This design comes from an exercise in tuning for small area and a short achievable clock period on the open sky130 flow, not from production work. RTL that was checked went through simulation tests only; none was proved equivalent to the original. Not every run is shown, and edits may drop behaviour that the tests do not exercise. Only the layout flow was run in runs 3 to 14; the RTL was not checked for function there.

==> flow/run.sh <==
#!/bin/bash
# synth_recipe.tcl (not shown) runs the flow's synth.tcl, then flattens the netlist and writes it again
# the make line also repeats each setting of config.mk as NAME=value (left out here)
make -C /OpenROAD-flow-scripts/flow DESIGN_CONFIG=/design/flow/config.mk WORK_HOME=/design/flow/orfs CLKGATE_MAP_FILE= SYNTH_SCRIPT=/design/flow/synth_recipe.tcl finish
==> flow/config.mk <==
export PLATFORM = sky130hd
export DESIGN_NAME = ConvEngine
export DESIGN_NICKNAME = ConvEngine
export VERILOG_FILES = /design/flow/design.v
export SDC_FILE = /design/flow/constraint.sdc
export NUM_CORES = 4
export LEC_CHECK = 0
export ABC_CLOCK_PERIOD_IN_PS = 2500
export CAP_MARGIN = 20
export CORE_MARGIN = 2
export CORE_UTILIZATION = 40
export SETUP_SLACK_MARGIN = 4.5
export SLEW_MARGIN = 20
==> flow/constraint.sdc <==
create_clock -name core_clock -period 10.0 [get_ports {clk}]
set_input_delay 2.0000 -clock core_clock [delete_from_list [all_inputs] [get_ports {clk}]]
set_output_delay 2.0000 -clock core_clock [all_outputs]
set_load 0.01 [all_outputs]
==> flow/design.v <==
module ConvEngine (
    input         clk,
    input         rst,
    input  [31:0] DMAport,
    input         acc_enable,
    input         acc_clear,
    output [31:0] result
);
  reg  [23:0] R0, R1, R2, R3, R4, R5;
  reg  [5:0]  z;               
  reg  [2:0]  lr;              
  reg  [2:0]  lrp;             
  reg  [17:0] P0, P1, P2;      
  reg  [18:0] Ds, Dc;        
  reg  [31:0] acc_s, acc_c;    
  wire       wr  = DMAport[7];
  wire [2:0] sel = DMAport[2:0];
  wire [23:0] data = DMAport[31:8];
  wire       valid = wr & (sel < 3'd6);
  always @(posedge clk) begin
    if (wr) begin
      case (sel)
        3'd0: R0 <= data;
        3'd1: R1 <= data;
        3'd2: R2 <= data;
        3'd3: R3 <= data;
        3'd4: R4 <= data;
        3'd5: R5 <= data;
        default: ;
      endcase
    end
  end
  wire [2:0] lrn = valid ? ((sel == 3'd0 || sel == 3'd3) ? 3'b001 :
                            (sel == 3'd1 || sel == 3'd4) ? 3'b010 : 3'b100) : lr;
  wire [5:0] zn = z & ~({5'd0, valid} << sel);
  always @(posedge clk or posedge rst) begin
    if (rst) begin
      z <= 6'b111111;
      lr <= 3'b001;
      lrp <= 3'b001;
    end else begin
      z <= zn;
      lr <= lrn;
      lrp <= lr;
    end
  end
  wire       wp = valid & (sel < 3'd3);      
  wire       wk = valid & (sel >= 3'd3);     
  wire [2:0] qp = {3{~wp}} & lrn & ~z[2:0];
  wire [2:0] qk = {3{~wk}} & lrn & ~z[5:3];
  wire [23:0] xp_n = ({24{wp}} & data) | ({24{qp[0]}} & R0) | ({24{qp[1]}} & R1) | ({24{qp[2]}} & R2);
  wire [23:0] xk_n = ({24{wk}} & data) | ({24{qk[0]}} & R3) | ({24{qk[1]}} & R4) | ({24{qk[2]}} & R5);
  wire [11:0] bo_n, bt_n, bn_n;
  genvar gm, gi;
  generate
    for (gm = 0; gm < 3; gm = gm + 1) begin : enc
      wire [7:0] k = xk_n[16 - 8 * gm +: 8];
      wire [8:0] kx = {k, 1'b0};
      for (gi = 0; gi < 4; gi = gi + 1) begin : dig
        assign bo_n[4 * gm + gi] = kx[2 * gi + 1] ^ kx[2 * gi];
        assign bt_n[4 * gm + gi] = (kx[2 * gi + 2] ^ kx[2 * gi + 1]) & ~(kx[2 * gi + 1] ^ kx[2 * gi]);
        assign bn_n[4 * gm + gi] = kx[2 * gi + 2];
      end
    end
  endgenerate
  wire [1:0] bc_n = xk_n[23] + xk_n[15] + xk_n[7];
  wire [2:0] mn  = ~(lrn | lr);
  wire       gn  = (lrn != lr);
  wire [2:0] zzn = zn[2:0] & zn[5:3];
  wire [2:0] xsn = {~mn[0] & ~mn[1], ~mn[0] & mn[1], mn[0]};
  wire [2:0] ysn = {~gn & mn[2], ~gn & ~mn[2], 1'b0};
  reg  [23:0] XP;
  reg  [11:0] bo, bt, bn;
  reg  [1:0]  bc;
  reg  [2:0]  sx, sy;
  reg         sxc, syc, sg;
  always @(posedge clk or posedge rst) begin
    if (rst) begin
      XP <= 24'd0;
      bo <= 12'd0;
      bt <= 12'd0;
      bn <= 12'd0;
      bc <= 2'd0;
      sx <= 3'd0;
      sy <= 3'd0;
      sxc <= 1'b1;
      syc <= 1'b1;
      sg <= 1'b0;
    end else begin
      XP <= xp_n;
      bo <= bo_n;
      bt <= bt_n;
      bn <= bn_n;
      bc <= bc_n;
      sx <= xsn & ~zzn;
      sy <= ysn & ~zzn;
      sxc <= |(xsn & zzn);
      syc <= |(ysn & zzn);
      sg <= gn;
    end
  end
  wire [23:0] pix = XP;
  wire [17:0] X = ({18{sx[0]}} & P0) | ({18{sx[1]}} & P1) | ({18{sx[2]}} & P2) | {sxc, 17'd0};
  wire [18:0] Y = ({(18+1){sg}} & Ds) | ({(18+1){sy[1]}} & {1'b0, P1}) | ({(18+1){sy[2]}} & {1'b0, P2})
                | {{(18-17){1'b0}}, syc, 17'd0};
  wire [18:0] Z = {(18+1){sg}} & Dc;
  wire [31:0] early;
  wire n1 = (((bo[0] & pix[16])) ^ bn[0]);
  wire n2 = (((bo[0] & pix[17]) | (bt[0] & pix[16])) ^ bn[0]);
  wire n3 = (((bo[0] & pix[18]) | (bt[0] & pix[17])) ^ bn[0]);
  wire n4 = (((bo[0] & pix[19]) | (bt[0] & pix[18])) ^ bn[0]);
  wire n5 = (((bo[0] & pix[20]) | (bt[0] & pix[19])) ^ bn[0]);
  wire n6 = (((bo[0] & pix[21]) | (bt[0] & pix[20])) ^ bn[0]);
  wire n7 = (((bo[0] & pix[22]) | (bt[0] & pix[21])) ^ bn[0]);
  wire n8 = (((bo[0] & pix[23]) | (bt[0] & pix[22])) ^ bn[0]);
  wire n9 = ~(((bo[0] & pix[23]) | (bt[0] & pix[23])) ^ bn[0]);
  wire n10 = (((bo[1] & pix[16])) ^ bn[1]);
  wire n11 = (((bo[1] & pix[17]) | (bt[1] & pix[16])) ^ bn[1]);
  wire n12 = (((bo[1] & pix[18]) | (bt[1] & pix[17])) ^ bn[1]);
  wire n13 = (((bo[1] & pix[19]) | (bt[1] & pix[18])) ^ bn[1]);
  wire n14 = (((bo[1] & pix[20]) | (bt[1] & pix[19])) ^ bn[1]);
  wire n15 = (((bo[1] & pix[21]) | (bt[1] & pix[20])) ^ bn[1]);
  wire n16 = (((bo[1] & pix[22]) | (bt[1] & pix[21])) ^ bn[1]);
  wire n17 = (((bo[1] & pix[23]) | (bt[1] & pix[22])) ^ bn[1]);
  wire n18 = ~(((bo[1] & pix[23]) | (bt[1] & pix[23])) ^ bn[1]);
  wire n19 = (((bo[2] & pix[16])) ^ bn[2]);
  wire n20 = (((bo[2] & pix[17]) | (bt[2] & pix[16])) ^ bn[2]);
  wire n21 = (((bo[2] & pix[18]) | (bt[2] & pix[17])) ^ bn[2]);
  wire n22 = (((bo[2] & pix[19]) | (bt[2] & pix[18])) ^ bn[2]);
  wire n23 = (((bo[2] & pix[20]) | (bt[2] & pix[19])) ^ bn[2]);
  wire n24 = (((bo[2] & pix[21]) | (bt[2] & pix[20])) ^ bn[2]);
  wire n25 = (((bo[2] & pix[22]) | (bt[2] & pix[21])) ^ bn[2]);
  wire n26 = (((bo[2] & pix[23]) | (bt[2] & pix[22])) ^ bn[2]);
  wire n27 = ~(((bo[2] & pix[23]) | (bt[2] & pix[23])) ^ bn[2]);
  wire n28 = (((bo[3] & pix[16])) ^ bn[3]);
  wire n29 = (((bo[3] & pix[17]) | (bt[3] & pix[16])) ^ bn[3]);
  wire n30 = (((bo[3] & pix[18]) | (bt[3] & pix[17])) ^ bn[3]);
  wire n31 = (((bo[3] & pix[19]) | (bt[3] & pix[18])) ^ bn[3]);
  wire n32 = (((bo[3] & pix[20]) | (bt[3] & pix[19])) ^ bn[3]);
  wire n33 = (((bo[3] & pix[21]) | (bt[3] & pix[20])) ^ bn[3]);
  wire n34 = (((bo[3] & pix[22]) | (bt[3] & pix[21])) ^ bn[3]);
  wire n35 = (((bo[3] & pix[23]) | (bt[3] & pix[22])) ^ bn[3]);
  wire n36 = ~(((bo[3] & pix[23]) | (bt[3] & pix[23])) ^ bn[3]);
  wire n37 = (((bo[4] & pix[8])) ^ bn[4]);
  wire n38 = (((bo[4] & pix[9]) | (bt[4] & pix[8])) ^ bn[4]);
  wire n39 = (((bo[4] & pix[10]) | (bt[4] & pix[9])) ^ bn[4]);
  wire n40 = (((bo[4] & pix[11]) | (bt[4] & pix[10])) ^ bn[4]);
  wire n41 = (((bo[4] & pix[12]) | (bt[4] & pix[11])) ^ bn[4]);
  wire n42 = (((bo[4] & pix[13]) | (bt[4] & pix[12])) ^ bn[4]);
  wire n43 = (((bo[4] & pix[14]) | (bt[4] & pix[13])) ^ bn[4]);
  wire n44 = (((bo[4] & pix[15]) | (bt[4] & pix[14])) ^ bn[4]);
  wire n45 = ~(((bo[4] & pix[15]) | (bt[4] & pix[15])) ^ bn[4]);
  wire n46 = (((bo[5] & pix[8])) ^ bn[5]);
  wire n47 = (((bo[5] & pix[9]) | (bt[5] & pix[8])) ^ bn[5]);
  wire n48 = (((bo[5] & pix[10]) | (bt[5] & pix[9])) ^ bn[5]);
  wire n49 = (((bo[5] & pix[11]) | (bt[5] & pix[10])) ^ bn[5]);
  wire n50 = (((bo[5] & pix[12]) | (bt[5] & pix[11])) ^ bn[5]);
  wire n51 = (((bo[5] & pix[13]) | (bt[5] & pix[12])) ^ bn[5]);
  wire n52 = (((bo[5] & pix[14]) | (bt[5] & pix[13])) ^ bn[5]);
  wire n53 = (((bo[5] & pix[15]) | (bt[5] & pix[14])) ^ bn[5]);
  wire n54 = ~(((bo[5] & pix[15]) | (bt[5] & pix[15])) ^ bn[5]);
  wire n55 = (((bo[6] & pix[8])) ^ bn[6]);
  wire n56 = (((bo[6] & pix[9]) | (bt[6] & pix[8])) ^ bn[6]);
  wire n57 = (((bo[6] & pix[10]) | (bt[6] & pix[9])) ^ bn[6]);
  wire n58 = (((bo[6] & pix[11]) | (bt[6] & pix[10])) ^ bn[6]);
  wire n59 = (((bo[6] & pix[12]) | (bt[6] & pix[11])) ^ bn[6]);
  wire n60 = (((bo[6] & pix[13]) | (bt[6] & pix[12])) ^ bn[6]);
  wire n61 = (((bo[6] & pix[14]) | (bt[6] & pix[13])) ^ bn[6]);
  wire n62 = (((bo[6] & pix[15]) | (bt[6] & pix[14])) ^ bn[6]);
  wire n63 = ~(((bo[6] & pix[15]) | (bt[6] & pix[15])) ^ bn[6]);
  wire n64 = (((bo[7] & pix[8])) ^ bn[7]);
  wire n65 = (((bo[7] & pix[9]) | (bt[7] & pix[8])) ^ bn[7]);
  wire n66 = (((bo[7] & pix[10]) | (bt[7] & pix[9])) ^ bn[7]);
  wire n67 = (((bo[7] & pix[11]) | (bt[7] & pix[10])) ^ bn[7]);
  wire n68 = (((bo[7] & pix[12]) | (bt[7] & pix[11])) ^ bn[7]);
  wire n69 = (((bo[7] & pix[13]) | (bt[7] & pix[12])) ^ bn[7]);
  wire n70 = (((bo[7] & pix[14]) | (bt[7] & pix[13])) ^ bn[7]);
  wire n71 = (((bo[7] & pix[15]) | (bt[7] & pix[14])) ^ bn[7]);
  wire n72 = ~(((bo[7] & pix[15]) | (bt[7] & pix[15])) ^ bn[7]);
  wire n73 = (((bo[8] & pix[0])) ^ bn[8]);
  wire n74 = (((bo[8] & pix[1]) | (bt[8] & pix[0])) ^ bn[8]);
  wire n75 = (((bo[8] & pix[2]) | (bt[8] & pix[1])) ^ bn[8]);
  wire n76 = (((bo[8] & pix[3]) | (bt[8] & pix[2])) ^ bn[8]);
  wire n77 = (((bo[8] & pix[4]) | (bt[8] & pix[3])) ^ bn[8]);
  wire n78 = (((bo[8] & pix[5]) | (bt[8] & pix[4])) ^ bn[8]);
  wire n79 = (((bo[8] & pix[6]) | (bt[8] & pix[5])) ^ bn[8]);
  wire n80 = (((bo[8] & pix[7]) | (bt[8] & pix[6])) ^ bn[8]);
  wire n81 = ~(((bo[8] & pix[7]) | (bt[8] & pix[7])) ^ bn[8]);
  wire n82 = (((bo[9] & pix[0])) ^ bn[9]);
  wire n83 = (((bo[9] & pix[1]) | (bt[9] & pix[0])) ^ bn[9]);
  wire n84 = (((bo[9] & pix[2]) | (bt[9] & pix[1])) ^ bn[9]);
  wire n85 = (((bo[9] & pix[3]) | (bt[9] & pix[2])) ^ bn[9]);
  wire n86 = (((bo[9] & pix[4]) | (bt[9] & pix[3])) ^ bn[9]);
  wire n87 = (((bo[9] & pix[5]) | (bt[9] & pix[4])) ^ bn[9]);
  wire n88 = (((bo[9] & pix[6]) | (bt[9] & pix[5])) ^ bn[9]);
  wire n89 = (((bo[9] & pix[7]) | (bt[9] & pix[6])) ^ bn[9]);
  wire n90 = ~(((bo[9] & pix[7]) | (bt[9] & pix[7])) ^ bn[9]);
  wire n91 = (((bo[10] & pix[0])) ^ bn[10]);
  wire n92 = (((bo[10] & pix[1]) | (bt[10] & pix[0])) ^ bn[10]);
  wire n93 = (((bo[10] & pix[2]) | (bt[10] & pix[1])) ^ bn[10]);
  wire n94 = (((bo[10] & pix[3]) | (bt[10] & pix[2])) ^ bn[10]);
  wire n95 = (((bo[10] & pix[4]) | (bt[10] & pix[3])) ^ bn[10]);
  wire n96 = (((bo[10] & pix[5]) | (bt[10] & pix[4])) ^ bn[10]);
  wire n97 = (((bo[10] & pix[6]) | (bt[10] & pix[5])) ^ bn[10]);
  wire n98 = (((bo[10] & pix[7]) | (bt[10] & pix[6])) ^ bn[10]);
  wire n99 = ~(((bo[10] & pix[7]) | (bt[10] & pix[7])) ^ bn[10]);
  wire n100 = (((bo[11] & pix[0])) ^ bn[11]);
  wire n101 = (((bo[11] & pix[1]) | (bt[11] & pix[0])) ^ bn[11]);
  wire n102 = (((bo[11] & pix[2]) | (bt[11] & pix[1])) ^ bn[11]);
  wire n103 = (((bo[11] & pix[3]) | (bt[11] & pix[2])) ^ bn[11]);
  wire n104 = (((bo[11] & pix[4]) | (bt[11] & pix[3])) ^ bn[11]);
  wire n105 = (((bo[11] & pix[5]) | (bt[11] & pix[4])) ^ bn[11]);
  wire n106 = (((bo[11] & pix[6]) | (bt[11] & pix[5])) ^ bn[11]);
  wire n107 = (((bo[11] & pix[7]) | (bt[11] & pix[6])) ^ bn[11]);
  wire n108 = ~(((bo[11] & pix[7]) | (bt[11] & pix[7])) ^ bn[11]);
  wire n109 = bn[2] ^ bn[6] ^ bn[10];
  wire n110 = (bn[2] & bn[6]) | (bn[2] & bn[10]) | (bn[6] & bn[10]);
  wire n111 = n5 ^ n12;
  wire n112 = n5 & n12;
  wire n113 = n6 ^ n13 ^ n20;
  wire n114 = (n6 & n13) | (n6 & n20) | (n13 & n20);
  wire n115 = bc[0] ^ n7 ^ n14;
  wire n116 = (bc[0] & n7) | (bc[0] & n14) | (n7 & n14);
  wire n117 = n21 ^ n28 ^ n43;
  wire n118 = (n21 & n28) | (n21 & n43) | (n28 & n43);
  wire n119 = n50 ^ n57;
  wire n120 = n50 & n57;
  wire n121 = bc[1] ^ n8 ^ n15;
  wire n122 = (bc[1] & n8) | (bc[1] & n15) | (n8 & n15);
  wire n123 = n22 ^ n29 ^ n44;
  wire n124 = (n22 & n29) | (n22 & n44) | (n29 & n44);
  wire n125 = n51 ^ n58 ^ n65;
  wire n126 = (n51 & n58) | (n51 & n65) | (n58 & n65);
  wire n127 = n80 ^ n87;
  wire n128 = n80 & n87;
  wire n129 = 1'b1 ^ n9 ^ n16;
  wire n130 = (1'b1 & n9) | (1'b1 & n16) | (n9 & n16);
  wire n131 = n23 ^ n30 ^ n45;
  wire n132 = (n23 & n30) | (n23 & n45) | (n30 & n45);
  wire n133 = n52 ^ n59 ^ n66;
  wire n134 = (n52 & n59) | (n52 & n66) | (n59 & n66);
  wire n135 = n81 ^ n88 ^ n95;
  wire n136 = (n81 & n88) | (n81 & n95) | (n88 & n95);
  wire n137 = n17 ^ n24 ^ n31;
  wire n138 = (n17 & n24) | (n17 & n31) | (n24 & n31);
  wire n139 = n53 ^ n60 ^ n67;
  wire n140 = (n53 & n60) | (n53 & n67) | (n60 & n67);
  wire n141 = n18 ^ n25 ^ n32;
  wire n142 = (n18 & n25) | (n18 & n32) | (n25 & n32);
  wire n143 = bn[1] ^ bn[5] ^ bn[9];
  wire n144 = (bn[1] & bn[5]) | (bn[1] & bn[9]) | (bn[5] & bn[9]);
  wire n145 = n3 ^ n10;
  wire n146 = n3 & n10;
  wire n147 = n4 ^ n11 ^ n40;
  wire n148 = (n4 & n11) | (n4 & n40) | (n11 & n40);
  wire n149 = n19 ^ n41 ^ n48;
  wire n150 = (n19 & n41) | (n19 & n48) | (n41 & n48);
  wire n151 = n55 ^ n77 ^ n84;
  wire n152 = (n55 & n77) | (n55 & n84) | (n77 & n84);
  wire n153 = n42 ^ n49 ^ n56;
  wire n154 = (n42 & n49) | (n42 & n56) | (n49 & n56);
  wire n155 = n78 ^ n85 ^ n92;
  wire n156 = (n78 & n85) | (n78 & n92) | (n85 & n92);
  wire n157 = n110 ^ n112;
  wire n158 = n110 & n112;
  wire n159 = n64 ^ n79 ^ n86;
  wire n160 = (n64 & n79) | (n64 & n86) | (n79 & n86);
  wire n161 = n93 ^ n100 ^ n119;
  wire n162 = (n93 & n100) | (n93 & n119) | (n100 & n119);
  wire n163 = n114 ^ n115 ^ n117;
  wire n164 = (n114 & n115) | (n114 & n117) | (n115 & n117);
  wire n165 = n94 ^ n101 ^ n120;
  wire n166 = (n94 & n101) | (n94 & n120) | (n101 & n120);
  wire n167 = n127 ^ n116 ^ n118;
  wire n168 = (n127 & n116) | (n127 & n118) | (n116 & n118);
  wire n169 = n121 ^ n123 ^ n125;
  wire n170 = (n121 & n123) | (n121 & n125) | (n123 & n125);
  wire n171 = n102 ^ n128 ^ n122;
  wire n172 = (n102 & n128) | (n102 & n122) | (n128 & n122);
  wire n173 = n124 ^ n126 ^ n129;
  wire n174 = (n124 & n126) | (n124 & n129) | (n126 & n129);
  wire n175 = n131 ^ n133 ^ n135;
  wire n176 = (n131 & n133) | (n131 & n135) | (n133 & n135);
  wire n177 = n89 ^ n96 ^ n103;
  wire n178 = (n89 & n96) | (n89 & n103) | (n96 & n103);
  wire n179 = n130 ^ n132 ^ n134;
  wire n180 = (n130 & n132) | (n130 & n134) | (n132 & n134);
  wire n181 = n136 ^ n137 ^ n139;
  wire n182 = (n136 & n137) | (n136 & n139) | (n137 & n139);
  wire n183 = n54 ^ n61 ^ n68;
  wire n184 = (n54 & n61) | (n54 & n68) | (n61 & n68);
  wire n185 = n90 ^ n97 ^ n104;
  wire n186 = (n90 & n97) | (n90 & n104) | (n97 & n104);
  wire n187 = n138 ^ n140 ^ n141;
  wire n188 = (n138 & n140) | (n138 & n141) | (n140 & n141);
  wire n189 = n26 ^ n33 ^ n62;
  wire n190 = (n26 & n33) | (n26 & n62) | (n33 & n62);
  wire n191 = n69 ^ n98 ^ n105;
  wire n192 = (n69 & n98) | (n69 & n105) | (n98 & n105);
  wire n193 = n27 ^ n34 ^ n63;
  wire n194 = (n27 & n34) | (n27 & n63) | (n34 & n63);
  wire n195 = bn[0] ^ bn[4] ^ bn[8];
  wire n196 = (bn[0] & bn[4]) | (bn[0] & bn[8]) | (bn[4] & bn[8]);
  wire n197 = n39 ^ n46 ^ n75;
  wire n198 = (n39 & n46) | (n39 & n75) | (n46 & n75);
  wire n199 = n47 ^ n76 ^ n83;
  wire n200 = (n47 & n76) | (n47 & n83) | (n76 & n83);
  wire n201 = n144 ^ n146;
  wire n202 = n144 & n146;
  wire n203 = n91 ^ n109 ^ n111;
  wire n204 = (n91 & n109) | (n91 & n111) | (n109 & n111);
  wire n205 = n148 ^ n149 ^ n151;
  wire n206 = (n148 & n149) | (n148 & n151) | (n149 & n151);
  wire n207 = n150 ^ n152 ^ n153;
  wire n208 = (n150 & n152) | (n150 & n153) | (n152 & n153);
  wire n209 = n155 ^ n113 ^ n157;
  wire n210 = (n155 & n113) | (n155 & n157) | (n113 & n157);
  wire n211 = n154 ^ n156 ^ n159;
  wire n212 = (n154 & n156) | (n154 & n159) | (n156 & n159);
  wire n213 = n158 ^ n161 ^ n163;
  wire n214 = (n158 & n161) | (n158 & n163) | (n161 & n163);
  wire n215 = n160 ^ n165 ^ n162;
  wire n216 = (n160 & n165) | (n160 & n162) | (n165 & n162);
  wire n217 = n167 ^ n164 ^ n169;
  wire n218 = (n167 & n164) | (n167 & n169) | (n164 & n169);
  wire n219 = n166 ^ n168 ^ n171;
  wire n220 = (n166 & n168) | (n166 & n171) | (n168 & n171);
  wire n221 = n170 ^ n173 ^ n175;
  wire n222 = (n170 & n173) | (n170 & n175) | (n173 & n175);
  wire n223 = n177 ^ n172 ^ n179;
  wire n224 = (n177 & n172) | (n177 & n179) | (n172 & n179);
  wire n225 = n174 ^ n176 ^ n181;
  wire n226 = (n174 & n176) | (n174 & n181) | (n176 & n181);
  wire n227 = n178 ^ n183 ^ n185;
  wire n228 = (n178 & n183) | (n178 & n185) | (n183 & n185);
  wire n229 = n180 ^ n182 ^ n187;
  wire n230 = (n180 & n182) | (n180 & n187) | (n182 & n187);
  wire n231 = n142 ^ n184 ^ n186;
  wire n232 = (n142 & n184) | (n142 & n186) | (n184 & n186);
  wire n233 = n189 ^ n191 ^ n188;
  wire n234 = (n189 & n191) | (n189 & n188) | (n191 & n188);
  wire n235 = n70 ^ n99 ^ n106;
  wire n236 = (n70 & n99) | (n70 & n106) | (n99 & n106);
  wire n237 = n190 ^ n192 ^ n193;
  wire n238 = (n190 & n192) | (n190 & n193) | (n192 & n193);
  wire n239 = n35 ^ n71 ^ n107;
  wire n240 = (n35 & n71) | (n35 & n107) | (n71 & n107);
  wire n241 = n1 ^ n37;
  wire n242 = n1 & n37;
  wire n243 = n2 ^ n38 ^ n74;
  wire n244 = (n2 & n38) | (n2 & n74) | (n38 & n74);
  wire n245 = n82 ^ n143 ^ n145;
  wire n246 = (n82 & n143) | (n82 & n145) | (n143 & n145);
  wire n247 = n198 ^ n199 ^ n147;
  wire n248 = (n198 & n199) | (n198 & n147) | (n199 & n147);
  wire n249 = n200 ^ n202 ^ n203;
  wire n250 = (n200 & n202) | (n200 & n203) | (n202 & n203);
  wire n251 = n204 ^ n206 ^ n207;
  wire n252 = (n204 & n206) | (n204 & n207) | (n206 & n207);
  wire n253 = n208 ^ n211 ^ n210;
  wire n254 = (n208 & n211) | (n208 & n210) | (n211 & n210);
  wire n255 = n212 ^ n215 ^ n214;
  wire n256 = (n212 & n215) | (n212 & n214) | (n215 & n214);
  wire n257 = n216 ^ n219 ^ n218;
  wire n258 = (n216 & n219) | (n216 & n218) | (n219 & n218);
  wire n259 = n220 ^ n223 ^ n222;
  wire n260 = (n220 & n223) | (n220 & n222) | (n223 & n222);
  wire n261 = n227 ^ n224 ^ n226;
  wire n262 = (n227 & n224) | (n227 & n226) | (n224 & n226);
  wire n263 = n231 ^ n228 ^ n233;
  wire n264 = (n231 & n228) | (n231 & n233) | (n228 & n233);
  wire n265 = n235 ^ n232 ^ n237;
  wire n266 = (n235 & n232) | (n235 & n237) | (n232 & n237);
  wire n267 = n194 ^ n236 ^ n239;
  wire n268 = (n194 & n236) | (n194 & n239) | (n236 & n239);
  wire n269 = n36 ^ n72 ^ n108;
  wire n270 = (n36 & n72) | (n36 & n108) | (n72 & n108);
  wire n271 = n73 ^ n195;
  wire n272 = n73 & n195;
  wire n273 = n196 ^ n242 ^ n243;
  wire n274 = (n196 & n242) | (n196 & n243) | (n242 & n243);
  wire n275 = n244 ^ n197 ^ n245;
  wire n276 = (n244 & n197) | (n244 & n245) | (n197 & n245);
  wire n277 = n201 ^ n246 ^ n247;
  wire n278 = (n201 & n246) | (n201 & n247) | (n246 & n247);
  wire n279 = n248 ^ n205 ^ n249;
  wire n280 = (n248 & n205) | (n248 & n249) | (n205 & n249);
  wire n281 = n209 ^ n250 ^ n251;
  wire n282 = (n209 & n250) | (n209 & n251) | (n250 & n251);
  wire n283 = n252 ^ n253 ^ n213;
  wire n284 = (n252 & n253) | (n252 & n213) | (n253 & n213);
  wire n285 = n254 ^ n217 ^ n255;
  wire n286 = (n254 & n217) | (n254 & n255) | (n217 & n255);
  wire n287 = n221 ^ n256 ^ n257;
  wire n288 = (n221 & n256) | (n221 & n257) | (n256 & n257);
  wire n289 = n225 ^ n258 ^ n259;
  wire n290 = (n225 & n258) | (n225 & n259) | (n258 & n259);
  wire n291 = n229 ^ n260 ^ n261;
  wire n292 = (n229 & n260) | (n229 & n261) | (n260 & n261);
  wire n293 = n230 ^ n262 ^ n263;
  wire n294 = (n230 & n262) | (n230 & n263) | (n262 & n263);
  wire n295 = n234 ^ n265 ^ n264;
  wire n296 = (n234 & n265) | (n234 & n264) | (n265 & n264);
  wire n297 = n238 ^ n267 ^ n266;
  wire n298 = (n238 & n267) | (n238 & n266) | (n267 & n266);
  wire n299 = n240 ^ n269 ^ n268;
  wire n300 = (n240 & n269) | (n240 & n268) | (n269 & n268);
  wire [18:0] t1a = {1'b0, 1'b0, 1'b1, n270, n299, n297, n295, n293, n291, n289, n287, n285, n283, n281, n279, n277, n275, n273, n271};
  wire [18:0] t1b = {1'b0, 1'b0, 1'b0, n300, n298, n296, n294, n292, n290, n288, n286, n284, n282, n280, n278, n276, n274, n272, n241};
  wire n301 = acc_s[0] ^ acc_c[0];
  wire n302 = acc_s[0] & acc_c[0];
  wire n303 = acc_s[1] ^ acc_c[1] ^ X[1];
  wire n304 = (acc_s[1] & acc_c[1]) | (acc_s[1] & X[1]) | (acc_c[1] & X[1]);
  wire n305 = acc_s[2] ^ acc_c[2] ^ X[2];
  wire n306 = (acc_s[2] & acc_c[2]) | (acc_s[2] & X[2]) | (acc_c[2] & X[2]);
  wire n307 = acc_s[3] ^ acc_c[3] ^ X[3];
  wire n308 = (acc_s[3] & acc_c[3]) | (acc_s[3] & X[3]) | (acc_c[3] & X[3]);
  wire n309 = acc_s[4] ^ acc_c[4] ^ X[4];
  wire n310 = (acc_s[4] & acc_c[4]) | (acc_s[4] & X[4]) | (acc_c[4] & X[4]);
  wire n311 = acc_s[5] ^ acc_c[5] ^ X[5];
  wire n312 = (acc_s[5] & acc_c[5]) | (acc_s[5] & X[5]) | (acc_c[5] & X[5]);
  wire n313 = acc_s[6] ^ acc_c[6] ^ X[6];
  wire n314 = (acc_s[6] & acc_c[6]) | (acc_s[6] & X[6]) | (acc_c[6] & X[6]);
  wire n315 = acc_s[7] ^ acc_c[7] ^ X[7];
  wire n316 = (acc_s[7] & acc_c[7]) | (acc_s[7] & X[7]) | (acc_c[7] & X[7]);
  wire n317 = acc_s[8] ^ acc_c[8] ^ X[8];
  wire n318 = (acc_s[8] & acc_c[8]) | (acc_s[8] & X[8]) | (acc_c[8] & X[8]);
  wire n319 = acc_s[9] ^ acc_c[9] ^ X[9];
  wire n320 = (acc_s[9] & acc_c[9]) | (acc_s[9] & X[9]) | (acc_c[9] & X[9]);
  wire n321 = acc_s[10] ^ acc_c[10] ^ X[10];
  wire n322 = (acc_s[10] & acc_c[10]) | (acc_s[10] & X[10]) | (acc_c[10] & X[10]);
  wire n323 = acc_s[11] ^ acc_c[11] ^ X[11];
  wire n324 = (acc_s[11] & acc_c[11]) | (acc_s[11] & X[11]) | (acc_c[11] & X[11]);
  wire n325 = acc_s[12] ^ acc_c[12] ^ X[12];
  wire n326 = (acc_s[12] & acc_c[12]) | (acc_s[12] & X[12]) | (acc_c[12] & X[12]);
  wire n327 = acc_s[13] ^ acc_c[13] ^ X[13];
  wire n328 = (acc_s[13] & acc_c[13]) | (acc_s[13] & X[13]) | (acc_c[13] & X[13]);
  wire n329 = acc_s[14] ^ acc_c[14] ^ X[14];
  wire n330 = (acc_s[14] & acc_c[14]) | (acc_s[14] & X[14]) | (acc_c[14] & X[14]);
  wire n331 = acc_s[15] ^ acc_c[15] ^ X[15];
  wire n332 = (acc_s[15] & acc_c[15]) | (acc_s[15] & X[15]) | (acc_c[15] & X[15]);
  wire n333 = acc_s[16] ^ acc_c[16] ^ X[16];
  wire n334 = (acc_s[16] & acc_c[16]) | (acc_s[16] & X[16]) | (acc_c[16] & X[16]);
  wire n335 = acc_s[17] ^ acc_c[17] ^ 1'b1;
  wire n336 = (acc_s[17] & acc_c[17]) | (acc_s[17] & 1'b1) | (acc_c[17] & 1'b1);
  wire n337 = X[17] ^ Y[17];
  wire n338 = X[17] & Y[17];
  wire n339 = acc_s[18] ^ acc_c[18] ^ Y[18];
  wire n340 = (acc_s[18] & acc_c[18]) | (acc_s[18] & Y[18]) | (acc_c[18] & Y[18]);
  wire n341 = X[0] ^ Y[0];
  wire n342 = X[0] & Y[0];
  wire n343 = Y[1] ^ Z[1] ^ n302;
  wire n344 = (Y[1] & Z[1]) | (Y[1] & n302) | (Z[1] & n302);
  wire n345 = Y[2] ^ Z[2] ^ n304;
  wire n346 = (Y[2] & Z[2]) | (Y[2] & n304) | (Z[2] & n304);
  wire n347 = Y[3] ^ Z[3] ^ n306;
  wire n348 = (Y[3] & Z[3]) | (Y[3] & n306) | (Z[3] & n306);
  wire n349 = Y[4] ^ Z[4] ^ n308;
  wire n350 = (Y[4] & Z[4]) | (Y[4] & n308) | (Z[4] & n308);
  wire n351 = Y[5] ^ Z[5] ^ n310;
  wire n352 = (Y[5] & Z[5]) | (Y[5] & n310) | (Z[5] & n310);
  wire n353 = Y[6] ^ Z[6] ^ n312;
  wire n354 = (Y[6] & Z[6]) | (Y[6] & n312) | (Z[6] & n312);
  wire n355 = Y[7] ^ Z[7] ^ n314;
  wire n356 = (Y[7] & Z[7]) | (Y[7] & n314) | (Z[7] & n314);
  wire n357 = Y[8] ^ Z[8] ^ n316;
  wire n358 = (Y[8] & Z[8]) | (Y[8] & n316) | (Z[8] & n316);
  wire n359 = Y[9] ^ Z[9] ^ n318;
  wire n360 = (Y[9] & Z[9]) | (Y[9] & n318) | (Z[9] & n318);
  wire n361 = Y[10] ^ Z[10] ^ n320;
  wire n362 = (Y[10] & Z[10]) | (Y[10] & n320) | (Z[10] & n320);
  wire n363 = Y[11] ^ Z[11] ^ n322;
  wire n364 = (Y[11] & Z[11]) | (Y[11] & n322) | (Z[11] & n322);
  wire n365 = Y[12] ^ Z[12] ^ n324;
  wire n366 = (Y[12] & Z[12]) | (Y[12] & n324) | (Z[12] & n324);
  wire n367 = Y[13] ^ Z[13] ^ n326;
  wire n368 = (Y[13] & Z[13]) | (Y[13] & n326) | (Z[13] & n326);
  wire n369 = Y[14] ^ Z[14] ^ n328;
  wire n370 = (Y[14] & Z[14]) | (Y[14] & n328) | (Z[14] & n328);
  wire n371 = Y[15] ^ Z[15] ^ n330;
  wire n372 = (Y[15] & Z[15]) | (Y[15] & n330) | (Z[15] & n330);
  wire n373 = Y[16] ^ Z[16] ^ n332;
  wire n374 = (Y[16] & Z[16]) | (Y[16] & n332) | (Z[16] & n332);
  wire n375 = Z[17] ^ n335 ^ n337;
  wire n376 = (Z[17] & n335) | (Z[17] & n337) | (n335 & n337);
  wire n377 = Z[18] ^ n336 ^ n338;
  wire n378 = (Z[18] & n336) | (Z[18] & n338) | (n336 & n338);
  wire n379 = acc_s[19] ^ acc_c[19] ^ 1'b1;
  wire n380 = (acc_s[19] & acc_c[19]) | (acc_s[19] & 1'b1) | (acc_c[19] & 1'b1);
  wire n381 = acc_s[20] ^ acc_c[20];
  wire n382 = acc_s[20] & acc_c[20];
  wire n383 = acc_s[21] ^ acc_c[21];
  wire n384 = acc_s[21] & acc_c[21];
  wire n385 = acc_s[22] ^ acc_c[22];
  wire n386 = acc_s[22] & acc_c[22];
  wire n387 = acc_s[23] ^ acc_c[23];
  wire n388 = acc_s[23] & acc_c[23];
  wire n389 = acc_s[24] ^ acc_c[24];
  wire n390 = acc_s[24] & acc_c[24];
  wire n391 = acc_s[25] ^ acc_c[25];
  wire n392 = acc_s[25] & acc_c[25];
  wire n393 = acc_s[26] ^ acc_c[26];
  wire n394 = acc_s[26] & acc_c[26];
  wire n395 = acc_s[27] ^ acc_c[27];
  wire n396 = acc_s[27] & acc_c[27];
  wire n397 = acc_s[28] ^ acc_c[28];
  wire n398 = acc_s[28] & acc_c[28];
  wire n399 = acc_s[29] ^ acc_c[29];
  wire n400 = acc_s[29] & acc_c[29];
  wire n401 = acc_s[30] ^ acc_c[30];
  wire n402 = acc_s[30] & acc_c[30];
  wire n403 = acc_s[31] ^ acc_c[31];
  wire n404 = acc_s[31] & acc_c[31];
  wire n405 = Z[0] ^ n301;
  wire n406 = Z[0] & n301;
  wire n407 = n342 ^ n343 ^ n303;
  wire n408 = (n342 & n343) | (n342 & n303) | (n343 & n303);
  wire n409 = n344 ^ n305 ^ n345;
  wire n410 = (n344 & n305) | (n344 & n345) | (n305 & n345);
  wire n411 = n307 ^ n346 ^ n347;
  wire n412 = (n307 & n346) | (n307 & n347) | (n346 & n347);
  wire n413 = n309 ^ n348 ^ n349;
  wire n414 = (n309 & n348) | (n309 & n349) | (n348 & n349);
  wire n415 = n311 ^ n350 ^ n351;
  wire n416 = (n311 & n350) | (n311 & n351) | (n350 & n351);
  wire n417 = n313 ^ n352 ^ n353;
  wire n418 = (n313 & n352) | (n313 & n353) | (n352 & n353);
  wire n419 = n315 ^ n354 ^ n355;
  wire n420 = (n315 & n354) | (n315 & n355) | (n354 & n355);
  wire n421 = n317 ^ n356 ^ n357;
  wire n422 = (n317 & n356) | (n317 & n357) | (n356 & n357);
  wire n423 = n319 ^ n358 ^ n359;
  wire n424 = (n319 & n358) | (n319 & n359) | (n358 & n359);
  wire n425 = n321 ^ n360 ^ n361;
  wire n426 = (n321 & n360) | (n321 & n361) | (n360 & n361);
  wire n427 = n323 ^ n362 ^ n363;
  wire n428 = (n323 & n362) | (n323 & n363) | (n362 & n363);
  wire n429 = n325 ^ n364 ^ n365;
  wire n430 = (n325 & n364) | (n325 & n365) | (n364 & n365);
  wire n431 = n327 ^ n366 ^ n367;
  wire n432 = (n327 & n366) | (n327 & n367) | (n366 & n367);
  wire n433 = n329 ^ n368 ^ n369;
  wire n434 = (n329 & n368) | (n329 & n369) | (n368 & n369);
  wire n435 = n331 ^ n370 ^ n371;
  wire n436 = (n331 & n370) | (n331 & n371) | (n370 & n371);
  wire n437 = n333 ^ n372 ^ n373;
  wire n438 = (n333 & n372) | (n333 & n373) | (n372 & n373);
  wire n439 = n334 ^ n375 ^ n374;
  wire n440 = (n334 & n375) | (n334 & n374) | (n375 & n374);
  wire n441 = n339 ^ n377 ^ n376;
  wire n442 = (n339 & n377) | (n339 & n376) | (n377 & n376);
  wire n443 = n379 ^ n340 ^ n378;
  wire n444 = (n379 & n340) | (n379 & n378) | (n340 & n378);
  wire n445 = 1'b1 ^ n381 ^ n380;
  wire n446 = (1'b1 & n381) | (1'b1 & n380) | (n381 & n380);
  wire n447 = 1'b1 ^ n382 ^ n383;
  wire n448 = (1'b1 & n382) | (1'b1 & n383) | (n382 & n383);
  wire n449 = 1'b1 ^ n384 ^ n385;
  wire n450 = (1'b1 & n384) | (1'b1 & n385) | (n384 & n385);
  wire n451 = 1'b1 ^ n386 ^ n387;
  wire n452 = (1'b1 & n386) | (1'b1 & n387) | (n386 & n387);
  wire n453 = 1'b1 ^ n388 ^ n389;
  wire n454 = (1'b1 & n388) | (1'b1 & n389) | (n388 & n389);
  wire n455 = 1'b1 ^ n390 ^ n391;
  wire n456 = (1'b1 & n390) | (1'b1 & n391) | (n390 & n391);
  wire n457 = 1'b1 ^ n392 ^ n393;
  wire n458 = (1'b1 & n392) | (1'b1 & n393) | (n392 & n393);
  wire n459 = 1'b1 ^ n394 ^ n395;
  wire n460 = (1'b1 & n394) | (1'b1 & n395) | (n394 & n395);
  wire n461 = 1'b1 ^ n396 ^ n397;
  wire n462 = (1'b1 & n396) | (1'b1 & n397) | (n396 & n397);
  wire n463 = 1'b1 ^ n398 ^ n399;
  wire n464 = (1'b1 & n398) | (1'b1 & n399) | (n398 & n399);
  wire n465 = 1'b1 ^ n400 ^ n401;
  wire n466 = (1'b1 & n400) | (1'b1 & n401) | (n400 & n401);
  wire n467 = 1'b1 ^ n402 ^ n403;
  wire n468 = (1'b1 & n402) | (1'b1 & n403) | (n402 & n403);
  wire [31:0] e_a = {n467, n465, n463, n461, n459, n457, n455, n453, n451, n449, n447, n445, n443, n441, n439, n437, n435, n433, n431, n429, n427, n425, n423, n421, n419, n417, n415, n413, n411, n409, n407, n405};
  wire [31:0] e_b = {n466, n464, n462, n460, n458, n456, n454, n452, n450, n448, n446, n444, n442, n440, n438, n436, n434, n432, n430, n428, n426, n424, n422, n420, n418, n416, n414, n412, n410, n408, n406, n341};
  wire n469 = n271 ^ n241 ^ early[0];
  wire n470 = (n271 & n241) | (n271 & early[0]) | (n241 & early[0]);
  wire n471 = n273 ^ n272 ^ early[1];
  wire n472 = (n273 & n272) | (n273 & early[1]) | (n272 & early[1]);
  wire n473 = n275 ^ n274 ^ early[2];
  wire n474 = (n275 & n274) | (n275 & early[2]) | (n274 & early[2]);
  wire n475 = n277 ^ n276 ^ early[3];
  wire n476 = (n277 & n276) | (n277 & early[3]) | (n276 & early[3]);
  wire n477 = n279 ^ n278 ^ early[4];
  wire n478 = (n279 & n278) | (n279 & early[4]) | (n278 & early[4]);
  wire n479 = n281 ^ n280 ^ early[5];
  wire n480 = (n281 & n280) | (n281 & early[5]) | (n280 & early[5]);
  wire n481 = n283 ^ n282 ^ early[6];
  wire n482 = (n283 & n282) | (n283 & early[6]) | (n282 & early[6]);
  wire n483 = n285 ^ n284 ^ early[7];
  wire n484 = (n285 & n284) | (n285 & early[7]) | (n284 & early[7]);
  wire n485 = n287 ^ n286 ^ early[8];
  wire n486 = (n287 & n286) | (n287 & early[8]) | (n286 & early[8]);
  wire n487 = n289 ^ n288 ^ early[9];
  wire n488 = (n289 & n288) | (n289 & early[9]) | (n288 & early[9]);
  wire n489 = n291 ^ n290 ^ early[10];
  wire n490 = (n291 & n290) | (n291 & early[10]) | (n290 & early[10]);
  wire n491 = n293 ^ n292 ^ early[11];
  wire n492 = (n293 & n292) | (n293 & early[11]) | (n292 & early[11]);
  wire n493 = n295 ^ n294 ^ early[12];
  wire n494 = (n295 & n294) | (n295 & early[12]) | (n294 & early[12]);
  wire n495 = n297 ^ n296 ^ early[13];
  wire n496 = (n297 & n296) | (n297 & early[13]) | (n296 & early[13]);
  wire n497 = n299 ^ n298 ^ early[14];
  wire n498 = (n299 & n298) | (n299 & early[14]) | (n298 & early[14]);
  wire n499 = n270 ^ n300 ^ early[15];
  wire n500 = (n270 & n300) | (n270 & early[15]) | (n300 & early[15]);
  wire n501 = 1'b1 ^ early[16];
  wire n502 = 1'b1 & early[16];
  wire [31:0] t2a = {early[31], early[30], early[29], early[28], early[27], early[26], early[25], early[24], early[23], early[22], early[21], early[20], early[19], early[18], n502, n500, n498, n496, n494, n492, n490, n488, n486, n484, n482, n480, n478, n476, n474, n472, n470, n469};
  wire [31:0] t2b = {1'b0, 1'b0, 1'b0, 1'b0, 1'b0, 1'b0, 1'b0, 1'b0, 1'b0, 1'b0, 1'b0, 1'b0, 1'b0, 1'b0, early[17], n501, n499, n497, n495, n493, n491, n489, n487, n485, n483, n481, n479, n477, n475, n473, n471, 1'b0};
  always @(posedge clk) begin
    Ds <= t1a;
    Dc <= t1b;
  end
  assign early = e_a + e_b;
  wire [17:0] dres = Ds + Dc;
  always @(posedge clk) begin
    if (lrp[0]) P0 <= dres;
    if (lrp[1]) P1 <= dres;
    if (lrp[2]) P2 <= dres;
  end
  always @(posedge clk or posedge rst) begin
    if (rst) begin
      acc_s <= 32'd0;
      acc_c <= 32'd0;
    end else if (acc_clear) begin
      acc_s <= 32'd0;
      acc_c <= 32'd0;
    end else if (acc_enable) begin
      acc_s <= t2a;
      acc_c <= t2b;
    end
  end
  assign result = acc_s + acc_c;
endmodule
==> flow_summary.json, run 1 <==
{
  "grt_antenna_before_repair": 0,
  "synth_top_area_cell": "edfxtp_1",
  "cpMostUsedCell": "o31a_1",
  "seq_area_share_pct": 39.94,
  "critPathKind": "flop to primary output",
  "slowest_delay_ns": 0.42,
  "die_x_um": 238.3,
  "synth_common_cells": "inv_1 (239), edfxtp_1 (198), fa_1 (155)",
  "cts.sinks": 361,
  "design_area_um2": 24750,
  "synth_top_area_share_pct": 27.08,
  "cts_resized": 55,
  "synth_seq_cells": 361,
  "maxSlewHeadroom_pct": 28.07,
  "synthXorXnorAreaFrac_pct": 7.213,
  "post_drt_wl_per_cell_um": 19.04,
  "hold_depth": 0,
  "buf_share_pct": 3.084,
  "place_inst": 2580,
  "worstHoldStart": "lr[0]",
  "clock_skew_ns": 0.01727,
  "grt_start_max_net_pins": 72,
  "wl_met1_um": 23510,
  "worst_pin_slew_ns": 1.079,
  "hold_viol": 0,
  "diodes": 0,
  "grt_pass1_vias": 14619,
  "syn_area_um2": 21960,
  "cp_top_family": "compound AO/OA/AOI/OAI gates",
  "worstPathArrival_ns": 3.50,
  "fin_cells": 2667,
  "async_flop_share_pct": 36.29,
  "fin_crit_ns": 5.501,
  "clkTransAtPathRegs_ns": 0.06,
  "min_to": "lrp[0]",
  "highest_layer": "met4",
  "filler_cell_count": 4953,
  "fmax_ghz": 0.1818,
  "synthCells": 1918,
  "crit_end": "result[21]",
  "synth_cell_types": 67,
  "yosysMostFrequentCell": "inv_1",
  "multi_input_area_um2": 10960,
  "cts_hold_buffers": 0,
  "synth_top_family_by_area": "adder cells",
  "rsz0062_at_grt": "true",
  "reg2regPathDepth": 14,
  "slew_violations": 0,
  "core-area_um2": 54030,
  "status": "complete, no violations",
  "grt_pass1_wl_um": 81590,
  "synthFlopType": "edfxtp_1",
  "setup_viol": 0,
  "gr-usage-all-layers_pct": 18.41,
  "r2r_start": "sx[1]",
  "syn_nets": 2205,
  "finalNetCount": 2226,
  "htreeDepth": 2,
  "n_all_inverters": 240,
  "clock_area_share_pct": 5.486,
  "crit_slowest_cell": "o41a_4",
  "utilization_pct": 45.80,
  "clk_latency_ns": 0.56,
  "pre_cts_ws_ns": 4.076,
  "top_usage_layer": "met2",
  "worst_slack_ns": 4.499,
  "final-seq-area_um2": 9883,
  "crit_fanout": 7,
  "hp-class": "flop to flop",
  "die_area_um2": 56790,
  "syn_area_per_cell_um2": 11.45,
  "nMultiInputCombCells": 1208,
  "post-cts-setup-buffers": 9,
  "hpwlAfterDp_um": 36940,
  "start_kind": "flop",
  "num-nonclk-buffers": 87,
  "area_delta_synth_final_pct": 12.68,
  "worstReg2RegEnd": "acc_s[28]",
  "critPathBufInv": 2,
  "seq_cell_count": 361,
  "initial_core_util_pct": 40.65,
  "synth_edf_count": 198,
  "min_period_over_period_pct": 55.01,
  "critPathRequiredTime_ns": 8.00,
  "maxCapViolCount": 0,
  "r2r_slack_ns": 4.77,
  "nWellTaps": 696,
  "drt-vias-per-instance": 5.332,
  "crit_cells": 11,
  "dr_wl_met2_um": 23820,
  "nClkBuffers": 53
}
==> run 1: sequential cells by signal (all words and copies together), names as in the netlist, 18 cells and up <==
register  cells
R5           24
R2           24
R1           24
P0           18
acc_s        32
P2           18
P1           18
XP           24
R0           24
R4           24
R3           24
==> run 1: layout by cell type (no fill, tap or decap), types with 11 or more instances in the layout <==
master / synthesis / final
a211oi_1: 21 / 19
a21o_1: 16 / 16
a21oi_1: 70 / 67
a221oi_1: 20 / 20
a222oi_1: 60 / 60
a22o_1: 21 / 21
a22oi_1: 86 / 86
and2_1: 22 / 22
buf_4: 1 / 24
clkbuf_16: 0 / 42
clkdlybuf4s50_1: 0 / 48
clkinv_2: 0 / 11
dfrtp_1: 121 / 118
dfxtp_1: 32 / 32
edfxtp_1: 198 / 198
fa_1: 155 / 154
ha_1: 96 / 90
inv_1: 239 / 234
mux2i_1: 26 / 26
nand2_1: 129 / 129
nand2b_1: 16 / 16
nand3_1: 21 / 21
nor2_1: 98 / 97
nor3_1: 18 / 13
o21ai_0: 42 / 36
xnor2_1: 100 / 100
xor2_1: 79 / 79
### Met1 routing, run 1

Scale bar: 50 µm. Supply wires on this layer in grey. Cells faint in the background.
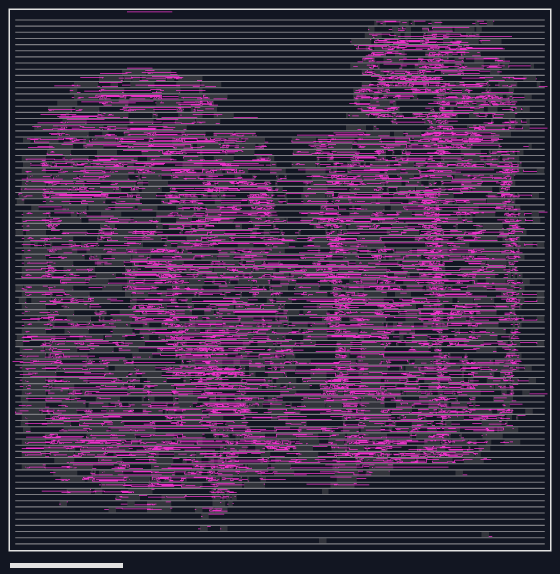
share of all routed wire: 46%
longest straight run: 53.8 µm
nets with wire on the layer: 2081
wire length on this layer: 23.5 mm
main direction: horizontal
vias post-DR: 14.22k
Global Route met1 Usage: 26.22%
WL final: 50790 µm

### Metal 2, run 1

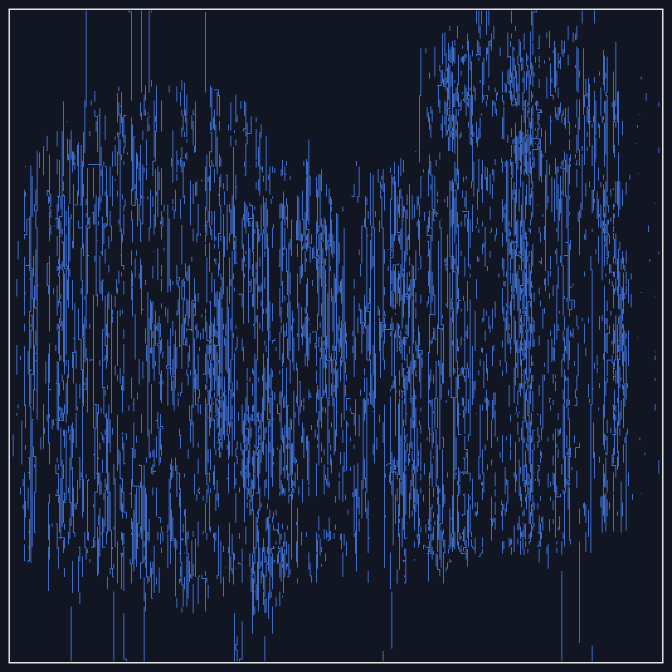
wire length on this layer: 23.8 mm
share of all routed wire: 47%
nets with wire on the layer: 1817
longest straight run: 86.1 µm
main direction: vertical
met2 usage: 29.60%

### M3 wires, run 1

Scale bar: 50 µm. Cells faint in the background.
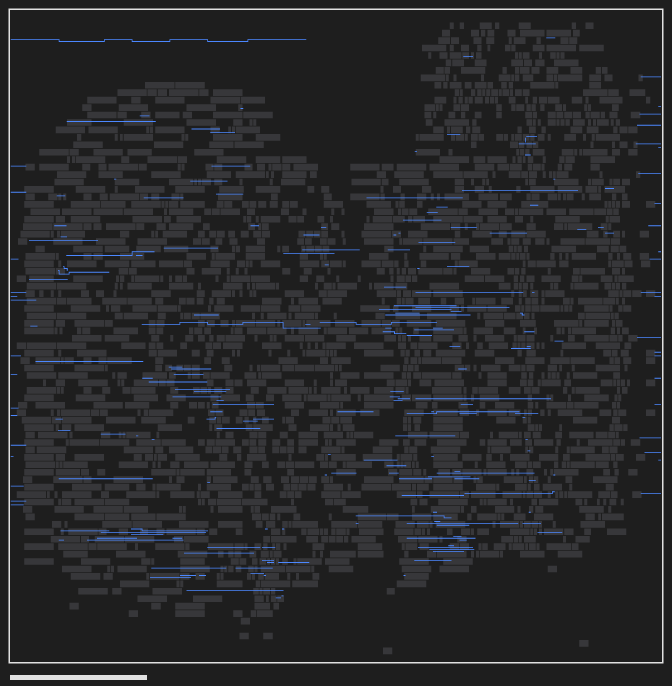
main direction: horizontal
wire length on this layer: 2200 µm

==> run 1 -> run 2 <==
--- a/flow/config.mk
+++ b/flow/config.mk
@@ -5,9 +5,9 @@
 export SDC_FILE = /design/flow/constraint.sdc
 export NUM_CORES = 4
 export LEC_CHECK = 0
-export ABC_CLOCK_PERIOD_IN_PS = 2500
+export ABC_CLOCK_PERIOD_IN_PS = 1500
 export CAP_MARGIN = 20
 export CORE_MARGIN = 2
 export CORE_UTILIZATION = 40
-export SETUP_SLACK_MARGIN = 4.5
+export SETUP_SLACK_MARGIN = 5
 export SLEW_MARGIN = 20
### Metal 2, run 2

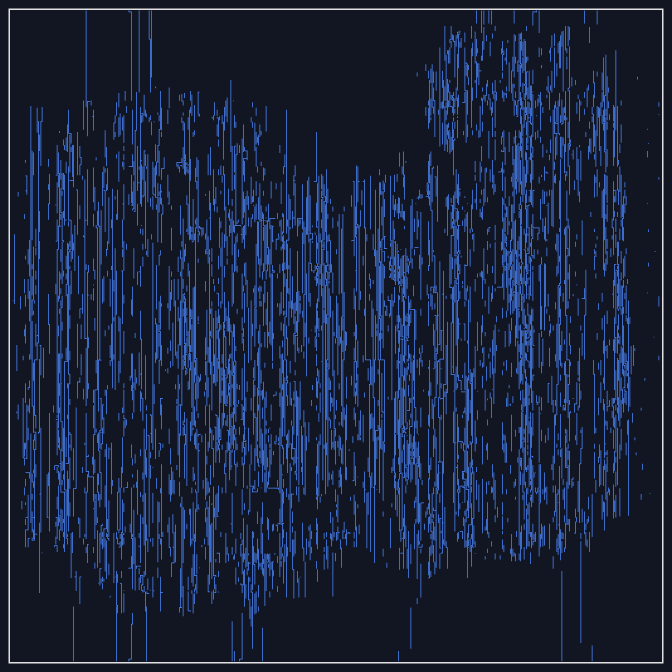
share of all routed wire: 47%
nets with wire on the layer: 1860
main direction: vertical
met2 usage: 30.05%
WL final: 51260 µm

==> run 2 against run 1 <==
Compared with the run above: design area grew 2.6%; die area stayed put; setup slack improved by 0.028 ns; highest routed layer unchanged; worst hold slack worse by 0.0063 ns; register-to-register slack better by 0.25 ns; maximum frequency increased by 0.52%; still clean.
==> flow_summary.json, run 2 <==
{
  "status": "complete, no violations",
  "design_area_um2": 25390,
  "finalNetCount": 2254,
  "port_buffers": 63,
  "synth_top_area_share_pct": 27.08,
  "grt_use_met1_pct": 25.25,
  "crit_slowest_cell": "o41a_4",
  "die_x_um": 238.3,
  "crit_fanout": 7,
  "post_drt_wl_per_cell_um": 19.01,
  "post-cts-setup-buffers": 19,
  "synth_common_cells": "inv_1 (239), edfxtp_1 (198), fa_1 (155)",
  "min_period_over_period_pct": 54.73,
  "core-area_um2": 54030,
  "highest_layer": "met4",
  "initial_core_util_pct": 40.65,
  "worst_pin_slew_ns": 1.068,
  "setup_viol": 0,
  "final_cell_mix": "inv_1 (233), edfxtp_1 (198), fa_1 (151)",
  "critPathKind": "flop to primary output",
  "yosysMostFrequentCell": "inv_1",
  "fmax_ghz": 0.1827,
  "start_kind": "flop",
  "cp-end-kind": "primary output",
  "cts_hold_buffers": 0,
  "cp_top_family": "compound AO/OA/AOI/OAI gates",
  "grt_start_max_net_pins": 70,
  "largest_reg_flops": 32,
  "utilization_pct": 47.00,
  "clock_skew_ns": 0.01707,
  "clkTransAtPathRegs_ns": 0.06,
  "fin_crit_ns": 5.473,
  "hp-class": "flop to flop",
  "grt_pass1_vias": 14807,
  "die_area_um2": 56790,
  "grt_pass1_wl_um": 81030,
  "rsz0062_at_grt": "true",
  "fin_cells": 2697,
  "drt-vias-per-instance": 5.357,
  "hold_viol": 0,
  "synthFlopType": "edfxtp_1",
  "die_h_um": 238.3,
  "gr-usage-all-layers_pct": 18.16,
  "top_register": "acc_s",
  "slowest_delay_ns": 0.42,
  "synth_top_area_cell": "edfxtp_1",
  "area_delta_synth_final_pct": 15.64,
  "worst_slack_ns": 4.527,
  "cts.sinks": 361,
  "synth_seq_cells": 361,
  "synthCells": 1918,
  "wl_met1_um": 23750,
  "top_usage_layer": "met2",
  "cts_resized": 96,
  "final_common_cell": "inv_1",
  "grt_antenna_before_repair": 0,
  "maxCapViolCount": 0,
  "htreeDepth": 2,
  "syn_area_per_cell_um2": 11.45,
  "pre_cts_ws_ns": 4.035,
  "critPathRequiredTime_ns": 8.00,
  "syn_area_um2": 21960,
  "critPathBufInv": 2,
  "worstPathArrival_ns": 3.47,
  "hpwlAfterDp_um": 36850,
  "synth_edf_count": 198,
  "cpMostUsedCell": "o31a_1",
  "slew_violations": 0,
  "maxSlewHeadroom_pct": 28.82
}
### Met4 routing, run 2

Supply wires on this layer in grey.
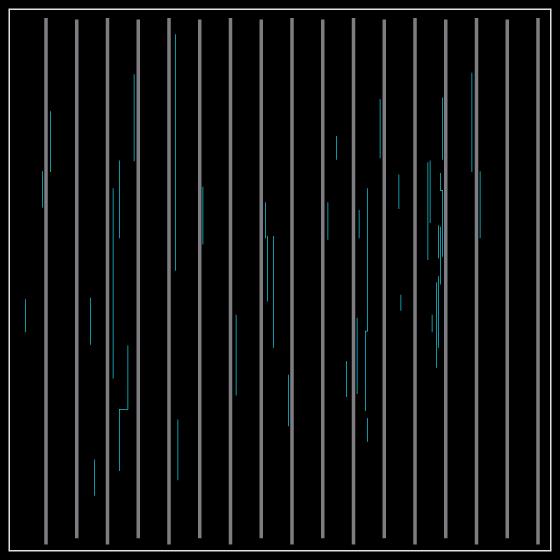
longest straight run: 104 µm
share of all routed wire: 2.3%
wire length on this layer: 1180 µm
vias post-DR: 14.45k

## run 2: layout make-up
type	count	area, µm²
clock buffer	51	1085
clock inverter	27	324.1
fill	4860	28630
inverter	240	904.6
multi-input combinational	1208	11310
sequential	361	9903
tap	696	870.8
timing repair buffer	114	1001
## run 2: logic make-up after synthesis
family | after synthesis | share of synthesized area, %
AND/OR/NAND/NOR | 349 | 7.299
flip-flops | 361 | 44.98
adder cells (fa/ha/maj) | 251 | 19.60
AO/OA/AOI/OAI | 400 | 13.62
multiplexers | 28 | 1.288
XOR/XNOR | 180 | 7.213
buffers and inverters | 349 | 6.005
## run 2: worst paths after layout
check,cells after the start,startpoint,slack (ns),end
max in group asynchronous,4,rst,6.59,bt[1]
setup / recovery,12,acc_s[1],4.53,result[21]
min in group asynchronous,3,rst,2.05,sy[1]
hold / removal,0,lr[0],0.40,lrp[0]
hold reg to reg,0,lr[0],0.40,lrp[0]
setup reg to reg,19,sx[0],5.02,acc_c[15]
--- run 3 (changed files replaced; the others as in run 2) ---
==> flow/design.v <==
module MUX(input [31:0] DMAport, output reg [24:0] out0, out1, out2, out3, out4, out5);
	always @ (*) begin
		out0 = 25'b0;
		out1 = 25'b0;
		out2 = 25'b0;
		out3 = 25'b0;
		out4 = 25'b0;
		out5 = 25'b0;
		case(DMAport[2:0])
			3'b000: out0 = DMAport[31:7];
			3'b001: out1 = DMAport[31:7];
			3'b010: out2 = DMAport[31:7];
			3'b011: out3 = DMAport[31:7];
			3'b100: out4 = DMAport[31:7];
			3'b101: out5 = DMAport[31:7];
			default:;
		endcase
	end
endmodule
module Register(input clk, input rst, input enable, input [23:0] datain, output reg [23:0] dataout);
	always @ (posedge clk or posedge rst) begin
		if (rst)
			dataout <= 24'b0;
		else if(enable)
			dataout <= datain;
	end
endmodule
module Wallace_BaughWooley (
    input  signed [7:0] a,
    input  signed [7:0] b,
    output signed [15:0] prod
);
    assign prod = a * b;
endmodule
module ConvEngine (
    input         clk,
    input         rst,
    input  [31:0] DMAport,        
    input         acc_enable,     
    input         acc_clear,      
    output [31:0] result          
);
    wire [24:0] mux_out0, mux_out1, mux_out2, mux_out3, mux_out4, mux_out5;
    MUX demux (
        .DMAport(DMAport),
        .out0(mux_out0),
        .out1(mux_out1),
        .out2(mux_out2),
        .out3(mux_out3),
        .out4(mux_out4),
        .out5(mux_out5)
    );
    wire [23:0] reg_data [5:0];
    Register reg0 (
        .clk(clk),
        .rst(rst),
        .enable(mux_out0[0]),
        .datain(mux_out0[24:1]),
        .dataout(reg_data[0])
    );
    Register reg1 (
        .clk(clk),
        .rst(rst),
        .enable(mux_out1[0]),
        .datain(mux_out1[24:1]),
        .dataout(reg_data[1])
    );
    Register reg2 (
        .clk(clk),
        .rst(rst),
        .enable(mux_out2[0]),
        .datain(mux_out2[24:1]),
        .dataout(reg_data[2])
    );
    Register reg3 (
        .clk(clk),
        .rst(rst),
        .enable(mux_out3[0]),
        .datain(mux_out3[24:1]),
        .dataout(reg_data[3])
    );
    Register reg4 (
        .clk(clk),
        .rst(rst),
        .enable(mux_out4[0]),
        .datain(mux_out4[24:1]),
        .dataout(reg_data[4])
    );
    Register reg5 (
        .clk(clk),
        .rst(rst),
        .enable(mux_out5[0]),
        .datain(mux_out5[24:1]),
        .dataout(reg_data[5])
    );
    wire signed [7:0] pixel [8:0];
    wire signed [7:0] kernel [8:0];
    assign pixel[0] = reg_data[0][23:16];
    assign pixel[1] = reg_data[0][15:8];
    assign pixel[2] = reg_data[0][7:0];
    assign pixel[3] = reg_data[1][23:16];
    assign pixel[4] = reg_data[1][15:8];
    assign pixel[5] = reg_data[1][7:0];
    assign pixel[6] = reg_data[2][23:16];
    assign pixel[7] = reg_data[2][15:8];
    assign pixel[8] = reg_data[2][7:0];
    assign kernel[0] = reg_data[3][23:16];
    assign kernel[1] = reg_data[3][15:8];
    assign kernel[2] = reg_data[3][7:0];
    assign kernel[3] = reg_data[4][23:16];
    assign kernel[4] = reg_data[4][15:8];
    assign kernel[5] = reg_data[4][7:0];
    assign kernel[6] = reg_data[5][23:16];
    assign kernel[7] = reg_data[5][15:8];
    assign kernel[8] = reg_data[5][7:0];
    wire signed [15:0] prod [8:0];
    Wallace_BaughWooley mult0 (.a(pixel[0]), .b(kernel[0]), .prod(prod[0]));
    Wallace_BaughWooley mult1 (.a(pixel[1]), .b(kernel[1]), .prod(prod[1]));
    Wallace_BaughWooley mult2 (.a(pixel[2]), .b(kernel[2]), .prod(prod[2]));
    Wallace_BaughWooley mult3 (.a(pixel[3]), .b(kernel[3]), .prod(prod[3]));
    Wallace_BaughWooley mult4 (.a(pixel[4]), .b(kernel[4]), .prod(prod[4]));
    Wallace_BaughWooley mult5 (.a(pixel[5]), .b(kernel[5]), .prod(prod[5]));
    Wallace_BaughWooley mult6 (.a(pixel[6]), .b(kernel[6]), .prod(prod[6]));
    Wallace_BaughWooley mult7 (.a(pixel[7]), .b(kernel[7]), .prod(prod[7]));
    Wallace_BaughWooley mult8 (.a(pixel[8]), .b(kernel[8]), .prod(prod[8]));
    wire signed [31:0] prod_ext [8:0];
    assign prod_ext[0] = {{16{prod[0][15]}}, prod[0]};
    assign prod_ext[1] = {{16{prod[1][15]}}, prod[1]};
    assign prod_ext[2] = {{16{prod[2][15]}}, prod[2]};
    assign prod_ext[3] = {{16{prod[3][15]}}, prod[3]};
    assign prod_ext[4] = {{16{prod[4][15]}}, prod[4]};
    assign prod_ext[5] = {{16{prod[5][15]}}, prod[5]};
    assign prod_ext[6] = {{16{prod[6][15]}}, prod[6]};
    assign prod_ext[7] = {{16{prod[7][15]}}, prod[7]};
    assign prod_ext[8] = {{16{prod[8][15]}}, prod[8]};
    wire signed [31:0] sum_products;
    assign sum_products = prod_ext[0] + prod_ext[1] + prod_ext[2] +
                          prod_ext[3] + prod_ext[4] + prod_ext[5] +
                          prod_ext[6] + prod_ext[7] + prod_ext[8];
    reg signed [31:0] accumulator;
    always @(posedge clk or posedge rst) begin
        if (rst) begin
            accumulator <= 32'b0;
        end else if (acc_clear) begin
            accumulator <= 32'b0;
        end else if (acc_enable) begin
            accumulator <= accumulator + sum_products;
        end
    end
    assign result = accumulator;
endmodule
==> flow/config.mk <==
export PLATFORM = sky130hd
export DESIGN_NAME = ConvEngine
export DESIGN_NICKNAME = ConvEngine
export VERILOG_FILES = /design/flow/design.v
export SDC_FILE = /design/flow/constraint.sdc
export NUM_CORES = 4
export LEC_CHECK = 0
export CAP_MARGIN = 20
export CORE_MARGIN = 2
export CORE_UTILIZATION = 40
export SLEW_MARGIN = 20
### Worst path highlighted, run 3

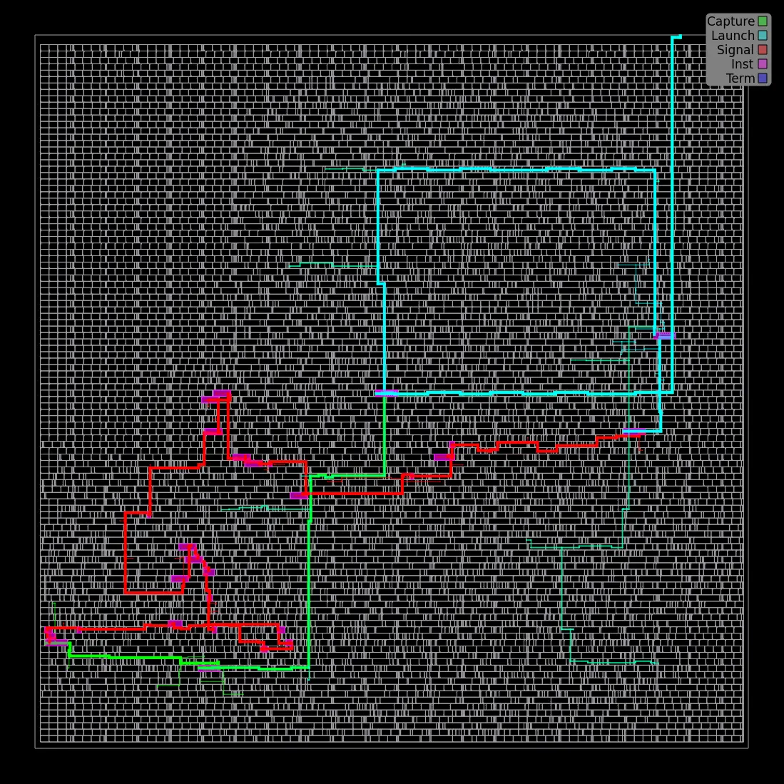
post-layout min period: 9.347 ns
Final Instance Count excl. Fillers: 4625
fin worst setup slack: 0.6531 ns

==> run 3 against run 2 <==
Compared with the run above: still clean on timing, DRC and antenna; via count is 51% higher; die area is 62% higher; count of clock-buffer cells in the layout is 33 lower; critical path type is now flop to flop.
==> flow_summary.json, run 3 <==
{
  "rsz0062_at_grt": "false",
  "filler_cell_count": 8531,
  "setup_viol": 0,
  "dr_wl_met2_um": 43310,
  "crit_fanout": 9,
  "reg2regPathDepth": 27,
  "slowest_delay_ns": 0.66,
  "area_delta_synth_final_pct": 7.591,
  "crit_start": "reg5.dataout[17]",
  "critPathRequiredTime_ns": 10.41,
  "hold_depth": 2,
  "crit_cells": 27,
  "synth_top_area_cell": "fa_1",
  "synth_top_family_by_area": "adder cells",
  "maxSlewHeadroom_pct": 32.45,
  "htreeDepth": 4,
  "hpwlAfterDp_um": 75670,
  "cp_top_family": "adder cells",
  "post_drt_wl_per_cell_um": 18.79,
  "final_cell_mix": "inv_1 (1047), fa_1 (907), and2_1 (306)",
  "cpMostUsedCell": "fa_1",
  "status": "complete, no violations",
  "async_flop_share_pct": 100.0,
  "cp-end-kind": "flop",
  "finalNetCount": 4605,
  "clock_skew_ns": 0.02451,
  "synth_seq_cells": 176,
  "routed_wl_um": 86920,
  "min_to": "accumulator[3]",
  "fmax_ghz": 0.1070,
  "grt_pass1_wl_um": 142400,
  "cts_hold_buffers": 0,
  "grt_antenna_before_repair": 4
}
### Metal 2, run 3

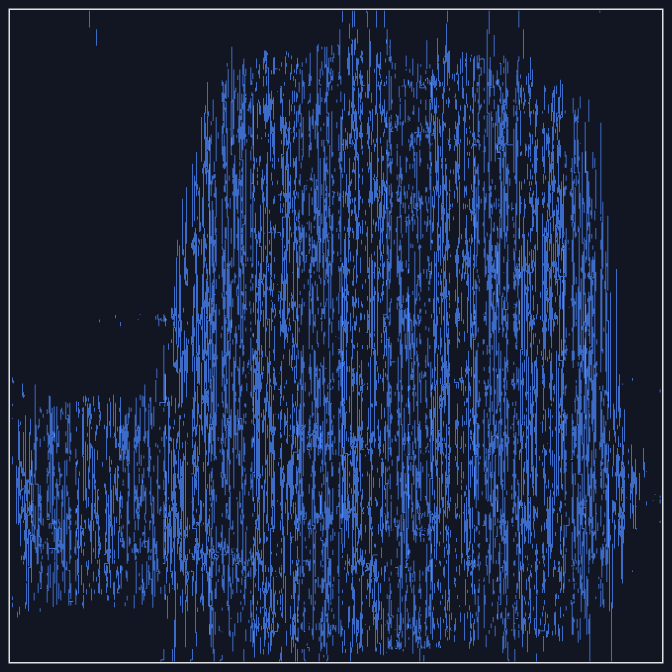
main direction: vertical
nets with wire on the layer: 3918

==> run 3: worst reg2reg max path, cell delays in order, from the launching register on <==
cell	delay, ns
dfrtp_1	0.54
and2_1	0.22
inv_1	0.07
fa_1	0.66
inv_1	0.20
fa_1	0.60
inv_1	0.11
fa_1	0.58
fa_1	0.50
fa_1	0.61
fa_1	0.47
fa_1	0.63
inv_1	0.39
fa_1	0.52
fa_1	0.49
inv_1	0.05
fa_1	0.47
inv_1	0.04
ha_1	0.36
nand4_1	0.19
nor3_1	0.27
o221ai_1	0.18
a211oi_1	0.23
buf_4	0.18
o41ai_2	0.09
a21oi_1	0.23
nor4b_1	0.08
a221o_1	0.27
==> run 3: cell type report <==
cell class              instances  area, µm²  share of cell area, %
multi-input cells            2106      27280                  70.75
inverters                    1048       3941                  10.22
clock inverters                14      151.4                 0.3927
diodes                          1      2.502               0.006491
flip-flops and latches        176       4404                  11.42
repair buffers                 97      880.8                  2.285
well taps                    1165       1458                  3.781
clock buffers                  18      439.2                  1.139
--- run 4 (changed files replaced; the others as in run 3) ---
==> flow/design.v <==
module ConvEngine (
    input         clk,
    input         rst,
    input  [31:0] DMAport,
    input         acc_enable,
    input         acc_clear,
    output [31:0] result
);
  reg  [23:0] R0, R1, R2, R3, R4, R5;
  reg  [2:0]  lr;              
  reg  [16:0] P0, P1, P2;      
  reg  [31:0] acc_s, acc_c;    
  wire       wr  = DMAport[7];
  wire [2:0] sel = DMAport[2:0];
  wire [23:0] data = DMAport[31:8];
  always @(posedge clk or posedge rst) begin
    if (rst) begin
      R0 <= 24'd0; R1 <= 24'd0; R2 <= 24'd0; R3 <= 24'd0; R4 <= 24'd0; R5 <= 24'd0;
    end else if (wr) begin
      case (sel)
        3'd0: R0 <= data;
        3'd1: R1 <= data;
        3'd2: R2 <= data;
        3'd3: R3 <= data;
        3'd4: R4 <= data;
        3'd5: R5 <= data;
        default: ;
      endcase
    end
  end
  always @(posedge clk or posedge rst) begin
    if (rst)
      lr <= 3'b001;
    else if (wr) begin
      case (sel)
        3'd0, 3'd3: lr <= 3'b001;
        3'd1, 3'd4: lr <= 3'b010;
        3'd2, 3'd5: lr <= 3'b100;
        default: ;
      endcase
    end
  end
  wire [23:0] pix = ({24{lr[0]}} & R0) | ({24{lr[1]}} & R1) | ({24{lr[2]}} & R2);
  wire [23:0] ker = ({24{lr[0]}} & R3) | ({24{lr[1]}} & R4) | ({24{lr[2]}} & R5);
  wire [16:0] pa = lr[0] ? P1 : P0;
  wire [16:0] pb = lr[2] ? P1 : P2;
  wire [31:0] early = result + {{15{pa[16]}}, pa} + {{15{pb[16]}}, pb} - 32'h20000;
  wire n1 = (pix[16] & ker[16]);
  wire n2 = (pix[16] & ker[17]);
  wire n3 = (pix[16] & ker[18]);
  wire n4 = (pix[16] & ker[19]);
  wire n5 = (pix[16] & ker[20]);
  wire n6 = (pix[16] & ker[21]);
  wire n7 = (pix[16] & ker[22]);
  wire n8 = ~(pix[16] & ker[23]);
  wire n9 = (pix[17] & ker[16]);
  wire n10 = (pix[17] & ker[17]);
  wire n11 = (pix[17] & ker[18]);
  wire n12 = (pix[17] & ker[19]);
  wire n13 = (pix[17] & ker[20]);
  wire n14 = (pix[17] & ker[21]);
  wire n15 = (pix[17] & ker[22]);
  wire n16 = ~(pix[17] & ker[23]);
  wire n17 = (pix[18] & ker[16]);
  wire n18 = (pix[18] & ker[17]);
  wire n19 = (pix[18] & ker[18]);
  wire n20 = (pix[18] & ker[19]);
  wire n21 = (pix[18] & ker[20]);
  wire n22 = (pix[18] & ker[21]);
  wire n23 = (pix[18] & ker[22]);
  wire n24 = ~(pix[18] & ker[23]);
  wire n25 = (pix[19] & ker[16]);
  wire n26 = (pix[19] & ker[17]);
  wire n27 = (pix[19] & ker[18]);
  wire n28 = (pix[19] & ker[19]);
  wire n29 = (pix[19] & ker[20]);
  wire n30 = (pix[19] & ker[21]);
  wire n31 = (pix[19] & ker[22]);
  wire n32 = ~(pix[19] & ker[23]);
  wire n33 = (pix[20] & ker[16]);
  wire n34 = (pix[20] & ker[17]);
  wire n35 = (pix[20] & ker[18]);
  wire n36 = (pix[20] & ker[19]);
  wire n37 = (pix[20] & ker[20]);
  wire n38 = (pix[20] & ker[21]);
  wire n39 = (pix[20] & ker[22]);
  wire n40 = ~(pix[20] & ker[23]);
  wire n41 = (pix[21] & ker[16]);
  wire n42 = (pix[21] & ker[17]);
  wire n43 = (pix[21] & ker[18]);
  wire n44 = (pix[21] & ker[19]);
  wire n45 = (pix[21] & ker[20]);
  wire n46 = (pix[21] & ker[21]);
  wire n47 = (pix[21] & ker[22]);
  wire n48 = ~(pix[21] & ker[23]);
  wire n49 = (pix[22] & ker[16]);
  wire n50 = (pix[22] & ker[17]);
  wire n51 = (pix[22] & ker[18]);
  wire n52 = (pix[22] & ker[19]);
  wire n53 = (pix[22] & ker[20]);
  wire n54 = (pix[22] & ker[21]);
  wire n55 = (pix[22] & ker[22]);
  wire n56 = ~(pix[22] & ker[23]);
  wire n57 = ~(pix[23] & ker[16]);
  wire n58 = ~(pix[23] & ker[17]);
  wire n59 = ~(pix[23] & ker[18]);
  wire n60 = ~(pix[23] & ker[19]);
  wire n61 = ~(pix[23] & ker[20]);
  wire n62 = ~(pix[23] & ker[21]);
  wire n63 = ~(pix[23] & ker[22]);
  wire n64 = (pix[23] & ker[23]);
  wire n65 = (pix[8] & ker[8]);
  wire n66 = (pix[8] & ker[9]);
  wire n67 = (pix[8] & ker[10]);
  wire n68 = (pix[8] & ker[11]);
  wire n69 = (pix[8] & ker[12]);
  wire n70 = (pix[8] & ker[13]);
  wire n71 = (pix[8] & ker[14]);
  wire n72 = ~(pix[8] & ker[15]);
  wire n73 = (pix[9] & ker[8]);
  wire n74 = (pix[9] & ker[9]);
  wire n75 = (pix[9] & ker[10]);
  wire n76 = (pix[9] & ker[11]);
  wire n77 = (pix[9] & ker[12]);
  wire n78 = (pix[9] & ker[13]);
  wire n79 = (pix[9] & ker[14]);
  wire n80 = ~(pix[9] & ker[15]);
  wire n81 = (pix[10] & ker[8]);
  wire n82 = (pix[10] & ker[9]);
  wire n83 = (pix[10] & ker[10]);
  wire n84 = (pix[10] & ker[11]);
  wire n85 = (pix[10] & ker[12]);
  wire n86 = (pix[10] & ker[13]);
  wire n87 = (pix[10] & ker[14]);
  wire n88 = ~(pix[10] & ker[15]);
  wire n89 = (pix[11] & ker[8]);
  wire n90 = (pix[11] & ker[9]);
  wire n91 = (pix[11] & ker[10]);
  wire n92 = (pix[11] & ker[11]);
  wire n93 = (pix[11] & ker[12]);
  wire n94 = (pix[11] & ker[13]);
  wire n95 = (pix[11] & ker[14]);
  wire n96 = ~(pix[11] & ker[15]);
  wire n97 = (pix[12] & ker[8]);
  wire n98 = (pix[12] & ker[9]);
  wire n99 = (pix[12] & ker[10]);
  wire n100 = (pix[12] & ker[11]);
  wire n101 = (pix[12] & ker[12]);
  wire n102 = (pix[12] & ker[13]);
  wire n103 = (pix[12] & ker[14]);
  wire n104 = ~(pix[12] & ker[15]);
  wire n105 = (pix[13] & ker[8]);
  wire n106 = (pix[13] & ker[9]);
  wire n107 = (pix[13] & ker[10]);
  wire n108 = (pix[13] & ker[11]);
  wire n109 = (pix[13] & ker[12]);
  wire n110 = (pix[13] & ker[13]);
  wire n111 = (pix[13] & ker[14]);
  wire n112 = ~(pix[13] & ker[15]);
  wire n113 = (pix[14] & ker[8]);
  wire n114 = (pix[14] & ker[9]);
  wire n115 = (pix[14] & ker[10]);
  wire n116 = (pix[14] & ker[11]);
  wire n117 = (pix[14] & ker[12]);
  wire n118 = (pix[14] & ker[13]);
  wire n119 = (pix[14] & ker[14]);
  wire n120 = ~(pix[14] & ker[15]);
  wire n121 = ~(pix[15] & ker[8]);
  wire n122 = ~(pix[15] & ker[9]);
  wire n123 = ~(pix[15] & ker[10]);
  wire n124 = ~(pix[15] & ker[11]);
  wire n125 = ~(pix[15] & ker[12]);
  wire n126 = ~(pix[15] & ker[13]);
  wire n127 = ~(pix[15] & ker[14]);
  wire n128 = (pix[15] & ker[15]);
  wire n129 = (pix[0] & ker[0]);
  wire n130 = (pix[0] & ker[1]);
  wire n131 = (pix[0] & ker[2]);
  wire n132 = (pix[0] & ker[3]);
  wire n133 = (pix[0] & ker[4]);
  wire n134 = (pix[0] & ker[5]);
  wire n135 = (pix[0] & ker[6]);
  wire n136 = ~(pix[0] & ker[7]);
  wire n137 = (pix[1] & ker[0]);
  wire n138 = (pix[1] & ker[1]);
  wire n139 = (pix[1] & ker[2]);
  wire n140 = (pix[1] & ker[3]);
  wire n141 = (pix[1] & ker[4]);
  wire n142 = (pix[1] & ker[5]);
  wire n143 = (pix[1] & ker[6]);
  wire n144 = ~(pix[1] & ker[7]);
  wire n145 = (pix[2] & ker[0]);
  wire n146 = (pix[2] & ker[1]);
  wire n147 = (pix[2] & ker[2]);
  wire n148 = (pix[2] & ker[3]);
  wire n149 = (pix[2] & ker[4]);
  wire n150 = (pix[2] & ker[5]);
  wire n151 = (pix[2] & ker[6]);
  wire n152 = ~(pix[2] & ker[7]);
  wire n153 = (pix[3] & ker[0]);
  wire n154 = (pix[3] & ker[1]);
  wire n155 = (pix[3] & ker[2]);
  wire n156 = (pix[3] & ker[3]);
  wire n157 = (pix[3] & ker[4]);
  wire n158 = (pix[3] & ker[5]);
  wire n159 = (pix[3] & ker[6]);
  wire n160 = ~(pix[3] & ker[7]);
  wire n161 = (pix[4] & ker[0]);
  wire n162 = (pix[4] & ker[1]);
  wire n163 = (pix[4] & ker[2]);
  wire n164 = (pix[4] & ker[3]);
  wire n165 = (pix[4] & ker[4]);
  wire n166 = (pix[4] & ker[5]);
  wire n167 = (pix[4] & ker[6]);
  wire n168 = ~(pix[4] & ker[7]);
  wire n169 = (pix[5] & ker[0]);
  wire n170 = (pix[5] & ker[1]);
  wire n171 = (pix[5] & ker[2]);
  wire n172 = (pix[5] & ker[3]);
  wire n173 = (pix[5] & ker[4]);
  wire n174 = (pix[5] & ker[5]);
  wire n175 = (pix[5] & ker[6]);
  wire n176 = ~(pix[5] & ker[7]);
  wire n177 = (pix[6] & ker[0]);
  wire n178 = (pix[6] & ker[1]);
  wire n179 = (pix[6] & ker[2]);
  wire n180 = (pix[6] & ker[3]);
  wire n181 = (pix[6] & ker[4]);
  wire n182 = (pix[6] & ker[5]);
  wire n183 = (pix[6] & ker[6]);
  wire n184 = ~(pix[6] & ker[7]);
  wire n185 = ~(pix[7] & ker[0]);
  wire n186 = ~(pix[7] & ker[1]);
  wire n187 = ~(pix[7] & ker[2]);
  wire n188 = ~(pix[7] & ker[3]);
  wire n189 = ~(pix[7] & ker[4]);
  wire n190 = ~(pix[7] & ker[5]);
  wire n191 = ~(pix[7] & ker[6]);
  wire n192 = (pix[7] & ker[7]);
  wire n193 = n1 ^ n65 ^ n129;
  wire n194 = (n1 & n65) | (n1 & n129) | (n65 & n129);
  wire n195 = n2 ^ n9 ^ n66;
  wire n196 = (n2 & n9) | (n2 & n66) | (n9 & n66);
  wire n197 = n73 ^ n130 ^ n137;
  wire n198 = (n73 & n130) | (n73 & n137) | (n130 & n137);
  wire n199 = n194 ^ n195 ^ n197;
  wire n200 = (n194 & n195) | (n194 & n197) | (n195 & n197);
  wire n201 = n3 ^ n10 ^ n17;
  wire n202 = (n3 & n10) | (n3 & n17) | (n10 & n17);
  wire n203 = n67 ^ n74 ^ n81;
  wire n204 = (n67 & n74) | (n67 & n81) | (n74 & n81);
  wire n205 = n131 ^ n138 ^ n145;
  wire n206 = (n131 & n138) | (n131 & n145) | (n138 & n145);
  wire n207 = n196 ^ n198 ^ n201;
  wire n208 = (n196 & n198) | (n196 & n201) | (n198 & n201);
  wire n209 = n203 ^ n205 ^ n200;
  wire n210 = (n203 & n205) | (n203 & n200) | (n205 & n200);
  wire n211 = n4 ^ n11 ^ n18;
  wire n212 = (n4 & n11) | (n4 & n18) | (n11 & n18);
  wire n213 = n25 ^ n68 ^ n75;
  wire n214 = (n25 & n68) | (n25 & n75) | (n68 & n75);
  wire n215 = n82 ^ n89 ^ n132;
  wire n216 = (n82 & n89) | (n82 & n132) | (n89 & n132);
  wire n217 = n139 ^ n146 ^ n153;
  wire n218 = (n139 & n146) | (n139 & n153) | (n146 & n153);
  wire n219 = n202 ^ n204 ^ n206;
  wire n220 = (n202 & n204) | (n202 & n206) | (n204 & n206);
  wire n221 = n211 ^ n213 ^ n215;
  wire n222 = (n211 & n213) | (n211 & n215) | (n213 & n215);
  wire n223 = n217 ^ n208 ^ n219;
  wire n224 = (n217 & n208) | (n217 & n219) | (n208 & n219);
  wire n225 = n221 ^ n210 ^ n223;
  wire n226 = (n221 & n210) | (n221 & n223) | (n210 & n223);
  wire n227 = n5 ^ n12 ^ n19;
  wire n228 = (n5 & n12) | (n5 & n19) | (n12 & n19);
  wire n229 = n26 ^ n33 ^ n69;
  wire n230 = (n26 & n33) | (n26 & n69) | (n33 & n69);
  wire n231 = n76 ^ n83 ^ n90;
  wire n232 = (n76 & n83) | (n76 & n90) | (n83 & n90);
  wire n233 = n97 ^ n133 ^ n140;
  wire n234 = (n97 & n133) | (n97 & n140) | (n133 & n140);
  wire n235 = n147 ^ n154 ^ n161;
  wire n236 = (n147 & n154) | (n147 & n161) | (n154 & n161);
  wire n237 = n212 ^ n214 ^ n216;
  wire n238 = (n212 & n214) | (n212 & n216) | (n214 & n216);
  wire n239 = n218 ^ n227 ^ n229;
  wire n240 = (n218 & n227) | (n218 & n229) | (n227 & n229);
  wire n241 = n231 ^ n233 ^ n235;
  wire n242 = (n231 & n233) | (n231 & n235) | (n233 & n235);
  wire n243 = n220 ^ n222 ^ n237;
  wire n244 = (n220 & n222) | (n220 & n237) | (n222 & n237);
  wire n245 = n239 ^ n241 ^ n224;
  wire n246 = (n239 & n241) | (n239 & n224) | (n241 & n224);
  wire n247 = n243 ^ n226 ^ n245;
  wire n248 = (n243 & n226) | (n243 & n245) | (n226 & n245);
  wire n249 = n6 ^ n13 ^ n20;
  wire n250 = (n6 & n13) | (n6 & n20) | (n13 & n20);
  wire n251 = n27 ^ n34 ^ n41;
  wire n252 = (n27 & n34) | (n27 & n41) | (n34 & n41);
  wire n253 = n70 ^ n77 ^ n84;
  wire n254 = (n70 & n77) | (n70 & n84) | (n77 & n84);
  wire n255 = n91 ^ n98 ^ n105;
  wire n256 = (n91 & n98) | (n91 & n105) | (n98 & n105);
  wire n257 = n134 ^ n141 ^ n148;
  wire n258 = (n134 & n141) | (n134 & n148) | (n141 & n148);
  wire n259 = n155 ^ n162 ^ n169;
  wire n260 = (n155 & n162) | (n155 & n169) | (n162 & n169);
  wire n261 = n228 ^ n230 ^ n232;
  wire n262 = (n228 & n230) | (n228 & n232) | (n230 & n232);
  wire n263 = n234 ^ n236 ^ n249;
  wire n264 = (n234 & n236) | (n234 & n249) | (n236 & n249);
  wire n265 = n251 ^ n253 ^ n255;
  wire n266 = (n251 & n253) | (n251 & n255) | (n253 & n255);
  wire n267 = n257 ^ n259 ^ n238;
  wire n268 = (n257 & n259) | (n257 & n238) | (n259 & n238);
  wire n269 = n240 ^ n242 ^ n261;
  wire n270 = (n240 & n242) | (n240 & n261) | (n242 & n261);
  wire n271 = n263 ^ n265 ^ n244;
  wire n272 = (n263 & n265) | (n263 & n244) | (n265 & n244);
  wire n273 = n267 ^ n269 ^ n246;
  wire n274 = (n267 & n269) | (n267 & n246) | (n269 & n246);
  wire n275 = n271 ^ n248 ^ n273;
  wire n276 = (n271 & n248) | (n271 & n273) | (n248 & n273);
  wire n277 = n7 ^ n14 ^ n21;
  wire n278 = (n7 & n14) | (n7 & n21) | (n14 & n21);
  wire n279 = n28 ^ n35 ^ n42;
  wire n280 = (n28 & n35) | (n28 & n42) | (n35 & n42);
  wire n281 = n49 ^ n71 ^ n78;
  wire n282 = (n49 & n71) | (n49 & n78) | (n71 & n78);
  wire n283 = n85 ^ n92 ^ n99;
  wire n284 = (n85 & n92) | (n85 & n99) | (n92 & n99);
  wire n285 = n106 ^ n113 ^ n135;
  wire n286 = (n106 & n113) | (n106 & n135) | (n113 & n135);
  wire n287 = n142 ^ n149 ^ n156;
  wire n288 = (n142 & n149) | (n142 & n156) | (n149 & n156);
  wire n289 = n163 ^ n170 ^ n177;
  wire n290 = (n163 & n170) | (n163 & n177) | (n170 & n177);
  wire n291 = n250 ^ n252 ^ n254;
  wire n292 = (n250 & n252) | (n250 & n254) | (n252 & n254);
  wire n293 = n256 ^ n258 ^ n260;
  wire n294 = (n256 & n258) | (n256 & n260) | (n258 & n260);
  wire n295 = n277 ^ n279 ^ n281;
  wire n296 = (n277 & n279) | (n277 & n281) | (n279 & n281);
  wire n297 = n283 ^ n285 ^ n287;
  wire n298 = (n283 & n285) | (n283 & n287) | (n285 & n287);
  wire n299 = n289 ^ n262 ^ n264;
  wire n300 = (n289 & n262) | (n289 & n264) | (n262 & n264);
  wire n301 = n266 ^ n291 ^ n293;
  wire n302 = (n266 & n291) | (n266 & n293) | (n291 & n293);
  wire n303 = n295 ^ n297 ^ n268;
  wire n304 = (n295 & n297) | (n295 & n268) | (n297 & n268);
  wire n305 = n270 ^ n299 ^ n301;
  wire n306 = (n270 & n299) | (n270 & n301) | (n299 & n301);
  wire n307 = n303 ^ n272 ^ n305;
  wire n308 = (n303 & n272) | (n303 & n305) | (n272 & n305);
  wire n309 = n274 ^ n307 ^ n276;
  wire n310 = (n274 & n307) | (n274 & n276) | (n307 & n276);
  wire n311 = n8 ^ n15 ^ n22;
  wire n312 = (n8 & n15) | (n8 & n22) | (n15 & n22);
  wire n313 = n29 ^ n36 ^ n43;
  wire n314 = (n29 & n36) | (n29 & n43) | (n36 & n43);
  wire n315 = n50 ^ n57 ^ n72;
  wire n316 = (n50 & n57) | (n50 & n72) | (n57 & n72);
  wire n317 = n79 ^ n86 ^ n93;
  wire n318 = (n79 & n86) | (n79 & n93) | (n86 & n93);
  wire n319 = n100 ^ n107 ^ n114;
  wire n320 = (n100 & n107) | (n100 & n114) | (n107 & n114);
  wire n321 = n121 ^ n136 ^ n143;
  wire n322 = (n121 & n136) | (n121 & n143) | (n136 & n143);
  wire n323 = n150 ^ n157 ^ n164;
  wire n324 = (n150 & n157) | (n150 & n164) | (n157 & n164);
  wire n325 = n171 ^ n178 ^ n185;
  wire n326 = (n171 & n178) | (n171 & n185) | (n178 & n185);
  wire n327 = n278 ^ n280 ^ n282;
  wire n328 = (n278 & n280) | (n278 & n282) | (n280 & n282);
  wire n329 = n284 ^ n286 ^ n288;
  wire n330 = (n284 & n286) | (n284 & n288) | (n286 & n288);
  wire n331 = n290 ^ n311 ^ n313;
  wire n332 = (n290 & n311) | (n290 & n313) | (n311 & n313);
  wire n333 = n315 ^ n317 ^ n319;
  wire n334 = (n315 & n317) | (n315 & n319) | (n317 & n319);
  wire n335 = n321 ^ n323 ^ n325;
  wire n336 = (n321 & n323) | (n321 & n325) | (n323 & n325);
  wire n337 = n292 ^ n294 ^ n296;
  wire n338 = (n292 & n294) | (n292 & n296) | (n294 & n296);
  wire n339 = n298 ^ n327 ^ n329;
  wire n340 = (n298 & n327) | (n298 & n329) | (n327 & n329);
  wire n341 = n331 ^ n333 ^ n335;
  wire n342 = (n331 & n333) | (n331 & n335) | (n333 & n335);
  wire n343 = n300 ^ n302 ^ n337;
  wire n344 = (n300 & n302) | (n300 & n337) | (n302 & n337);
  wire n345 = n339 ^ n341 ^ n304;
  wire n346 = (n339 & n341) | (n339 & n304) | (n341 & n304);
  wire n347 = n306 ^ n343 ^ n345;
  wire n348 = (n306 & n343) | (n306 & n345) | (n343 & n345);
  wire n349 = n308 ^ n347 ^ n310;
  wire n350 = (n308 & n347) | (n308 & n310) | (n347 & n310);
  wire n351 = 1'b1 ^ n16 ^ n23;
  wire n352 = (1'b1 & n16) | (1'b1 & n23) | (n16 & n23);
  wire n353 = n30 ^ n37 ^ n44;
  wire n354 = (n30 & n37) | (n30 & n44) | (n37 & n44);
  wire n355 = n51 ^ n58 ^ n80;
  wire n356 = (n51 & n58) | (n51 & n80) | (n58 & n80);
  wire n357 = n87 ^ n94 ^ n101;
  wire n358 = (n87 & n94) | (n87 & n101) | (n94 & n101);
  wire n359 = n108 ^ n115 ^ n122;
  wire n360 = (n108 & n115) | (n108 & n122) | (n115 & n122);
  wire n361 = n144 ^ n151 ^ n158;
  wire n362 = (n144 & n151) | (n144 & n158) | (n151 & n158);
  wire n363 = n165 ^ n172 ^ n179;
  wire n364 = (n165 & n172) | (n165 & n179) | (n172 & n179);
  wire n365 = n186 ^ n312 ^ n314;
  wire n366 = (n186 & n312) | (n186 & n314) | (n312 & n314);
  wire n367 = n316 ^ n318 ^ n320;
  wire n368 = (n316 & n318) | (n316 & n320) | (n318 & n320);
  wire n369 = n322 ^ n324 ^ n326;
  wire n370 = (n322 & n324) | (n322 & n326) | (n324 & n326);
  wire n371 = n351 ^ n353 ^ n355;
  wire n372 = (n351 & n353) | (n351 & n355) | (n353 & n355);
  wire n373 = n357 ^ n359 ^ n361;
  wire n374 = (n357 & n359) | (n357 & n361) | (n359 & n361);
  wire n375 = n363 ^ n328 ^ n330;
  wire n376 = (n363 & n328) | (n363 & n330) | (n328 & n330);
  wire n377 = n332 ^ n334 ^ n336;
  wire n378 = (n332 & n334) | (n332 & n336) | (n334 & n336);
  wire n379 = n365 ^ n367 ^ n369;
  wire n380 = (n365 & n367) | (n365 & n369) | (n367 & n369);
  wire n381 = n371 ^ n373 ^ n338;
  wire n382 = (n371 & n373) | (n371 & n338) | (n373 & n338);
  wire n383 = n340 ^ n375 ^ n342;
  wire n384 = (n340 & n375) | (n340 & n342) | (n375 & n342);
  wire n385 = n377 ^ n379 ^ n344;
  wire n386 = (n377 & n379) | (n377 & n344) | (n379 & n344);
  wire n387 = n381 ^ n383 ^ n346;
  wire n388 = (n381 & n383) | (n381 & n346) | (n383 & n346);
  wire n389 = n385 ^ n348 ^ n387;
  wire n390 = (n385 & n348) | (n385 & n387) | (n348 & n387);
  wire n391 = 1'b1 ^ n24 ^ n31;
  wire n392 = (1'b1 & n24) | (1'b1 & n31) | (n24 & n31);
  wire n393 = n38 ^ n45 ^ n52;
  wire n394 = (n38 & n45) | (n38 & n52) | (n45 & n52);
  wire n395 = n59 ^ n88 ^ n95;
  wire n396 = (n59 & n88) | (n59 & n95) | (n88 & n95);
  wire n397 = n102 ^ n109 ^ n116;
  wire n398 = (n102 & n109) | (n102 & n116) | (n109 & n116);
  wire n399 = n123 ^ n152 ^ n159;
  wire n400 = (n123 & n152) | (n123 & n159) | (n152 & n159);
  wire n401 = n166 ^ n173 ^ n180;
  wire n402 = (n166 & n173) | (n166 & n180) | (n173 & n180);
  wire n403 = n187 ^ n352 ^ n354;
  wire n404 = (n187 & n352) | (n187 & n354) | (n352 & n354);
  wire n405 = n356 ^ n358 ^ n360;
  wire n406 = (n356 & n358) | (n356 & n360) | (n358 & n360);
  wire n407 = n362 ^ n364 ^ n391;
  wire n408 = (n362 & n364) | (n362 & n391) | (n364 & n391);
  wire n409 = n393 ^ n395 ^ n397;
  wire n410 = (n393 & n395) | (n393 & n397) | (n395 & n397);
  wire n411 = n399 ^ n401 ^ n366;
  wire n412 = (n399 & n401) | (n399 & n366) | (n401 & n366);
  wire n413 = n368 ^ n370 ^ n372;
  wire n414 = (n368 & n370) | (n368 & n372) | (n370 & n372);
  wire n415 = n374 ^ n403 ^ n405;
  wire n416 = (n374 & n403) | (n374 & n405) | (n403 & n405);
  wire n417 = n407 ^ n409 ^ n376;
  wire n418 = (n407 & n409) | (n407 & n376) | (n409 & n376);
  wire n419 = n378 ^ n380 ^ n411;
  wire n420 = (n378 & n380) | (n378 & n411) | (n380 & n411);
  wire n421 = n413 ^ n415 ^ n417;
  wire n422 = (n413 & n415) | (n413 & n417) | (n415 & n417);
  wire n423 = n382 ^ n384 ^ n419;
  wire n424 = (n382 & n384) | (n382 & n419) | (n384 & n419);
  wire n425 = n421 ^ n386 ^ n423;
  wire n426 = (n421 & n386) | (n421 & n423) | (n386 & n423);
  wire n427 = n388 ^ n425 ^ n390;
  wire n428 = (n388 & n425) | (n388 & n390) | (n425 & n390);
  wire n429 = n32 ^ n39 ^ n46;
  wire n430 = (n32 & n39) | (n32 & n46) | (n39 & n46);
  wire n431 = n53 ^ n60 ^ n96;
  wire n432 = (n53 & n60) | (n53 & n96) | (n60 & n96);
  wire n433 = n103 ^ n110 ^ n117;
  wire n434 = (n103 & n110) | (n103 & n117) | (n110 & n117);
  wire n435 = n124 ^ n160 ^ n167;
  wire n436 = (n124 & n160) | (n124 & n167) | (n160 & n167);
  wire n437 = n174 ^ n181 ^ n188;
  wire n438 = (n174 & n181) | (n174 & n188) | (n181 & n188);
  wire n439 = n392 ^ n394 ^ n396;
  wire n440 = (n392 & n394) | (n392 & n396) | (n394 & n396);
  wire n441 = n398 ^ n400 ^ n402;
  wire n442 = (n398 & n400) | (n398 & n402) | (n400 & n402);
  wire n443 = n429 ^ n431 ^ n433;
  wire n444 = (n429 & n431) | (n429 & n433) | (n431 & n433);
  wire n445 = n435 ^ n437 ^ n404;
  wire n446 = (n435 & n437) | (n435 & n404) | (n437 & n404);
  wire n447 = n406 ^ n408 ^ n410;
  wire n448 = (n406 & n408) | (n406 & n410) | (n408 & n410);
  wire n449 = n439 ^ n441 ^ n443;
  wire n450 = (n439 & n441) | (n439 & n443) | (n441 & n443);
  wire n451 = n412 ^ n414 ^ n416;
  wire n452 = (n412 & n414) | (n412 & n416) | (n414 & n416);
  wire n453 = n445 ^ n447 ^ n449;
  wire n454 = (n445 & n447) | (n445 & n449) | (n447 & n449);
  wire n455 = n418 ^ n420 ^ n451;
  wire n456 = (n418 & n420) | (n418 & n451) | (n420 & n451);
  wire n457 = n453 ^ n422 ^ n424;
  wire n458 = (n453 & n422) | (n453 & n424) | (n422 & n424);
  wire n459 = n455 ^ n426 ^ n457;
  wire n460 = (n455 & n426) | (n455 & n457) | (n426 & n457);
  wire n461 = n40 ^ n47 ^ n54;
  wire n462 = (n40 & n47) | (n40 & n54) | (n47 & n54);
  wire n463 = n61 ^ n104 ^ n111;
  wire n464 = (n61 & n104) | (n61 & n111) | (n104 & n111);
  wire n465 = n118 ^ n125 ^ n168;
  wire n466 = (n118 & n125) | (n118 & n168) | (n125 & n168);
  wire n467 = n175 ^ n182 ^ n189;
  wire n468 = (n175 & n182) | (n175 & n189) | (n182 & n189);
  wire n469 = n430 ^ n432 ^ n434;
  wire n470 = (n430 & n432) | (n430 & n434) | (n432 & n434);
  wire n471 = n436 ^ n438 ^ n461;
  wire n472 = (n436 & n438) | (n436 & n461) | (n438 & n461);
  wire n473 = n463 ^ n465 ^ n467;
  wire n474 = (n463 & n465) | (n463 & n467) | (n465 & n467);
  wire n475 = n440 ^ n442 ^ n444;
  wire n476 = (n440 & n442) | (n440 & n444) | (n442 & n444);
  wire n477 = n469 ^ n471 ^ n473;
  wire n478 = (n469 & n471) | (n469 & n473) | (n471 & n473);
  wire n479 = n446 ^ n448 ^ n450;
  wire n480 = (n446 & n448) | (n446 & n450) | (n448 & n450);
  wire n481 = n475 ^ n477 ^ n452;
  wire n482 = (n475 & n477) | (n475 & n452) | (n477 & n452);
  wire n483 = n454 ^ n479 ^ n456;
  wire n484 = (n454 & n479) | (n454 & n456) | (n479 & n456);
  wire n485 = n481 ^ n458 ^ n483;
  wire n486 = (n481 & n458) | (n481 & n483) | (n458 & n483);
  wire n487 = n48 ^ n55 ^ n62;
  wire n488 = (n48 & n55) | (n48 & n62) | (n55 & n62);
  wire n489 = n112 ^ n119 ^ n126;
  wire n490 = (n112 & n119) | (n112 & n126) | (n119 & n126);
  wire n491 = n176 ^ n183 ^ n190;
  wire n492 = (n176 & n183) | (n176 & n190) | (n183 & n190);
  wire n493 = n462 ^ n464 ^ n466;
  wire n494 = (n462 & n464) | (n462 & n466) | (n464 & n466);
  wire n495 = n468 ^ n487 ^ n489;
  wire n496 = (n468 & n487) | (n468 & n489) | (n487 & n489);
  wire n497 = n491 ^ n470 ^ n472;
  wire n498 = (n491 & n470) | (n491 & n472) | (n470 & n472);
  wire n499 = n474 ^ n493 ^ n495;
  wire n500 = (n474 & n493) | (n474 & n495) | (n493 & n495);
  wire n501 = n476 ^ n478 ^ n497;
  wire n502 = (n476 & n478) | (n476 & n497) | (n478 & n497);
  wire n503 = n499 ^ n480 ^ n501;
  wire n504 = (n499 & n480) | (n499 & n501) | (n480 & n501);
  wire n505 = n482 ^ n503 ^ n484;
  wire n506 = (n482 & n503) | (n482 & n484) | (n503 & n484);
  wire n507 = n56 ^ n63 ^ n120;
  wire n508 = (n56 & n63) | (n56 & n120) | (n63 & n120);
  wire n509 = n127 ^ n184 ^ n191;
  wire n510 = (n127 & n184) | (n127 & n191) | (n184 & n191);
  wire n511 = n488 ^ n490 ^ n492;
  wire n512 = (n488 & n490) | (n488 & n492) | (n490 & n492);
  wire n513 = n507 ^ n509 ^ n494;
  wire n514 = (n507 & n509) | (n507 & n494) | (n509 & n494);
  wire n515 = n496 ^ n511 ^ n498;
  wire n516 = (n496 & n511) | (n496 & n498) | (n511 & n498);
  wire n517 = n513 ^ n500 ^ n502;
  wire n518 = (n513 & n500) | (n513 & n502) | (n500 & n502);
  wire n519 = n515 ^ n517 ^ n504;
  wire n520 = (n515 & n517) | (n515 & n504) | (n517 & n504);
  wire n521 = n64 ^ n128 ^ n192;
  wire n522 = (n64 & n128) | (n64 & n192) | (n128 & n192);
  wire n523 = n508 ^ n510 ^ n521;
  wire n524 = (n508 & n510) | (n508 & n521) | (n510 & n521);
  wire n525 = n512 ^ n523 ^ n514;
  wire n526 = (n512 & n523) | (n512 & n514) | (n523 & n514);
  wire n527 = n525 ^ n516 ^ n518;
  wire n528 = (n525 & n516) | (n525 & n518) | (n516 & n518);
  wire n529 = 1'b1 ^ n522 ^ n524;
  wire n530 = (1'b1 & n522) | (1'b1 & n524) | (n522 & n524);
  wire n531 = n529 ^ n526 ^ n528;
  wire n532 = (n529 & n526) | (n529 & n528) | (n526 & n528);
  wire [18:0] t1a = {1'b0, 1'b0, n530, n531, n527, n519, n486, n460, n459, n427, n389, n349, n309, n275, n247, n225, n207, n199, n193};
  wire [18:0] t1b = {1'b0, 1'b0, n532, 1'b0, n520, n506, n505, n485, n428, 1'b0, n350, 1'b0, 1'b0, 1'b0, 1'b0, 1'b0, n209, 1'b0, 1'b0};
  wire n533 = early[2] ^ n207 ^ n209;
  wire n534 = (early[2] & n207) | (early[2] & n209) | (n207 & n209);
  wire n535 = early[3] ^ n534 ^ n225;
  wire n536 = (early[3] & n534) | (early[3] & n225) | (n534 & n225);
  wire n537 = early[4] ^ n247 ^ n536;
  wire n538 = (early[4] & n247) | (early[4] & n536) | (n247 & n536);
  wire n539 = early[5] ^ n275 ^ n538;
  wire n540 = (early[5] & n275) | (early[5] & n538) | (n275 & n538);
  wire n541 = early[6] ^ n309 ^ n540;
  wire n542 = (early[6] & n309) | (early[6] & n540) | (n309 & n540);
  wire n543 = early[7] ^ n349 ^ n542;
  wire n544 = (early[7] & n349) | (early[7] & n542) | (n349 & n542);
  wire n545 = early[8] ^ n389 ^ n350;
  wire n546 = (early[8] & n389) | (early[8] & n350) | (n389 & n350);
  wire n547 = early[9] ^ n427 ^ n546;
  wire n548 = (early[9] & n427) | (early[9] & n546) | (n427 & n546);
  wire n549 = early[10] ^ n459 ^ n428;
  wire n550 = (early[10] & n459) | (early[10] & n428) | (n459 & n428);
  wire n551 = early[11] ^ n460 ^ n485;
  wire n552 = (early[11] & n460) | (early[11] & n485) | (n460 & n485);
  wire n553 = early[12] ^ n486 ^ n505;
  wire n554 = (early[12] & n486) | (early[12] & n505) | (n486 & n505);
  wire n555 = early[13] ^ n519 ^ n506;
  wire n556 = (early[13] & n519) | (early[13] & n506) | (n519 & n506);
  wire n557 = early[14] ^ n527 ^ n520;
  wire n558 = (early[14] & n527) | (early[14] & n520) | (n527 & n520);
  wire n559 = early[15] ^ n531 ^ n558;
  wire n560 = (early[15] & n531) | (early[15] & n558) | (n531 & n558);
  wire n561 = early[16] ^ n530 ^ n532;
  wire n562 = (early[16] & n530) | (early[16] & n532) | (n530 & n532);
  wire [31:0] t2a = {early[31], early[30], early[29], early[28], early[27], early[26], early[25], early[24], early[23], early[22], early[21], early[20], early[19], early[18], early[17], n561, n559, n557, n554, n552, n551, n549, n547, n545, n543, n541, n539, n537, n535, n533, early[1], early[0]};
  wire [31:0] t2b = {1'b0, 1'b0, 1'b0, 1'b0, 1'b0, 1'b0, 1'b0, 1'b0, 1'b0, 1'b0, 1'b0, 1'b0, 1'b0, 1'b0, n562, n560, 1'b0, n556, n555, n553, n550, n548, 1'b0, n544, 1'b0, 1'b0, 1'b0, 1'b0, 1'b0, 1'b0, n199, n193};
  wire [16:0] dot = t1a[16:0] + t1b[16:0];
  always @(posedge clk or posedge rst) begin
    if (rst) begin
      P0 <= 17'd0; P1 <= 17'd0; P2 <= 17'd0;
    end else begin
      if (lr[0]) P0 <= dot;
      if (lr[1]) P1 <= dot;
      if (lr[2]) P2 <= dot;
    end
  end
  always @(posedge clk or posedge rst) begin
    if (rst) begin
      acc_s <= 32'd0;
      acc_c <= 32'd0;
    end else if (acc_clear) begin
      acc_s <= 32'd0;
      acc_c <= 32'd0;
    end else if (acc_enable) begin
      acc_s <= t2a;
      acc_c <= t2b;
    end
  end
  assign result = acc_s + acc_c;
endmodule
### Worst path highlighted, run 4

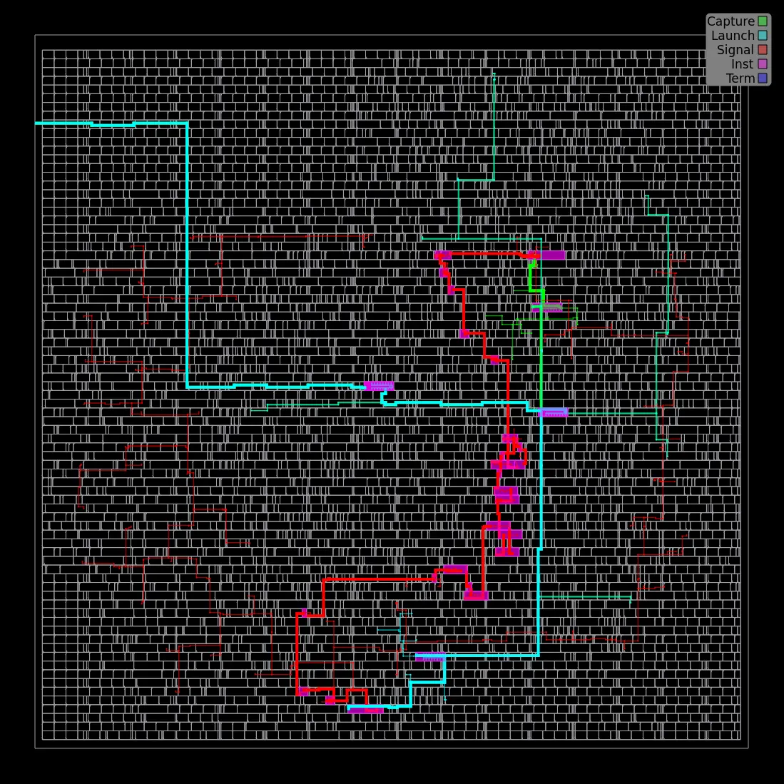
post-layout min period: 7.881 ns
Final Instance Count excl. Fillers: 2499
fin worst setup slack: 2.119 ns
Setup TNS Final: 0 ns

==> run 4 against run 3 <==
Compared with the run above: synthesized cell count decreased by 47%; critical path depth fell by 2; wire length fell by 47%; design area is 44% lower; first-iteration DRC count shrank 33%; flip-flop and latch count increased by 64; area after synthesis decreased by 47%; cell count shrank 46%; maximum frequency up 19%; critical endpoint is now P0[15].
==> flow_summary.json, run 4 <==
{
  "die_x_um": 222.3,
  "r2r_start": "lr[0]",
  "clkTransAtPathRegs_ns": 0.06,
  "grt_use_met1_pct": 27.16,
  "initial_core_util_pct": 40.78,
  "syn_area_um2": 19060,
  "cts_resized": 0,
  "top_register": "acc_s",
  "routed_wl_um": 46180,
  "setup_viol": 0,
  "min_period_over_period_pct": 78.81,
  "design_area_um2": 21610,
  "cts.sinks": 240,
  "grt_pass1_vias": 14031,
  "clock_skew_ns": 0.02497,
  "area_delta_synth_final_pct": 13.33,
  "hold_depth": 2,
  "post_drt_wl_per_cell_um": 18.48,
  "grt_pass1_wl_um": 76640,
  "hpwlAfterDp_um": 34820,
  "grt_start_max_net_pins": 147,
  "largest_reg_flops": 32,
  "status": "complete, no violations",
  "syn_nets": 2116,
  "clk_latency_ns": 0.59,
  "synth_edf_count": 0,
  "slew_violations": 0,
  "cp_top_family": "adder cells",
  "final_cell_mix": "dfrtp_1 (237), inv_1 (221), fa_1 (215)",
  "hp-class": "flop to flop",
  "slowest_delay_ns": 0.96,
  "finalNetCount": 2201,
  "crit_start": "lr[0]",
  "hold_viol": 0,
  "min_to": "P2[1]",
  "rsz0062_at_grt": "false",
  "crit_cells": 25,
  "critPathRequiredTime_ns": 10.42,
  "filler_cell_count": 4357,
  "synth-compound-area-share_pct": 7.994,
  "top_usage_layer": "met2",
  "htreeDepth": 1,
  "synth-simple-area-share_pct": 11.74,
  "port_buffers": 63
}
### M3 wires, run 4

Scale bar: 50 µm. Cells faint in the background.
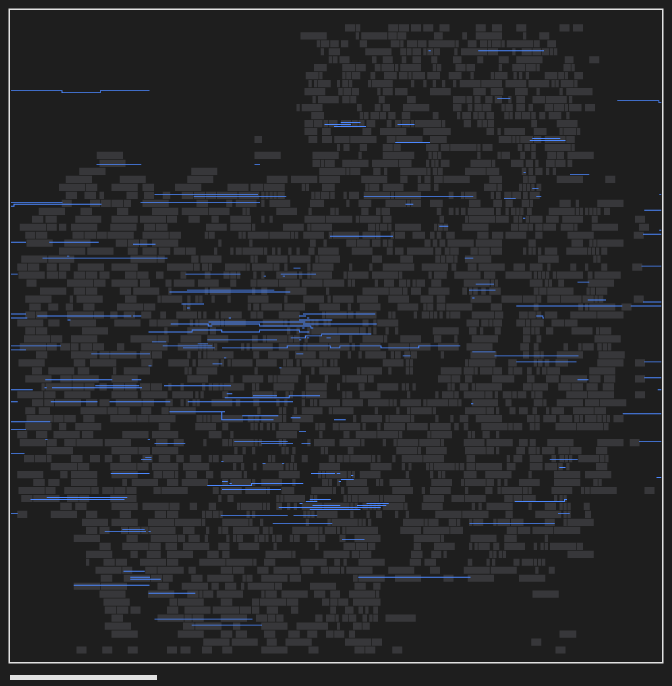
longest straight run: 42.3 µm
wire length on this layer: 2130 µm

==> run 4: cell types whose count changed in the layout (fill, tap and decap cells not counted), moves of 61 or more <==
| cell | change |
|---|---|
| and2_1 | -292 |
| ha_1 | -134 |
| inv_1 | -826 |
| fa_1 | -692 |
| nor2_1 | +145 |
| dfrtp_1 | +61 |
| nand2_1 | -96 |
==> run 4: per-layer routing <==
metal	part of all wire, %	vias up
met3	4.6	79
met2	47	291
met5	0	-
met1	46	6685
li1	-	6073
met4	2.5	0
==> run 4: area by class of cell <==
class | instances | area [µm²] | area share (%)
clock buffer | 40 | 797.0 | 3.689
clock inverter | 14 | 166.4 | 0.7702
inverter | 222 | 845.8 | 3.915
multi-input combinational | 1262 | 12020 | 55.65
sequential | 240 | 6016 | 27.84
tap | 607 | 759.5 | 3.515
timing repair buffer | 114 | 998.5 | 4.621
==> run 4 -> run 5 <==
--- a/flow/config.mk
+++ b/flow/config.mk
@@ -5,7 +5,9 @@
 export SDC_FILE = /design/flow/constraint.sdc
 export NUM_CORES = 4
 export LEC_CHECK = 0
+export ABC_CLOCK_PERIOD_IN_PS = 5000
 export CAP_MARGIN = 20
 export CORE_MARGIN = 2
 export CORE_UTILIZATION = 40
+export SETUP_SLACK_MARGIN = 5
 export SLEW_MARGIN = 20
### Met4 routing, run 5

Supply wires on this layer in grey.
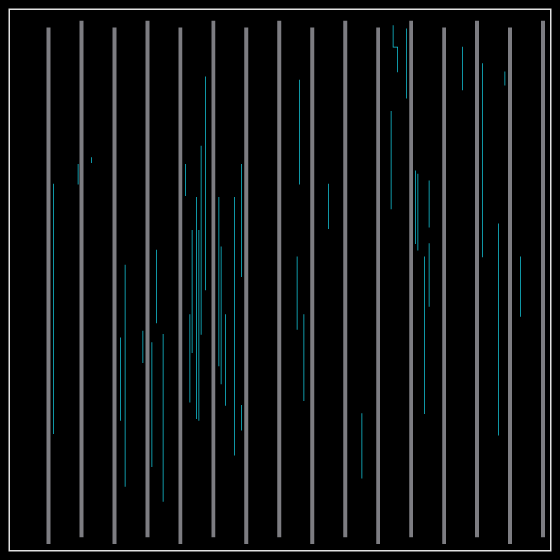
nets with wire on the layer: 31
wire length on this layer: 1790 µm
share of all routed wire: 3.5%
longest straight run: 106 µm
main direction: vertical
vias post-DR: 13.73k
WL final: 50770 µm

==> run 5 against run 4 <==
Compared with the run above: highest routed layer is now met5; still clean; flip-flop and latch count did not move; sequential share of layout area fell by 2.6 points; wire length rose by 10%; worst hold slack got worse by 0.0052 ns; utilization rose by 4.7 points.
==> flow_summary.json, run 5 <==
{
  "dr_wl_met2_um": 23750,
  "final_common_cell": "dfrtp_1",
  "utilization_pct": 50.93,
  "cts.sinks": 240,
  "largest_reg_flops": 32,
  "synth_common_cells": "dfrtp_1 (239), inv_1 (222), fa_1 (215)",
  "synth_top_family_by_area": "adder cells",
  "worstHoldStart": "P2[13]",
  "synth_top_area_cell": "dfrtp_1",
  "grt_pass1_vias": 14783,
  "pre_cts_ws_ns": 2.520,
  "htreeDepth": 1,
  "design_area_um2": 23810,
  "min_period_over_period_pct": 67.25,
  "num-nonclk-buffers": 219,
  "r2r_slack_ns": 3.28,
  "worstReg2RegEnd": "P2[16]",
  "synth_top_area_share_pct": 31.37,
  "synth-simple-area-share_pct": 11.74,
  "finalNetCount": 2305,
  "synth_cell_types": 70,
  "die_x_um": 222.3,
  "hpwlAfterDp_um": 34620,
  "maxSlewHeadroom_pct": 29.46,
  "slew_violations": 0,
  "critPathRequiredTime_ns": 10.49,
  "hold_depth": 2,
  "post_drt_wl_per_cell_um": 19.52,
  "drt-vias-per-instance": 5.277,
  "setup_viol": 0,
  "synth_adder_area_share_pct": 27.89,
  "clock_area_share_pct": 3.972,
  "maxCapViolCount": 0,
  "synth_edf_count": 0,
  "nMultiInputCombCells": 1262,
  "synthCells": 1784,
  "synth-compound-area-share_pct": 7.994,
  "multi_input_area_share_pct": 55.46,
  "core-area_um2": 46750,
  "syn_nets": 2116,
  "synth_seq_cells": 240,
  "fmax_ghz": 0.1487,
  "crit_fanout": 6,
  "status": "complete, no violations",
  "critPathKind": "flop to flop",
  "buf_share_pct": 8.575,
  "final-seq-area_um2": 6018,
  "top_usage_layer": "met2",
  "worst_slack_ns": 3.275,
  "fin_crit_ns": 6.725,
  "grt_antenna_before_repair": 1,
  "final_cell_mix": "dfrtp_1 (237), inv_1 (187), nor2_1 (179)",
  "cts_hold_buffers": 0,
  "dr_wl_met3_um": 2651,
  "clock_skew_ns": 0.02289,
  "reg2regPathDepth": 24,
  "grt_use_met1_pct": 27.68,
  "start_kind": "flop",
  "cts_resized": 180,
  "numCtsBuffers": 28,
  "worstPathArrival_ns": 7.21,
  "hold_viol": 0,
  "syn_area_per_cell_um2": 10.69,
  "rsz0062_at_grt": "true",
  "nClkBuffers": 42,
  "seq_cell_count": 240,
  "multi_input_area_um2": 13210,
  "synthFlopType": "dfrtp_1",
  "n_all_inverters": 222,
  "async_flop_share_pct": 100.0,
  "hp-class": "flop to flop",
  "yosysMostFrequentCell": "dfrtp_1",
  "min_to": "P2[13]",
  "place_inst": 2444,
  "synthXorXnorAreaFrac_pct": 3.216,
  "clkTransAtPathRegs_ns": 0.06,
  "cp-end-kind": "flop",
  "r2r_start": "lr[0]",
  "gr-usage-all-layers_pct": 20.52,
  "top_register": "acc_s",
  "die_h_um": 222.3,
  "grt_start_max_net_pins": 151,
  "highest_layer": "met5",
  "synthMuxAreaShare_pct": 12.06,
  "fin_cells": 2601,
  "grt_pass1_wl_um": 80620,
  "use_met2_pct": 33.63,
  "nWellTaps": 607,
  "initial_core_util_pct": 40.78,
  "port_buffers": 63,
  "seq_area_share_pct": 25.27,
  "filler_cell_count": 4193,
  "setup_tns_ns": 0,
  "syn_area_um2": 19060,
  "post-cts-setup-buffers": 70,
  "diodes": 0,
  "die_area_um2": 49420
}
### M3 wires, run 5

Scale bar: 50 µm. Cells faint in the background.
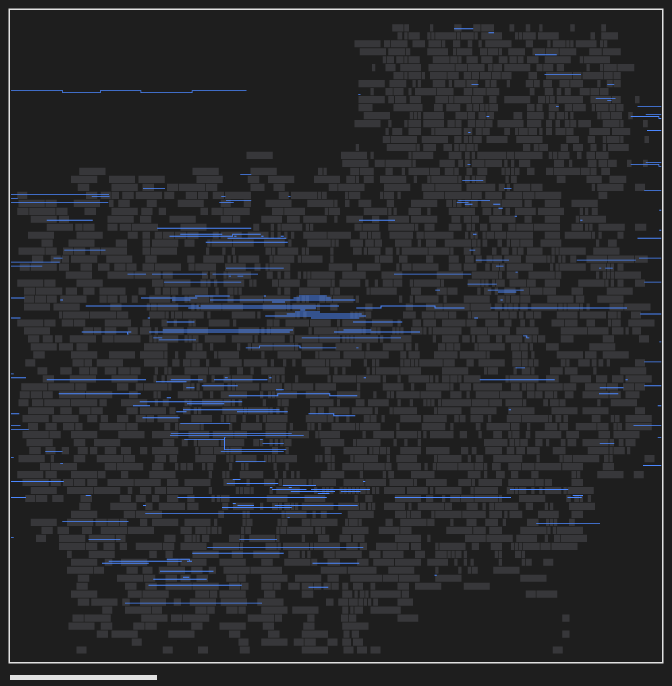
share of all routed wire: 5.2%
main direction: horizontal
longest straight run: 66.7 µm
nets with wire on the layer: 138
wire length on this layer: 2650 µm

run 5: cell counts after synthesis:
No cell type changed its count.
run 5: critical path, cell delays in order (launching register included):
cell and delay, ns:
dfstp_4 0.49, buf_12 0.15, buf_6 0.13, a222oi_1 0.59, buf_4 0.27, nor2_1 0.07, fa_1 0.49, fa_2 0.54
inv_1 0.06, fa_2 0.52, inv_1 0.05, fa_2 0.35, fa_2 0.35, fa_2 0.36, inv_2 0.07, fa_2 0.47
o41a_1 0.48, o31ai_2 0.28, a21oi_2 0.11, nor2b_2 0.15, o31a_1 0.17, o21bai_1 0.08, xor2_1 0.14, buf_4 0.16
a21oi_2 0.12
run 5: worst max-delay path by stage:
| stage | from | endpoint | slack, ns | cells after the start |
|---|---|---|---|---|
| 2_1_floorplan | lr[0] | P1[16] | 3.71 | 23 |
| 3_3_place_gp | lr[1] | P2[16] | 2.50 | 21 |
| 3_5_place_dp | lr[0] | P2[16] | 2.52 | 23 |
| 4_1_cts | lr[0] | P2[16] | 3.22 | 28 |
| 5_1_grt | lr[0] | P2[16] | 3.09 | 24 |
| 6_report | lr[0] | P2[16] | 3.28 | 24 |
==> run 5 -> run 6 <==
--- a/flow/config.mk
+++ b/flow/config.mk
@@ -5,9 +5,9 @@
 export SDC_FILE = /design/flow/constraint.sdc
 export NUM_CORES = 4
 export LEC_CHECK = 0
-export ABC_CLOCK_PERIOD_IN_PS = 5000
+export ABC_CLOCK_PERIOD_IN_PS = 7000
 export CAP_MARGIN = 20
 export CORE_MARGIN = 2
 export CORE_UTILIZATION = 40
-export SETUP_SLACK_MARGIN = 5
+export SETUP_SLACK_MARGIN = 3
 export SLEW_MARGIN = 20
### Metal 2, run 6

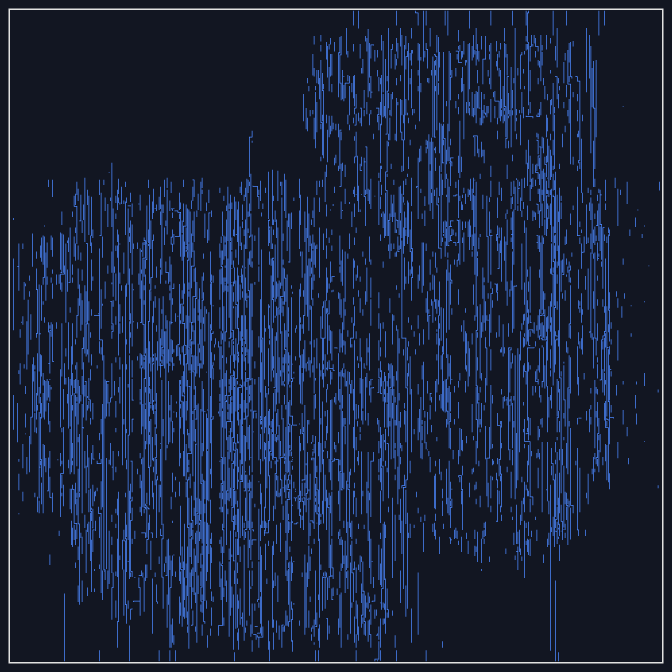
longest straight run: 73.1 µm
share of all routed wire: 46%
WL final: 49130 µm
met2 usage: 32.95%
vias post-DR: 13.32k

==> run 6 against run 5 <==
Compared with the run above: non-clock buffer count decreased by 64; largest cell class unchanged; flip-flop and latch count unchanged; still clean.
==> flow_summary.json, run 6 <==
{
  "status": "complete, no violations",
  "place_inst": 2444,
  "synthCells": 1784,
  "core-area_um2": 46750,
  "critPathKind": "flop to flop",
  "die_x_um": 222.3,
  "crit_fanout": 12,
  "wl_met1_um": 22470,
  "design_area_um2": 22290,
  "finalNetCount": 2242,
  "min_to": "P0[11]",
  "start_kind": "flop",
  "dr_wl_met3_um": 2656,
  "synthFlopType": "dfrtp_1",
  "drt-vias-per-instance": 5.243,
  "filler_cell_count": 4337,
  "post-cts-setup-buffers": 28,
  "rsz0062_at_grt": "false",
  "top_register": "acc_s",
  "htreeDepth": 1,
  "cts.path.max_buffers": 3,
  "cts_resized": 26,
  "clk_latency_ns": 0.58,
  "synthXorXnorAreaFrac_pct": 3.216,
  "area_delta_synth_final_pct": 16.91,
  "hold_depth": 2,
  "grt_use_met1_pct": 28.27,
  "die_h_um": 222.3,
  "synth_top_area_share_pct": 31.37,
  "critPathRequiredTime_ns": 10.44,
  "synth_adder_area_share_pct": 27.89,
  "utilization_pct": 47.67,
  "multi_input_area_um2": 12150,
  "post_drt_wl_per_cell_um": 19.34,
  "syn_area_um2": 19060,
  "gr-usage-all-layers_pct": 20.33,
  "worst_slack_ns": 3.209,
  "reg2regPathDepth": 24,
  "hp-class": "flop to flop",
  "crit_end": "P1[16]",
  "die_area_um2": 49420,
  "setup_tns_ns": 0,
  "crit_start": "lr[0]",
  "yosysMostFrequentCell": "dfrtp_1",
  "min_period_over_period_pct": 67.91,
  "syn_nets": 2116,
  "diodes": 0,
  "slew_violations": 0,
  "grt_pass1_vias": 14243,
  "synth-simple-area-share_pct": 11.74,
  "maxCapViolCount": 0,
  "synthMuxAreaShare_pct": 12.06,
  "fin_cells": 2540,
  "synth_edf_count": 0,
  "synth_seq_cells": 240,
  "fin_crit_ns": 6.791,
  "r2r_slack_ns": 3.21,
  "final-seq-area_um2": 6018,
  "clock_skew_ns": 0.01778,
  "top_usage_layer": "met2",
  "hpwlAfterDp_um": 34390,
  "worstReg2RegEnd": "P1[16]",
  "grt_pass1_wl_um": 79230,
  "grt_start_max_net_pins": 166,
  "final_common_cell": "dfrtp_1",
  "worst_pin_slew_ns": 1.032,
  "highest_layer": "met4",
  "syn_area_per_cell_um2": 10.69,
  "final_cell_mix": "dfrtp_1 (237), inv_1 (217), fa_1 (193)",
  "dr_wl_met2_um": 22640,
  "port_buffers": 63,
  "cp-end-kind": "flop",
  "synth-compound-area-share_pct": 7.994,
  "worstPathArrival_ns": 7.23,
  "maxSlewHeadroom_pct": 31.18,
  "fmax_ghz": 0.1473,
  "worstHoldStart": "P0[11]"
}
### Met4 routing, run 6

Supply wires on this layer in grey.
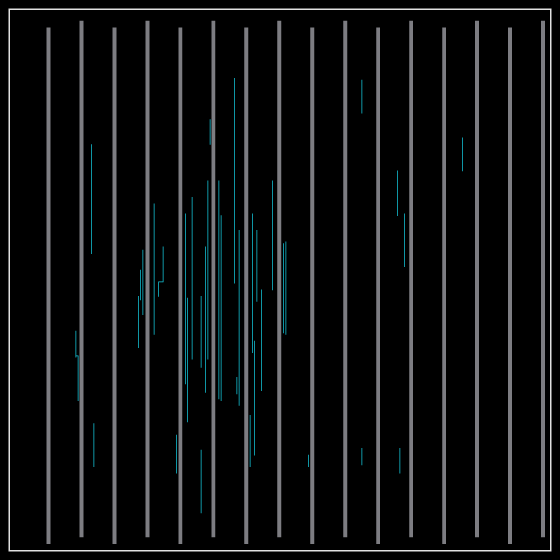
nets with wire on the layer: 24
longest straight run: 89.8 µm
main direction: vertical

## run 6: cell counts after synthesis
Identical to the previous run, type by type.
## run 6: cell type report
cell class	instances	share of cell area [%]
multi-input combinational	1262	54.50
tap	607	3.408
clock buffer	41	3.593
clock inverter	13	0.8814
inverter	222	3.756
timing repair buffer	155	6.860
sequential	240	27.00
## run 6: worst max-delay path, stage by stage (launching register included)
cell and delay [ns]:
dfstp_4 0.49, buf_12 0.16, buf_16 0.16, a222oi_1 0.40, buf_4 0.21, buf_4 0.16, nor2_1 0.08, fa_1 0.55
fa_1 0.47, fa_2 0.40, fa_2 0.56, inv_1 0.05, fa_1 0.49, inv_1 0.06, fa_2 0.51, ha_4 0.29
inv_1 0.07, o41a_1 0.41, o31ai_2 0.25, a21oi_2 0.11, nor2b_2 0.14, o31a_1 0.15, o21bai_1 0.11, xor2_1 0.24
a21oi_1 0.11
--- run 7 (changed files replaced; the others as in run 6) ---
==> flow/design.v <==
module ConvEngine (
    input         clk,
    input         rst,
    input  [31:0] DMAport,
    input         acc_enable,
    input         acc_clear,
    output [31:0] result
);
  reg  [23:0] R0, R1, R2, R3, R4, R5;
  reg  [2:0]  lr;              
  reg  [2:0]  lrp;             
  reg  [17:0] P0, P1, P2;      
  reg  [18:0] Ds, Dc;        
  reg  [31:0] acc_s, acc_c;    
  wire       wr  = DMAport[7];
  wire [2:0] sel = DMAport[2:0];
  wire [23:0] data = DMAport[31:8];
  always @(posedge clk or posedge rst) begin
    if (rst) begin
      R0 <= 24'd0; R1 <= 24'd0; R2 <= 24'd0; R3 <= 24'd0; R4 <= 24'd0; R5 <= 24'd0;
    end else if (wr) begin
      case (sel)
        3'd0: R0 <= data;
        3'd1: R1 <= data;
        3'd2: R2 <= data;
        3'd3: R3 <= data;
        3'd4: R4 <= data;
        3'd5: R5 <= data;
        default: ;
      endcase
    end
  end
  always @(posedge clk or posedge rst) begin
    if (rst) begin
      lr <= 3'b001;
      lrp <= 3'b001;
    end else begin
      lrp <= lr;
      if (wr) begin
        case (sel)
          3'd0, 3'd3: lr <= 3'b001;
          3'd1, 3'd4: lr <= 3'b010;
          3'd2, 3'd5: lr <= 3'b100;
          default: ;
        endcase
      end
    end
  end
  wire [23:0] pix = ({24{lr[0]}} & R0) | ({24{lr[1]}} & R1) | ({24{lr[2]}} & R2);
  wire [23:0] ker = ({24{lr[0]}} & R3) | ({24{lr[1]}} & R4) | ({24{lr[2]}} & R5);
  wire [2:0]  m = ~(lr | lrp);
  wire        g = (lr != lrp);
  wire [31:0] early = acc_s + acc_c + ({18{m[0]}} & P0) + ({18{m[1]}} & P1) + ({18{m[2]}} & P2)
                    + ({(18+1){g}} & Ds) + ({(18+1){g}} & Dc) - 32'h60000;
  wire n1 = (pix[16] & ker[16]);
  wire n2 = (pix[16] & ker[17]);
  wire n3 = (pix[16] & ker[18]);
  wire n4 = (pix[16] & ker[19]);
  wire n5 = (pix[16] & ker[20]);
  wire n6 = (pix[16] & ker[21]);
  wire n7 = (pix[16] & ker[22]);
  wire n8 = ~(pix[16] & ker[23]);
  wire n9 = (pix[17] & ker[16]);
  wire n10 = (pix[17] & ker[17]);
  wire n11 = (pix[17] & ker[18]);
  wire n12 = (pix[17] & ker[19]);
  wire n13 = (pix[17] & ker[20]);
  wire n14 = (pix[17] & ker[21]);
  wire n15 = (pix[17] & ker[22]);
  wire n16 = ~(pix[17] & ker[23]);
  wire n17 = (pix[18] & ker[16]);
  wire n18 = (pix[18] & ker[17]);
  wire n19 = (pix[18] & ker[18]);
  wire n20 = (pix[18] & ker[19]);
  wire n21 = (pix[18] & ker[20]);
  wire n22 = (pix[18] & ker[21]);
  wire n23 = (pix[18] & ker[22]);
  wire n24 = ~(pix[18] & ker[23]);
  wire n25 = (pix[19] & ker[16]);
  wire n26 = (pix[19] & ker[17]);
  wire n27 = (pix[19] & ker[18]);
  wire n28 = (pix[19] & ker[19]);
  wire n29 = (pix[19] & ker[20]);
  wire n30 = (pix[19] & ker[21]);
  wire n31 = (pix[19] & ker[22]);
  wire n32 = ~(pix[19] & ker[23]);
  wire n33 = (pix[20] & ker[16]);
  wire n34 = (pix[20] & ker[17]);
  wire n35 = (pix[20] & ker[18]);
  wire n36 = (pix[20] & ker[19]);
  wire n37 = (pix[20] & ker[20]);
  wire n38 = (pix[20] & ker[21]);
  wire n39 = (pix[20] & ker[22]);
  wire n40 = ~(pix[20] & ker[23]);
  wire n41 = (pix[21] & ker[16]);
  wire n42 = (pix[21] & ker[17]);
  wire n43 = (pix[21] & ker[18]);
  wire n44 = (pix[21] & ker[19]);
  wire n45 = (pix[21] & ker[20]);
  wire n46 = (pix[21] & ker[21]);
  wire n47 = (pix[21] & ker[22]);
  wire n48 = ~(pix[21] & ker[23]);
  wire n49 = (pix[22] & ker[16]);
  wire n50 = (pix[22] & ker[17]);
  wire n51 = (pix[22] & ker[18]);
  wire n52 = (pix[22] & ker[19]);
  wire n53 = (pix[22] & ker[20]);
  wire n54 = (pix[22] & ker[21]);
  wire n55 = (pix[22] & ker[22]);
  wire n56 = ~(pix[22] & ker[23]);
  wire n57 = ~(pix[23] & ker[16]);
  wire n58 = ~(pix[23] & ker[17]);
  wire n59 = ~(pix[23] & ker[18]);
  wire n60 = ~(pix[23] & ker[19]);
  wire n61 = ~(pix[23] & ker[20]);
  wire n62 = ~(pix[23] & ker[21]);
  wire n63 = ~(pix[23] & ker[22]);
  wire n64 = (pix[23] & ker[23]);
  wire n65 = (pix[8] & ker[8]);
  wire n66 = (pix[8] & ker[9]);
  wire n67 = (pix[8] & ker[10]);
  wire n68 = (pix[8] & ker[11]);
  wire n69 = (pix[8] & ker[12]);
  wire n70 = (pix[8] & ker[13]);
  wire n71 = (pix[8] & ker[14]);
  wire n72 = ~(pix[8] & ker[15]);
  wire n73 = (pix[9] & ker[8]);
  wire n74 = (pix[9] & ker[9]);
  wire n75 = (pix[9] & ker[10]);
  wire n76 = (pix[9] & ker[11]);
  wire n77 = (pix[9] & ker[12]);
  wire n78 = (pix[9] & ker[13]);
  wire n79 = (pix[9] & ker[14]);
  wire n80 = ~(pix[9] & ker[15]);
  wire n81 = (pix[10] & ker[8]);
  wire n82 = (pix[10] & ker[9]);
  wire n83 = (pix[10] & ker[10]);
  wire n84 = (pix[10] & ker[11]);
  wire n85 = (pix[10] & ker[12]);
  wire n86 = (pix[10] & ker[13]);
  wire n87 = (pix[10] & ker[14]);
  wire n88 = ~(pix[10] & ker[15]);
  wire n89 = (pix[11] & ker[8]);
  wire n90 = (pix[11] & ker[9]);
  wire n91 = (pix[11] & ker[10]);
  wire n92 = (pix[11] & ker[11]);
  wire n93 = (pix[11] & ker[12]);
  wire n94 = (pix[11] & ker[13]);
  wire n95 = (pix[11] & ker[14]);
  wire n96 = ~(pix[11] & ker[15]);
  wire n97 = (pix[12] & ker[8]);
  wire n98 = (pix[12] & ker[9]);
  wire n99 = (pix[12] & ker[10]);
  wire n100 = (pix[12] & ker[11]);
  wire n101 = (pix[12] & ker[12]);
  wire n102 = (pix[12] & ker[13]);
  wire n103 = (pix[12] & ker[14]);
  wire n104 = ~(pix[12] & ker[15]);
  wire n105 = (pix[13] & ker[8]);
  wire n106 = (pix[13] & ker[9]);
  wire n107 = (pix[13] & ker[10]);
  wire n108 = (pix[13] & ker[11]);
  wire n109 = (pix[13] & ker[12]);
  wire n110 = (pix[13] & ker[13]);
  wire n111 = (pix[13] & ker[14]);
  wire n112 = ~(pix[13] & ker[15]);
  wire n113 = (pix[14] & ker[8]);
  wire n114 = (pix[14] & ker[9]);
  wire n115 = (pix[14] & ker[10]);
  wire n116 = (pix[14] & ker[11]);
  wire n117 = (pix[14] & ker[12]);
  wire n118 = (pix[14] & ker[13]);
  wire n119 = (pix[14] & ker[14]);
  wire n120 = ~(pix[14] & ker[15]);
  wire n121 = ~(pix[15] & ker[8]);
  wire n122 = ~(pix[15] & ker[9]);
  wire n123 = ~(pix[15] & ker[10]);
  wire n124 = ~(pix[15] & ker[11]);
  wire n125 = ~(pix[15] & ker[12]);
  wire n126 = ~(pix[15] & ker[13]);
  wire n127 = ~(pix[15] & ker[14]);
  wire n128 = (pix[15] & ker[15]);
  wire n129 = (pix[0] & ker[0]);
  wire n130 = (pix[0] & ker[1]);
  wire n131 = (pix[0] & ker[2]);
  wire n132 = (pix[0] & ker[3]);
  wire n133 = (pix[0] & ker[4]);
  wire n134 = (pix[0] & ker[5]);
  wire n135 = (pix[0] & ker[6]);
  wire n136 = ~(pix[0] & ker[7]);
  wire n137 = (pix[1] & ker[0]);
  wire n138 = (pix[1] & ker[1]);
  wire n139 = (pix[1] & ker[2]);
  wire n140 = (pix[1] & ker[3]);
  wire n141 = (pix[1] & ker[4]);
  wire n142 = (pix[1] & ker[5]);
  wire n143 = (pix[1] & ker[6]);
  wire n144 = ~(pix[1] & ker[7]);
  wire n145 = (pix[2] & ker[0]);
  wire n146 = (pix[2] & ker[1]);
  wire n147 = (pix[2] & ker[2]);
  wire n148 = (pix[2] & ker[3]);
  wire n149 = (pix[2] & ker[4]);
  wire n150 = (pix[2] & ker[5]);
  wire n151 = (pix[2] & ker[6]);
  wire n152 = ~(pix[2] & ker[7]);
  wire n153 = (pix[3] & ker[0]);
  wire n154 = (pix[3] & ker[1]);
  wire n155 = (pix[3] & ker[2]);
  wire n156 = (pix[3] & ker[3]);
  wire n157 = (pix[3] & ker[4]);
  wire n158 = (pix[3] & ker[5]);
  wire n159 = (pix[3] & ker[6]);
  wire n160 = ~(pix[3] & ker[7]);
  wire n161 = (pix[4] & ker[0]);
  wire n162 = (pix[4] & ker[1]);
  wire n163 = (pix[4] & ker[2]);
  wire n164 = (pix[4] & ker[3]);
  wire n165 = (pix[4] & ker[4]);
  wire n166 = (pix[4] & ker[5]);
  wire n167 = (pix[4] & ker[6]);
  wire n168 = ~(pix[4] & ker[7]);
  wire n169 = (pix[5] & ker[0]);
  wire n170 = (pix[5] & ker[1]);
  wire n171 = (pix[5] & ker[2]);
  wire n172 = (pix[5] & ker[3]);
  wire n173 = (pix[5] & ker[4]);
  wire n174 = (pix[5] & ker[5]);
  wire n175 = (pix[5] & ker[6]);
  wire n176 = ~(pix[5] & ker[7]);
  wire n177 = (pix[6] & ker[0]);
  wire n178 = (pix[6] & ker[1]);
  wire n179 = (pix[6] & ker[2]);
  wire n180 = (pix[6] & ker[3]);
  wire n181 = (pix[6] & ker[4]);
  wire n182 = (pix[6] & ker[5]);
  wire n183 = (pix[6] & ker[6]);
  wire n184 = ~(pix[6] & ker[7]);
  wire n185 = ~(pix[7] & ker[0]);
  wire n186 = ~(pix[7] & ker[1]);
  wire n187 = ~(pix[7] & ker[2]);
  wire n188 = ~(pix[7] & ker[3]);
  wire n189 = ~(pix[7] & ker[4]);
  wire n190 = ~(pix[7] & ker[5]);
  wire n191 = ~(pix[7] & ker[6]);
  wire n192 = (pix[7] & ker[7]);
  wire n193 = n7 ^ n14 ^ n21;
  wire n194 = (n7 & n14) | (n7 & n21) | (n14 & n21);
  wire n195 = n8 ^ n15 ^ n22;
  wire n196 = (n8 & n15) | (n8 & n22) | (n15 & n22);
  wire n197 = n29 ^ n36 ^ n43;
  wire n198 = (n29 & n36) | (n29 & n43) | (n36 & n43);
  wire n199 = n50 ^ n57 ^ n72;
  wire n200 = (n50 & n57) | (n50 & n72) | (n57 & n72);
  wire n201 = 1'b1 ^ n16 ^ n23;
  wire n202 = (1'b1 & n16) | (1'b1 & n23) | (n16 & n23);
  wire n203 = n30 ^ n37 ^ n44;
  wire n204 = (n30 & n37) | (n30 & n44) | (n37 & n44);
  wire n205 = n51 ^ n58 ^ n80;
  wire n206 = (n51 & n58) | (n51 & n80) | (n58 & n80);
  wire n207 = 1'b1 ^ n24 ^ n31;
  wire n208 = (1'b1 & n24) | (1'b1 & n31) | (n24 & n31);
  wire n209 = n38 ^ n45;
  wire n210 = n38 & n45;
  wire n211 = n5 ^ n12 ^ n19;
  wire n212 = (n5 & n12) | (n5 & n19) | (n12 & n19);
  wire n213 = n6 ^ n13 ^ n20;
  wire n214 = (n6 & n13) | (n6 & n20) | (n13 & n20);
  wire n215 = n27 ^ n34 ^ n41;
  wire n216 = (n27 & n34) | (n27 & n41) | (n34 & n41);
  wire n217 = n70 ^ n77 ^ n84;
  wire n218 = (n70 & n77) | (n70 & n84) | (n77 & n84);
  wire n219 = n28 ^ n35 ^ n42;
  wire n220 = (n28 & n35) | (n28 & n42) | (n35 & n42);
  wire n221 = n49 ^ n71 ^ n78;
  wire n222 = (n49 & n71) | (n49 & n78) | (n71 & n78);
  wire n223 = n85 ^ n92 ^ n99;
  wire n224 = (n85 & n92) | (n85 & n99) | (n92 & n99);
  wire n225 = n106 ^ n113 ^ n135;
  wire n226 = (n106 & n113) | (n106 & n135) | (n113 & n135);
  wire n227 = n142 ^ n149;
  wire n228 = n142 & n149;
  wire n229 = n79 ^ n86 ^ n93;
  wire n230 = (n79 & n86) | (n79 & n93) | (n86 & n93);
  wire n231 = n100 ^ n107 ^ n114;
  wire n232 = (n100 & n107) | (n100 & n114) | (n107 & n114);
  wire n233 = n121 ^ n136 ^ n143;
  wire n234 = (n121 & n136) | (n121 & n143) | (n136 & n143);
  wire n235 = n150 ^ n157 ^ n164;
  wire n236 = (n150 & n157) | (n150 & n164) | (n157 & n164);
  wire n237 = n171 ^ n178 ^ n185;
  wire n238 = (n171 & n178) | (n171 & n185) | (n178 & n185);
  wire n239 = n194 ^ n195;
  wire n240 = n194 & n195;
  wire n241 = n87 ^ n94 ^ n101;
  wire n242 = (n87 & n94) | (n87 & n101) | (n94 & n101);
  wire n243 = n108 ^ n115 ^ n122;
  wire n244 = (n108 & n115) | (n108 & n122) | (n115 & n122);
  wire n245 = n144 ^ n151 ^ n158;
  wire n246 = (n144 & n151) | (n144 & n158) | (n151 & n158);
  wire n247 = n165 ^ n172 ^ n179;
  wire n248 = (n165 & n172) | (n165 & n179) | (n172 & n179);
  wire n249 = n186 ^ n196 ^ n198;
  wire n250 = (n186 & n196) | (n186 & n198) | (n196 & n198);
  wire n251 = n200 ^ n201 ^ n203;
  wire n252 = (n200 & n201) | (n200 & n203) | (n201 & n203);
  wire n253 = n52 ^ n59 ^ n88;
  wire n254 = (n52 & n59) | (n52 & n88) | (n59 & n88);
  wire n255 = n95 ^ n102 ^ n109;
  wire n256 = (n95 & n102) | (n95 & n109) | (n102 & n109);
  wire n257 = n116 ^ n123 ^ n152;
  wire n258 = (n116 & n123) | (n116 & n152) | (n123 & n152);
  wire n259 = n159 ^ n166 ^ n173;
  wire n260 = (n159 & n166) | (n159 & n173) | (n166 & n173);
  wire n261 = n180 ^ n187 ^ n209;
  wire n262 = (n180 & n187) | (n180 & n209) | (n187 & n209);
  wire n263 = n202 ^ n204 ^ n206;
  wire n264 = (n202 & n204) | (n202 & n206) | (n204 & n206);
  wire n265 = n32 ^ n39 ^ n46;
  wire n266 = (n32 & n39) | (n32 & n46) | (n39 & n46);
  wire n267 = n53 ^ n60 ^ n96;
  wire n268 = (n53 & n60) | (n53 & n96) | (n60 & n96);
  wire n269 = n103 ^ n110 ^ n117;
  wire n270 = (n103 & n110) | (n103 & n117) | (n110 & n117);
  wire n271 = n124 ^ n160 ^ n167;
  wire n272 = (n124 & n160) | (n124 & n167) | (n160 & n167);
  wire n273 = n174 ^ n181 ^ n188;
  wire n274 = (n174 & n181) | (n174 & n188) | (n181 & n188);
  wire n275 = n40 ^ n47 ^ n54;
  wire n276 = (n40 & n47) | (n40 & n54) | (n47 & n54);
  wire n277 = n61 ^ n104 ^ n111;
  wire n278 = (n61 & n104) | (n61 & n111) | (n104 & n111);
  wire n279 = n4 ^ n11 ^ n18;
  wire n280 = (n4 & n11) | (n4 & n18) | (n11 & n18);
  wire n281 = n25 ^ n68;
  wire n282 = n25 & n68;
  wire n283 = n26 ^ n33 ^ n69;
  wire n284 = (n26 & n33) | (n26 & n69) | (n33 & n69);
  wire n285 = n76 ^ n83 ^ n90;
  wire n286 = (n76 & n83) | (n76 & n90) | (n83 & n90);
  wire n287 = n97 ^ n133 ^ n140;
  wire n288 = (n97 & n133) | (n97 & n140) | (n133 & n140);
  wire n289 = n91 ^ n98 ^ n105;
  wire n290 = (n91 & n98) | (n91 & n105) | (n98 & n105);
  wire n291 = n134 ^ n141 ^ n148;
  wire n292 = (n134 & n141) | (n134 & n148) | (n141 & n148);
  wire n293 = n155 ^ n162 ^ n169;
  wire n294 = (n155 & n162) | (n155 & n169) | (n162 & n169);
  wire n295 = n212 ^ n213;
  wire n296 = n212 & n213;
  wire n297 = n156 ^ n163 ^ n170;
  wire n298 = (n156 & n163) | (n156 & n170) | (n163 & n170);
  wire n299 = n177 ^ n227 ^ n214;
  wire n300 = (n177 & n227) | (n177 & n214) | (n227 & n214);
  wire n301 = n216 ^ n218 ^ n219;
  wire n302 = (n216 & n218) | (n216 & n219) | (n218 & n219);
  wire n303 = n221 ^ n223 ^ n225;
  wire n304 = (n221 & n223) | (n221 & n225) | (n223 & n225);
  wire n305 = n228 ^ n220 ^ n222;
  wire n306 = (n228 & n220) | (n228 & n222) | (n220 & n222);
  wire n307 = n224 ^ n226 ^ n229;
  wire n308 = (n224 & n226) | (n224 & n229) | (n226 & n229);
  wire n309 = n231 ^ n233 ^ n235;
  wire n310 = (n231 & n233) | (n231 & n235) | (n233 & n235);
  wire n311 = n237 ^ n197 ^ n199;
  wire n312 = (n237 & n197) | (n237 & n199) | (n197 & n199);
  wire n313 = n230 ^ n232 ^ n234;
  wire n314 = (n230 & n232) | (n230 & n234) | (n232 & n234);
  wire n315 = n236 ^ n238 ^ n241;
  wire n316 = (n236 & n238) | (n236 & n241) | (n238 & n241);
  wire n317 = n243 ^ n245 ^ n247;
  wire n318 = (n243 & n245) | (n243 & n247) | (n245 & n247);
  wire n319 = n205 ^ n240 ^ n249;
  wire n320 = (n205 & n240) | (n205 & n249) | (n240 & n249);
  wire n321 = n242 ^ n244 ^ n246;
  wire n322 = (n242 & n244) | (n242 & n246) | (n244 & n246);
  wire n323 = n248 ^ n253 ^ n255;
  wire n324 = (n248 & n253) | (n248 & n255) | (n253 & n255);
  wire n325 = n257 ^ n259 ^ n207;
  wire n326 = (n257 & n259) | (n257 & n207) | (n259 & n207);
  wire n327 = n261 ^ n250 ^ n263;
  wire n328 = (n261 & n250) | (n261 & n263) | (n250 & n263);
  wire n329 = n210 ^ n208 ^ n254;
  wire n330 = (n210 & n208) | (n210 & n254) | (n208 & n254);
  wire n331 = n256 ^ n258 ^ n260;
  wire n332 = (n256 & n258) | (n256 & n260) | (n258 & n260);
  wire n333 = n265 ^ n267 ^ n269;
  wire n334 = (n265 & n267) | (n265 & n269) | (n267 & n269);
  wire n335 = n271 ^ n273 ^ n262;
  wire n336 = (n271 & n273) | (n271 & n262) | (n273 & n262);
  wire n337 = n118 ^ n125 ^ n168;
  wire n338 = (n118 & n125) | (n118 & n168) | (n125 & n168);
  wire n339 = n175 ^ n182 ^ n189;
  wire n340 = (n175 & n182) | (n175 & n189) | (n182 & n189);
  wire n341 = n266 ^ n268 ^ n270;
  wire n342 = (n266 & n268) | (n266 & n270) | (n268 & n270);
  wire n343 = n272 ^ n274 ^ n275;
  wire n344 = (n272 & n274) | (n272 & n275) | (n274 & n275);
  wire n345 = n48 ^ n55 ^ n62;
  wire n346 = (n48 & n55) | (n48 & n62) | (n55 & n62);
  wire n347 = n112 ^ n119 ^ n126;
  wire n348 = (n112 & n119) | (n112 & n126) | (n119 & n126);
  wire n349 = n176 ^ n183 ^ n190;
  wire n350 = (n176 & n183) | (n176 & n190) | (n183 & n190);
  wire n351 = n3 ^ n10 ^ n17;
  wire n352 = (n3 & n10) | (n3 & n17) | (n10 & n17);
  wire n353 = n67 ^ n74;
  wire n354 = n67 & n74;
  wire n355 = n75 ^ n82 ^ n89;
  wire n356 = (n75 & n82) | (n75 & n89) | (n82 & n89);
  wire n357 = n132 ^ n139 ^ n146;
  wire n358 = (n132 & n139) | (n132 & n146) | (n139 & n146);
  wire n359 = n153 ^ n281;
  wire n360 = n153 & n281;
  wire n361 = n147 ^ n154 ^ n161;
  wire n362 = (n147 & n154) | (n147 & n161) | (n154 & n161);
  wire n363 = n282 ^ n280 ^ n283;
  wire n364 = (n282 & n280) | (n282 & n283) | (n280 & n283);
  wire n365 = n285 ^ n287 ^ n211;
  wire n366 = (n285 & n287) | (n285 & n211) | (n287 & n211);
  wire n367 = n284 ^ n286 ^ n288;
  wire n368 = (n284 & n286) | (n284 & n288) | (n286 & n288);
  wire n369 = n289 ^ n291 ^ n293;
  wire n370 = (n289 & n291) | (n289 & n293) | (n291 & n293);
  wire n371 = n215 ^ n217 ^ n295;
  wire n372 = (n215 & n217) | (n215 & n295) | (n217 & n295);
  wire n373 = n290 ^ n292 ^ n294;
  wire n374 = (n290 & n292) | (n290 & n294) | (n292 & n294);
  wire n375 = n297 ^ n193 ^ n296;
  wire n376 = (n297 & n193) | (n297 & n296) | (n193 & n296);
  wire n377 = n299 ^ n301 ^ n303;
  wire n378 = (n299 & n301) | (n299 & n303) | (n301 & n303);
  wire n379 = n298 ^ n239 ^ n300;
  wire n380 = (n298 & n239) | (n298 & n300) | (n239 & n300);
  wire n381 = n305 ^ n302 ^ n304;
  wire n382 = (n305 & n302) | (n305 & n304) | (n302 & n304);
  wire n383 = n307 ^ n309 ^ n311;
  wire n384 = (n307 & n309) | (n307 & n311) | (n309 & n311);
  wire n385 = n306 ^ n313 ^ n308;
  wire n386 = (n306 & n313) | (n306 & n308) | (n313 & n308);
  wire n387 = n310 ^ n312 ^ n315;
  wire n388 = (n310 & n312) | (n310 & n315) | (n312 & n315);
  wire n389 = n317 ^ n251 ^ n319;
  wire n390 = (n317 & n251) | (n317 & n319) | (n251 & n319);
  wire n391 = n314 ^ n321 ^ n252;
  wire n392 = (n314 & n321) | (n314 & n252) | (n321 & n252);
  wire n393 = n316 ^ n318 ^ n323;
  wire n394 = (n316 & n318) | (n316 & n323) | (n318 & n323);
  wire n395 = n325 ^ n320 ^ n327;
  wire n396 = (n325 & n320) | (n325 & n327) | (n320 & n327);
  wire n397 = n264 ^ n322 ^ n329;
  wire n398 = (n264 & n322) | (n264 & n329) | (n322 & n329);
  wire n399 = n331 ^ n324 ^ n326;
  wire n400 = (n331 & n324) | (n331 & n326) | (n324 & n326);
  wire n401 = n333 ^ n335 ^ n328;
  wire n402 = (n333 & n335) | (n333 & n328) | (n335 & n328);
  wire n403 = n337 ^ n339 ^ n277;
  wire n404 = (n337 & n339) | (n337 & n277) | (n339 & n277);
  wire n405 = n330 ^ n332 ^ n341;
  wire n406 = (n330 & n332) | (n330 & n341) | (n332 & n341);
  wire n407 = n334 ^ n343 ^ n336;
  wire n408 = (n334 & n343) | (n334 & n336) | (n343 & n336);
  wire n409 = n276 ^ n278 ^ n338;
  wire n410 = (n276 & n278) | (n276 & n338) | (n278 & n338);
  wire n411 = n340 ^ n345 ^ n347;
  wire n412 = (n340 & n345) | (n340 & n347) | (n345 & n347);
  wire n413 = n349 ^ n342 ^ n344;
  wire n414 = (n349 & n342) | (n349 & n344) | (n342 & n344);
  wire n415 = n56 ^ n63 ^ n120;
  wire n416 = (n56 & n63) | (n56 & n120) | (n63 & n120);
  wire n417 = n127 ^ n184 ^ n191;
  wire n418 = (n127 & n184) | (n127 & n191) | (n184 & n191);
  wire n419 = n346 ^ n348 ^ n350;
  wire n420 = (n346 & n348) | (n346 & n350) | (n348 & n350);
  wire n421 = n2 ^ n9 ^ n66;
  wire n422 = (n2 & n9) | (n2 & n66) | (n9 & n66);
  wire n423 = n81 ^ n131 ^ n138;
  wire n424 = (n81 & n131) | (n81 & n138) | (n131 & n138);
  wire n425 = n145 ^ n353;
  wire n426 = n145 & n353;
  wire n427 = n354 ^ n352 ^ n355;
  wire n428 = (n354 & n352) | (n354 & n355) | (n352 & n355);
  wire n429 = n357 ^ n279 ^ n359;
  wire n430 = (n357 & n279) | (n357 & n359) | (n279 & n359);
  wire n431 = n356 ^ n358 ^ n361;
  wire n432 = (n356 & n358) | (n356 & n361) | (n358 & n361);
  wire n433 = n360 ^ n363 ^ n365;
  wire n434 = (n360 & n363) | (n360 & n365) | (n363 & n365);
  wire n435 = n362 ^ n367 ^ n364;
  wire n436 = (n362 & n367) | (n362 & n364) | (n367 & n364);
  wire n437 = n366 ^ n369 ^ n371;
  wire n438 = (n366 & n369) | (n366 & n371) | (n369 & n371);
  wire n439 = n368 ^ n373 ^ n370;
  wire n440 = (n368 & n373) | (n368 & n370) | (n373 & n370);
  wire n441 = n375 ^ n372 ^ n377;
  wire n442 = (n375 & n372) | (n375 & n377) | (n372 & n377);
  wire n443 = n374 ^ n376 ^ n379;
  wire n444 = (n374 & n376) | (n374 & n379) | (n376 & n379);
  wire n445 = n381 ^ n378 ^ n383;
  wire n446 = (n381 & n378) | (n381 & n383) | (n378 & n383);
  wire n447 = n380 ^ n382 ^ n385;
  wire n448 = (n380 & n382) | (n380 & n385) | (n382 & n385);
  wire n449 = n384 ^ n387 ^ n389;
  wire n450 = (n384 & n387) | (n384 & n389) | (n387 & n389);
  wire n451 = n386 ^ n391 ^ n388;
  wire n452 = (n386 & n391) | (n386 & n388) | (n391 & n388);
  wire n453 = n393 ^ n390 ^ n395;
  wire n454 = (n393 & n390) | (n393 & n395) | (n390 & n395);
  wire n455 = n392 ^ n397 ^ n399;
  wire n456 = (n392 & n397) | (n392 & n399) | (n397 & n399);
  wire n457 = n394 ^ n401 ^ n396;
  wire n458 = (n394 & n401) | (n394 & n396) | (n401 & n396);
  wire n459 = n403 ^ n398 ^ n400;
  wire n460 = (n403 & n398) | (n403 & n400) | (n398 & n400);
  wire n461 = n405 ^ n407 ^ n402;
  wire n462 = (n405 & n407) | (n405 & n402) | (n407 & n402);
  wire n463 = n409 ^ n404 ^ n411;
  wire n464 = (n409 & n404) | (n409 & n411) | (n404 & n411);
  wire n465 = n406 ^ n413 ^ n408;
  wire n466 = (n406 & n413) | (n406 & n408) | (n413 & n408);
  wire n467 = n415 ^ n417 ^ n410;
  wire n468 = (n415 & n417) | (n415 & n410) | (n417 & n410);
  wire n469 = n419 ^ n412 ^ n414;
  wire n470 = (n419 & n412) | (n419 & n414) | (n412 & n414);
  wire n471 = n64 ^ n128 ^ n192;
  wire n472 = (n64 & n128) | (n64 & n192) | (n128 & n192);
  wire n473 = n416 ^ n418 ^ n420;
  wire n474 = (n416 & n418) | (n416 & n420) | (n418 & n420);
  wire n475 = n73 ^ n130;
  wire n476 = n73 & n130;
  wire n477 = n422 ^ n423 ^ n351;
  wire n478 = (n422 & n423) | (n422 & n351) | (n423 & n351);
  wire n479 = n424 ^ n426 ^ n427;
  wire n480 = (n424 & n426) | (n424 & n427) | (n426 & n427);
  wire n481 = n428 ^ n431 ^ n430;
  wire n482 = (n428 & n431) | (n428 & n430) | (n431 & n430);
  wire n483 = n432 ^ n435 ^ n434;
  wire n484 = (n432 & n435) | (n432 & n434) | (n435 & n434);
  wire n485 = n436 ^ n439 ^ n438;
  wire n486 = (n436 & n439) | (n436 & n438) | (n439 & n438);
  wire n487 = n440 ^ n443 ^ n442;
  wire n488 = (n440 & n443) | (n440 & n442) | (n443 & n442);
  wire n489 = n444 ^ n447 ^ n446;
  wire n490 = (n444 & n447) | (n444 & n446) | (n447 & n446);
  wire n491 = n448 ^ n451 ^ n450;
  wire n492 = (n448 & n451) | (n448 & n450) | (n451 & n450);
  wire n493 = n452 ^ n455 ^ n457;
  wire n494 = (n452 & n455) | (n452 & n457) | (n455 & n457);
  wire n495 = n459 ^ n456 ^ n461;
  wire n496 = (n459 & n456) | (n459 & n461) | (n456 & n461);
  wire n497 = n463 ^ n460 ^ n465;
  wire n498 = (n463 & n460) | (n463 & n465) | (n460 & n465);
  wire n499 = n467 ^ n464 ^ n469;
  wire n500 = (n467 & n464) | (n467 & n469) | (n464 & n469);
  wire n501 = n471 ^ n468 ^ n473;
  wire n502 = (n471 & n468) | (n471 & n473) | (n468 & n473);
  wire n503 = 1'b1 ^ n472;
  wire n504 = 1'b1 & n472;
  wire n505 = n1 ^ n65;
  wire n506 = n1 & n65;
  wire n507 = n137 ^ n475 ^ n421;
  wire n508 = (n137 & n475) | (n137 & n421) | (n475 & n421);
  wire n509 = n476 ^ n425 ^ n477;
  wire n510 = (n476 & n425) | (n476 & n477) | (n425 & n477);
  wire n511 = n478 ^ n429 ^ n479;
  wire n512 = (n478 & n429) | (n478 & n479) | (n429 & n479);
  wire n513 = n480 ^ n433 ^ n481;
  wire n514 = (n480 & n433) | (n480 & n481) | (n433 & n481);
  wire n515 = n482 ^ n437 ^ n483;
  wire n516 = (n482 & n437) | (n482 & n483) | (n437 & n483);
  wire n517 = n484 ^ n441 ^ n485;
  wire n518 = (n484 & n441) | (n484 & n485) | (n441 & n485);
  wire n519 = n445 ^ n486 ^ n487;
  wire n520 = (n445 & n486) | (n445 & n487) | (n486 & n487);
  wire n521 = n488 ^ n489 ^ n449;
  wire n522 = (n488 & n489) | (n488 & n449) | (n489 & n449);
  wire n523 = n490 ^ n453 ^ n491;
  wire n524 = (n490 & n453) | (n490 & n491) | (n453 & n491);
  wire n525 = n454 ^ n492 ^ n493;
  wire n526 = (n454 & n492) | (n454 & n493) | (n492 & n493);
  wire n527 = n458 ^ n495 ^ n494;
  wire n528 = (n458 & n495) | (n458 & n494) | (n495 & n494);
  wire n529 = n462 ^ n497 ^ n496;
  wire n530 = (n462 & n497) | (n462 & n496) | (n497 & n496);
  wire n531 = n466 ^ n499 ^ n498;
  wire n532 = (n466 & n499) | (n466 & n498) | (n499 & n498);
  wire n533 = n470 ^ n501 ^ n500;
  wire n534 = (n470 & n501) | (n470 & n500) | (n501 & n500);
  wire n535 = n503 ^ n474 ^ n502;
  wire n536 = (n503 & n474) | (n503 & n502) | (n474 & n502);
  wire [18:0] t1a = {1'b0, 1'b0, n504, n535, n533, n531, n529, n527, n525, n523, n521, n519, n517, n515, n513, n511, n509, n507, n505};
  wire [18:0] t1b = {1'b0, 1'b0, n536, n534, n532, n530, n528, n526, n524, n522, n520, n518, n516, n514, n512, n510, n508, n506, n129};
  wire n537 = n505 ^ n129 ^ early[0];
  wire n538 = (n505 & n129) | (n505 & early[0]) | (n129 & early[0]);
  wire n539 = n507 ^ n506 ^ early[1];
  wire n540 = (n507 & n506) | (n507 & early[1]) | (n506 & early[1]);
  wire n541 = n509 ^ n508 ^ early[2];
  wire n542 = (n509 & n508) | (n509 & early[2]) | (n508 & early[2]);
  wire n543 = n511 ^ n510 ^ early[3];
  wire n544 = (n511 & n510) | (n511 & early[3]) | (n510 & early[3]);
  wire n545 = n513 ^ n512 ^ early[4];
  wire n546 = (n513 & n512) | (n513 & early[4]) | (n512 & early[4]);
  wire n547 = n515 ^ n514 ^ early[5];
  wire n548 = (n515 & n514) | (n515 & early[5]) | (n514 & early[5]);
  wire n549 = n517 ^ n516 ^ early[6];
  wire n550 = (n517 & n516) | (n517 & early[6]) | (n516 & early[6]);
  wire n551 = n519 ^ n518 ^ early[7];
  wire n552 = (n519 & n518) | (n519 & early[7]) | (n518 & early[7]);
  wire n553 = n521 ^ n520 ^ early[8];
  wire n554 = (n521 & n520) | (n521 & early[8]) | (n520 & early[8]);
  wire n555 = n523 ^ n522 ^ early[9];
  wire n556 = (n523 & n522) | (n523 & early[9]) | (n522 & early[9]);
  wire n557 = n525 ^ n524 ^ early[10];
  wire n558 = (n525 & n524) | (n525 & early[10]) | (n524 & early[10]);
  wire n559 = n527 ^ n526 ^ early[11];
  wire n560 = (n527 & n526) | (n527 & early[11]) | (n526 & early[11]);
  wire n561 = n529 ^ n528 ^ early[12];
  wire n562 = (n529 & n528) | (n529 & early[12]) | (n528 & early[12]);
  wire n563 = n531 ^ n530 ^ early[13];
  wire n564 = (n531 & n530) | (n531 & early[13]) | (n530 & early[13]);
  wire n565 = n533 ^ n532 ^ early[14];
  wire n566 = (n533 & n532) | (n533 & early[14]) | (n532 & early[14]);
  wire n567 = n535 ^ n534 ^ early[15];
  wire n568 = (n535 & n534) | (n535 & early[15]) | (n534 & early[15]);
  wire n569 = n504 ^ n536 ^ early[16];
  wire n570 = (n504 & n536) | (n504 & early[16]) | (n536 & early[16]);
  wire [31:0] t2a = {early[31], early[30], early[29], early[28], early[27], early[26], early[25], early[24], early[23], early[22], early[21], early[20], early[19], early[18], n570, n568, n566, n564, n562, n560, n558, n556, n554, n552, n550, n548, n546, n544, n542, n540, n538, n537};
  wire [31:0] t2b = {1'b0, 1'b0, 1'b0, 1'b0, 1'b0, 1'b0, 1'b0, 1'b0, 1'b0, 1'b0, 1'b0, 1'b0, 1'b0, 1'b0, early[17], n569, n567, n565, n563, n561, n559, n557, n555, n553, n551, n549, n547, n545, n543, n541, n539, 1'b0};
  always @(posedge clk) begin
    Ds <= t1a;
    Dc <= t1b;
  end
  wire [17:0] dres = Ds + Dc;
  always @(posedge clk or posedge rst) begin
    if (rst) begin
      P0 <= 18'h20000; P1 <= 18'h20000; P2 <= 18'h20000;
    end else begin
      if (lrp[0]) P0 <= dres;
      if (lrp[1]) P1 <= dres;
      if (lrp[2]) P2 <= dres;
    end
  end
  always @(posedge clk or posedge rst) begin
    if (rst) begin
      acc_s <= 32'd0;
      acc_c <= 32'd0;
    end else if (acc_clear) begin
      acc_s <= 32'd0;
      acc_c <= 32'd0;
    end else if (acc_enable) begin
      acc_s <= t2a;
      acc_c <= t2b;
    end
  end
  assign result = acc_s + acc_c;
endmodule
==> flow/config.mk <==
export PLATFORM = sky130hd
export DESIGN_NAME = ConvEngine
export DESIGN_NICKNAME = ConvEngine
export VERILOG_FILES = /design/flow/design.v
export SDC_FILE = /design/flow/constraint.sdc
export NUM_CORES = 4
export LEC_CHECK = 0
export ABC_CLOCK_PERIOD_IN_PS = 5000
export CAP_MARGIN = 20
export CORE_MARGIN = 2
export CORE_UTILIZATION = 40
export SETUP_SLACK_MARGIN = 5
export SLEW_MARGIN = 20
### Worst path highlighted, run 7

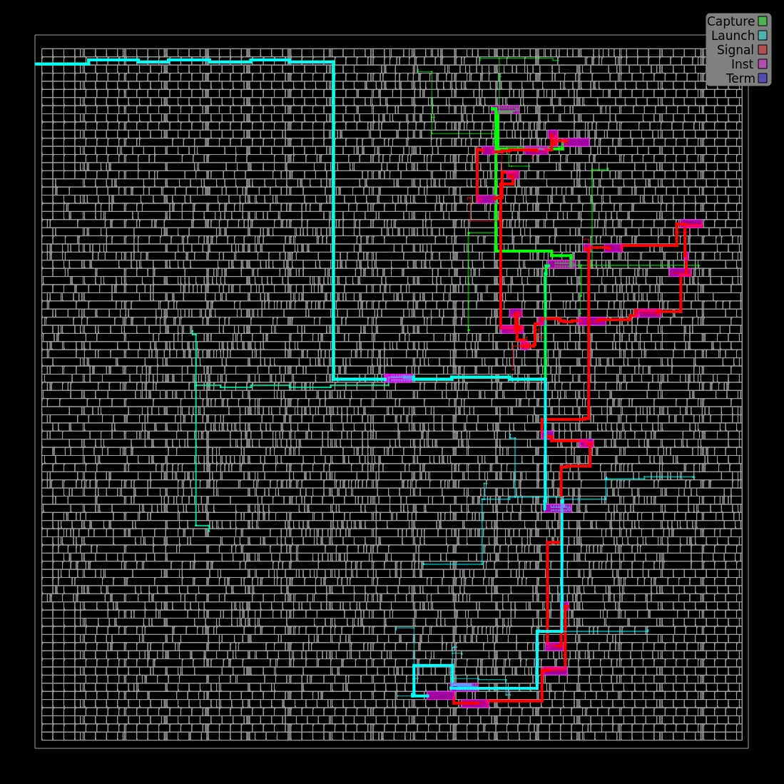
Final Instance Count excl. Fillers: 3043
fin worst setup slack: 3.847 ns
fin util: 50.70%
post-layout min period: 6.153 ns

==> run 7 against run 6 <==
Compared with the run above: register-to-register slack gained 0.64 ns; clock skew grew 0.0056 ns; highest routed layer unchanged; die area grew 15%; cell count grew 20%; global-route usage grew 2.6 points; via count grew 21%; critical endpoint is now acc_s[30]; count of clock-buffer cells in the layout grew 10; flip-flop and latch count grew 47; still clean on timing, DRC and antenna; sequential share of layout area shrank 1.4 points; non-clock buffer count grew 95.
==> flow_summary.json, run 7 <==
{
  "final_cell_mix": "inv_1 (266), dfrtp_1 (245), fa_1 (207)",
  "die_x_um": 238.5,
  "cts.path.max_buffers": 3,
  "synth-compound-area-share_pct": 7.859,
  "min_period_over_period_pct": 61.53,
  "syn_nets": 2493,
  "port_buffers": 63,
  "area_delta_synth_final_pct": 24.74,
  "cpMostUsedCell": "fa_1",
  "status": "complete, no violations",
  "core-area_um2": 54130,
  "crit_fanout": 5,
  "vias": 16064,
  "grt_use_met1_pct": 31.43,
  "final_common_cell": "inv_1",
  "finalNetCount": 2712,
  "clk_latency_ns": 0.55,
  "worstPathArrival_ns": 6.57,
  "routed_wl_um": 63290,
  "syn_area_um2": 22000,
  "worstReg2RegEnd": "acc_s[30]",
  "synthCells": 2106,
  "drt-vias-per-instance": 5.279,
  "path_cells": "ha_4 -> fa_2 -> a21o_1 -> a21oi_4 -> nor4_2 -> o41a_1 -> nor2_2 -> xnor2_2 -> fa_1 -> inv_2 -> fa_1 -> fa_1 -> inv_2 -> ha_4 -> nand4_1 -> buf_4 -> nor2_4 -> a211oi_4 -> or3_4 -> o211a_4 -> or3_4 -> a31oi_4 -> xnor2_1 -> o21ai_1",
  "reg2regPathDepth": 24,
  "synth_top_area_cell": "dfrtp_1",
  "synth_seq_cells": 287,
  "grt_pass1_wl_um": 99620,
  "fmax_ghz": 0.1625,
  "pre_cts_ws_ns": 3.411,
  "hp-class": "flop to flop",
  "filler_cell_count": 4811,
  "die_h_um": 238.5,
  "die_area_um2": 56890,
  "place_inst": 2833,
  "r2r_start": "acc_c[1]",
  "clock_skew_ns": 0.02339,
  "synth_common_cells": "inv_1 (294), dfrtp_1 (248), fa_1 (248)",
  "synth_top_area_share_pct": 28.21,
  "initial_core_util_pct": 40.64,
  "syn_area_per_cell_um2": 10.45,
  "setup_viol": 0,
  "hold_viol": 0,
  "synth_cell_types": 64,
  "dr_wl_met2_um": 29950,
  "clkTransAtPathRegs_ns": 0.07,
  "worstHoldStart": "P0[16]",
  "critPathKind": "flop to flop",
  "numCtsBuffers": 35,
  "highest_layer": "met4",
  "min_to": "P0[16]",
  "hold_depth": 2,
  "synth_edf_count": 0,
  "r2r_slack_ns": 3.85,
  "cp_top_family": "adder cells",
  "crit_slowest_cell": "fa_1",
  "critPathBufInv": 3,
  "synthXorXnorAreaFrac_pct": 2.906,
  "cp-end-kind": "flop",
  "synthMuxAreaShare_pct": 10.77,
  "grt_pass1_vias": 17310,
  "worst_pin_slew_ns": 0.9879,
  "crit_end": "acc_s[30]",
  "maxCapViolCount": 0,
  "synth-simple-area-share_pct": 11.91,
  "cts.sinks": 287,
  "largest_reg_flops": 32,
  "slew_violations": 0,
  "synthFlopType": "dfrtp_1",
  "slowest_delay_ns": 0.57,
  "yosysMostFrequentCell": "inv_1",
  "top_usage_layer": "met2",
  "drt_iter0_markers": 1027,
  "maxSlewHeadroom_pct": 34.14,
  "crit_start": "acc_c[1]",
  "top_register": "acc_s",
  "crit_cells": 24,
  "synth_adder_area_share_pct": 28.42,
  "rsz0062_at_grt": "true",
  "synth_area_leaders": "dfrtp_1 (28%), fa_1 (23%), mux2_2 (9.7%)",
  "hpwlAfterDp_um": 43990,
  "use_met2_pct": 37.54,
  "htreeDepth": 2,
  "grt_antenna_before_repair": 2,
  "async_flop_share_pct": 88.15
}
### The routed nets, run 7

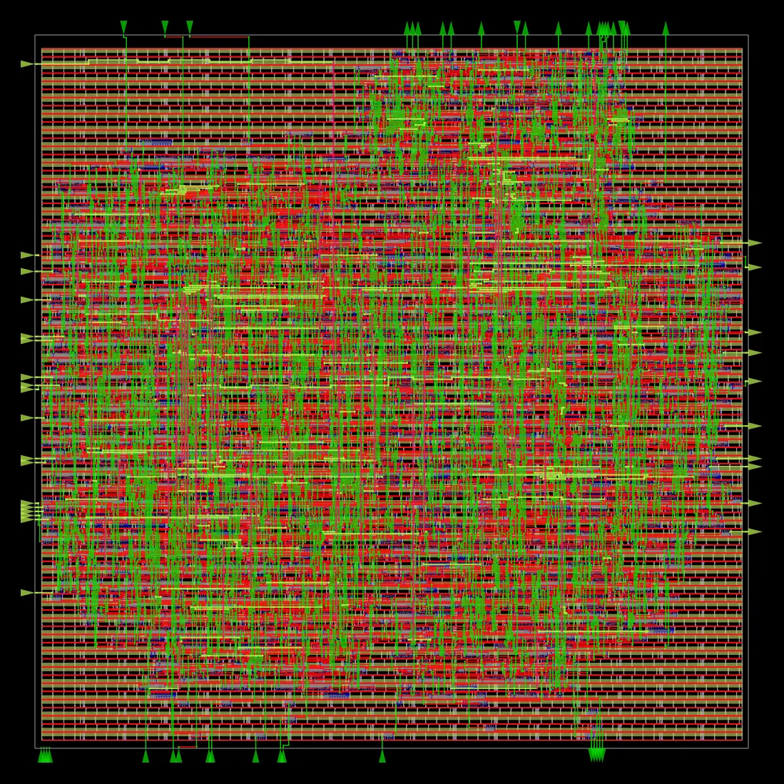
post-DR wirelength/cell: 20.80 µm
wl on met1: 28720 µm
Routed met3 length: 2727 µm

## run 7: cell types whose count changed after synthesis, moves of 18 or more
cell,delta
a222oi_1,-18
and2_1,+52
dfxtp_1,+34
fa_1,+33
ha_1,+22
inv_1,+72
nand2_1,+76
or2_2,-33
## run 7: cells by family (layout without fill, tap and decap cells)
logic type,Yosys count,after routing
AOI/OAI and AO/OA,247,247
xor gates and xnor gates,73,73
adders and majority gates,351,351
buffers and inverters,362,603
DFF,287,287
muxes,213,213
and+or+nand+nor,573,573
## run 7: area by class of cell
class	count	area [µm²]	share of cell area (%)
Clock buffer	51	1007	3.670
Clock inverter	8	123.9	0.4513
Inverter	294	1117	4.071
Multi-Input combinational cell	1457	14820	54.00
Timing Repair Buffer	250	2477	9.027
Tap cell	696	870.8	3.173
Sequential cell	287	7028	25.61
## run 7: stage by stage
step	area (µm²)	util, %
floorplan	22380	-
CTS	26700	49.31
global route	27450	50.70
detailed placement	23810	43.98
global placement	23810	43.98
finish	27450	50.70
## run 7: timing repair
item,in CTS,in global routing
gates resized for setup,263,114
pin swaps,106,103
cloned,11,1
setup buffers,99,40
hold buffers,0,0
endpoints found under the setup margin,85,65
==> run 7 -> run 8 <==
--- a/flow/design.v
+++ b/flow/design.v
@@ -7,6 +7,7 @@
     output [31:0] result
 );
   reg  [23:0] R0, R1, R2, R3, R4, R5;
+  reg  [5:0]  z;               
   reg  [2:0]  lr;              
   reg  [2:0]  lrp;             
   reg  [17:0] P0, P1, P2;      
@@ -15,10 +16,8 @@
   wire       wr  = DMAport[7];
   wire [2:0] sel = DMAport[2:0];
   wire [23:0] data = DMAport[31:8];
-  always @(posedge clk or posedge rst) begin
-    if (rst) begin
-      R0 <= 24'd0; R1 <= 24'd0; R2 <= 24'd0; R3 <= 24'd0; R4 <= 24'd0; R5 <= 24'd0;
-    end else if (wr) begin
+  always @(posedge clk) begin
+    if (wr) begin
       case (sel)
         3'd0: R0 <= data;
         3'd1: R1 <= data;
@@ -32,26 +31,44 @@
   end
   always @(posedge clk or posedge rst) begin
     if (rst) begin
+      z <= 6'b111111;
       lr <= 3'b001;
       lrp <= 3'b001;
     end else begin
       lrp <= lr;
       if (wr) begin
         case (sel)
-          3'd0, 3'd3: lr <= 3'b001;
-          3'd1, 3'd4: lr <= 3'b010;
-          3'd2, 3'd5: lr <= 3'b100;
+          3'd0: begin z[0] <= 1'b0; lr <= 3'b001; end
+          3'd1: begin z[1] <= 1'b0; lr <= 3'b010; end
+          3'd2: begin z[2] <= 1'b0; lr <= 3'b100; end
+          3'd3: begin z[3] <= 1'b0; lr <= 3'b001; end
+          3'd4: begin z[4] <= 1'b0; lr <= 3'b010; end
+          3'd5: begin z[5] <= 1'b0; lr <= 3'b100; end
           default: ;
         endcase
       end
     end
   end
-  wire [23:0] pix = ({24{lr[0]}} & R0) | ({24{lr[1]}} & R1) | ({24{lr[2]}} & R2);
-  wire [23:0] ker = ({24{lr[0]}} & R3) | ({24{lr[1]}} & R4) | ({24{lr[2]}} & R5);
-  wire [2:0]  m = ~(lr | lrp);
-  wire        g = (lr != lrp);
-  wire [31:0] early = acc_s + acc_c + ({18{m[0]}} & P0) + ({18{m[1]}} & P1) + ({18{m[2]}} & P2)
-                    + ({(18+1){g}} & Ds) + ({(18+1){g}} & Dc) - 32'h60000;
+  wire [2:0] sp = lr & ~z[2:0];
+  wire [2:0] sk = lr & ~z[5:3];
+  wire [23:0] pix = ({24{sp[0]}} & R0) | ({24{sp[1]}} & R1) | ({24{sp[2]}} & R2);
+  wire [23:0] ker = ({24{sk[0]}} & R3) | ({24{sk[1]}} & R4) | ({24{sk[2]}} & R5);
+  wire [2:0]  m  = ~(lr | lrp);           
+  wire        g  = (lr != lrp);           
+  wire [2:0]  zz = z[2:0] & z[5:3];       
+  wire [2:0]  xs = {~m[0] & ~m[1], ~m[0] & m[1], m[0]};
+  wire [2:0]  ys = {~g & m[2], ~g & ~m[2], 1'b0};
+  wire [17:0] P0v = zz[0] ? 18'h20000 : P0;
+  wire [17:0] P1v = zz[1] ? 18'h20000 : P1;
+  wire [17:0] P2v = zz[2] ? 18'h20000 : P2;
+  wire [17:0] X  = ({18{xs[0]}} & P0v) | ({18{xs[1]}} & P1v) | ({18{xs[2]}} & P2v);
+  wire [18:0] Y  = ({(18+1){g}} & Ds) | ({(18+1){ys[1]}} & {1'b0, P1v}) | ({(18+1){ys[2]}} & {1'b0, P2v});
+  wire [18:0] Zr = {(18+1){g}} & Dc;
+  wire        en = acc_enable;
+  wire [17:0] Xg = {18{en}} & X;
+  wire [18:0] Yg = {(18+1){en}} & Y;
+  wire [18:0] Zg = {(18+1){en}} & Zr;
+  wire [31:0] early;
   wire n1 = (pix[16] & ker[16]);
   wire n2 = (pix[16] & ker[17]);
   wire n3 = (pix[16] & ker[18]);
@@ -590,66 +607,264 @@
   wire n536 = (n503 & n474) | (n503 & n502) | (n474 & n502);
   wire [18:0] t1a = {1'b0, 1'b0, n504, n535, n533, n531, n529, n527, n525, n523, n521, n519, n517, n515, n513, n511, n509, n507, n505};
   wire [18:0] t1b = {1'b0, 1'b0, n536, n534, n532, n530, n528, n526, n524, n522, n520, n518, n516, n514, n512, n510, n508, n506, n129};
-  wire n537 = n505 ^ n129 ^ early[0];
-  wire n538 = (n505 & n129) | (n505 & early[0]) | (n129 & early[0]);
-  wire n539 = n507 ^ n506 ^ early[1];
-  wire n540 = (n507 & n506) | (n507 & early[1]) | (n506 & early[1]);
-  wire n541 = n509 ^ n508 ^ early[2];
-  wire n542 = (n509 & n508) | (n509 & early[2]) | (n508 & early[2]);
-  wire n543 = n511 ^ n510 ^ early[3];
-  wire n544 = (n511 & n510) | (n511 & early[3]) | (n510 & early[3]);
-  wire n545 = n513 ^ n512 ^ early[4];
-  wire n546 = (n513 & n512) | (n513 & early[4]) | (n512 & early[4]);
-  wire n547 = n515 ^ n514 ^ early[5];
-  wire n548 = (n515 & n514) | (n515 & early[5]) | (n514 & early[5]);
-  wire n549 = n517 ^ n516 ^ early[6];
-  wire n550 = (n517 & n516) | (n517 & early[6]) | (n516 & early[6]);
-  wire n551 = n519 ^ n518 ^ early[7];
-  wire n552 = (n519 & n518) | (n519 & early[7]) | (n518 & early[7]);
-  wire n553 = n521 ^ n520 ^ early[8];
-  wire n554 = (n521 & n520) | (n521 & early[8]) | (n520 & early[8]);
-  wire n555 = n523 ^ n522 ^ early[9];
-  wire n556 = (n523 & n522) | (n523 & early[9]) | (n522 & early[9]);
-  wire n557 = n525 ^ n524 ^ early[10];
-  wire n558 = (n525 & n524) | (n525 & early[10]) | (n524 & early[10]);
-  wire n559 = n527 ^ n526 ^ early[11];
-  wire n560 = (n527 & n526) | (n527 & early[11]) | (n526 & early[11]);
-  wire n561 = n529 ^ n528 ^ early[12];
-  wire n562 = (n529 & n528) | (n529 & early[12]) | (n528 & early[12]);
-  wire n563 = n531 ^ n530 ^ early[13];
-  wire n564 = (n531 & n530) | (n531 & early[13]) | (n530 & early[13]);
-  wire n565 = n533 ^ n532 ^ early[14];
-  wire n566 = (n533 & n532) | (n533 & early[14]) | (n532 & early[14]);
-  wire n567 = n535 ^ n534 ^ early[15];
-  wire n568 = (n535 & n534) | (n535 & early[15]) | (n534 & early[15]);
-  wire n569 = n504 ^ n536 ^ early[16];
-  wire n570 = (n504 & n536) | (n504 & early[16]) | (n536 & early[16]);
-  wire [31:0] t2a = {early[31], early[30], early[29], early[28], early[27], early[26], early[25], early[24], early[23], early[22], early[21], early[20], early[19], early[18], n570, n568, n566, n564, n562, n560, n558, n556, n554, n552, n550, n548, n546, n544, n542, n540, n538, n537};
-  wire [31:0] t2b = {1'b0, 1'b0, 1'b0, 1'b0, 1'b0, 1'b0, 1'b0, 1'b0, 1'b0, 1'b0, 1'b0, 1'b0, 1'b0, 1'b0, early[17], n569, n567, n565, n563, n561, n559, n557, n555, n553, n551, n549, n547, n545, n543, n541, n539, 1'b0};
+  wire n537 = acc_s[0] ^ acc_c[0];
+  wire n538 = acc_s[0] & acc_c[0];
+  wire n539 = acc_s[1] ^ acc_c[1] ^ Xg[1];
+  wire n540 = (acc_s[1] & acc_c[1]) | (acc_s[1] & Xg[1]) | (acc_c[1] & Xg[1]);
+  wire n541 = acc_s[2] ^ acc_c[2] ^ Xg[2];
+  wire n542 = (acc_s[2] & acc_c[2]) | (acc_s[2] & Xg[2]) | (acc_c[2] & Xg[2]);
+  wire n543 = acc_s[3] ^ acc_c[3] ^ Xg[3];
+  wire n544 = (acc_s[3] & acc_c[3]) | (acc_s[3] & Xg[3]) | (acc_c[3] & Xg[3]);
+  wire n545 = acc_s[4] ^ acc_c[4] ^ Xg[4];
+  wire n546 = (acc_s[4] & acc_c[4]) | (acc_s[4] & Xg[4]) | (acc_c[4] & Xg[4]);
+  wire n547 = acc_s[5] ^ acc_c[5] ^ Xg[5];
+  wire n548 = (acc_s[5] & acc_c[5]) | (acc_s[5] & Xg[5]) | (acc_c[5] & Xg[5]);
+  wire n549 = acc_s[6] ^ acc_c[6] ^ Xg[6];
+  wire n550 = (acc_s[6] & acc_c[6]) | (acc_s[6] & Xg[6]) | (acc_c[6] & Xg[6]);
+  wire n551 = acc_s[7] ^ acc_c[7] ^ Xg[7];
+  wire n552 = (acc_s[7] & acc_c[7]) | (acc_s[7] & Xg[7]) | (acc_c[7] & Xg[7]);
+  wire n553 = acc_s[8] ^ acc_c[8] ^ Xg[8];
+  wire n554 = (acc_s[8] & acc_c[8]) | (acc_s[8] & Xg[8]) | (acc_c[8] & Xg[8]);
+  wire n555 = acc_s[9] ^ acc_c[9] ^ Xg[9];
+  wire n556 = (acc_s[9] & acc_c[9]) | (acc_s[9] & Xg[9]) | (acc_c[9] & Xg[9]);
+  wire n557 = acc_s[10] ^ acc_c[10] ^ Xg[10];
+  wire n558 = (acc_s[10] & acc_c[10]) | (acc_s[10] & Xg[10]) | (acc_c[10] & Xg[10]);
+  wire n559 = acc_s[11] ^ acc_c[11] ^ Xg[11];
+  wire n560 = (acc_s[11] & acc_c[11]) | (acc_s[11] & Xg[11]) | (acc_c[11] & Xg[11]);
+  wire n561 = acc_s[12] ^ acc_c[12] ^ Xg[12];
+  wire n562 = (acc_s[12] & acc_c[12]) | (acc_s[12] & Xg[12]) | (acc_c[12] & Xg[12]);
+  wire n563 = acc_s[13] ^ acc_c[13] ^ Xg[13];
+  wire n564 = (acc_s[13] & acc_c[13]) | (acc_s[13] & Xg[13]) | (acc_c[13] & Xg[13]);
+  wire n565 = acc_s[14] ^ acc_c[14] ^ Xg[14];
+  wire n566 = (acc_s[14] & acc_c[14]) | (acc_s[14] & Xg[14]) | (acc_c[14] & Xg[14]);
+  wire n567 = acc_s[15] ^ acc_c[15] ^ Xg[15];
+  wire n568 = (acc_s[15] & acc_c[15]) | (acc_s[15] & Xg[15]) | (acc_c[15] & Xg[15]);
+  wire n569 = acc_s[16] ^ acc_c[16] ^ Xg[16];
+  wire n570 = (acc_s[16] & acc_c[16]) | (acc_s[16] & Xg[16]) | (acc_c[16] & Xg[16]);
+  wire n571 = acc_s[17] ^ acc_c[17] ^ en;
+  wire n572 = (acc_s[17] & acc_c[17]) | (acc_s[17] & en) | (acc_c[17] & en);
+  wire n573 = Xg[17] ^ Yg[17];
+  wire n574 = Xg[17] & Yg[17];
+  wire n575 = acc_s[18] ^ acc_c[18] ^ Yg[18];
+  wire n576 = (acc_s[18] & acc_c[18]) | (acc_s[18] & Yg[18]) | (acc_c[18] & Yg[18]);
+  wire n577 = Xg[0] ^ Yg[0];
+  wire n578 = Xg[0] & Yg[0];
+  wire n579 = Yg[1] ^ Zg[1] ^ n538;
+  wire n580 = (Yg[1] & Zg[1]) | (Yg[1] & n538) | (Zg[1] & n538);
+  wire n581 = Yg[2] ^ Zg[2] ^ n540;
+  wire n582 = (Yg[2] & Zg[2]) | (Yg[2] & n540) | (Zg[2] & n540);
+  wire n583 = Yg[3] ^ Zg[3] ^ n542;
+  wire n584 = (Yg[3] & Zg[3]) | (Yg[3] & n542) | (Zg[3] & n542);
+  wire n585 = Yg[4] ^ Zg[4] ^ n544;
+  wire n586 = (Yg[4] & Zg[4]) | (Yg[4] & n544) | (Zg[4] & n544);
+  wire n587 = Yg[5] ^ Zg[5] ^ n546;
+  wire n588 = (Yg[5] & Zg[5]) | (Yg[5] & n546) | (Zg[5] & n546);
+  wire n589 = Yg[6] ^ Zg[6] ^ n548;
+  wire n590 = (Yg[6] & Zg[6]) | (Yg[6] & n548) | (Zg[6] & n548);
+  wire n591 = Yg[7] ^ Zg[7] ^ n550;
+  wire n592 = (Yg[7] & Zg[7]) | (Yg[7] & n550) | (Zg[7] & n550);
+  wire n593 = Yg[8] ^ Zg[8] ^ n552;
+  wire n594 = (Yg[8] & Zg[8]) | (Yg[8] & n552) | (Zg[8] & n552);
+  wire n595 = Yg[9] ^ Zg[9] ^ n554;
+  wire n596 = (Yg[9] & Zg[9]) | (Yg[9] & n554) | (Zg[9] & n554);
+  wire n597 = Yg[10] ^ Zg[10] ^ n556;
+  wire n598 = (Yg[10] & Zg[10]) | (Yg[10] & n556) | (Zg[10] & n556);
+  wire n599 = Yg[11] ^ Zg[11] ^ n558;
+  wire n600 = (Yg[11] & Zg[11]) | (Yg[11] & n558) | (Zg[11] & n558);
+  wire n601 = Yg[12] ^ Zg[12] ^ n560;
+  wire n602 = (Yg[12] & Zg[12]) | (Yg[12] & n560) | (Zg[12] & n560);
+  wire n603 = Yg[13] ^ Zg[13] ^ n562;
+  wire n604 = (Yg[13] & Zg[13]) | (Yg[13] & n562) | (Zg[13] & n562);
+  wire n605 = Yg[14] ^ Zg[14] ^ n564;
+  wire n606 = (Yg[14] & Zg[14]) | (Yg[14] & n564) | (Zg[14] & n564);
+  wire n607 = Yg[15] ^ Zg[15] ^ n566;
+  wire n608 = (Yg[15] & Zg[15]) | (Yg[15] & n566) | (Zg[15] & n566);
+  wire n609 = Yg[16] ^ Zg[16] ^ n568;
+  wire n610 = (Yg[16] & Zg[16]) | (Yg[16] & n568) | (Zg[16] & n568);
+  wire n611 = Zg[17] ^ n573 ^ n571;
+  wire n612 = (Zg[17] & n573) | (Zg[17] & n571) | (n573 & n571);
+  wire n613 = Zg[18] ^ n574 ^ n572;
+  wire n614 = (Zg[18] & n574) | (Zg[18] & n572) | (n574 & n572);
+  wire n615 = acc_s[19] ^ acc_c[19] ^ en;
+  wire n616 = (acc_s[19] & acc_c[19]) | (acc_s[19] & en) | (acc_c[19] & en);
+  wire n617 = acc_s[20] ^ acc_c[20];
+  wire n618 = acc_s[20] & acc_c[20];
+  wire n619 = acc_s[21] ^ acc_c[21];
+  wire n620 = acc_s[21] & acc_c[21];
+  wire n621 = acc_s[22] ^ acc_c[22];
+  wire n622 = acc_s[22] & acc_c[22];
+  wire n623 = acc_s[23] ^ acc_c[23];
+  wire n624 = acc_s[23] & acc_c[23];
+  wire n625 = acc_s[24] ^ acc_c[24];
+  wire n626 = acc_s[24] & acc_c[24];
+  wire n627 = acc_s[25] ^ acc_c[25];
+  wire n628 = acc_s[25] & acc_c[25];
+  wire n629 = acc_s[26] ^ acc_c[26];
+  wire n630 = acc_s[26] & acc_c[26];
+  wire n631 = acc_s[27] ^ acc_c[27];
+  wire n632 = acc_s[27] & acc_c[27];
+  wire n633 = acc_s[28] ^ acc_c[28];
+  wire n634 = acc_s[28] & acc_c[28];
+  wire n635 = acc_s[29] ^ acc_c[29];
+  wire n636 = acc_s[29] & acc_c[29];
+  wire n637 = acc_s[30] ^ acc_c[30];
+  wire n638 = acc_s[30] & acc_c[30];
+  wire n639 = acc_s[31] ^ acc_c[31];
+  wire n640 = acc_s[31] & acc_c[31];
+  wire n641 = Zg[0] ^ n537;
+  wire n642 = Zg[0] & n537;
+  wire n643 = n578 ^ n579 ^ n539;
+  wire n644 = (n578 & n579) | (n578 & n539) | (n579 & n539);
+  wire n645 = n580 ^ n541 ^ n581;
+  wire n646 = (n580 & n541) | (n580 & n581) | (n541 & n581);
+  wire n647 = n543 ^ n582 ^ n583;
+  wire n648 = (n543 & n582) | (n543 & n583) | (n582 & n583);
+  wire n649 = n545 ^ n584 ^ n585;
+  wire n650 = (n545 & n584) | (n545 & n585) | (n584 & n585);
+  wire n651 = n547 ^ n586 ^ n587;
+  wire n652 = (n547 & n586) | (n547 & n587) | (n586 & n587);
+  wire n653 = n549 ^ n588 ^ n589;
+  wire n654 = (n549 & n588) | (n549 & n589) | (n588 & n589);
+  wire n655 = n551 ^ n590 ^ n591;
+  wire n656 = (n551 & n590) | (n551 & n591) | (n590 & n591);
+  wire n657 = n553 ^ n592 ^ n593;
+  wire n658 = (n553 & n592) | (n553 & n593) | (n592 & n593);
+  wire n659 = n555 ^ n594 ^ n595;
+  wire n660 = (n555 & n594) | (n555 & n595) | (n594 & n595);
+  wire n661 = n557 ^ n596 ^ n597;
+  wire n662 = (n557 & n596) | (n557 & n597) | (n596 & n597);
+  wire n663 = n559 ^ n598 ^ n599;
+  wire n664 = (n559 & n598) | (n559 & n599) | (n598 & n599);
+  wire n665 = n561 ^ n600 ^ n601;
+  wire n666 = (n561 & n600) | (n561 & n601) | (n600 & n601);
+  wire n667 = n563 ^ n602 ^ n603;
+  wire n668 = (n563 & n602) | (n563 & n603) | (n602 & n603);
+  wire n669 = n565 ^ n604 ^ n605;
+  wire n670 = (n565 & n604) | (n565 & n605) | (n604 & n605);
+  wire n671 = n567 ^ n606 ^ n607;
+  wire n672 = (n567 & n606) | (n567 & n607) | (n606 & n607);
+  wire n673 = n569 ^ n608 ^ n609;
+  wire n674 = (n569 & n608) | (n569 & n609) | (n608 & n609);
+  wire n675 = n570 ^ n611 ^ n610;
+  wire n676 = (n570 & n611) | (n570 & n610) | (n611 & n610);
+  wire n677 = n575 ^ n613 ^ n612;
+  wire n678 = (n575 & n613) | (n575 & n612) | (n613 & n612);
+  wire n679 = n615 ^ n576 ^ n614;
+  wire n680 = (n615 & n576) | (n615 & n614) | (n576 & n614);
+  wire n681 = en ^ n617 ^ n616;
+  wire n682 = (en & n617) | (en & n616) | (n617 & n616);
+  wire n683 = en ^ n618 ^ n619;
+  wire n684 = (en & n618) | (en & n619) | (n618 & n619);
+  wire n685 = en ^ n620 ^ n621;
+  wire n686 = (en & n620) | (en & n621) | (n620 & n621);
+  wire n687 = en ^ n622 ^ n623;
+  wire n688 = (en & n622) | (en & n623) | (n622 & n623);
+  wire n689 = en ^ n624 ^ n625;
+  wire n690 = (en & n624) | (en & n625) | (n624 & n625);
+  wire n691 = en ^ n626 ^ n627;
+  wire n692 = (en & n626) | (en & n627) | (n626 & n627);
+  wire n693 = en ^ n628 ^ n629;
+  wire n694 = (en & n628) | (en & n629) | (n628 & n629);
+  wire n695 = en ^ n630 ^ n631;
+  wire n696 = (en & n630) | (en & n631) | (n630 & n631);
+  wire n697 = en ^ n632 ^ n633;
+  wire n698 = (en & n632) | (en & n633) | (n632 & n633);
+  wire n699 = en ^ n634 ^ n635;
+  wire n700 = (en & n634) | (en & n635) | (n634 & n635);
+  wire n701 = en ^ n636 ^ n637;
+  wire n702 = (en & n636) | (en & n637) | (n636 & n637);
+  wire n703 = en ^ n638 ^ n639;
+  wire n704 = (en & n638) | (en & n639) | (n638 & n639);
+  wire [31:0] e_a = {n703, n701, n699, n697, n695, n693, n691, n689, n687, n685, n683, n681, n679, n677, n675, n673, n671, n669, n667, n665, n663, n661, n659, n657, n655, n653, n651, n649, n647, n645, n643, n641};
+  wire [31:0] e_b = {n702, n700, n698, n696, n694, n692, n690, n688, n686, n684, n682, n680, n678, n676, n674, n672, n670, n668, n666, n664, n662, n660, n658, n656, n654, n652, n650, n648, n646, n644, n642, n577};
+  wire n705 = acc_enable & n505;
+  wire n706 = acc_enable & n129;
+  wire n707 = acc_enable & n507;
+  wire n708 = acc_enable & n506;
+  wire n709 = acc_enable & n509;
+  wire n710 = acc_enable & n508;
+  wire n711 = acc_enable & n511;
+  wire n712 = acc_enable & n510;
+  wire n713 = acc_enable & n513;
+  wire n714 = acc_enable & n512;
+  wire n715 = acc_enable & n515;
+  wire n716 = acc_enable & n514;
+  wire n717 = acc_enable & n517;
+  wire n718 = acc_enable & n516;
+  wire n719 = acc_enable & n519;
+  wire n720 = acc_enable & n518;
+  wire n721 = acc_enable & n521;
+  wire n722 = acc_enable & n520;
+  wire n723 = acc_enable & n523;
+  wire n724 = acc_enable & n522;
+  wire n725 = acc_enable & n525;
+  wire n726 = acc_enable & n524;
+  wire n727 = acc_enable & n527;
+  wire n728 = acc_enable & n526;
+  wire n729 = acc_enable & n529;
+  wire n730 = acc_enable & n528;
+  wire n731 = acc_enable & n531;
+  wire n732 = acc_enable & n530;
+  wire n733 = acc_enable & n533;
+  wire n734 = acc_enable & n532;
+  wire n735 = acc_enable & n535;
+  wire n736 = acc_enable & n534;
+  wire n737 = acc_enable & n504;
+  wire n738 = acc_enable & n536;
+  wire n739 = n705 ^ n706 ^ early[0];
+  wire n740 = (n705 & n706) | (n705 & early[0]) | (n706 & early[0]);
+  wire n741 = n707 ^ n708 ^ early[1];
+  wire n742 = (n707 & n708) | (n707 & early[1]) | (n708 & early[1]);
+  wire n743 = n709 ^ n710 ^ early[2];
+  wire n744 = (n709 & n710) | (n709 & early[2]) | (n710 & early[2]);
+  wire n745 = n711 ^ n712 ^ early[3];
+  wire n746 = (n711 & n712) | (n711 & early[3]) | (n712 & early[3]);
+  wire n747 = n713 ^ n714 ^ early[4];
+  wire n748 = (n713 & n714) | (n713 & early[4]) | (n714 & early[4]);
+  wire n749 = n715 ^ n716 ^ early[5];
+  wire n750 = (n715 & n716) | (n715 & early[5]) | (n716 & early[5]);
+  wire n751 = n717 ^ n718 ^ early[6];
+  wire n752 = (n717 & n718) | (n717 & early[6]) | (n718 & early[6]);
+  wire n753 = n719 ^ n720 ^ early[7];
+  wire n754 = (n719 & n720) | (n719 & early[7]) | (n720 & early[7]);
+  wire n755 = n721 ^ n722 ^ early[8];
+  wire n756 = (n721 & n722) | (n721 & early[8]) | (n722 & early[8]);
+  wire n757 = n723 ^ n724 ^ early[9];
+  wire n758 = (n723 & n724) | (n723 & early[9]) | (n724 & early[9]);
+  wire n759 = n725 ^ n726 ^ early[10];
+  wire n760 = (n725 & n726) | (n725 & early[10]) | (n726 & early[10]);
+  wire n761 = n727 ^ n728 ^ early[11];
+  wire n762 = (n727 & n728) | (n727 & early[11]) | (n728 & early[11]);
+  wire n763 = n729 ^ n730 ^ early[12];
+  wire n764 = (n729 & n730) | (n729 & early[12]) | (n730 & early[12]);
+  wire n765 = n731 ^ n732 ^ early[13];
+  wire n766 = (n731 & n732) | (n731 & early[13]) | (n732 & early[13]);
+  wire n767 = n733 ^ n734 ^ early[14];
+  wire n768 = (n733 & n734) | (n733 & early[14]) | (n734 & early[14]);
+  wire n769 = n735 ^ n736 ^ early[15];
+  wire n770 = (n735 & n736) | (n735 & early[15]) | (n736 & early[15]);
+  wire n771 = n737 ^ n738 ^ early[16];
+  wire n772 = (n737 & n738) | (n737 & early[16]) | (n738 & early[16]);
+  wire [31:0] t2a = {early[31], early[30], early[29], early[28], early[27], early[26], early[25], early[24], early[23], early[22], early[21], early[20], early[19], early[18], n772, n770, n768, n766, n764, n762, n760, n758, n756, n754, n752, n750, n748, n746, n744, n742, n740, n739};
+  wire [31:0] t2b = {1'b0, 1'b0, 1'b0, 1'b0, 1'b0, 1'b0, 1'b0, 1'b0, 1'b0, 1'b0, 1'b0, 1'b0, 1'b0, 1'b0, early[17], n771, n769, n767, n765, n763, n761, n759, n757, n755, n753, n751, n749, n747, n745, n743, n741, 1'b0};
   always @(posedge clk) begin
     Ds <= t1a;
     Dc <= t1b;
   end
+  assign early = e_a + e_b;
   wire [17:0] dres = Ds + Dc;
-  always @(posedge clk or posedge rst) begin
-    if (rst) begin
-      P0 <= 18'h20000; P1 <= 18'h20000; P2 <= 18'h20000;
-    end else begin
-      if (lrp[0]) P0 <= dres;
-      if (lrp[1]) P1 <= dres;
-      if (lrp[2]) P2 <= dres;
-    end
+  always @(posedge clk) begin
+    if (lrp[0]) P0 <= dres;
+    if (lrp[1]) P1 <= dres;
+    if (lrp[2]) P2 <= dres;
   end
   always @(posedge clk or posedge rst) begin
     if (rst) begin
       acc_s <= 32'd0;
       acc_c <= 32'd0;
-    end else if (acc_clear) begin
-      acc_s <= 32'd0;
-      acc_c <= 32'd0;
-    end else if (acc_enable) begin
-      acc_s <= t2a;
-      acc_c <= t2b;
+    end else begin
+      acc_s <= {32{~acc_clear}} & t2a;
+      acc_c <= {32{~acc_clear}} & t2b;
     end
   end
   assign result = acc_s + acc_c;
--- a/flow/config.mk
+++ b/flow/config.mk
@@ -5,9 +5,9 @@
 export SDC_FILE = /design/flow/constraint.sdc
 export NUM_CORES = 4
 export LEC_CHECK = 0
-export ABC_CLOCK_PERIOD_IN_PS = 5000
+export ABC_CLOCK_PERIOD_IN_PS = 6000
 export CAP_MARGIN = 20
 export CORE_MARGIN = 2
 export CORE_UTILIZATION = 40
-export SETUP_SLACK_MARGIN = 5
+export SETUP_SLACK_MARGIN = 4
 export SLEW_MARGIN = 20
### M3 wires, run 8

Scale bar: 50 µm. Cells faint in the background.
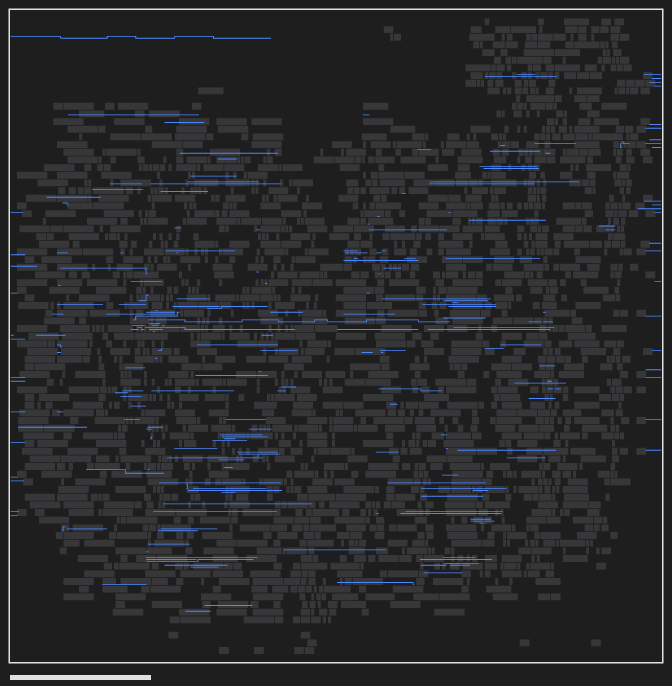
longest straight run: 52.4 µm
share of all routed wire: 5.0%
main direction: horizontal
met3 usage in global routing: 2.473%
WL final: 56590 µm
vias post-DR: 14.17k

==> run 8 against run 7 <==
Compared with the run above: still clean; first-iteration DRC count is 3.0% higher; worst hold slack worse by 0.096 ns; critical path depth is 6 lower; cell count is 12% lower; register-to-register slack better by 0.28 ns; critical path type unchanged; critical endpoint is now acc_c[10]; highest routed layer unchanged.
==> flow_summary.json, run 8 <==
{
  "worstReg2RegEnd": "acc_c[10]",
  "maxCapViolCount": 0,
  "numCtsBuffers": 34,
  "r2r_slack_ns": 4.13,
  "largest_reg_flops": 32,
  "r2r_start": "z[2]",
  "design_area_um2": 24060,
  "pre_cts_ws_ns": 2.827,
  "grt_start_max_net_pins": 62,
  "fmax_ghz": 0.1703,
  "synthCells": 1871,
  "fin_cells": 2685,
  "crit_fanout": 12,
  "critPathBufInv": 4,
  "cp-end-kind": "flop",
  "fin_crit_ns": 5.870,
  "finalNetCount": 2345,
  "synth_top_area_cell": "edfxtp_1",
  "synth-compound-area-share_pct": 10.67,
  "top_register": "acc_s",
  "utilization_pct": 47.00,
  "port_buffers": 63,
  "slowest_delay_ns": 0.71,
  "crit_slowest_cell": "dfstp_2",
  "synth_adder_area_share_pct": 28.16,
  "min_period_over_period_pct": 58.70,
  "final_cell_mix": "fa_1 (223), inv_1 (212), nand2_1 (208)",
  "cp_top_family": "adder cells",
  "crit_start": "z[2]",
  "synth_area_leaders": "edfxtp_1 (29%), fa_1 (22%), dfrtp_1 (6.4%)",
  "worstHoldStart": "lr[0]",
  "critPathKind": "flop to flop",
  "clock_skew_ns": 0.02197,
  "htreeDepth": 2,
  "syn_area_per_cell_um2": 11.05,
  "hold_viol": 0,
  "synth_common_cells": "fa_1 (229), inv_1 (216), nand2_1 (212)",
  "drt_iter0_markers": 1058,
  "die_area_um2": 53530,
  "area_delta_synth_final_pct": 16.38,
  "slew_violations": 0,
  "diodes": 0,
  "synth-simple-area-share_pct": 13.51,
  "post_drt_wl_per_cell_um": 21.08,
  "status": "complete, no violations",
  "grt_pass1_vias": 14924,
  "core-area_um2": 51200,
  "synth_top_family_by_area": "adder cells",
  "setup_tns_ns": 0,
  "grt_antenna_before_repair": 0,
  "reg2regPathDepth": 18,
  "hpwlAfterDp_um": 41560,
  "drt-vias-per-instance": 5.279,
  "post-cts-setup-buffers": 14,
  "crit_cells": 18,
  "worstPathArrival_ns": 6.25,
  "grt_pass1_wl_um": 86780,
  "syn_nets": 2235,
  "path_cells": "nor2_4 -> buf_4 -> a22oi_1 -> and2_1 -> nor2_1 -> ha_1 -> fa_1 -> inv_1 -> fa_2 -> inv_1 -> fa_1 -> fa_1 -> inv_1 -> fa_1 -> fa_2 -> and2_1 -> fa_1 -> nor2b_1",
  "die_h_um": 231.4,
  "syn_area_um2": 20680,
  "synth_edf_count": 198
}
### The routed nets, run 8

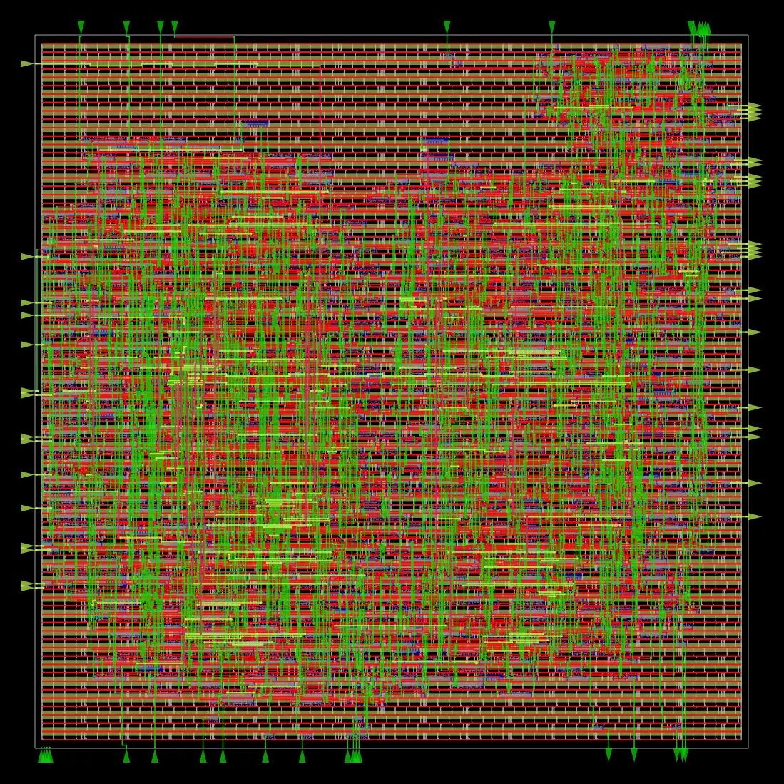
wl on met1: 25150 µm
GRT Total Usage: 21.38%
Routed met3 length: 2809 µm
met2 WL post-DR: 27210 µm
DR top layer: met4

run 8: layout make-up:
cell class	count	area, µm²
Tap cell	680	850.8
Timing Repair Buffer	117	1212
Inverter	216	818.3
Clock buffer	50	960.9
Sequential cell	293	8179
Multi-Input combinational cell	1319	11890
Fill cell	4693	27140
Clock inverter	10	147.6
run 8: routing by layer:
| metal | part of all wire [%] | wire, µm | vias up |
|---|---|---|---|
| li1 | - | - | 6528 |
| met1 | 44 | 25150 | 7191 |
| met2 | 48 | 27210 | 376 |
| met3 | 5.0 | 2809 | 79 |
| met4 | 2.5 | 1416 | 0 |
| met5 | 0 | 0 | - |
run 8: worst register-to-register path, cell delays in order (launching register included):
cell and delay [ns]:
dfstp_2 0.71, nor2_4 0.16, buf_4 0.18, a22oi_1 0.17, and2_1 0.29, nor2_1 0.08
ha_1 0.22, fa_1 0.59, inv_1 0.08, fa_2 0.35, inv_1 0.08, fa_1 0.44
fa_1 0.52, inv_1 0.05, fa_1 0.51, fa_2 0.49, and2_1 0.20, fa_1 0.46
nor2b_1 0.13
==> run 8 -> run 9 <==
--- a/flow/config.mk
+++ b/flow/config.mk
@@ -5,9 +5,9 @@
 export SDC_FILE = /design/flow/constraint.sdc
 export NUM_CORES = 4
 export LEC_CHECK = 0
-export ABC_CLOCK_PERIOD_IN_PS = 6000
+export ABC_CLOCK_PERIOD_IN_PS = 4000
 export CAP_MARGIN = 20
 export CORE_MARGIN = 2
 export CORE_UTILIZATION = 40
-export SETUP_SLACK_MARGIN = 4
+export SETUP_SLACK_MARGIN = 5
 export SLEW_MARGIN = 20
### Metal 2, run 9

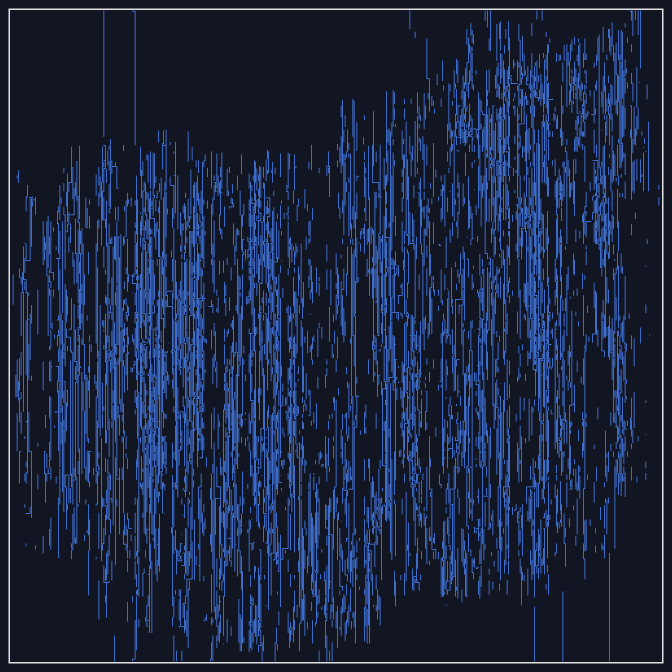
main direction: vertical
longest straight run: 77.2 µm
vias post-DR: 14.86k
met2 usage: 38.53%
WL final: 58600 µm

==> run 9 against run 8 <==
Compared with the run above: worst hold slack gained 0.017 ns; sequential share of layout area shrank 3.5 points; highest routed layer unchanged; design area grew 12%; non-clock buffer count grew 136; count of clock-buffer cells in the layout shrank 11; setup slack gained 0.24 ns; still clean; cell count grew 5.1%; wire length grew 3.6%.
==> flow_summary.json, run 9 <==
{
  "status": "complete, no violations",
  "worstHoldStart": "lr[2]",
  "min_period_over_period_pct": 56.32,
  "dr_wl_met2_um": 28560,
  "gr-usage-all-layers_pct": 22.59,
  "worstPathArrival_ns": 6.03,
  "grt_use_met1_pct": 29.96,
  "largest_reg_flops": 32,
  "cts_resized": 282,
  "synth_seq_cells": 293,
  "cpMostUsedCell": "fa_2",
  "multi_input_area_share_pct": 49.21,
  "synth_top_area_share_pct": 28.76,
  "min_to": "lrp[2]",
  "slew_violations": 0,
  "die_h_um": 231.4,
  "cts.path.max_buffers": 3,
  "clk_latency_ns": 0.56,
  "grt_pass1_wl_um": 92340,
  "cts_hold_buffers": 0,
  "nClkBuffers": 39,
  "highest_layer": "met4",
  "fmax_ghz": 0.1776,
  "critPathKind": "flop to flop",
  "drt-vias-per-instance": 5.265,
  "reg2regPathDepth": 18,
  "hp-class": "flop to flop",
  "met3_usage_pct": 2.645,
  "crit_start": "z[3]",
  "die_x_um": 231.4,
  "setup_tns_ns": 0,
  "r2r_start": "z[3]",
  "design_area_um2": 26850,
  "place_inst": 2587,
  "drt_iter0_markers": 1159,
  "grt_pass1_vias": 16029,
  "synth_cell_types": 74,
  "crit_slowest_cell": "fa_2",
  "worst_pin_slew_ns": 1.101,
  "core-area_um2": 51200,
  "synth_top_area_cell": "edfxtp_1",
  "critPathRequiredTime_ns": 10.40,
  "synth_area_leaders": "edfxtp_1 (29%), fa_1 (22%), dfrtp_1 (6.4%)",
  "numCtsBuffers": 35,
  "async_flop_share_pct": 20.82,
  "setup_viol": 0,
  "initial_core_util_pct": 40.38,
  "rsz0062_at_grt": "true",
  "top_usage_layer": "met2"
}
### Worst path highlighted, run 9

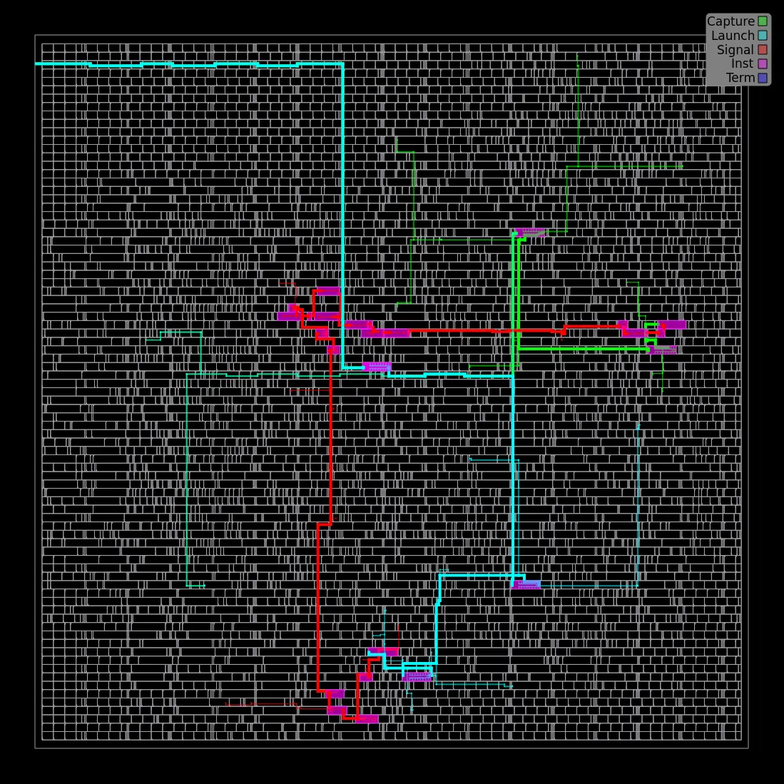
Final Instance Count excl. Fillers: 2823
post-layout min period: 5.632 ns
fin util: 52.44%
fin worst setup slack: 4.368 ns

run 9: changes by cell type in the layout (fill, tap and decap cells not counted), sizes merged, moves of 2 or more:
cell / previous run / this run
buf: 51 / 195
bufbuf: 1 / 5
bufinv: 3 / 5
clkbuf: 54 / 46
clkdlybuf4s50: 61 / 40
clkinv: 4 / 10
dlygate4sd2: 0 / 2
dlymetal6s2s: 0 / 4
inv: 217 / 220
run 9: worst max-delay path: cells and delay by family (launching register included):
| family | cells | cell delay (ns) |
|---|---|---|
| buf+inv | 5 | 0.44 |
| simple gates | 4 | 0.39 |
| flops | 1 | 0.59 |
| compound gates | 2 | 0.51 |
| fa+ha+maj | 7 | 3.53 |
run 9: kinds of logic (layout without fill, tap and decap cells):
group           count (synthesis)  in the layout  share of synthesized area [%]
flops                         293            293                          39.48
compound gates                315            315                          10.67
buf+inv                       262            530                          4.853
mux                             6              6                         0.3510
fa+ha+maj                     328            328                          28.16
simple gates                  597            601                          13.51
xor+xnor                       70             70                          2.965
==> run 9 -> run 10 <==
--- a/flow/design.v
+++ b/flow/design.v
@@ -36,23 +36,41 @@
       lrp <= 3'b001;
     end else begin
       lrp <= lr;
+      lr <= lrn;
       if (wr) begin
         case (sel)
-          3'd0: begin z[0] <= 1'b0; lr <= 3'b001; end
-          3'd1: begin z[1] <= 1'b0; lr <= 3'b010; end
-          3'd2: begin z[2] <= 1'b0; lr <= 3'b100; end
-          3'd3: begin z[3] <= 1'b0; lr <= 3'b001; end
-          3'd4: begin z[4] <= 1'b0; lr <= 3'b010; end
-          3'd5: begin z[5] <= 1'b0; lr <= 3'b100; end
+          3'd0: z[0] <= 1'b0;
+          3'd1: z[1] <= 1'b0;
+          3'd2: z[2] <= 1'b0;
+          3'd3: z[3] <= 1'b0;
+          3'd4: z[4] <= 1'b0;
+          3'd5: z[5] <= 1'b0;
           default: ;
         endcase
       end
     end
   end
-  wire [2:0] sp = lr & ~z[2:0];
-  wire [2:0] sk = lr & ~z[5:3];
-  wire [23:0] pix = ({24{sp[0]}} & R0) | ({24{sp[1]}} & R1) | ({24{sp[2]}} & R2);
-  wire [23:0] ker = ({24{sk[0]}} & R3) | ({24{sk[1]}} & R4) | ({24{sk[2]}} & R5);
+  wire       valid = wr & (sel < 3'd6);
+  wire [2:0] lrn = valid ? ((sel == 3'd0 || sel == 3'd3) ? 3'b001 :
+                            (sel == 3'd1 || sel == 3'd4) ? 3'b010 : 3'b100) : lr;
+  wire       wp = valid & (sel < 3'd3);      
+  wire       wk = valid & (sel >= 3'd3);     
+  wire [2:0] qp = {3{~wp}} & lrn & ~z[2:0];
+  wire [2:0] qk = {3{~wk}} & lrn & ~z[5:3];
+  wire [23:0] xp_n = ({24{wp}} & data) | ({24{qp[0]}} & R0) | ({24{qp[1]}} & R1) | ({24{qp[2]}} & R2);
+  wire [23:0] xk_n = ({24{wk}} & data) | ({24{qk[0]}} & R3) | ({24{qk[1]}} & R4) | ({24{qk[2]}} & R5);
+  reg  [23:0] XP, XK;
+  always @(posedge clk or posedge rst) begin
+    if (rst) begin
+      XP <= 24'd0;
+      XK <= 24'd0;
+    end else begin
+      XP <= xp_n;
+      XK <= xk_n;
+    end
+  end
+  wire [23:0] pix = XP;
+  wire [23:0] ker = XK;
   wire [2:0]  m  = ~(lr | lrp);           
   wire        g  = (lr != lrp);           
   wire [2:0]  zz = z[2:0] & z[5:3];       
--- a/flow/config.mk
+++ b/flow/config.mk
@@ -5,9 +5,9 @@
 export SDC_FILE = /design/flow/constraint.sdc
 export NUM_CORES = 4
 export LEC_CHECK = 0
-export ABC_CLOCK_PERIOD_IN_PS = 4000
+export ABC_CLOCK_PERIOD_IN_PS = 6000
 export CAP_MARGIN = 20
 export CORE_MARGIN = 2
 export CORE_UTILIZATION = 40
-export SETUP_SLACK_MARGIN = 5
+export SETUP_SLACK_MARGIN = 4
 export SLEW_MARGIN = 20
### Met1 routing, run 10

Scale bar: 50 µm. Supply wires on this layer in grey. Cells faint in the background.
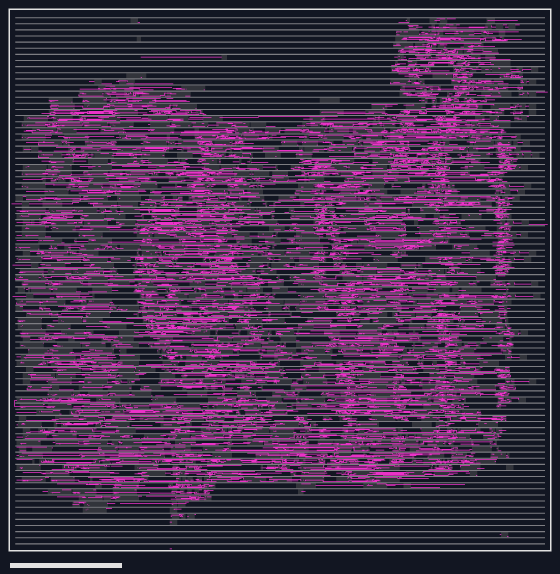
share of all routed wire: 46%
wire length on this layer: 25.0 mm

==> run 10 against run 9 <==
Compared with the run above: still clean; first-iteration DRC count shrank 14%; area after synthesis grew 7.8%; global-route usage shrank 3.0 points; design area shrank 6.5%; via count shrank 2.2%; critical path depth shrank 3; synthesized cell count grew 1.5%; flip-flop and latch count grew 48; critical path type is now primary input to flop; highest routed layer unchanged.
==> flow_summary.json, run 10 <==
{
  "status": "complete, no violations",
  "grt_start_max_net_pins": 58,
  "syn_area_um2": 22290,
  "final_cell_mix": "inv_1 (230), fa_1 (229), edfxtp_1 (198)",
  "maxCapViolCount": 0,
  "cpMostUsedCell": "fa_1",
  "cp_top_family": "adder cells",
  "cp-end-kind": "flop",
  "rsz0062_at_grt": "true",
  "design_area_um2": 25110,
  "dr_wl_met3_um": 2507,
  "clock_skew_ns": 0.02683,
  "syn_nets": 2264,
  "port_buffers": 63,
  "synth_area_leaders": "edfxtp_1 (27%), fa_1 (21%), dfrtp_1 (11%)",
  "utilization_pct": 45.58,
  "die_area_um2": 57620,
  "setup_viol": 0,
  "r2r_start": "lrp[0]",
  "min_to": "lrp[2]",
  "r2r_slack_ns": 4.28,
  "worstReg2RegEnd": "acc_c[15]",
  "clkTransAtPathRegs_ns": 0.06,
  "crit_end": "acc_c[15]",
  "critPathRequiredTime_ns": 10.40,
  "diodes": 0,
  "synthFlopType": "edfxtp_1",
  "fin_cells": 2756,
  "wl_met1_um": 24970,
  "grt_pass1_wl_um": 87090,
  "reg2regPathDepth": 20,
  "worst_pin_slew_ns": 1.080,
  "slew_violations": 0,
  "finalNetCount": 2341,
  "hpwlAfterDp_um": 39780,
  "grt_antenna_before_repair": 1,
  "synth_edf_count": 198,
  "area_delta_synth_final_pct": 12.66,
  "crit_cells": 15,
  "worstHoldStart": "lr[2]",
  "crit_fanout": 49,
  "cts_resized": 10,
  "cts.path.max_buffers": 3,
  "die_x_um": 240.1,
  "path_cells": "buf_6 -> buf_12 -> nor2b_1 -> fa_1 -> fa_1 -> fa_1 -> ha_1 -> nand2_1 -> nor3_1 -> o21ai_0 -> a21oi_1 -> nor2_1 -> xnor2_2 -> fa_1 -> nor2b_1",
  "drt-vias-per-instance": 5.276,
  "die_h_um": 240.1,
  "cts.sinks": 341,
  "initial_core_util_pct": 40.45,
  "post_drt_wl_per_cell_um": 19.73,
  "start_kind": "primary input",
  "hold_depth": 0,
  "async_flop_share_pct": 31.96,
  "clk_latency_ns": 0.57,
  "critPathKind": "primary input to flop",
  "dr_wl_met2_um": 25600,
  "min_period_over_period_pct": 57.33,
  "synth_common_cells": "inv_1 (231), fa_1 (229), edfxtp_1 (198)",
  "filler_cell_count": 5120,
  "maxSlewHeadroom_pct": 27.99,
  "largest_reg_flops": 32,
  "top_register": "acc_s",
  "setup_tns_ns": 0,
  "synth_seq_cells": 341
}
### M3 wires, run 10

Scale bar: 50 µm. Cells faint in the background.
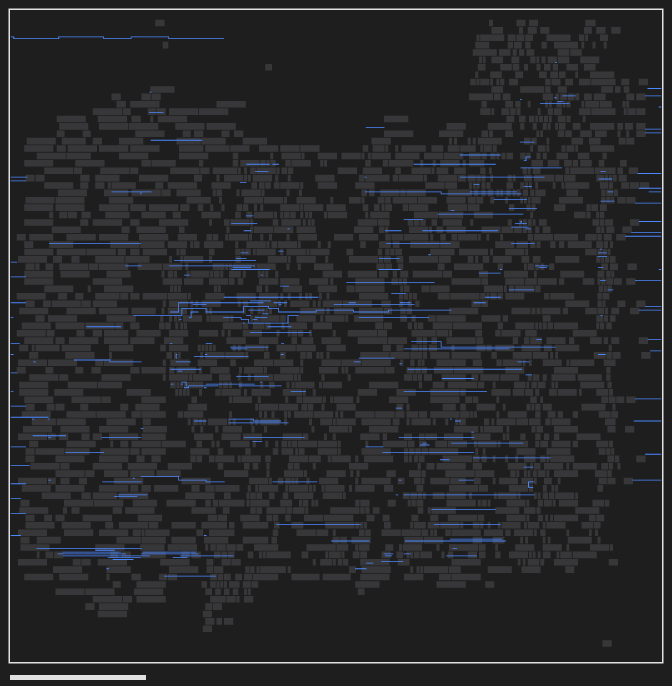
wire length on this layer: 2510 µm
longest straight run: 47.8 µm
nets with wire on the layer: 165
main direction: horizontal
WL final: 54370 µm
met3 usage in global routing: 2.193%
vias post-DR: 14.54k

run 10: changes by cell type in the layout (fill, tap and decap cells not counted), sizes merged, moves of 48 or more:
cell and delta:
and2 +73, buf -166, dfrtp +48, nor2 -89
a221o +51
run 10: logic make-up after synthesis:
| kind of cell | after synthesis | synth area share, % |
|---|---|---|
| xor+xnor | 67 | 2.633 |
| mux | 8 | 0.4098 |
| flops | 341 | 42.01 |
| compound gates | 340 | 11.57 |
| buf+inv | 285 | 5.097 |
| fa+ha+maj | 328 | 26.13 |
| simple gates | 531 | 12.15 |
run 10: area by class of cell:
| cell class | instances | area (µm²) | share of cell area [%] |
|---|---|---|---|
| multi-input cells | 1274 | 11870 | 47.26 |
| inverters | 231 | 869.6 | 3.463 |
| clock inverters | 24 | 201.4 | 0.8022 |
| well taps | 748 | 935.9 | 3.727 |
| flip-flops and latches | 341 | 9375 | 37.34 |
| repair buffers | 90 | 842.1 | 3.353 |
| clock buffers | 48 | 1020 | 4.061 |
run 10: metal layers:
layer	up-vias	track usage, %
li1	6672	-
met2	385	32.28
met5	-	0
met4	0	6.023
met3	95	2.193
met1	7388	27.23
==> run 10 -> run 11 <==
--- a/flow/config.mk
+++ b/flow/config.mk
@@ -5,9 +5,9 @@
 export SDC_FILE = /design/flow/constraint.sdc
 export NUM_CORES = 4
 export LEC_CHECK = 0
-export ABC_CLOCK_PERIOD_IN_PS = 6000
+export ABC_CLOCK_PERIOD_IN_PS = 2500
 export CAP_MARGIN = 20
 export CORE_MARGIN = 2
 export CORE_UTILIZATION = 40
-export SETUP_SLACK_MARGIN = 4
+export SETUP_SLACK_MARGIN = 4.5
 export SLEW_MARGIN = 20
### M3 wires, run 11

Scale bar: 50 µm. Cells faint in the background.
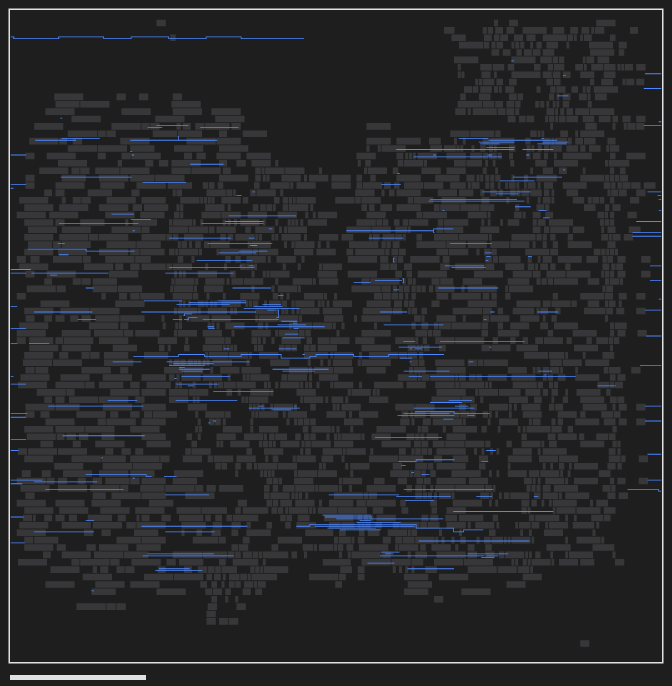
share of all routed wire: 5.7%
wire length on this layer: 3120 µm
nets with wire on the layer: 176
main direction: horizontal

==> run 11 against run 10 <==
Compared with the run above: still clean; non-clock buffer count is 4 higher; first-iteration DRC count rose by 1.9%; critical path depth did not move; critical endpoint unchanged; largest cell class unchanged.
==> flow_summary.json, run 11 <==
{
  "status": "complete, no violations",
  "grt_pass1_vias": 15422,
  "worstHoldStart": "lr[2]",
  "crit_fanout": 34,
  "crit_end": "acc_c[15]",
  "clock_area_share_pct": 5.111,
  "critPathRequiredTime_ns": 10.42,
  "fmax_ghz": 0.1848,
  "seq_cell_count": 341,
  "crit_start": "acc_enable",
  "r2r_slack_ns": 4.65,
  "synth_top_family_by_area": "adder cells",
  "r2r_start": "lrp[0]",
  "synth_common_cells": "inv_1 (231), fa_1 (229), edfxtp_1 (198)",
  "synthXorXnorAreaFrac_pct": 2.633,
  "core-area_um2": 55090,
  "worstPathArrival_ns": 5.84,
  "final-seq-area_um2": 9375,
  "cts_resized": 27,
  "top_register": "acc_s",
  "design_area_um2": 25560,
  "synth_edf_count": 198,
  "final_cell_mix": "inv_1 (229), fa_1 (220), edfxtp_1 (198)",
  "drt-vias-per-instance": 5.242,
  "synth_seq_cells": 341,
  "start_kind": "primary input",
  "critPathKind": "primary input to flop",
  "seq_area_share_pct": 36.68,
  "area_delta_synth_final_pct": 14.68,
  "biggestCellCategory": "multi-input combinational cells",
  "pre_cts_ws_ns": 3.365,
  "hold_viol": 0,
  "multi_input_area_um2": 12160,
  "filler_cell_count": 5001,
  "multi_input_area_share_pct": 47.59,
  "synth-simple-area-share_pct": 12.15,
  "top_usage_layer": "met2",
  "nMultiInputCombCells": 1274,
  "grt_pass1_wl_um": 86680,
  "syn_area_um2": 22290,
  "diodes": 0,
  "routed_wl_um": 54790,
  "grt_antenna_before_repair": 0,
  "vias": 14467,
  "fin_crit_ns": 5.411,
  "synthFlopType": "edfxtp_1",
  "min_to": "lrp[2]",
  "largest_reg_flops": 32,
  "synth-compound-area-share_pct": 11.57,
  "buf_share_pct": 3.559,
  "worst_slack_ns": 4.589,
  "rsz0062_at_grt": "true",
  "maxCapViolCount": 0,
  "cts_hold_buffers": 0,
  "numCtsBuffers": 39,
  "place_area_um2": 23980,
  "nWellTaps": 748,
  "maxSlewHeadroom_pct": 34.83,
  "synthMuxAreaShare_pct": 0.4098,
  "syn_area_per_cell_um2": 11.73,
  "num-nonclk-buffers": 94,
  "synthCells": 1900,
  "met3_usage_pct": 2.836,
  "hp-class": "flop to flop",
  "die_h_um": 240.1,
  "worstReg2RegEnd": "acc_c[14]",
  "port_buffers": 63,
  "synth_top_area_share_pct": 26.68,
  "finalNetCount": 2345,
  "nClkBuffers": 50,
  "yosysMostFrequentCell": "inv_1",
  "synth_adder_area_share_pct": 26.13
}
### Metal 2, run 11

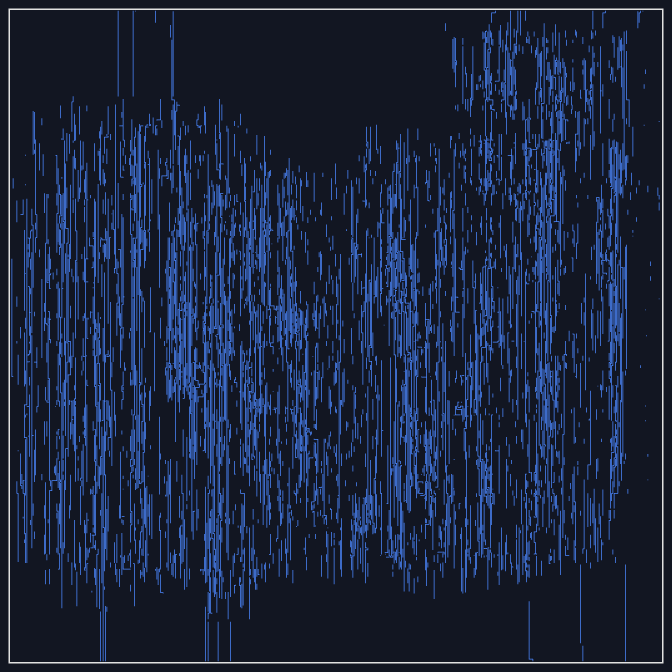
share of all routed wire: 47%
main direction: vertical
nets with wire on the layer: 1950
wire length on this layer: 25.8 mm

## run 11: changes by cell type in the layout (fill, tap and decap cells not counted), moves of 5 or more
| cell | change |
|---|---|
| ha_1 | -15 |
| a21oi_1 | -11 |
| ha_4 | +11 |
| a21oi_2 | +9 |
| fa_1 | -9 |
| fa_2 | +9 |
| clkdlybuf4s50_1 | -8 |
| dlygate4sd2_1 | +6 |
| clkbuf_8 | +5 |
| clkinv_1 | -5 |
## run 11: through the flow
stage,utilization (%),instances
floorplan,-,1900
global placement,43.53,2678
detailed placement,43.53,2678
CTS,46.05,2752
global route,46.39,2760
finish,46.39,2760
## run 11: per-layer routing
layer / wire length (µm) / vias up
li1: - / 6689
met1: 24530 / 7257
met2: 25800 / 439
met3: 3122 / 82
met4: 1343 / 0
met5: 0 / -
## run 11: critical path, stage by stage
cell and delay (ns):
buf_12 0.14, buf_8 0.19, nor2b_4 0.15, fa_2 0.38
fa_1 0.54, fa_1 0.45, ha_4 0.34, nand2_2 0.09
o21ai_1 0.33, a21oi_2 0.14, a21oi_2 0.21, nor2_1 0.09
xnor2_2 0.20, fa_1 0.42, nor2b_1 0.13
## Run 12: large edit since run 11, in outline
flow/design.v: 889 -> 588 lines; modules unchanged: 0
  ConvEngine: edited, 889 -> 588 lines
### Met1 routing, run 12

Scale bar: 50 µm. Supply wires on this layer in grey. Cells faint in the background.
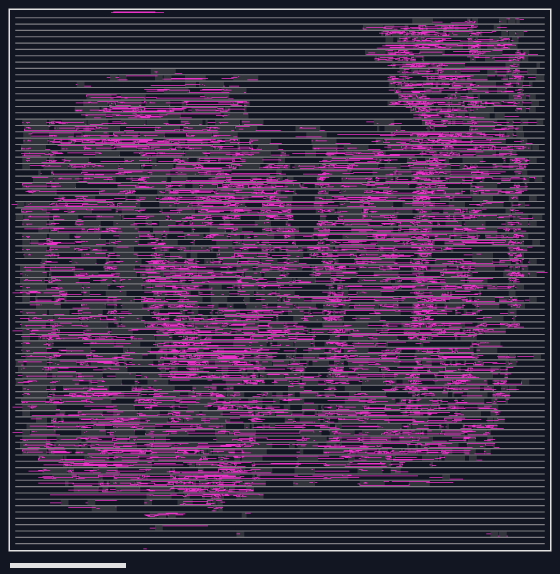
nets with wire on the layer: 1987
share of all routed wire: 48%
wire length on this layer: 22.1 mm

==> run 12 against run 11 <==
Compared with the run above: utilization decreased by 0.16 points; synthesized cell count decreased by 3.8%; flip-flop and latch count decreased by 17; count of clock-buffer cells in the layout stayed put; via count is 7.4% lower; sequential share of layout area rose by 2.0 points.
==> flow_summary.json, run 12 <==
{
  "status": "complete, no violations",
  "crit_fanout": 6,
  "final_common_cell": "inv_1",
  "worst_pin_slew_ns": 1.009,
  "syn_area_per_cell_um2": 11.36,
  "seq_cell_count": 324,
  "nClkBuffers": 50,
  "clk_latency_ns": 0.56,
  "grt_antenna_before_repair": 0,
  "critPathBufInv": 1,
  "largest_reg_flops": 32,
  "htreeDepth": 2,
  "critPathRequiredTime_ns": 8.00,
  "die_x_um": 231.8,
  "cts_resized": 31,
  "async_flop_share_pct": 38.89,
  "hpwlAfterDp_um": 34070,
  "setup_viol": 0,
  "area_delta_synth_final_pct": 14.26,
  "biggestCellCategory": "multi-input combinational cells",
  "multi_input_area_um2": 10670,
  "seq_area_share_pct": 38.66,
  "syn_nets": 2089,
  "filler_cell_count": 4767,
  "synth_top_area_share_pct": 28.64,
  "post-cts-setup-buffers": 1,
  "grt_pass1_vias": 13638,
  "finalNetCount": 2121,
  "synthFlopType": "edfxtp_1",
  "post_drt_wl_per_cell_um": 18.08,
  "worstHoldStart": "R1[16]",
  "final-seq-area_um2": 9169,
  "setup_tns_ns": 0,
  "drt_iter0_markers": 841,
  "slew_violations": 0,
  "min_period_over_period_pct": 53.98,
  "num-nonclk-buffers": 101,
  "r2r_slack_ns": 4.71,
  "worst_slack_ns": 4.602,
  "gr-usage-all-layers_pct": 17.49,
  "drt-vias-per-instance": 5.216
}
### Met4 routing, run 12

Supply wires on this layer in grey.
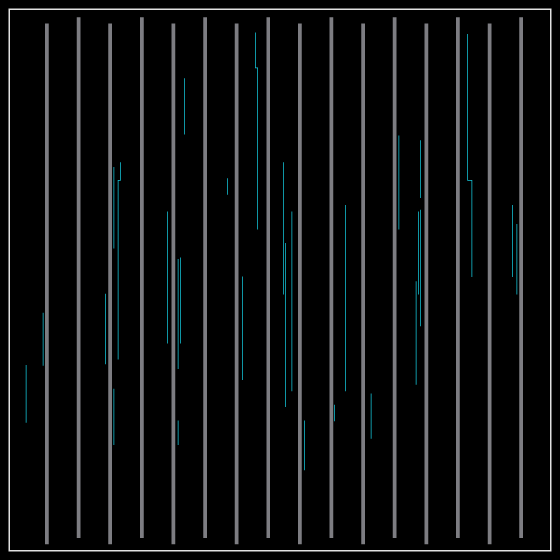
wire length on this layer: 1220 µm
longest straight run: 79.6 µm
share of all routed wire: 2.6%
main direction: vertical
nets with wire on the layer: 20
WL final: 46430 µm
vias post-DR: 13.39k

==> run 12: cell count changes after synthesis, moves of 21 or more <==
cell / before / now
xor2_1: 21 / 84
a221o_1: 52 / 4
dfxtp_1: 34 / 0
a22oi_1: 12 / 148
fa_1: 229 / 138
nand2_1: 179 / 99
a211oi_1: 6 / 27
xnor2_1: 46 / 101
clkbuf_1: 34 / 92
and2_1: 128 / 3
nor2b_1: 46 / 16
==> run 12: cells by family (layout without fill, tap and decap cells) <==
kind of cell	count (synthesis)	after routing	share of synthesized area (%)
compound gates	431	431	15.56
xor+xnor	185	185	7.806
fa+ha+maj	226	226	18.61
buf+inv	340	401	6.323
flops	324	324	43.89
mux	21	21	1.019
simple gates	300	300	6.793
==> run 12: final timing paths <==
kind,to,cells after the start
max,result[30],11
min,XP[16],2
max reg2reg,P1[15],19
min reg2reg,XP[16],2
max in group asynchronous,acc_s[23],3
min in group asynchronous,lr[2],2
==> run 12: routing by layer <==
metal	vias to the layer above	GRT usage [%]	routed length (µm)
met5	-	0	0
met4	0	5.609	1220
met3	67	2.100	1659
met2	258	27.87	21460
met1	6653	24.89	22080
li1	6416	-	-
==> run 12 -> run 13 <==
--- a/flow/design.v
+++ b/flow/design.v
@@ -9,7 +9,6 @@
   reg  [23:0] R0, R1, R2, R3, R4, R5;
   reg  [5:0]  z;               
   reg  [2:0]  lr;              
-  reg  [17:0] P0, P1, P2;      
   reg  [31:0] acc_s, acc_c;    
   wire       wr  = DMAport[7];
   wire [2:0] sel = DMAport[2:0];
@@ -60,14 +59,9 @@
     end
   endgenerate
   wire [1:0] bc_n = xk_n[23] + xk_n[15] + xk_n[7];
-  wire [2:0] zzn = zn[2:0] & zn[5:3];
-  wire [2:0] xsn = {1'b0, lrn[0], ~lrn[0]};
-  wire [2:0] ysn = {~lrn[2], lrn[2], 1'b0};
   reg  [23:0] XP;
   reg  [11:0] bo, bt, bn;
   reg  [1:0]  bc;
-  reg  [2:0]  sx, sy;
-  reg         sxc, syc;
   always @(posedge clk or posedge rst) begin
     if (rst) begin
       XP <= 24'd0;
@@ -75,25 +69,15 @@
       bt <= 12'd0;
       bn <= 12'd0;
       bc <= 2'd0;
-      sx <= 3'd0;
-      sy <= 3'd0;
-      sxc <= 1'b1;
-      syc <= 1'b1;
     end else begin
       XP <= xp_n;
       bo <= bo_n;
       bt <= bt_n;
       bn <= bn_n;
       bc <= bc_n;
-      sx <= xsn & ~zzn;
-      sy <= ysn & ~zzn;
-      sxc <= |(xsn & zzn);
-      syc <= |(ysn & zzn);
     end
   end
   wire [23:0] pix = XP;
-  wire [17:0] X = ({18{sx[0]}} & P0) | ({18{sx[1]}} & P1) | ({18{sx[2]}} & P2) | {sxc, 17'd0};
-  wire [17:0] Y = ({18{sy[1]}} & P1) | ({18{sy[2]}} & P2) | {syc, 17'd0};
   wire [31:0] early;
   wire n1 = (((bo[0] & pix[16])) ^ bn[0]);
   wire n2 = (((bo[0] & pix[17]) | (bt[0] & pix[16])) ^ bn[0]);
@@ -567,10 +551,19 @@
   wire [31:0] t2b = {1'b0, 1'b0, 1'b0, 1'b0, 1'b0, 1'b0, 1'b0, 1'b0, 1'b0, 1'b0, 1'b0, 1'b0, 1'b0, 1'b0, early[17], n463, n461, n459, n457, n455, n453, n451, n449, n447, n445, n443, n441, n439, n437, n435, n433, 1'b0};
   assign early = e_a + e_b;
   wire [17:0] dres = t1a[17:0] + t1b[17:0];
-  always @(posedge clk) begin
-    if (lr[0]) P0 <= dres;
-    if (lr[1]) P1 <= dres;
-    if (lr[2]) P2 <= dres;
+  reg  [17:0] X, Y;
+  wire [2:0] lc = ~(lr | lrn);                      
+  wire       c_in_x = (lc[0] | (lc[1] & lrn[2]));   
+  wire [17:0] pc = c_in_x ? X : Y;
+  wire       a_low = (lr[0] | (lr[1] & lc[2]));     
+  always @(posedge clk or posedge rst) begin
+    if (rst) begin
+      X <= 18'h20000;
+      Y <= 18'h20000;
+    end else if (lrn != lr) begin
+      X <= a_low ? dres : pc;
+      Y <= a_low ? pc : dres;
+    end
   end
   always @(posedge clk or posedge rst) begin
     if (rst) begin
### The routed nets, run 13

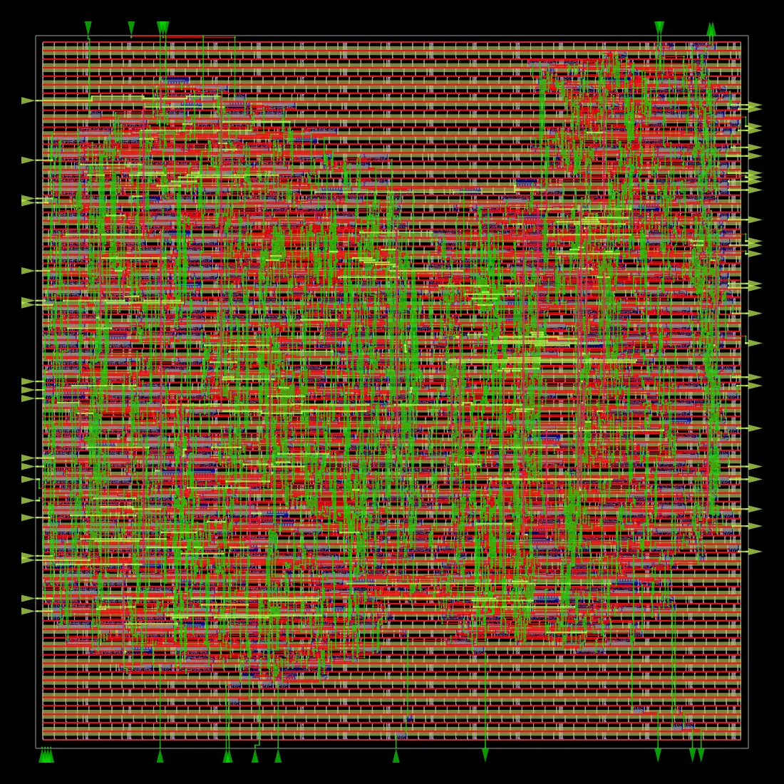
Routed met3 length: 2345 µm
vias post-DR: 13.60k

==> run 13 against run 12 <==
Compared with the run above: register-to-register slack is essentially flat; critical path depth grew 1; global-route usage grew 1.1 points; via count grew 1.5%; count of clock-buffer cells in the layout is the same; area after synthesis shrank 3.4%; clock skew shrank 0.0067 ns; setup slack gained 0.060 ns; cell count shrank 1.4%; sequential share of layout area shrank 2.1 points; largest cell class unchanged.
==> flow_summary.json, run 13 <==
{
  "worstReg2RegEnd": "Y[11]",
  "synth_seq_cells": 300,
  "wl_met1_um": 22170,
  "yosysMostFrequentCell": "inv_1",
  "clock_skew_ns": 0.01379,
  "grt_antenna_before_repair": 0,
  "hp-class": "flop to flop",
  "syn_nets": 2076,
  "crit_end": "result[28]",
  "numCtsBuffers": 35,
  "synth_common_cells": "inv_1 (182), dfrtp_1 (147), edfxtp_1 (144)",
  "cp_top_family": "compound AO/OA/AOI/OAI gates",
  "core-area_um2": 49760,
  "hold_viol": 0,
  "place_area_um2": 21230,
  "synthCells": 1809,
  "synth-compound-area-share_pct": 16.05,
  "r2r_slack_ns": 4.70,
  "utilization_pct": 45.43,
  "path_cells": "ha_1 -> a21o_1 -> a21oi_2 -> o21ai_1 -> a2111oi_2 -> o21ba_2 -> o21ai_1 -> a21o_1 -> buf_4 -> nand3_1 -> xnor2_1 -> dlygate4sd2_1",
  "initial_core_util_pct": 40.28,
  "crit_slowest_cell": "dfrtp_2",
  "top_register": "acc_s",
  "die_area_um2": 51910,
  "synth_top_area_share_pct": 21.58,
  "synth_adder_area_share_pct": 19.67,
  "htreeDepth": 2,
  "crit_fanout": 4,
  "clkTransAtPathRegs_ns": 0.06,
  "min_period_over_period_pct": 53.38,
  "clk_latency_ns": 0.56,
  "synthMuxAreaShare_pct": 1.848,
  "gr-usage-all-layers_pct": 18.64,
  "crit_cells": 12,
  "synthFlopType": "dfrtp_1",
  "rsz0062_at_grt": "false",
  "post_drt_wl_per_cell_um": 18.85,
  "final_cell_mix": "inv_1 (177), edfxtp_1 (144), fa_1 (140)",
  "diodes": 0,
  "slowest_delay_ns": 0.44,
  "critPathBufInv": 2,
  "critPathKind": "flop to primary output",
  "synth_top_family_by_area": "adder cells",
  "maxSlewHeadroom_pct": 37.44,
  "met3_usage_pct": 2.275,
  "synth_cell_types": 87,
  "async_flop_share_pct": 52.00,
  "syn_area_per_cell_um2": 11.08,
  "critPathRequiredTime_ns": 8.00,
  "largest_reg_flops": 32,
  "finalNetCount": 2101,
  "grt_pass1_vias": 13813,
  "highest_layer": "met4",
  "reg2regPathDepth": 18,
  "cts.sinks": 300,
  "setup_viol": 0,
  "fin_cells": 2533,
  "synth_top_area_cell": "edfxtp_1",
  "grt_start_max_net_pins": 72,
  "die_h_um": 227.8,
  "dr_wl_met2_um": 22080,
  "place_inst": 2454,
  "drt-vias-per-instance": 5.370,
  "setup_tns_ns": 0,
  "synthXorXnorAreaFrac_pct": 8.172,
  "crit_start": "acc_s[2]",
  "status": "complete, no violations",
  "worst_pin_slew_ns": 0.9286,
  "grt_pass1_wl_um": 77250,
  "design_area_um2": 22600
}
### Metal 2, run 13

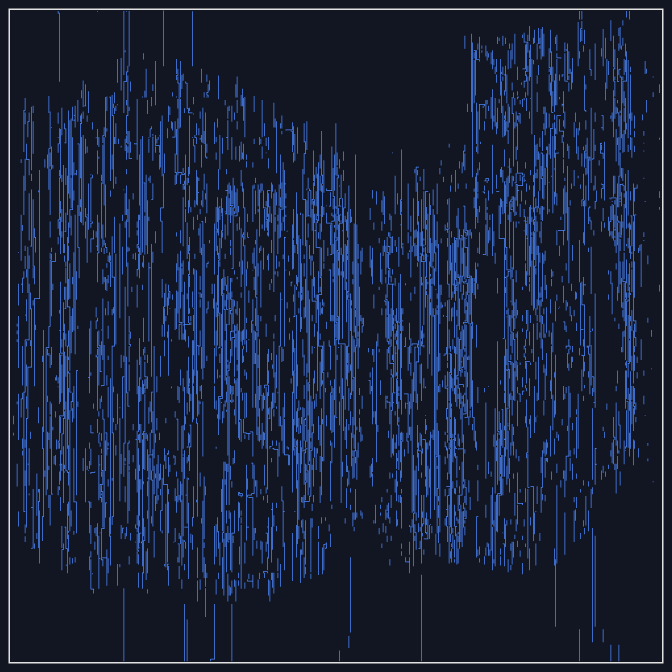
share of all routed wire: 46%
longest straight run: 68.0 µm
nets with wire on the layer: 1699
WL final: 47740 µm
met2 usage: 30.00%

run 13: cell types whose count changed after synthesis, sizes merged, moves of 28 or more:
| cell | delta |
|---|---|
| a222oi | +33 |
| a22oi | -64 |
| dfrtp | +30 |
| edfxtp | -54 |
| inv | -50 |
| nand2 | +28 |
run 13: repair_timing:
item | 4_1_cts | 5_1_grt
gates cloned | 0 | 0
pin swaps | 7 | 6
buffers inserted | 7 | 8
endpoints found under the setup margin | 27 | 24
resized for setup | 27 | 47
hold buffers | 0 | 0
run 13: area by class of cell:
cell class / instances / area, µm²
clock buffer: 50 / 993.5
clock inverter: 14 / 163.9
fill: 4625 / 27160
inverter: 182 / 686.9
multi-input combinational: 1217 / 10780
sequential: 300 / 8274
tap: 672 / 840.8
timing repair buffer: 98 / 868.3
run 13: worst min path at each step:
stage | startpoint | end | slack, ns | cells after the start
finish | R0[10] | XP[10] | 0.44 | 2
detailed placement | R0[0] | XP[0] | 0.43 | 2
global route | R0[8] | XP[8] | 0.47 | 2
floorplan | R0[0] | XP[0] | 0.42 | 2
global placement | R0[0] | XP[0] | 0.42 | 2
CTS | R0[12] | XP[12] | 0.45 | 2
## Run 14: large edit since run 13, in outline
flow/design.v: 581 -> 897 lines; modules unchanged: 0
  ConvEngine: edited, 581 -> 897 lines
### Met1 routing, run 14

Scale bar: 50 µm. Supply wires on this layer in grey. Cells faint in the background.
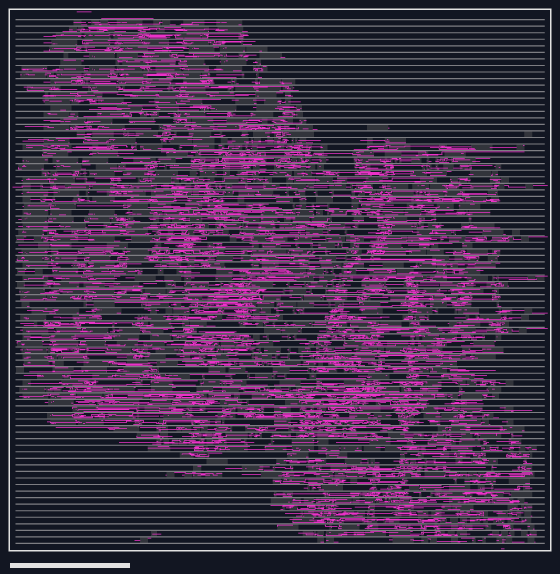
longest straight run: 51.1 µm
wire length on this layer: 20.7 mm
share of all routed wire: 45%
nets with wire on the layer: 1930

==> run 14 against run 13 <==
Compared with the run above: synthesized cell count shrank 4.2%; sequential share of layout area up 0.50 points; critical path type is now flop to flop; flip-flop and latch count unchanged; die area fell by 3.1%.
==> flow_summary.json, run 14 <==
{
  "min_period_over_period_pct": 53.49,
  "grt_start_max_net_pins": 65,
  "grt_antenna_before_repair": 0,
  "gr-usage-all-layers_pct": 18.37,
  "synthCells": 1733,
  "status": "complete, no violations",
  "worst_pin_slew_ns": 0.9241,
  "slowest_delay_ns": 0.54,
  "area_delta_synth_final_pct": 14.96,
  "synth_cell_types": 72,
  "clk_latency_ns": 0.57,
  "seq_area_share_pct": 37.10,
  "critPathRequiredTime_ns": 10.48,
  "syn_nets": 2008,
  "utilization_pct": 46.65,
  "r2r_start": "XP[21]",
  "drt_iter0_markers": 1136,
  "design_area_um2": 22320,
  "worst_slack_ns": 4.651,
  "die_x_um": 224.3,
  "finalNetCount": 2063,
  "nWellTaps": 615,
  "die_h_um": 224.3,
  "clkTransAtPathRegs_ns": 0.06,
  "critPathBufInv": 4,
  "hold_viol": 0,
  "hold_depth": 2,
  "cp_top_family": "adder cells",
  "port_buffers": 63,
  "final-seq-area_um2": 8282,
  "setup_tns_ns": 0,
  "synth_edf_count": 144,
  "final_cell_mix": "inv_1 (178), edfxtp_1 (144), fa_1 (138)",
  "place_area_um2": 20620,
  "initial_core_util_pct": 40.58,
  "htreeDepth": 2,
  "hp-class": "flop to flop",
  "core-area_um2": 47850,
  "setup_viol": 0,
  "syn_area_per_cell_um2": 11.20,
  "filler_cell_count": 4342,
  "seq_cell_count": 300,
  "maxCapViolCount": 0,
  "pre_cts_ws_ns": 4.153,
  "synth_top_area_cell": "edfxtp_1",
  "multi_input_area_um2": 10380,
  "multi_input_area_share_pct": 46.50,
  "reg2regPathDepth": 20,
  "min_to": "XP[23]",
  "place_inst": 2330,
  "crit_slowest_cell": "fa_1",
  "async_flop_share_pct": 52.00,
  "rsz0062_at_grt": "true",
  "routed_wl_um": 45930,
  "worstReg2RegEnd": "Y[13]",
  "numCtsBuffers": 34,
  "fin_cells": 2429,
  "synthFlopType": "dfrtp_1",
  "cts.path.max_buffers": 3,
  "synth_area_leaders": "edfxtp_1 (22%), dfrtp_1 (19%), fa_1 (15%)",
  "fin_crit_ns": 5.349,
  "clock_area_share_pct": 5.179,
  "crit_fanout": 6,
  "clock_skew_ns": 0.03983,
  "n_all_inverters": 185,
  "yosysMostFrequentCell": "inv_1",
  "path_cells": "buf_4 -> a22oi_2 -> xor2_2 -> fa_1 -> fa_1 -> inv_1 -> fa_2 -> fa_1 -> inv_1 -> fa_1 -> inv_2 -> ha_4 -> a21o_1 -> a211oi_2 -> o21ai_2 -> nor2_2 -> a21boi_0 -> xnor2_1 -> o22ai_1 -> a21oi_1"
}
### Met4 routing, run 14

Supply wires on this layer in grey.
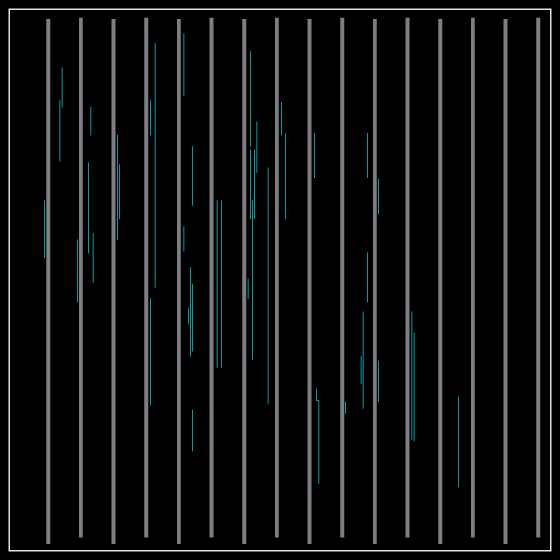
share of all routed wire: 2.9%
nets with wire on the layer: 29
wire length on this layer: 1330 µm
main direction: vertical
longest straight run: 101 µm

==> run 14: worst max path at each step <==
stage                          start          to  slack, ns  depth (start not counted)
after floorplan                bn[6]       X[14]       4.64                         20
after global placement    DMAport[0]       Y[17]       4.15                         10
after detailed placement  DMAport[0]       Y[17]       4.15                         10
after CTS                   acc_p[3]  result[16]       4.51                         10
after global routing          XP[21]       Y[14]       4.44                         21
final                         XP[21]       Y[13]       4.65                         20
==> run 14: repair_timing <==
action,in CTS,in global routing
hold endpoints to repair,0,0
hold buffers,0,0
setup buffers,26,11
endpoints found under the setup margin,27,14
gates resized for setup,64,45
pin swaps,9,31
==> run 14: cells by family (layout without fill, tap and decap cells) <==
kind of cell | Yosys count | in the layout | share of synthesized area [%]
AOI/OAI and AO/OA | 355 | 355 | 13.42
xor gates and xnor gates | 172 | 172 | 7.759
adders and majority gates | 239 | 239 | 20.89
buffers and inverters | 286 | 367 | 5.645
DFF | 300 | 300 | 42.43
muxes | 45 | 45 | 2.326
and+or+nand+nor | 336 | 336 | 7.527
==> run 14: metal layers <==
layer  wire [µm]  track usage (%)  part of all wire (%)
met5           0                0                     0
met4        1332            5.832                   2.9
met3        2247            2.822                   4.9
met2       21670            29.54                    47
met1       20690            25.66                    45
--- run 15: outline of the changes from run 14 ---
flow/design.v: 897 -> 967 lines; modules unchanged: 0
  ConvEngine: edited, 897 -> 967 lines
### Met4 routing, run 15

Supply wires on this layer in grey.
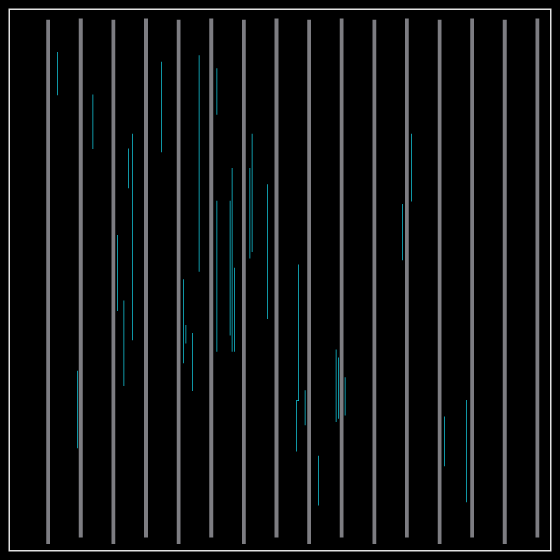
main direction: vertical
longest straight run: 89.8 µm
nets with wire on the layer: 21
share of all routed wire: 2.5%
wire length on this layer: 1120 µm

==> run 15 against run 14 <==
Compared with the run above: non-clock buffer count down 12; count of clock-buffer cells in the layout increased by 4; wire length is 1.9% lower; global-route usage decreased by 0.18 points; cell count shrank 0.78%; critical path type is now flop to primary output.
==> flow_summary.json, run 15 <==
{
  "num-nonclk-buffers": 108,
  "worstHoldStart": "R1[0]",
  "hold_depth": 2,
  "final_cell_mix": "inv_1 (174), edfxtp_1 (144), fa_1 (141)",
  "status": "complete, no violations",
  "ant_nets": 0,
  "buf_share_pct": 4.345,
  "clock_area_share_pct": 5.410,
  "r2r_start": "bo[5]",
  "min_to": "XP[0]",
  "clkTransAtPathRegs_ns": 0.06,
  "worst_pin_slew_ns": 0.9483,
  "drt_iter0_markers": 1068,
  "synthCells": 1726,
  "yosysMostFrequentCell": "inv_1",
  "filler_cell_count": 4310,
  "core-area_um2": 47950,
  "maxSlewHeadroom_pct": 36.78,
  "grt_overflow": 0,
  "worst_slack_ns": 4.567,
  "top_register": "acc_p",
  "maxCapViolCount": 0,
  "synth_common_cells": "inv_1 (178), a22oi_1 (148), dfrtp_1 (147)",
  "nWellTaps": 615,
  "area_delta_synth_final_pct": 14.59,
  "crit_cells": 10,
  "crit_fanout": 4,
  "start_kind": "flop",
  "pre_cts_ws_ns": 4.321,
  "gr-usage-all-layers_pct": 18.19,
  "nClkBuffers": 48,
  "cts.path.max_buffers": 3,
  "drt-vias-per-instance": 5.408,
  "cp-end-kind": "primary output",
  "seq_cell_count": 300,
  "n_all_inverters": 181,
  "syn_nets": 2003,
  "cts_hold_buffers": 0,
  "htreeDepth": 2,
  "nMultiInputCombCells": 1142,
  "crit_start": "acc_g[4]",
  "min_period_over_period_pct": 54.33,
  "clock_skew_ns": 0.02909,
  "grt_pass1_wl_um": 72370,
  "critPathKind": "flop to primary output",
  "multi_input_area_share_pct": 46.63,
  "syn_area_um2": 19480,
  "hold_viol": 0,
  "critPathRequiredTime_ns": 8.00,
  "reg2regPathDepth": 20,
  "synth_cell_types": 76,
  "final_common_cell": "inv_1",
  "clk_latency_ns": 0.56,
  "numCtsBuffers": 35,
  "multi_input_area_um2": 10410,
  "die_h_um": 224.7,
  "place_area_um2": 20660,
  "grt_start_max_net_pins": 75,
  "fin_crit_ns": 5.433,
  "setup_tns_ns": 0,
  "critPathBufInv": 2,
  "grt_pass1_vias": 13113,
  "crit_slowest_cell": "clkdlybuf4s50_1",
  "slowest_delay_ns": 0.53,
  "die_area_um2": 50470,
  "initial_core_util_pct": 40.62,
  "worstPathArrival_ns": 3.43,
  "crit_end": "result[16]",
  "hp-class": "flop to flop",
  "fin_cells": 2410,
  "port_buffers": 63,
  "grt_antenna_before_repair": 0,
  "largest_reg_flops": 32,
  "die_x_um": 224.7,
  "synthFlopType": "dfrtp_1",
  "slew_violations": 0,
  "async_flop_share_pct": 52.00,
  "diodes": 0,
  "post_drt_wl_per_cell_um": 18.69,
  "path_cells": "ha_1 -> or2_2 -> o2111ai_4 -> o211ai_1 -> a41oi_2 -> buf_6 -> nor2b_1 -> a211o_1 -> ha_1 -> clkdlybuf4s50_1",
  "finalNetCount": 2045,
  "setup_viol": 0,
  "biggestCellCategory": "multi-input combinational cells",
  "design_area_um2": 22320,
  "cts.sinks": 300,
  "final-seq-area_um2": 8280
}
### M3 wires, run 15

Scale bar: 50 µm. Cells faint in the background.
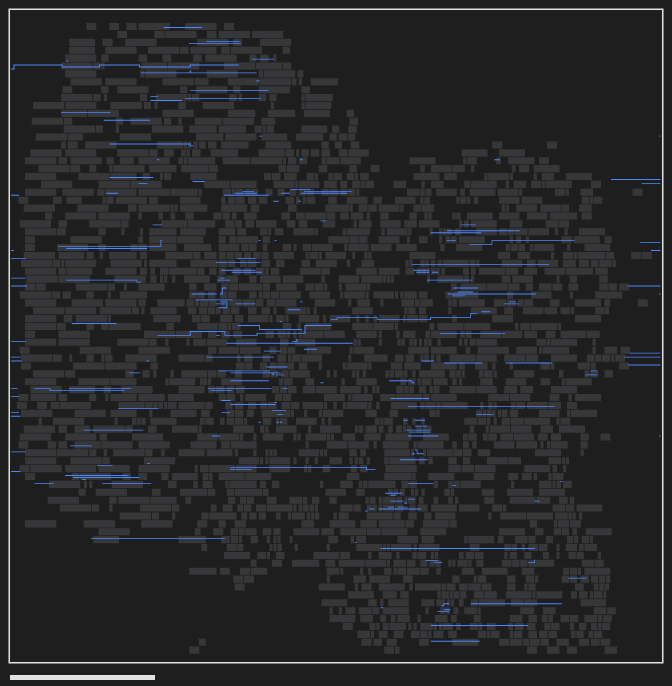
share of all routed wire: 4.3%
nets with wire on the layer: 128
longest straight run: 52.9 µm
wire length on this layer: 1950 µm
met3 usage in global routing: 2.573%
vias post-DR: 13.03k
WL final: 45050 µm

[run 15: timing repair]
item,4_1_cts,5_1_grt
gates resized for setup,38,50
setup endpoints to repair,26,25
buffers inserted,22,4
gates cloned,1,0
hold endpoints to repair,0,0
pin swaps,7,8
[run 15: cell families (layout without fill, tap and decap cells)]
logic type / after synthesis / after routing / synth area share [%]
AOI/OAI and AO/OA: 379 / 379 / 13.93
xor gates and xnor gates: 166 / 166 / 7.465
adders and majority gates: 241 / 241 / 21.07
buffers and inverters: 285 / 353 / 5.615
DFF: 300 / 300 / 42.30
muxes: 42 / 42 / 2.171
and+or+nand+nor: 313 / 314 / 7.439
[run 15: routing by layer]
layer | share of wire [%] | GRT usage (%) | routed length [µm]
met2 | 48 | 29.36 | 21470
met4 | 2.5 | 5.918 | 1121
met1 | 46 | 25.37 | 20510
met3 | 4.3 | 2.573 | 1947
met5 | 0 | 0 | 0

==> notes/layouts.md <==
Pictures saved along the way, in no particular order.

The routed nets.
(a)
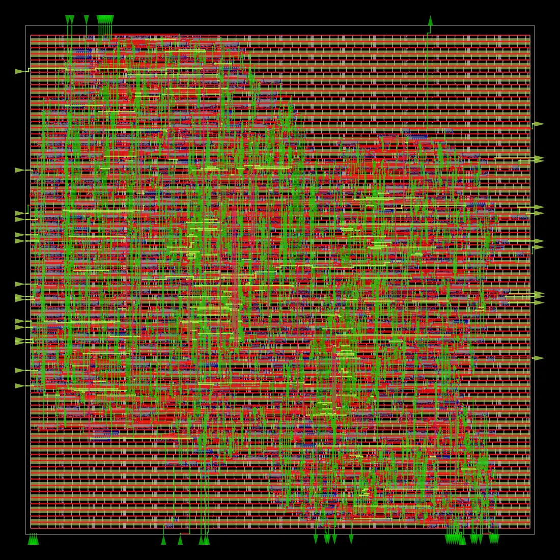
(b)
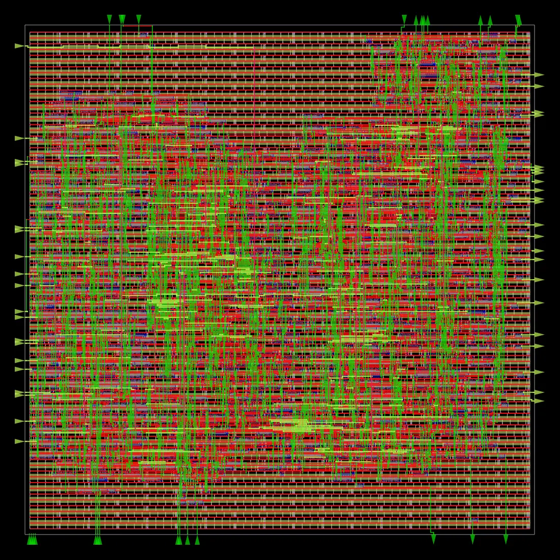
(c)
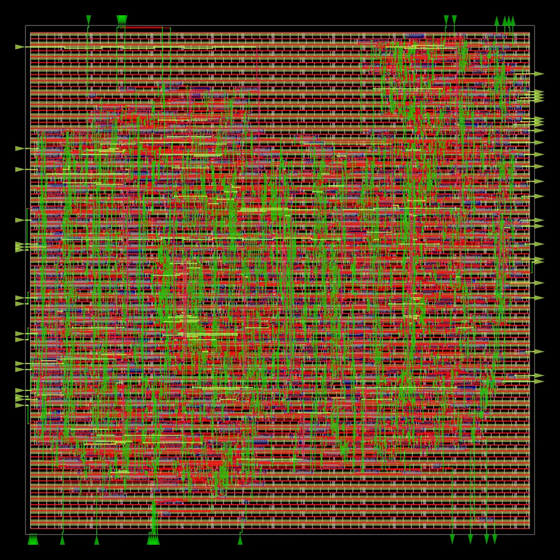
(d)
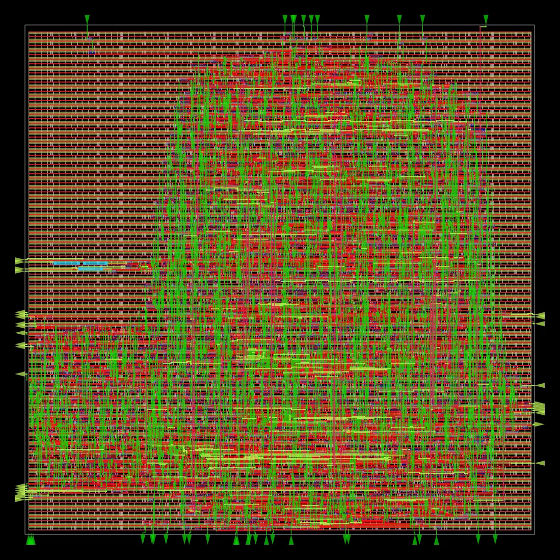
(e)
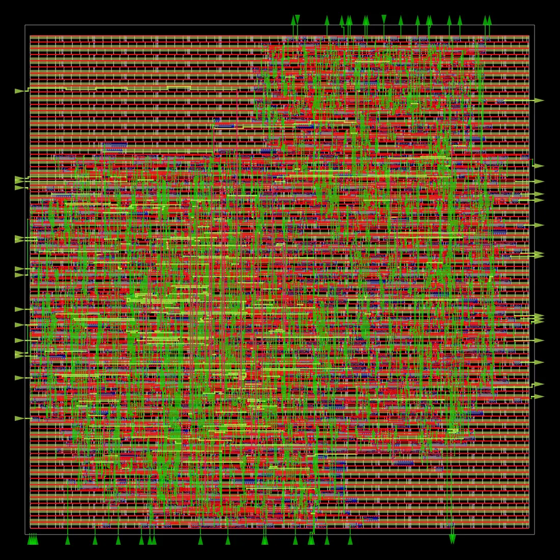
(a): run 15
(e): run 6
(b): run 11
(d): run 3
(c): run 12
Of these, most wire: (d)


==> gallery <==
The routed nets.
image #1
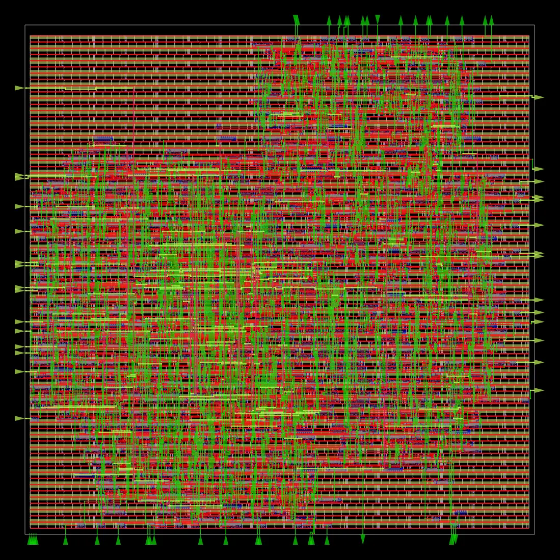
image #2
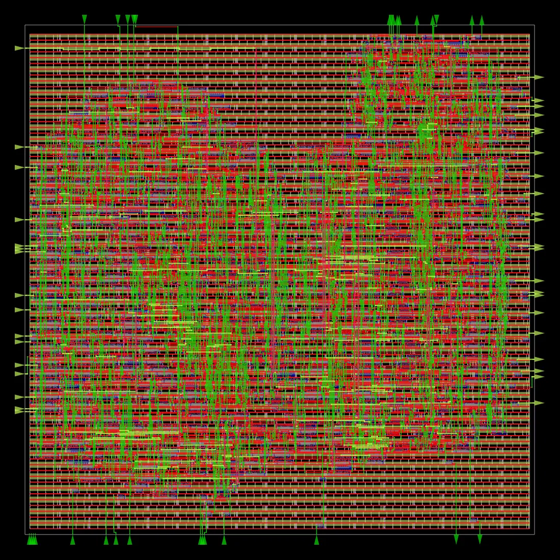
image #3
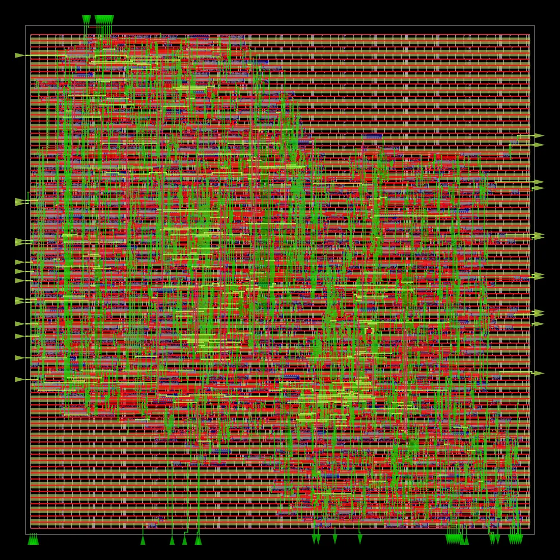
image #2 -> run 1
image #1 -> run 4
image #3 -> run 14

[static timing again, ports no longer ideal]
Ports are ideal in the flow. The routed layouts listed here were re-timed in OpenROAD. Step 1: set_driving_cell puts a clkbuf_16 on clk and a buf_2 on each other input, an assumption about the parent block. Step 2 moves the port delays by t, midway between the first and last clock arrival at a register: inputs arrive t later, outputs are due t later. That takes back most of the time a late clock gives input paths. Three values: ideal, step 1, step 2; two values: the first two.
run | t, ns | slack for setup (ns) | hold WS [ns] | slew at the worst register clock pin (ns) | worst data-port slew with drivers (ns)
run 1 | 0.607 | 4.499 / 4.446 / 4.687 | 0.401 / 0.401 / 0.401 | 0.06 / 0.06 | 0.05
run 2 | 0.627 | 4.527 / 4.473 / 4.690 | 0.395 / 0.395 / 0.395 | 0.06 / 0.06 | 0.05
run 3 | 0.597 | 0.653 / 0.653 / 0.653 | 0.577 / 0.577 / 0.577 | 0.09 / 0.09 | 0.07
run 4 | 0.629 | 2.119 / 2.119 / 2.119 | 0.473 / 0.473 / 0.473 | 0.06 / 0.06 | 0.05
run 5 | 0.619 | 3.275 / 3.275 / 3.275 | 0.468 / 0.468 / 0.468 | 0.06 / 0.06 | 0.06
run 6 | 0.627 | 3.209 / 3.209 / 3.209 | 0.472 / 0.472 / 0.472 | 0.06 / 0.06 | 0.05
run 7 | 0.595 | 3.847 / 3.847 / 3.847 | 0.482 / 0.482 / 0.482 | 0.07 / 0.07 | 0.05
run 8 | 0.584 | 4.130 / 4.130 / 3.598 | 0.386 / 0.386 / 0.386 | 0.06 / 0.06 | 0.10
run 9 | 0.599 | 4.368 / 4.368 / 3.793 | 0.404 / 0.404 / 0.404 | 0.07 / 0.07 | 0.21
run 10 | 0.612 | 4.267 / 4.252 / 3.674 | 0.380 / 0.380 / 0.380 | 0.06 / 0.06 | 0.05
run 11 | 0.613 | 4.589 / 4.590 / 3.977 | 0.381 / 0.381 / 0.381 | 0.06 / 0.06 | 0.07
run 12 | 0.595 | 4.602 / 4.552 / 4.589 | 0.464 / 0.464 / 0.464 | 0.06 / 0.06 | 0.05
run 13 | 0.611 | 4.662 / 4.602 / 4.643 | 0.444 / 0.444 / 0.444 | 0.06 / 0.06 | 0.05
run 14 | 0.613 | 4.651 / 4.647 / 4.290 | 0.444 / 0.444 / 0.444 | 0.07 / 0.07 | 0.06
run 15 | 0.601 | 4.567 / 4.510 / 4.500 | 0.460 / 0.460 / 0.460 | 0.06 / 0.06 | 0.05
After both steps setup and hold are still met in every run listed. The setup slack of run 11, which loses most, moves by +0.001 ns with the drivers and by -0.612 ns with both steps.
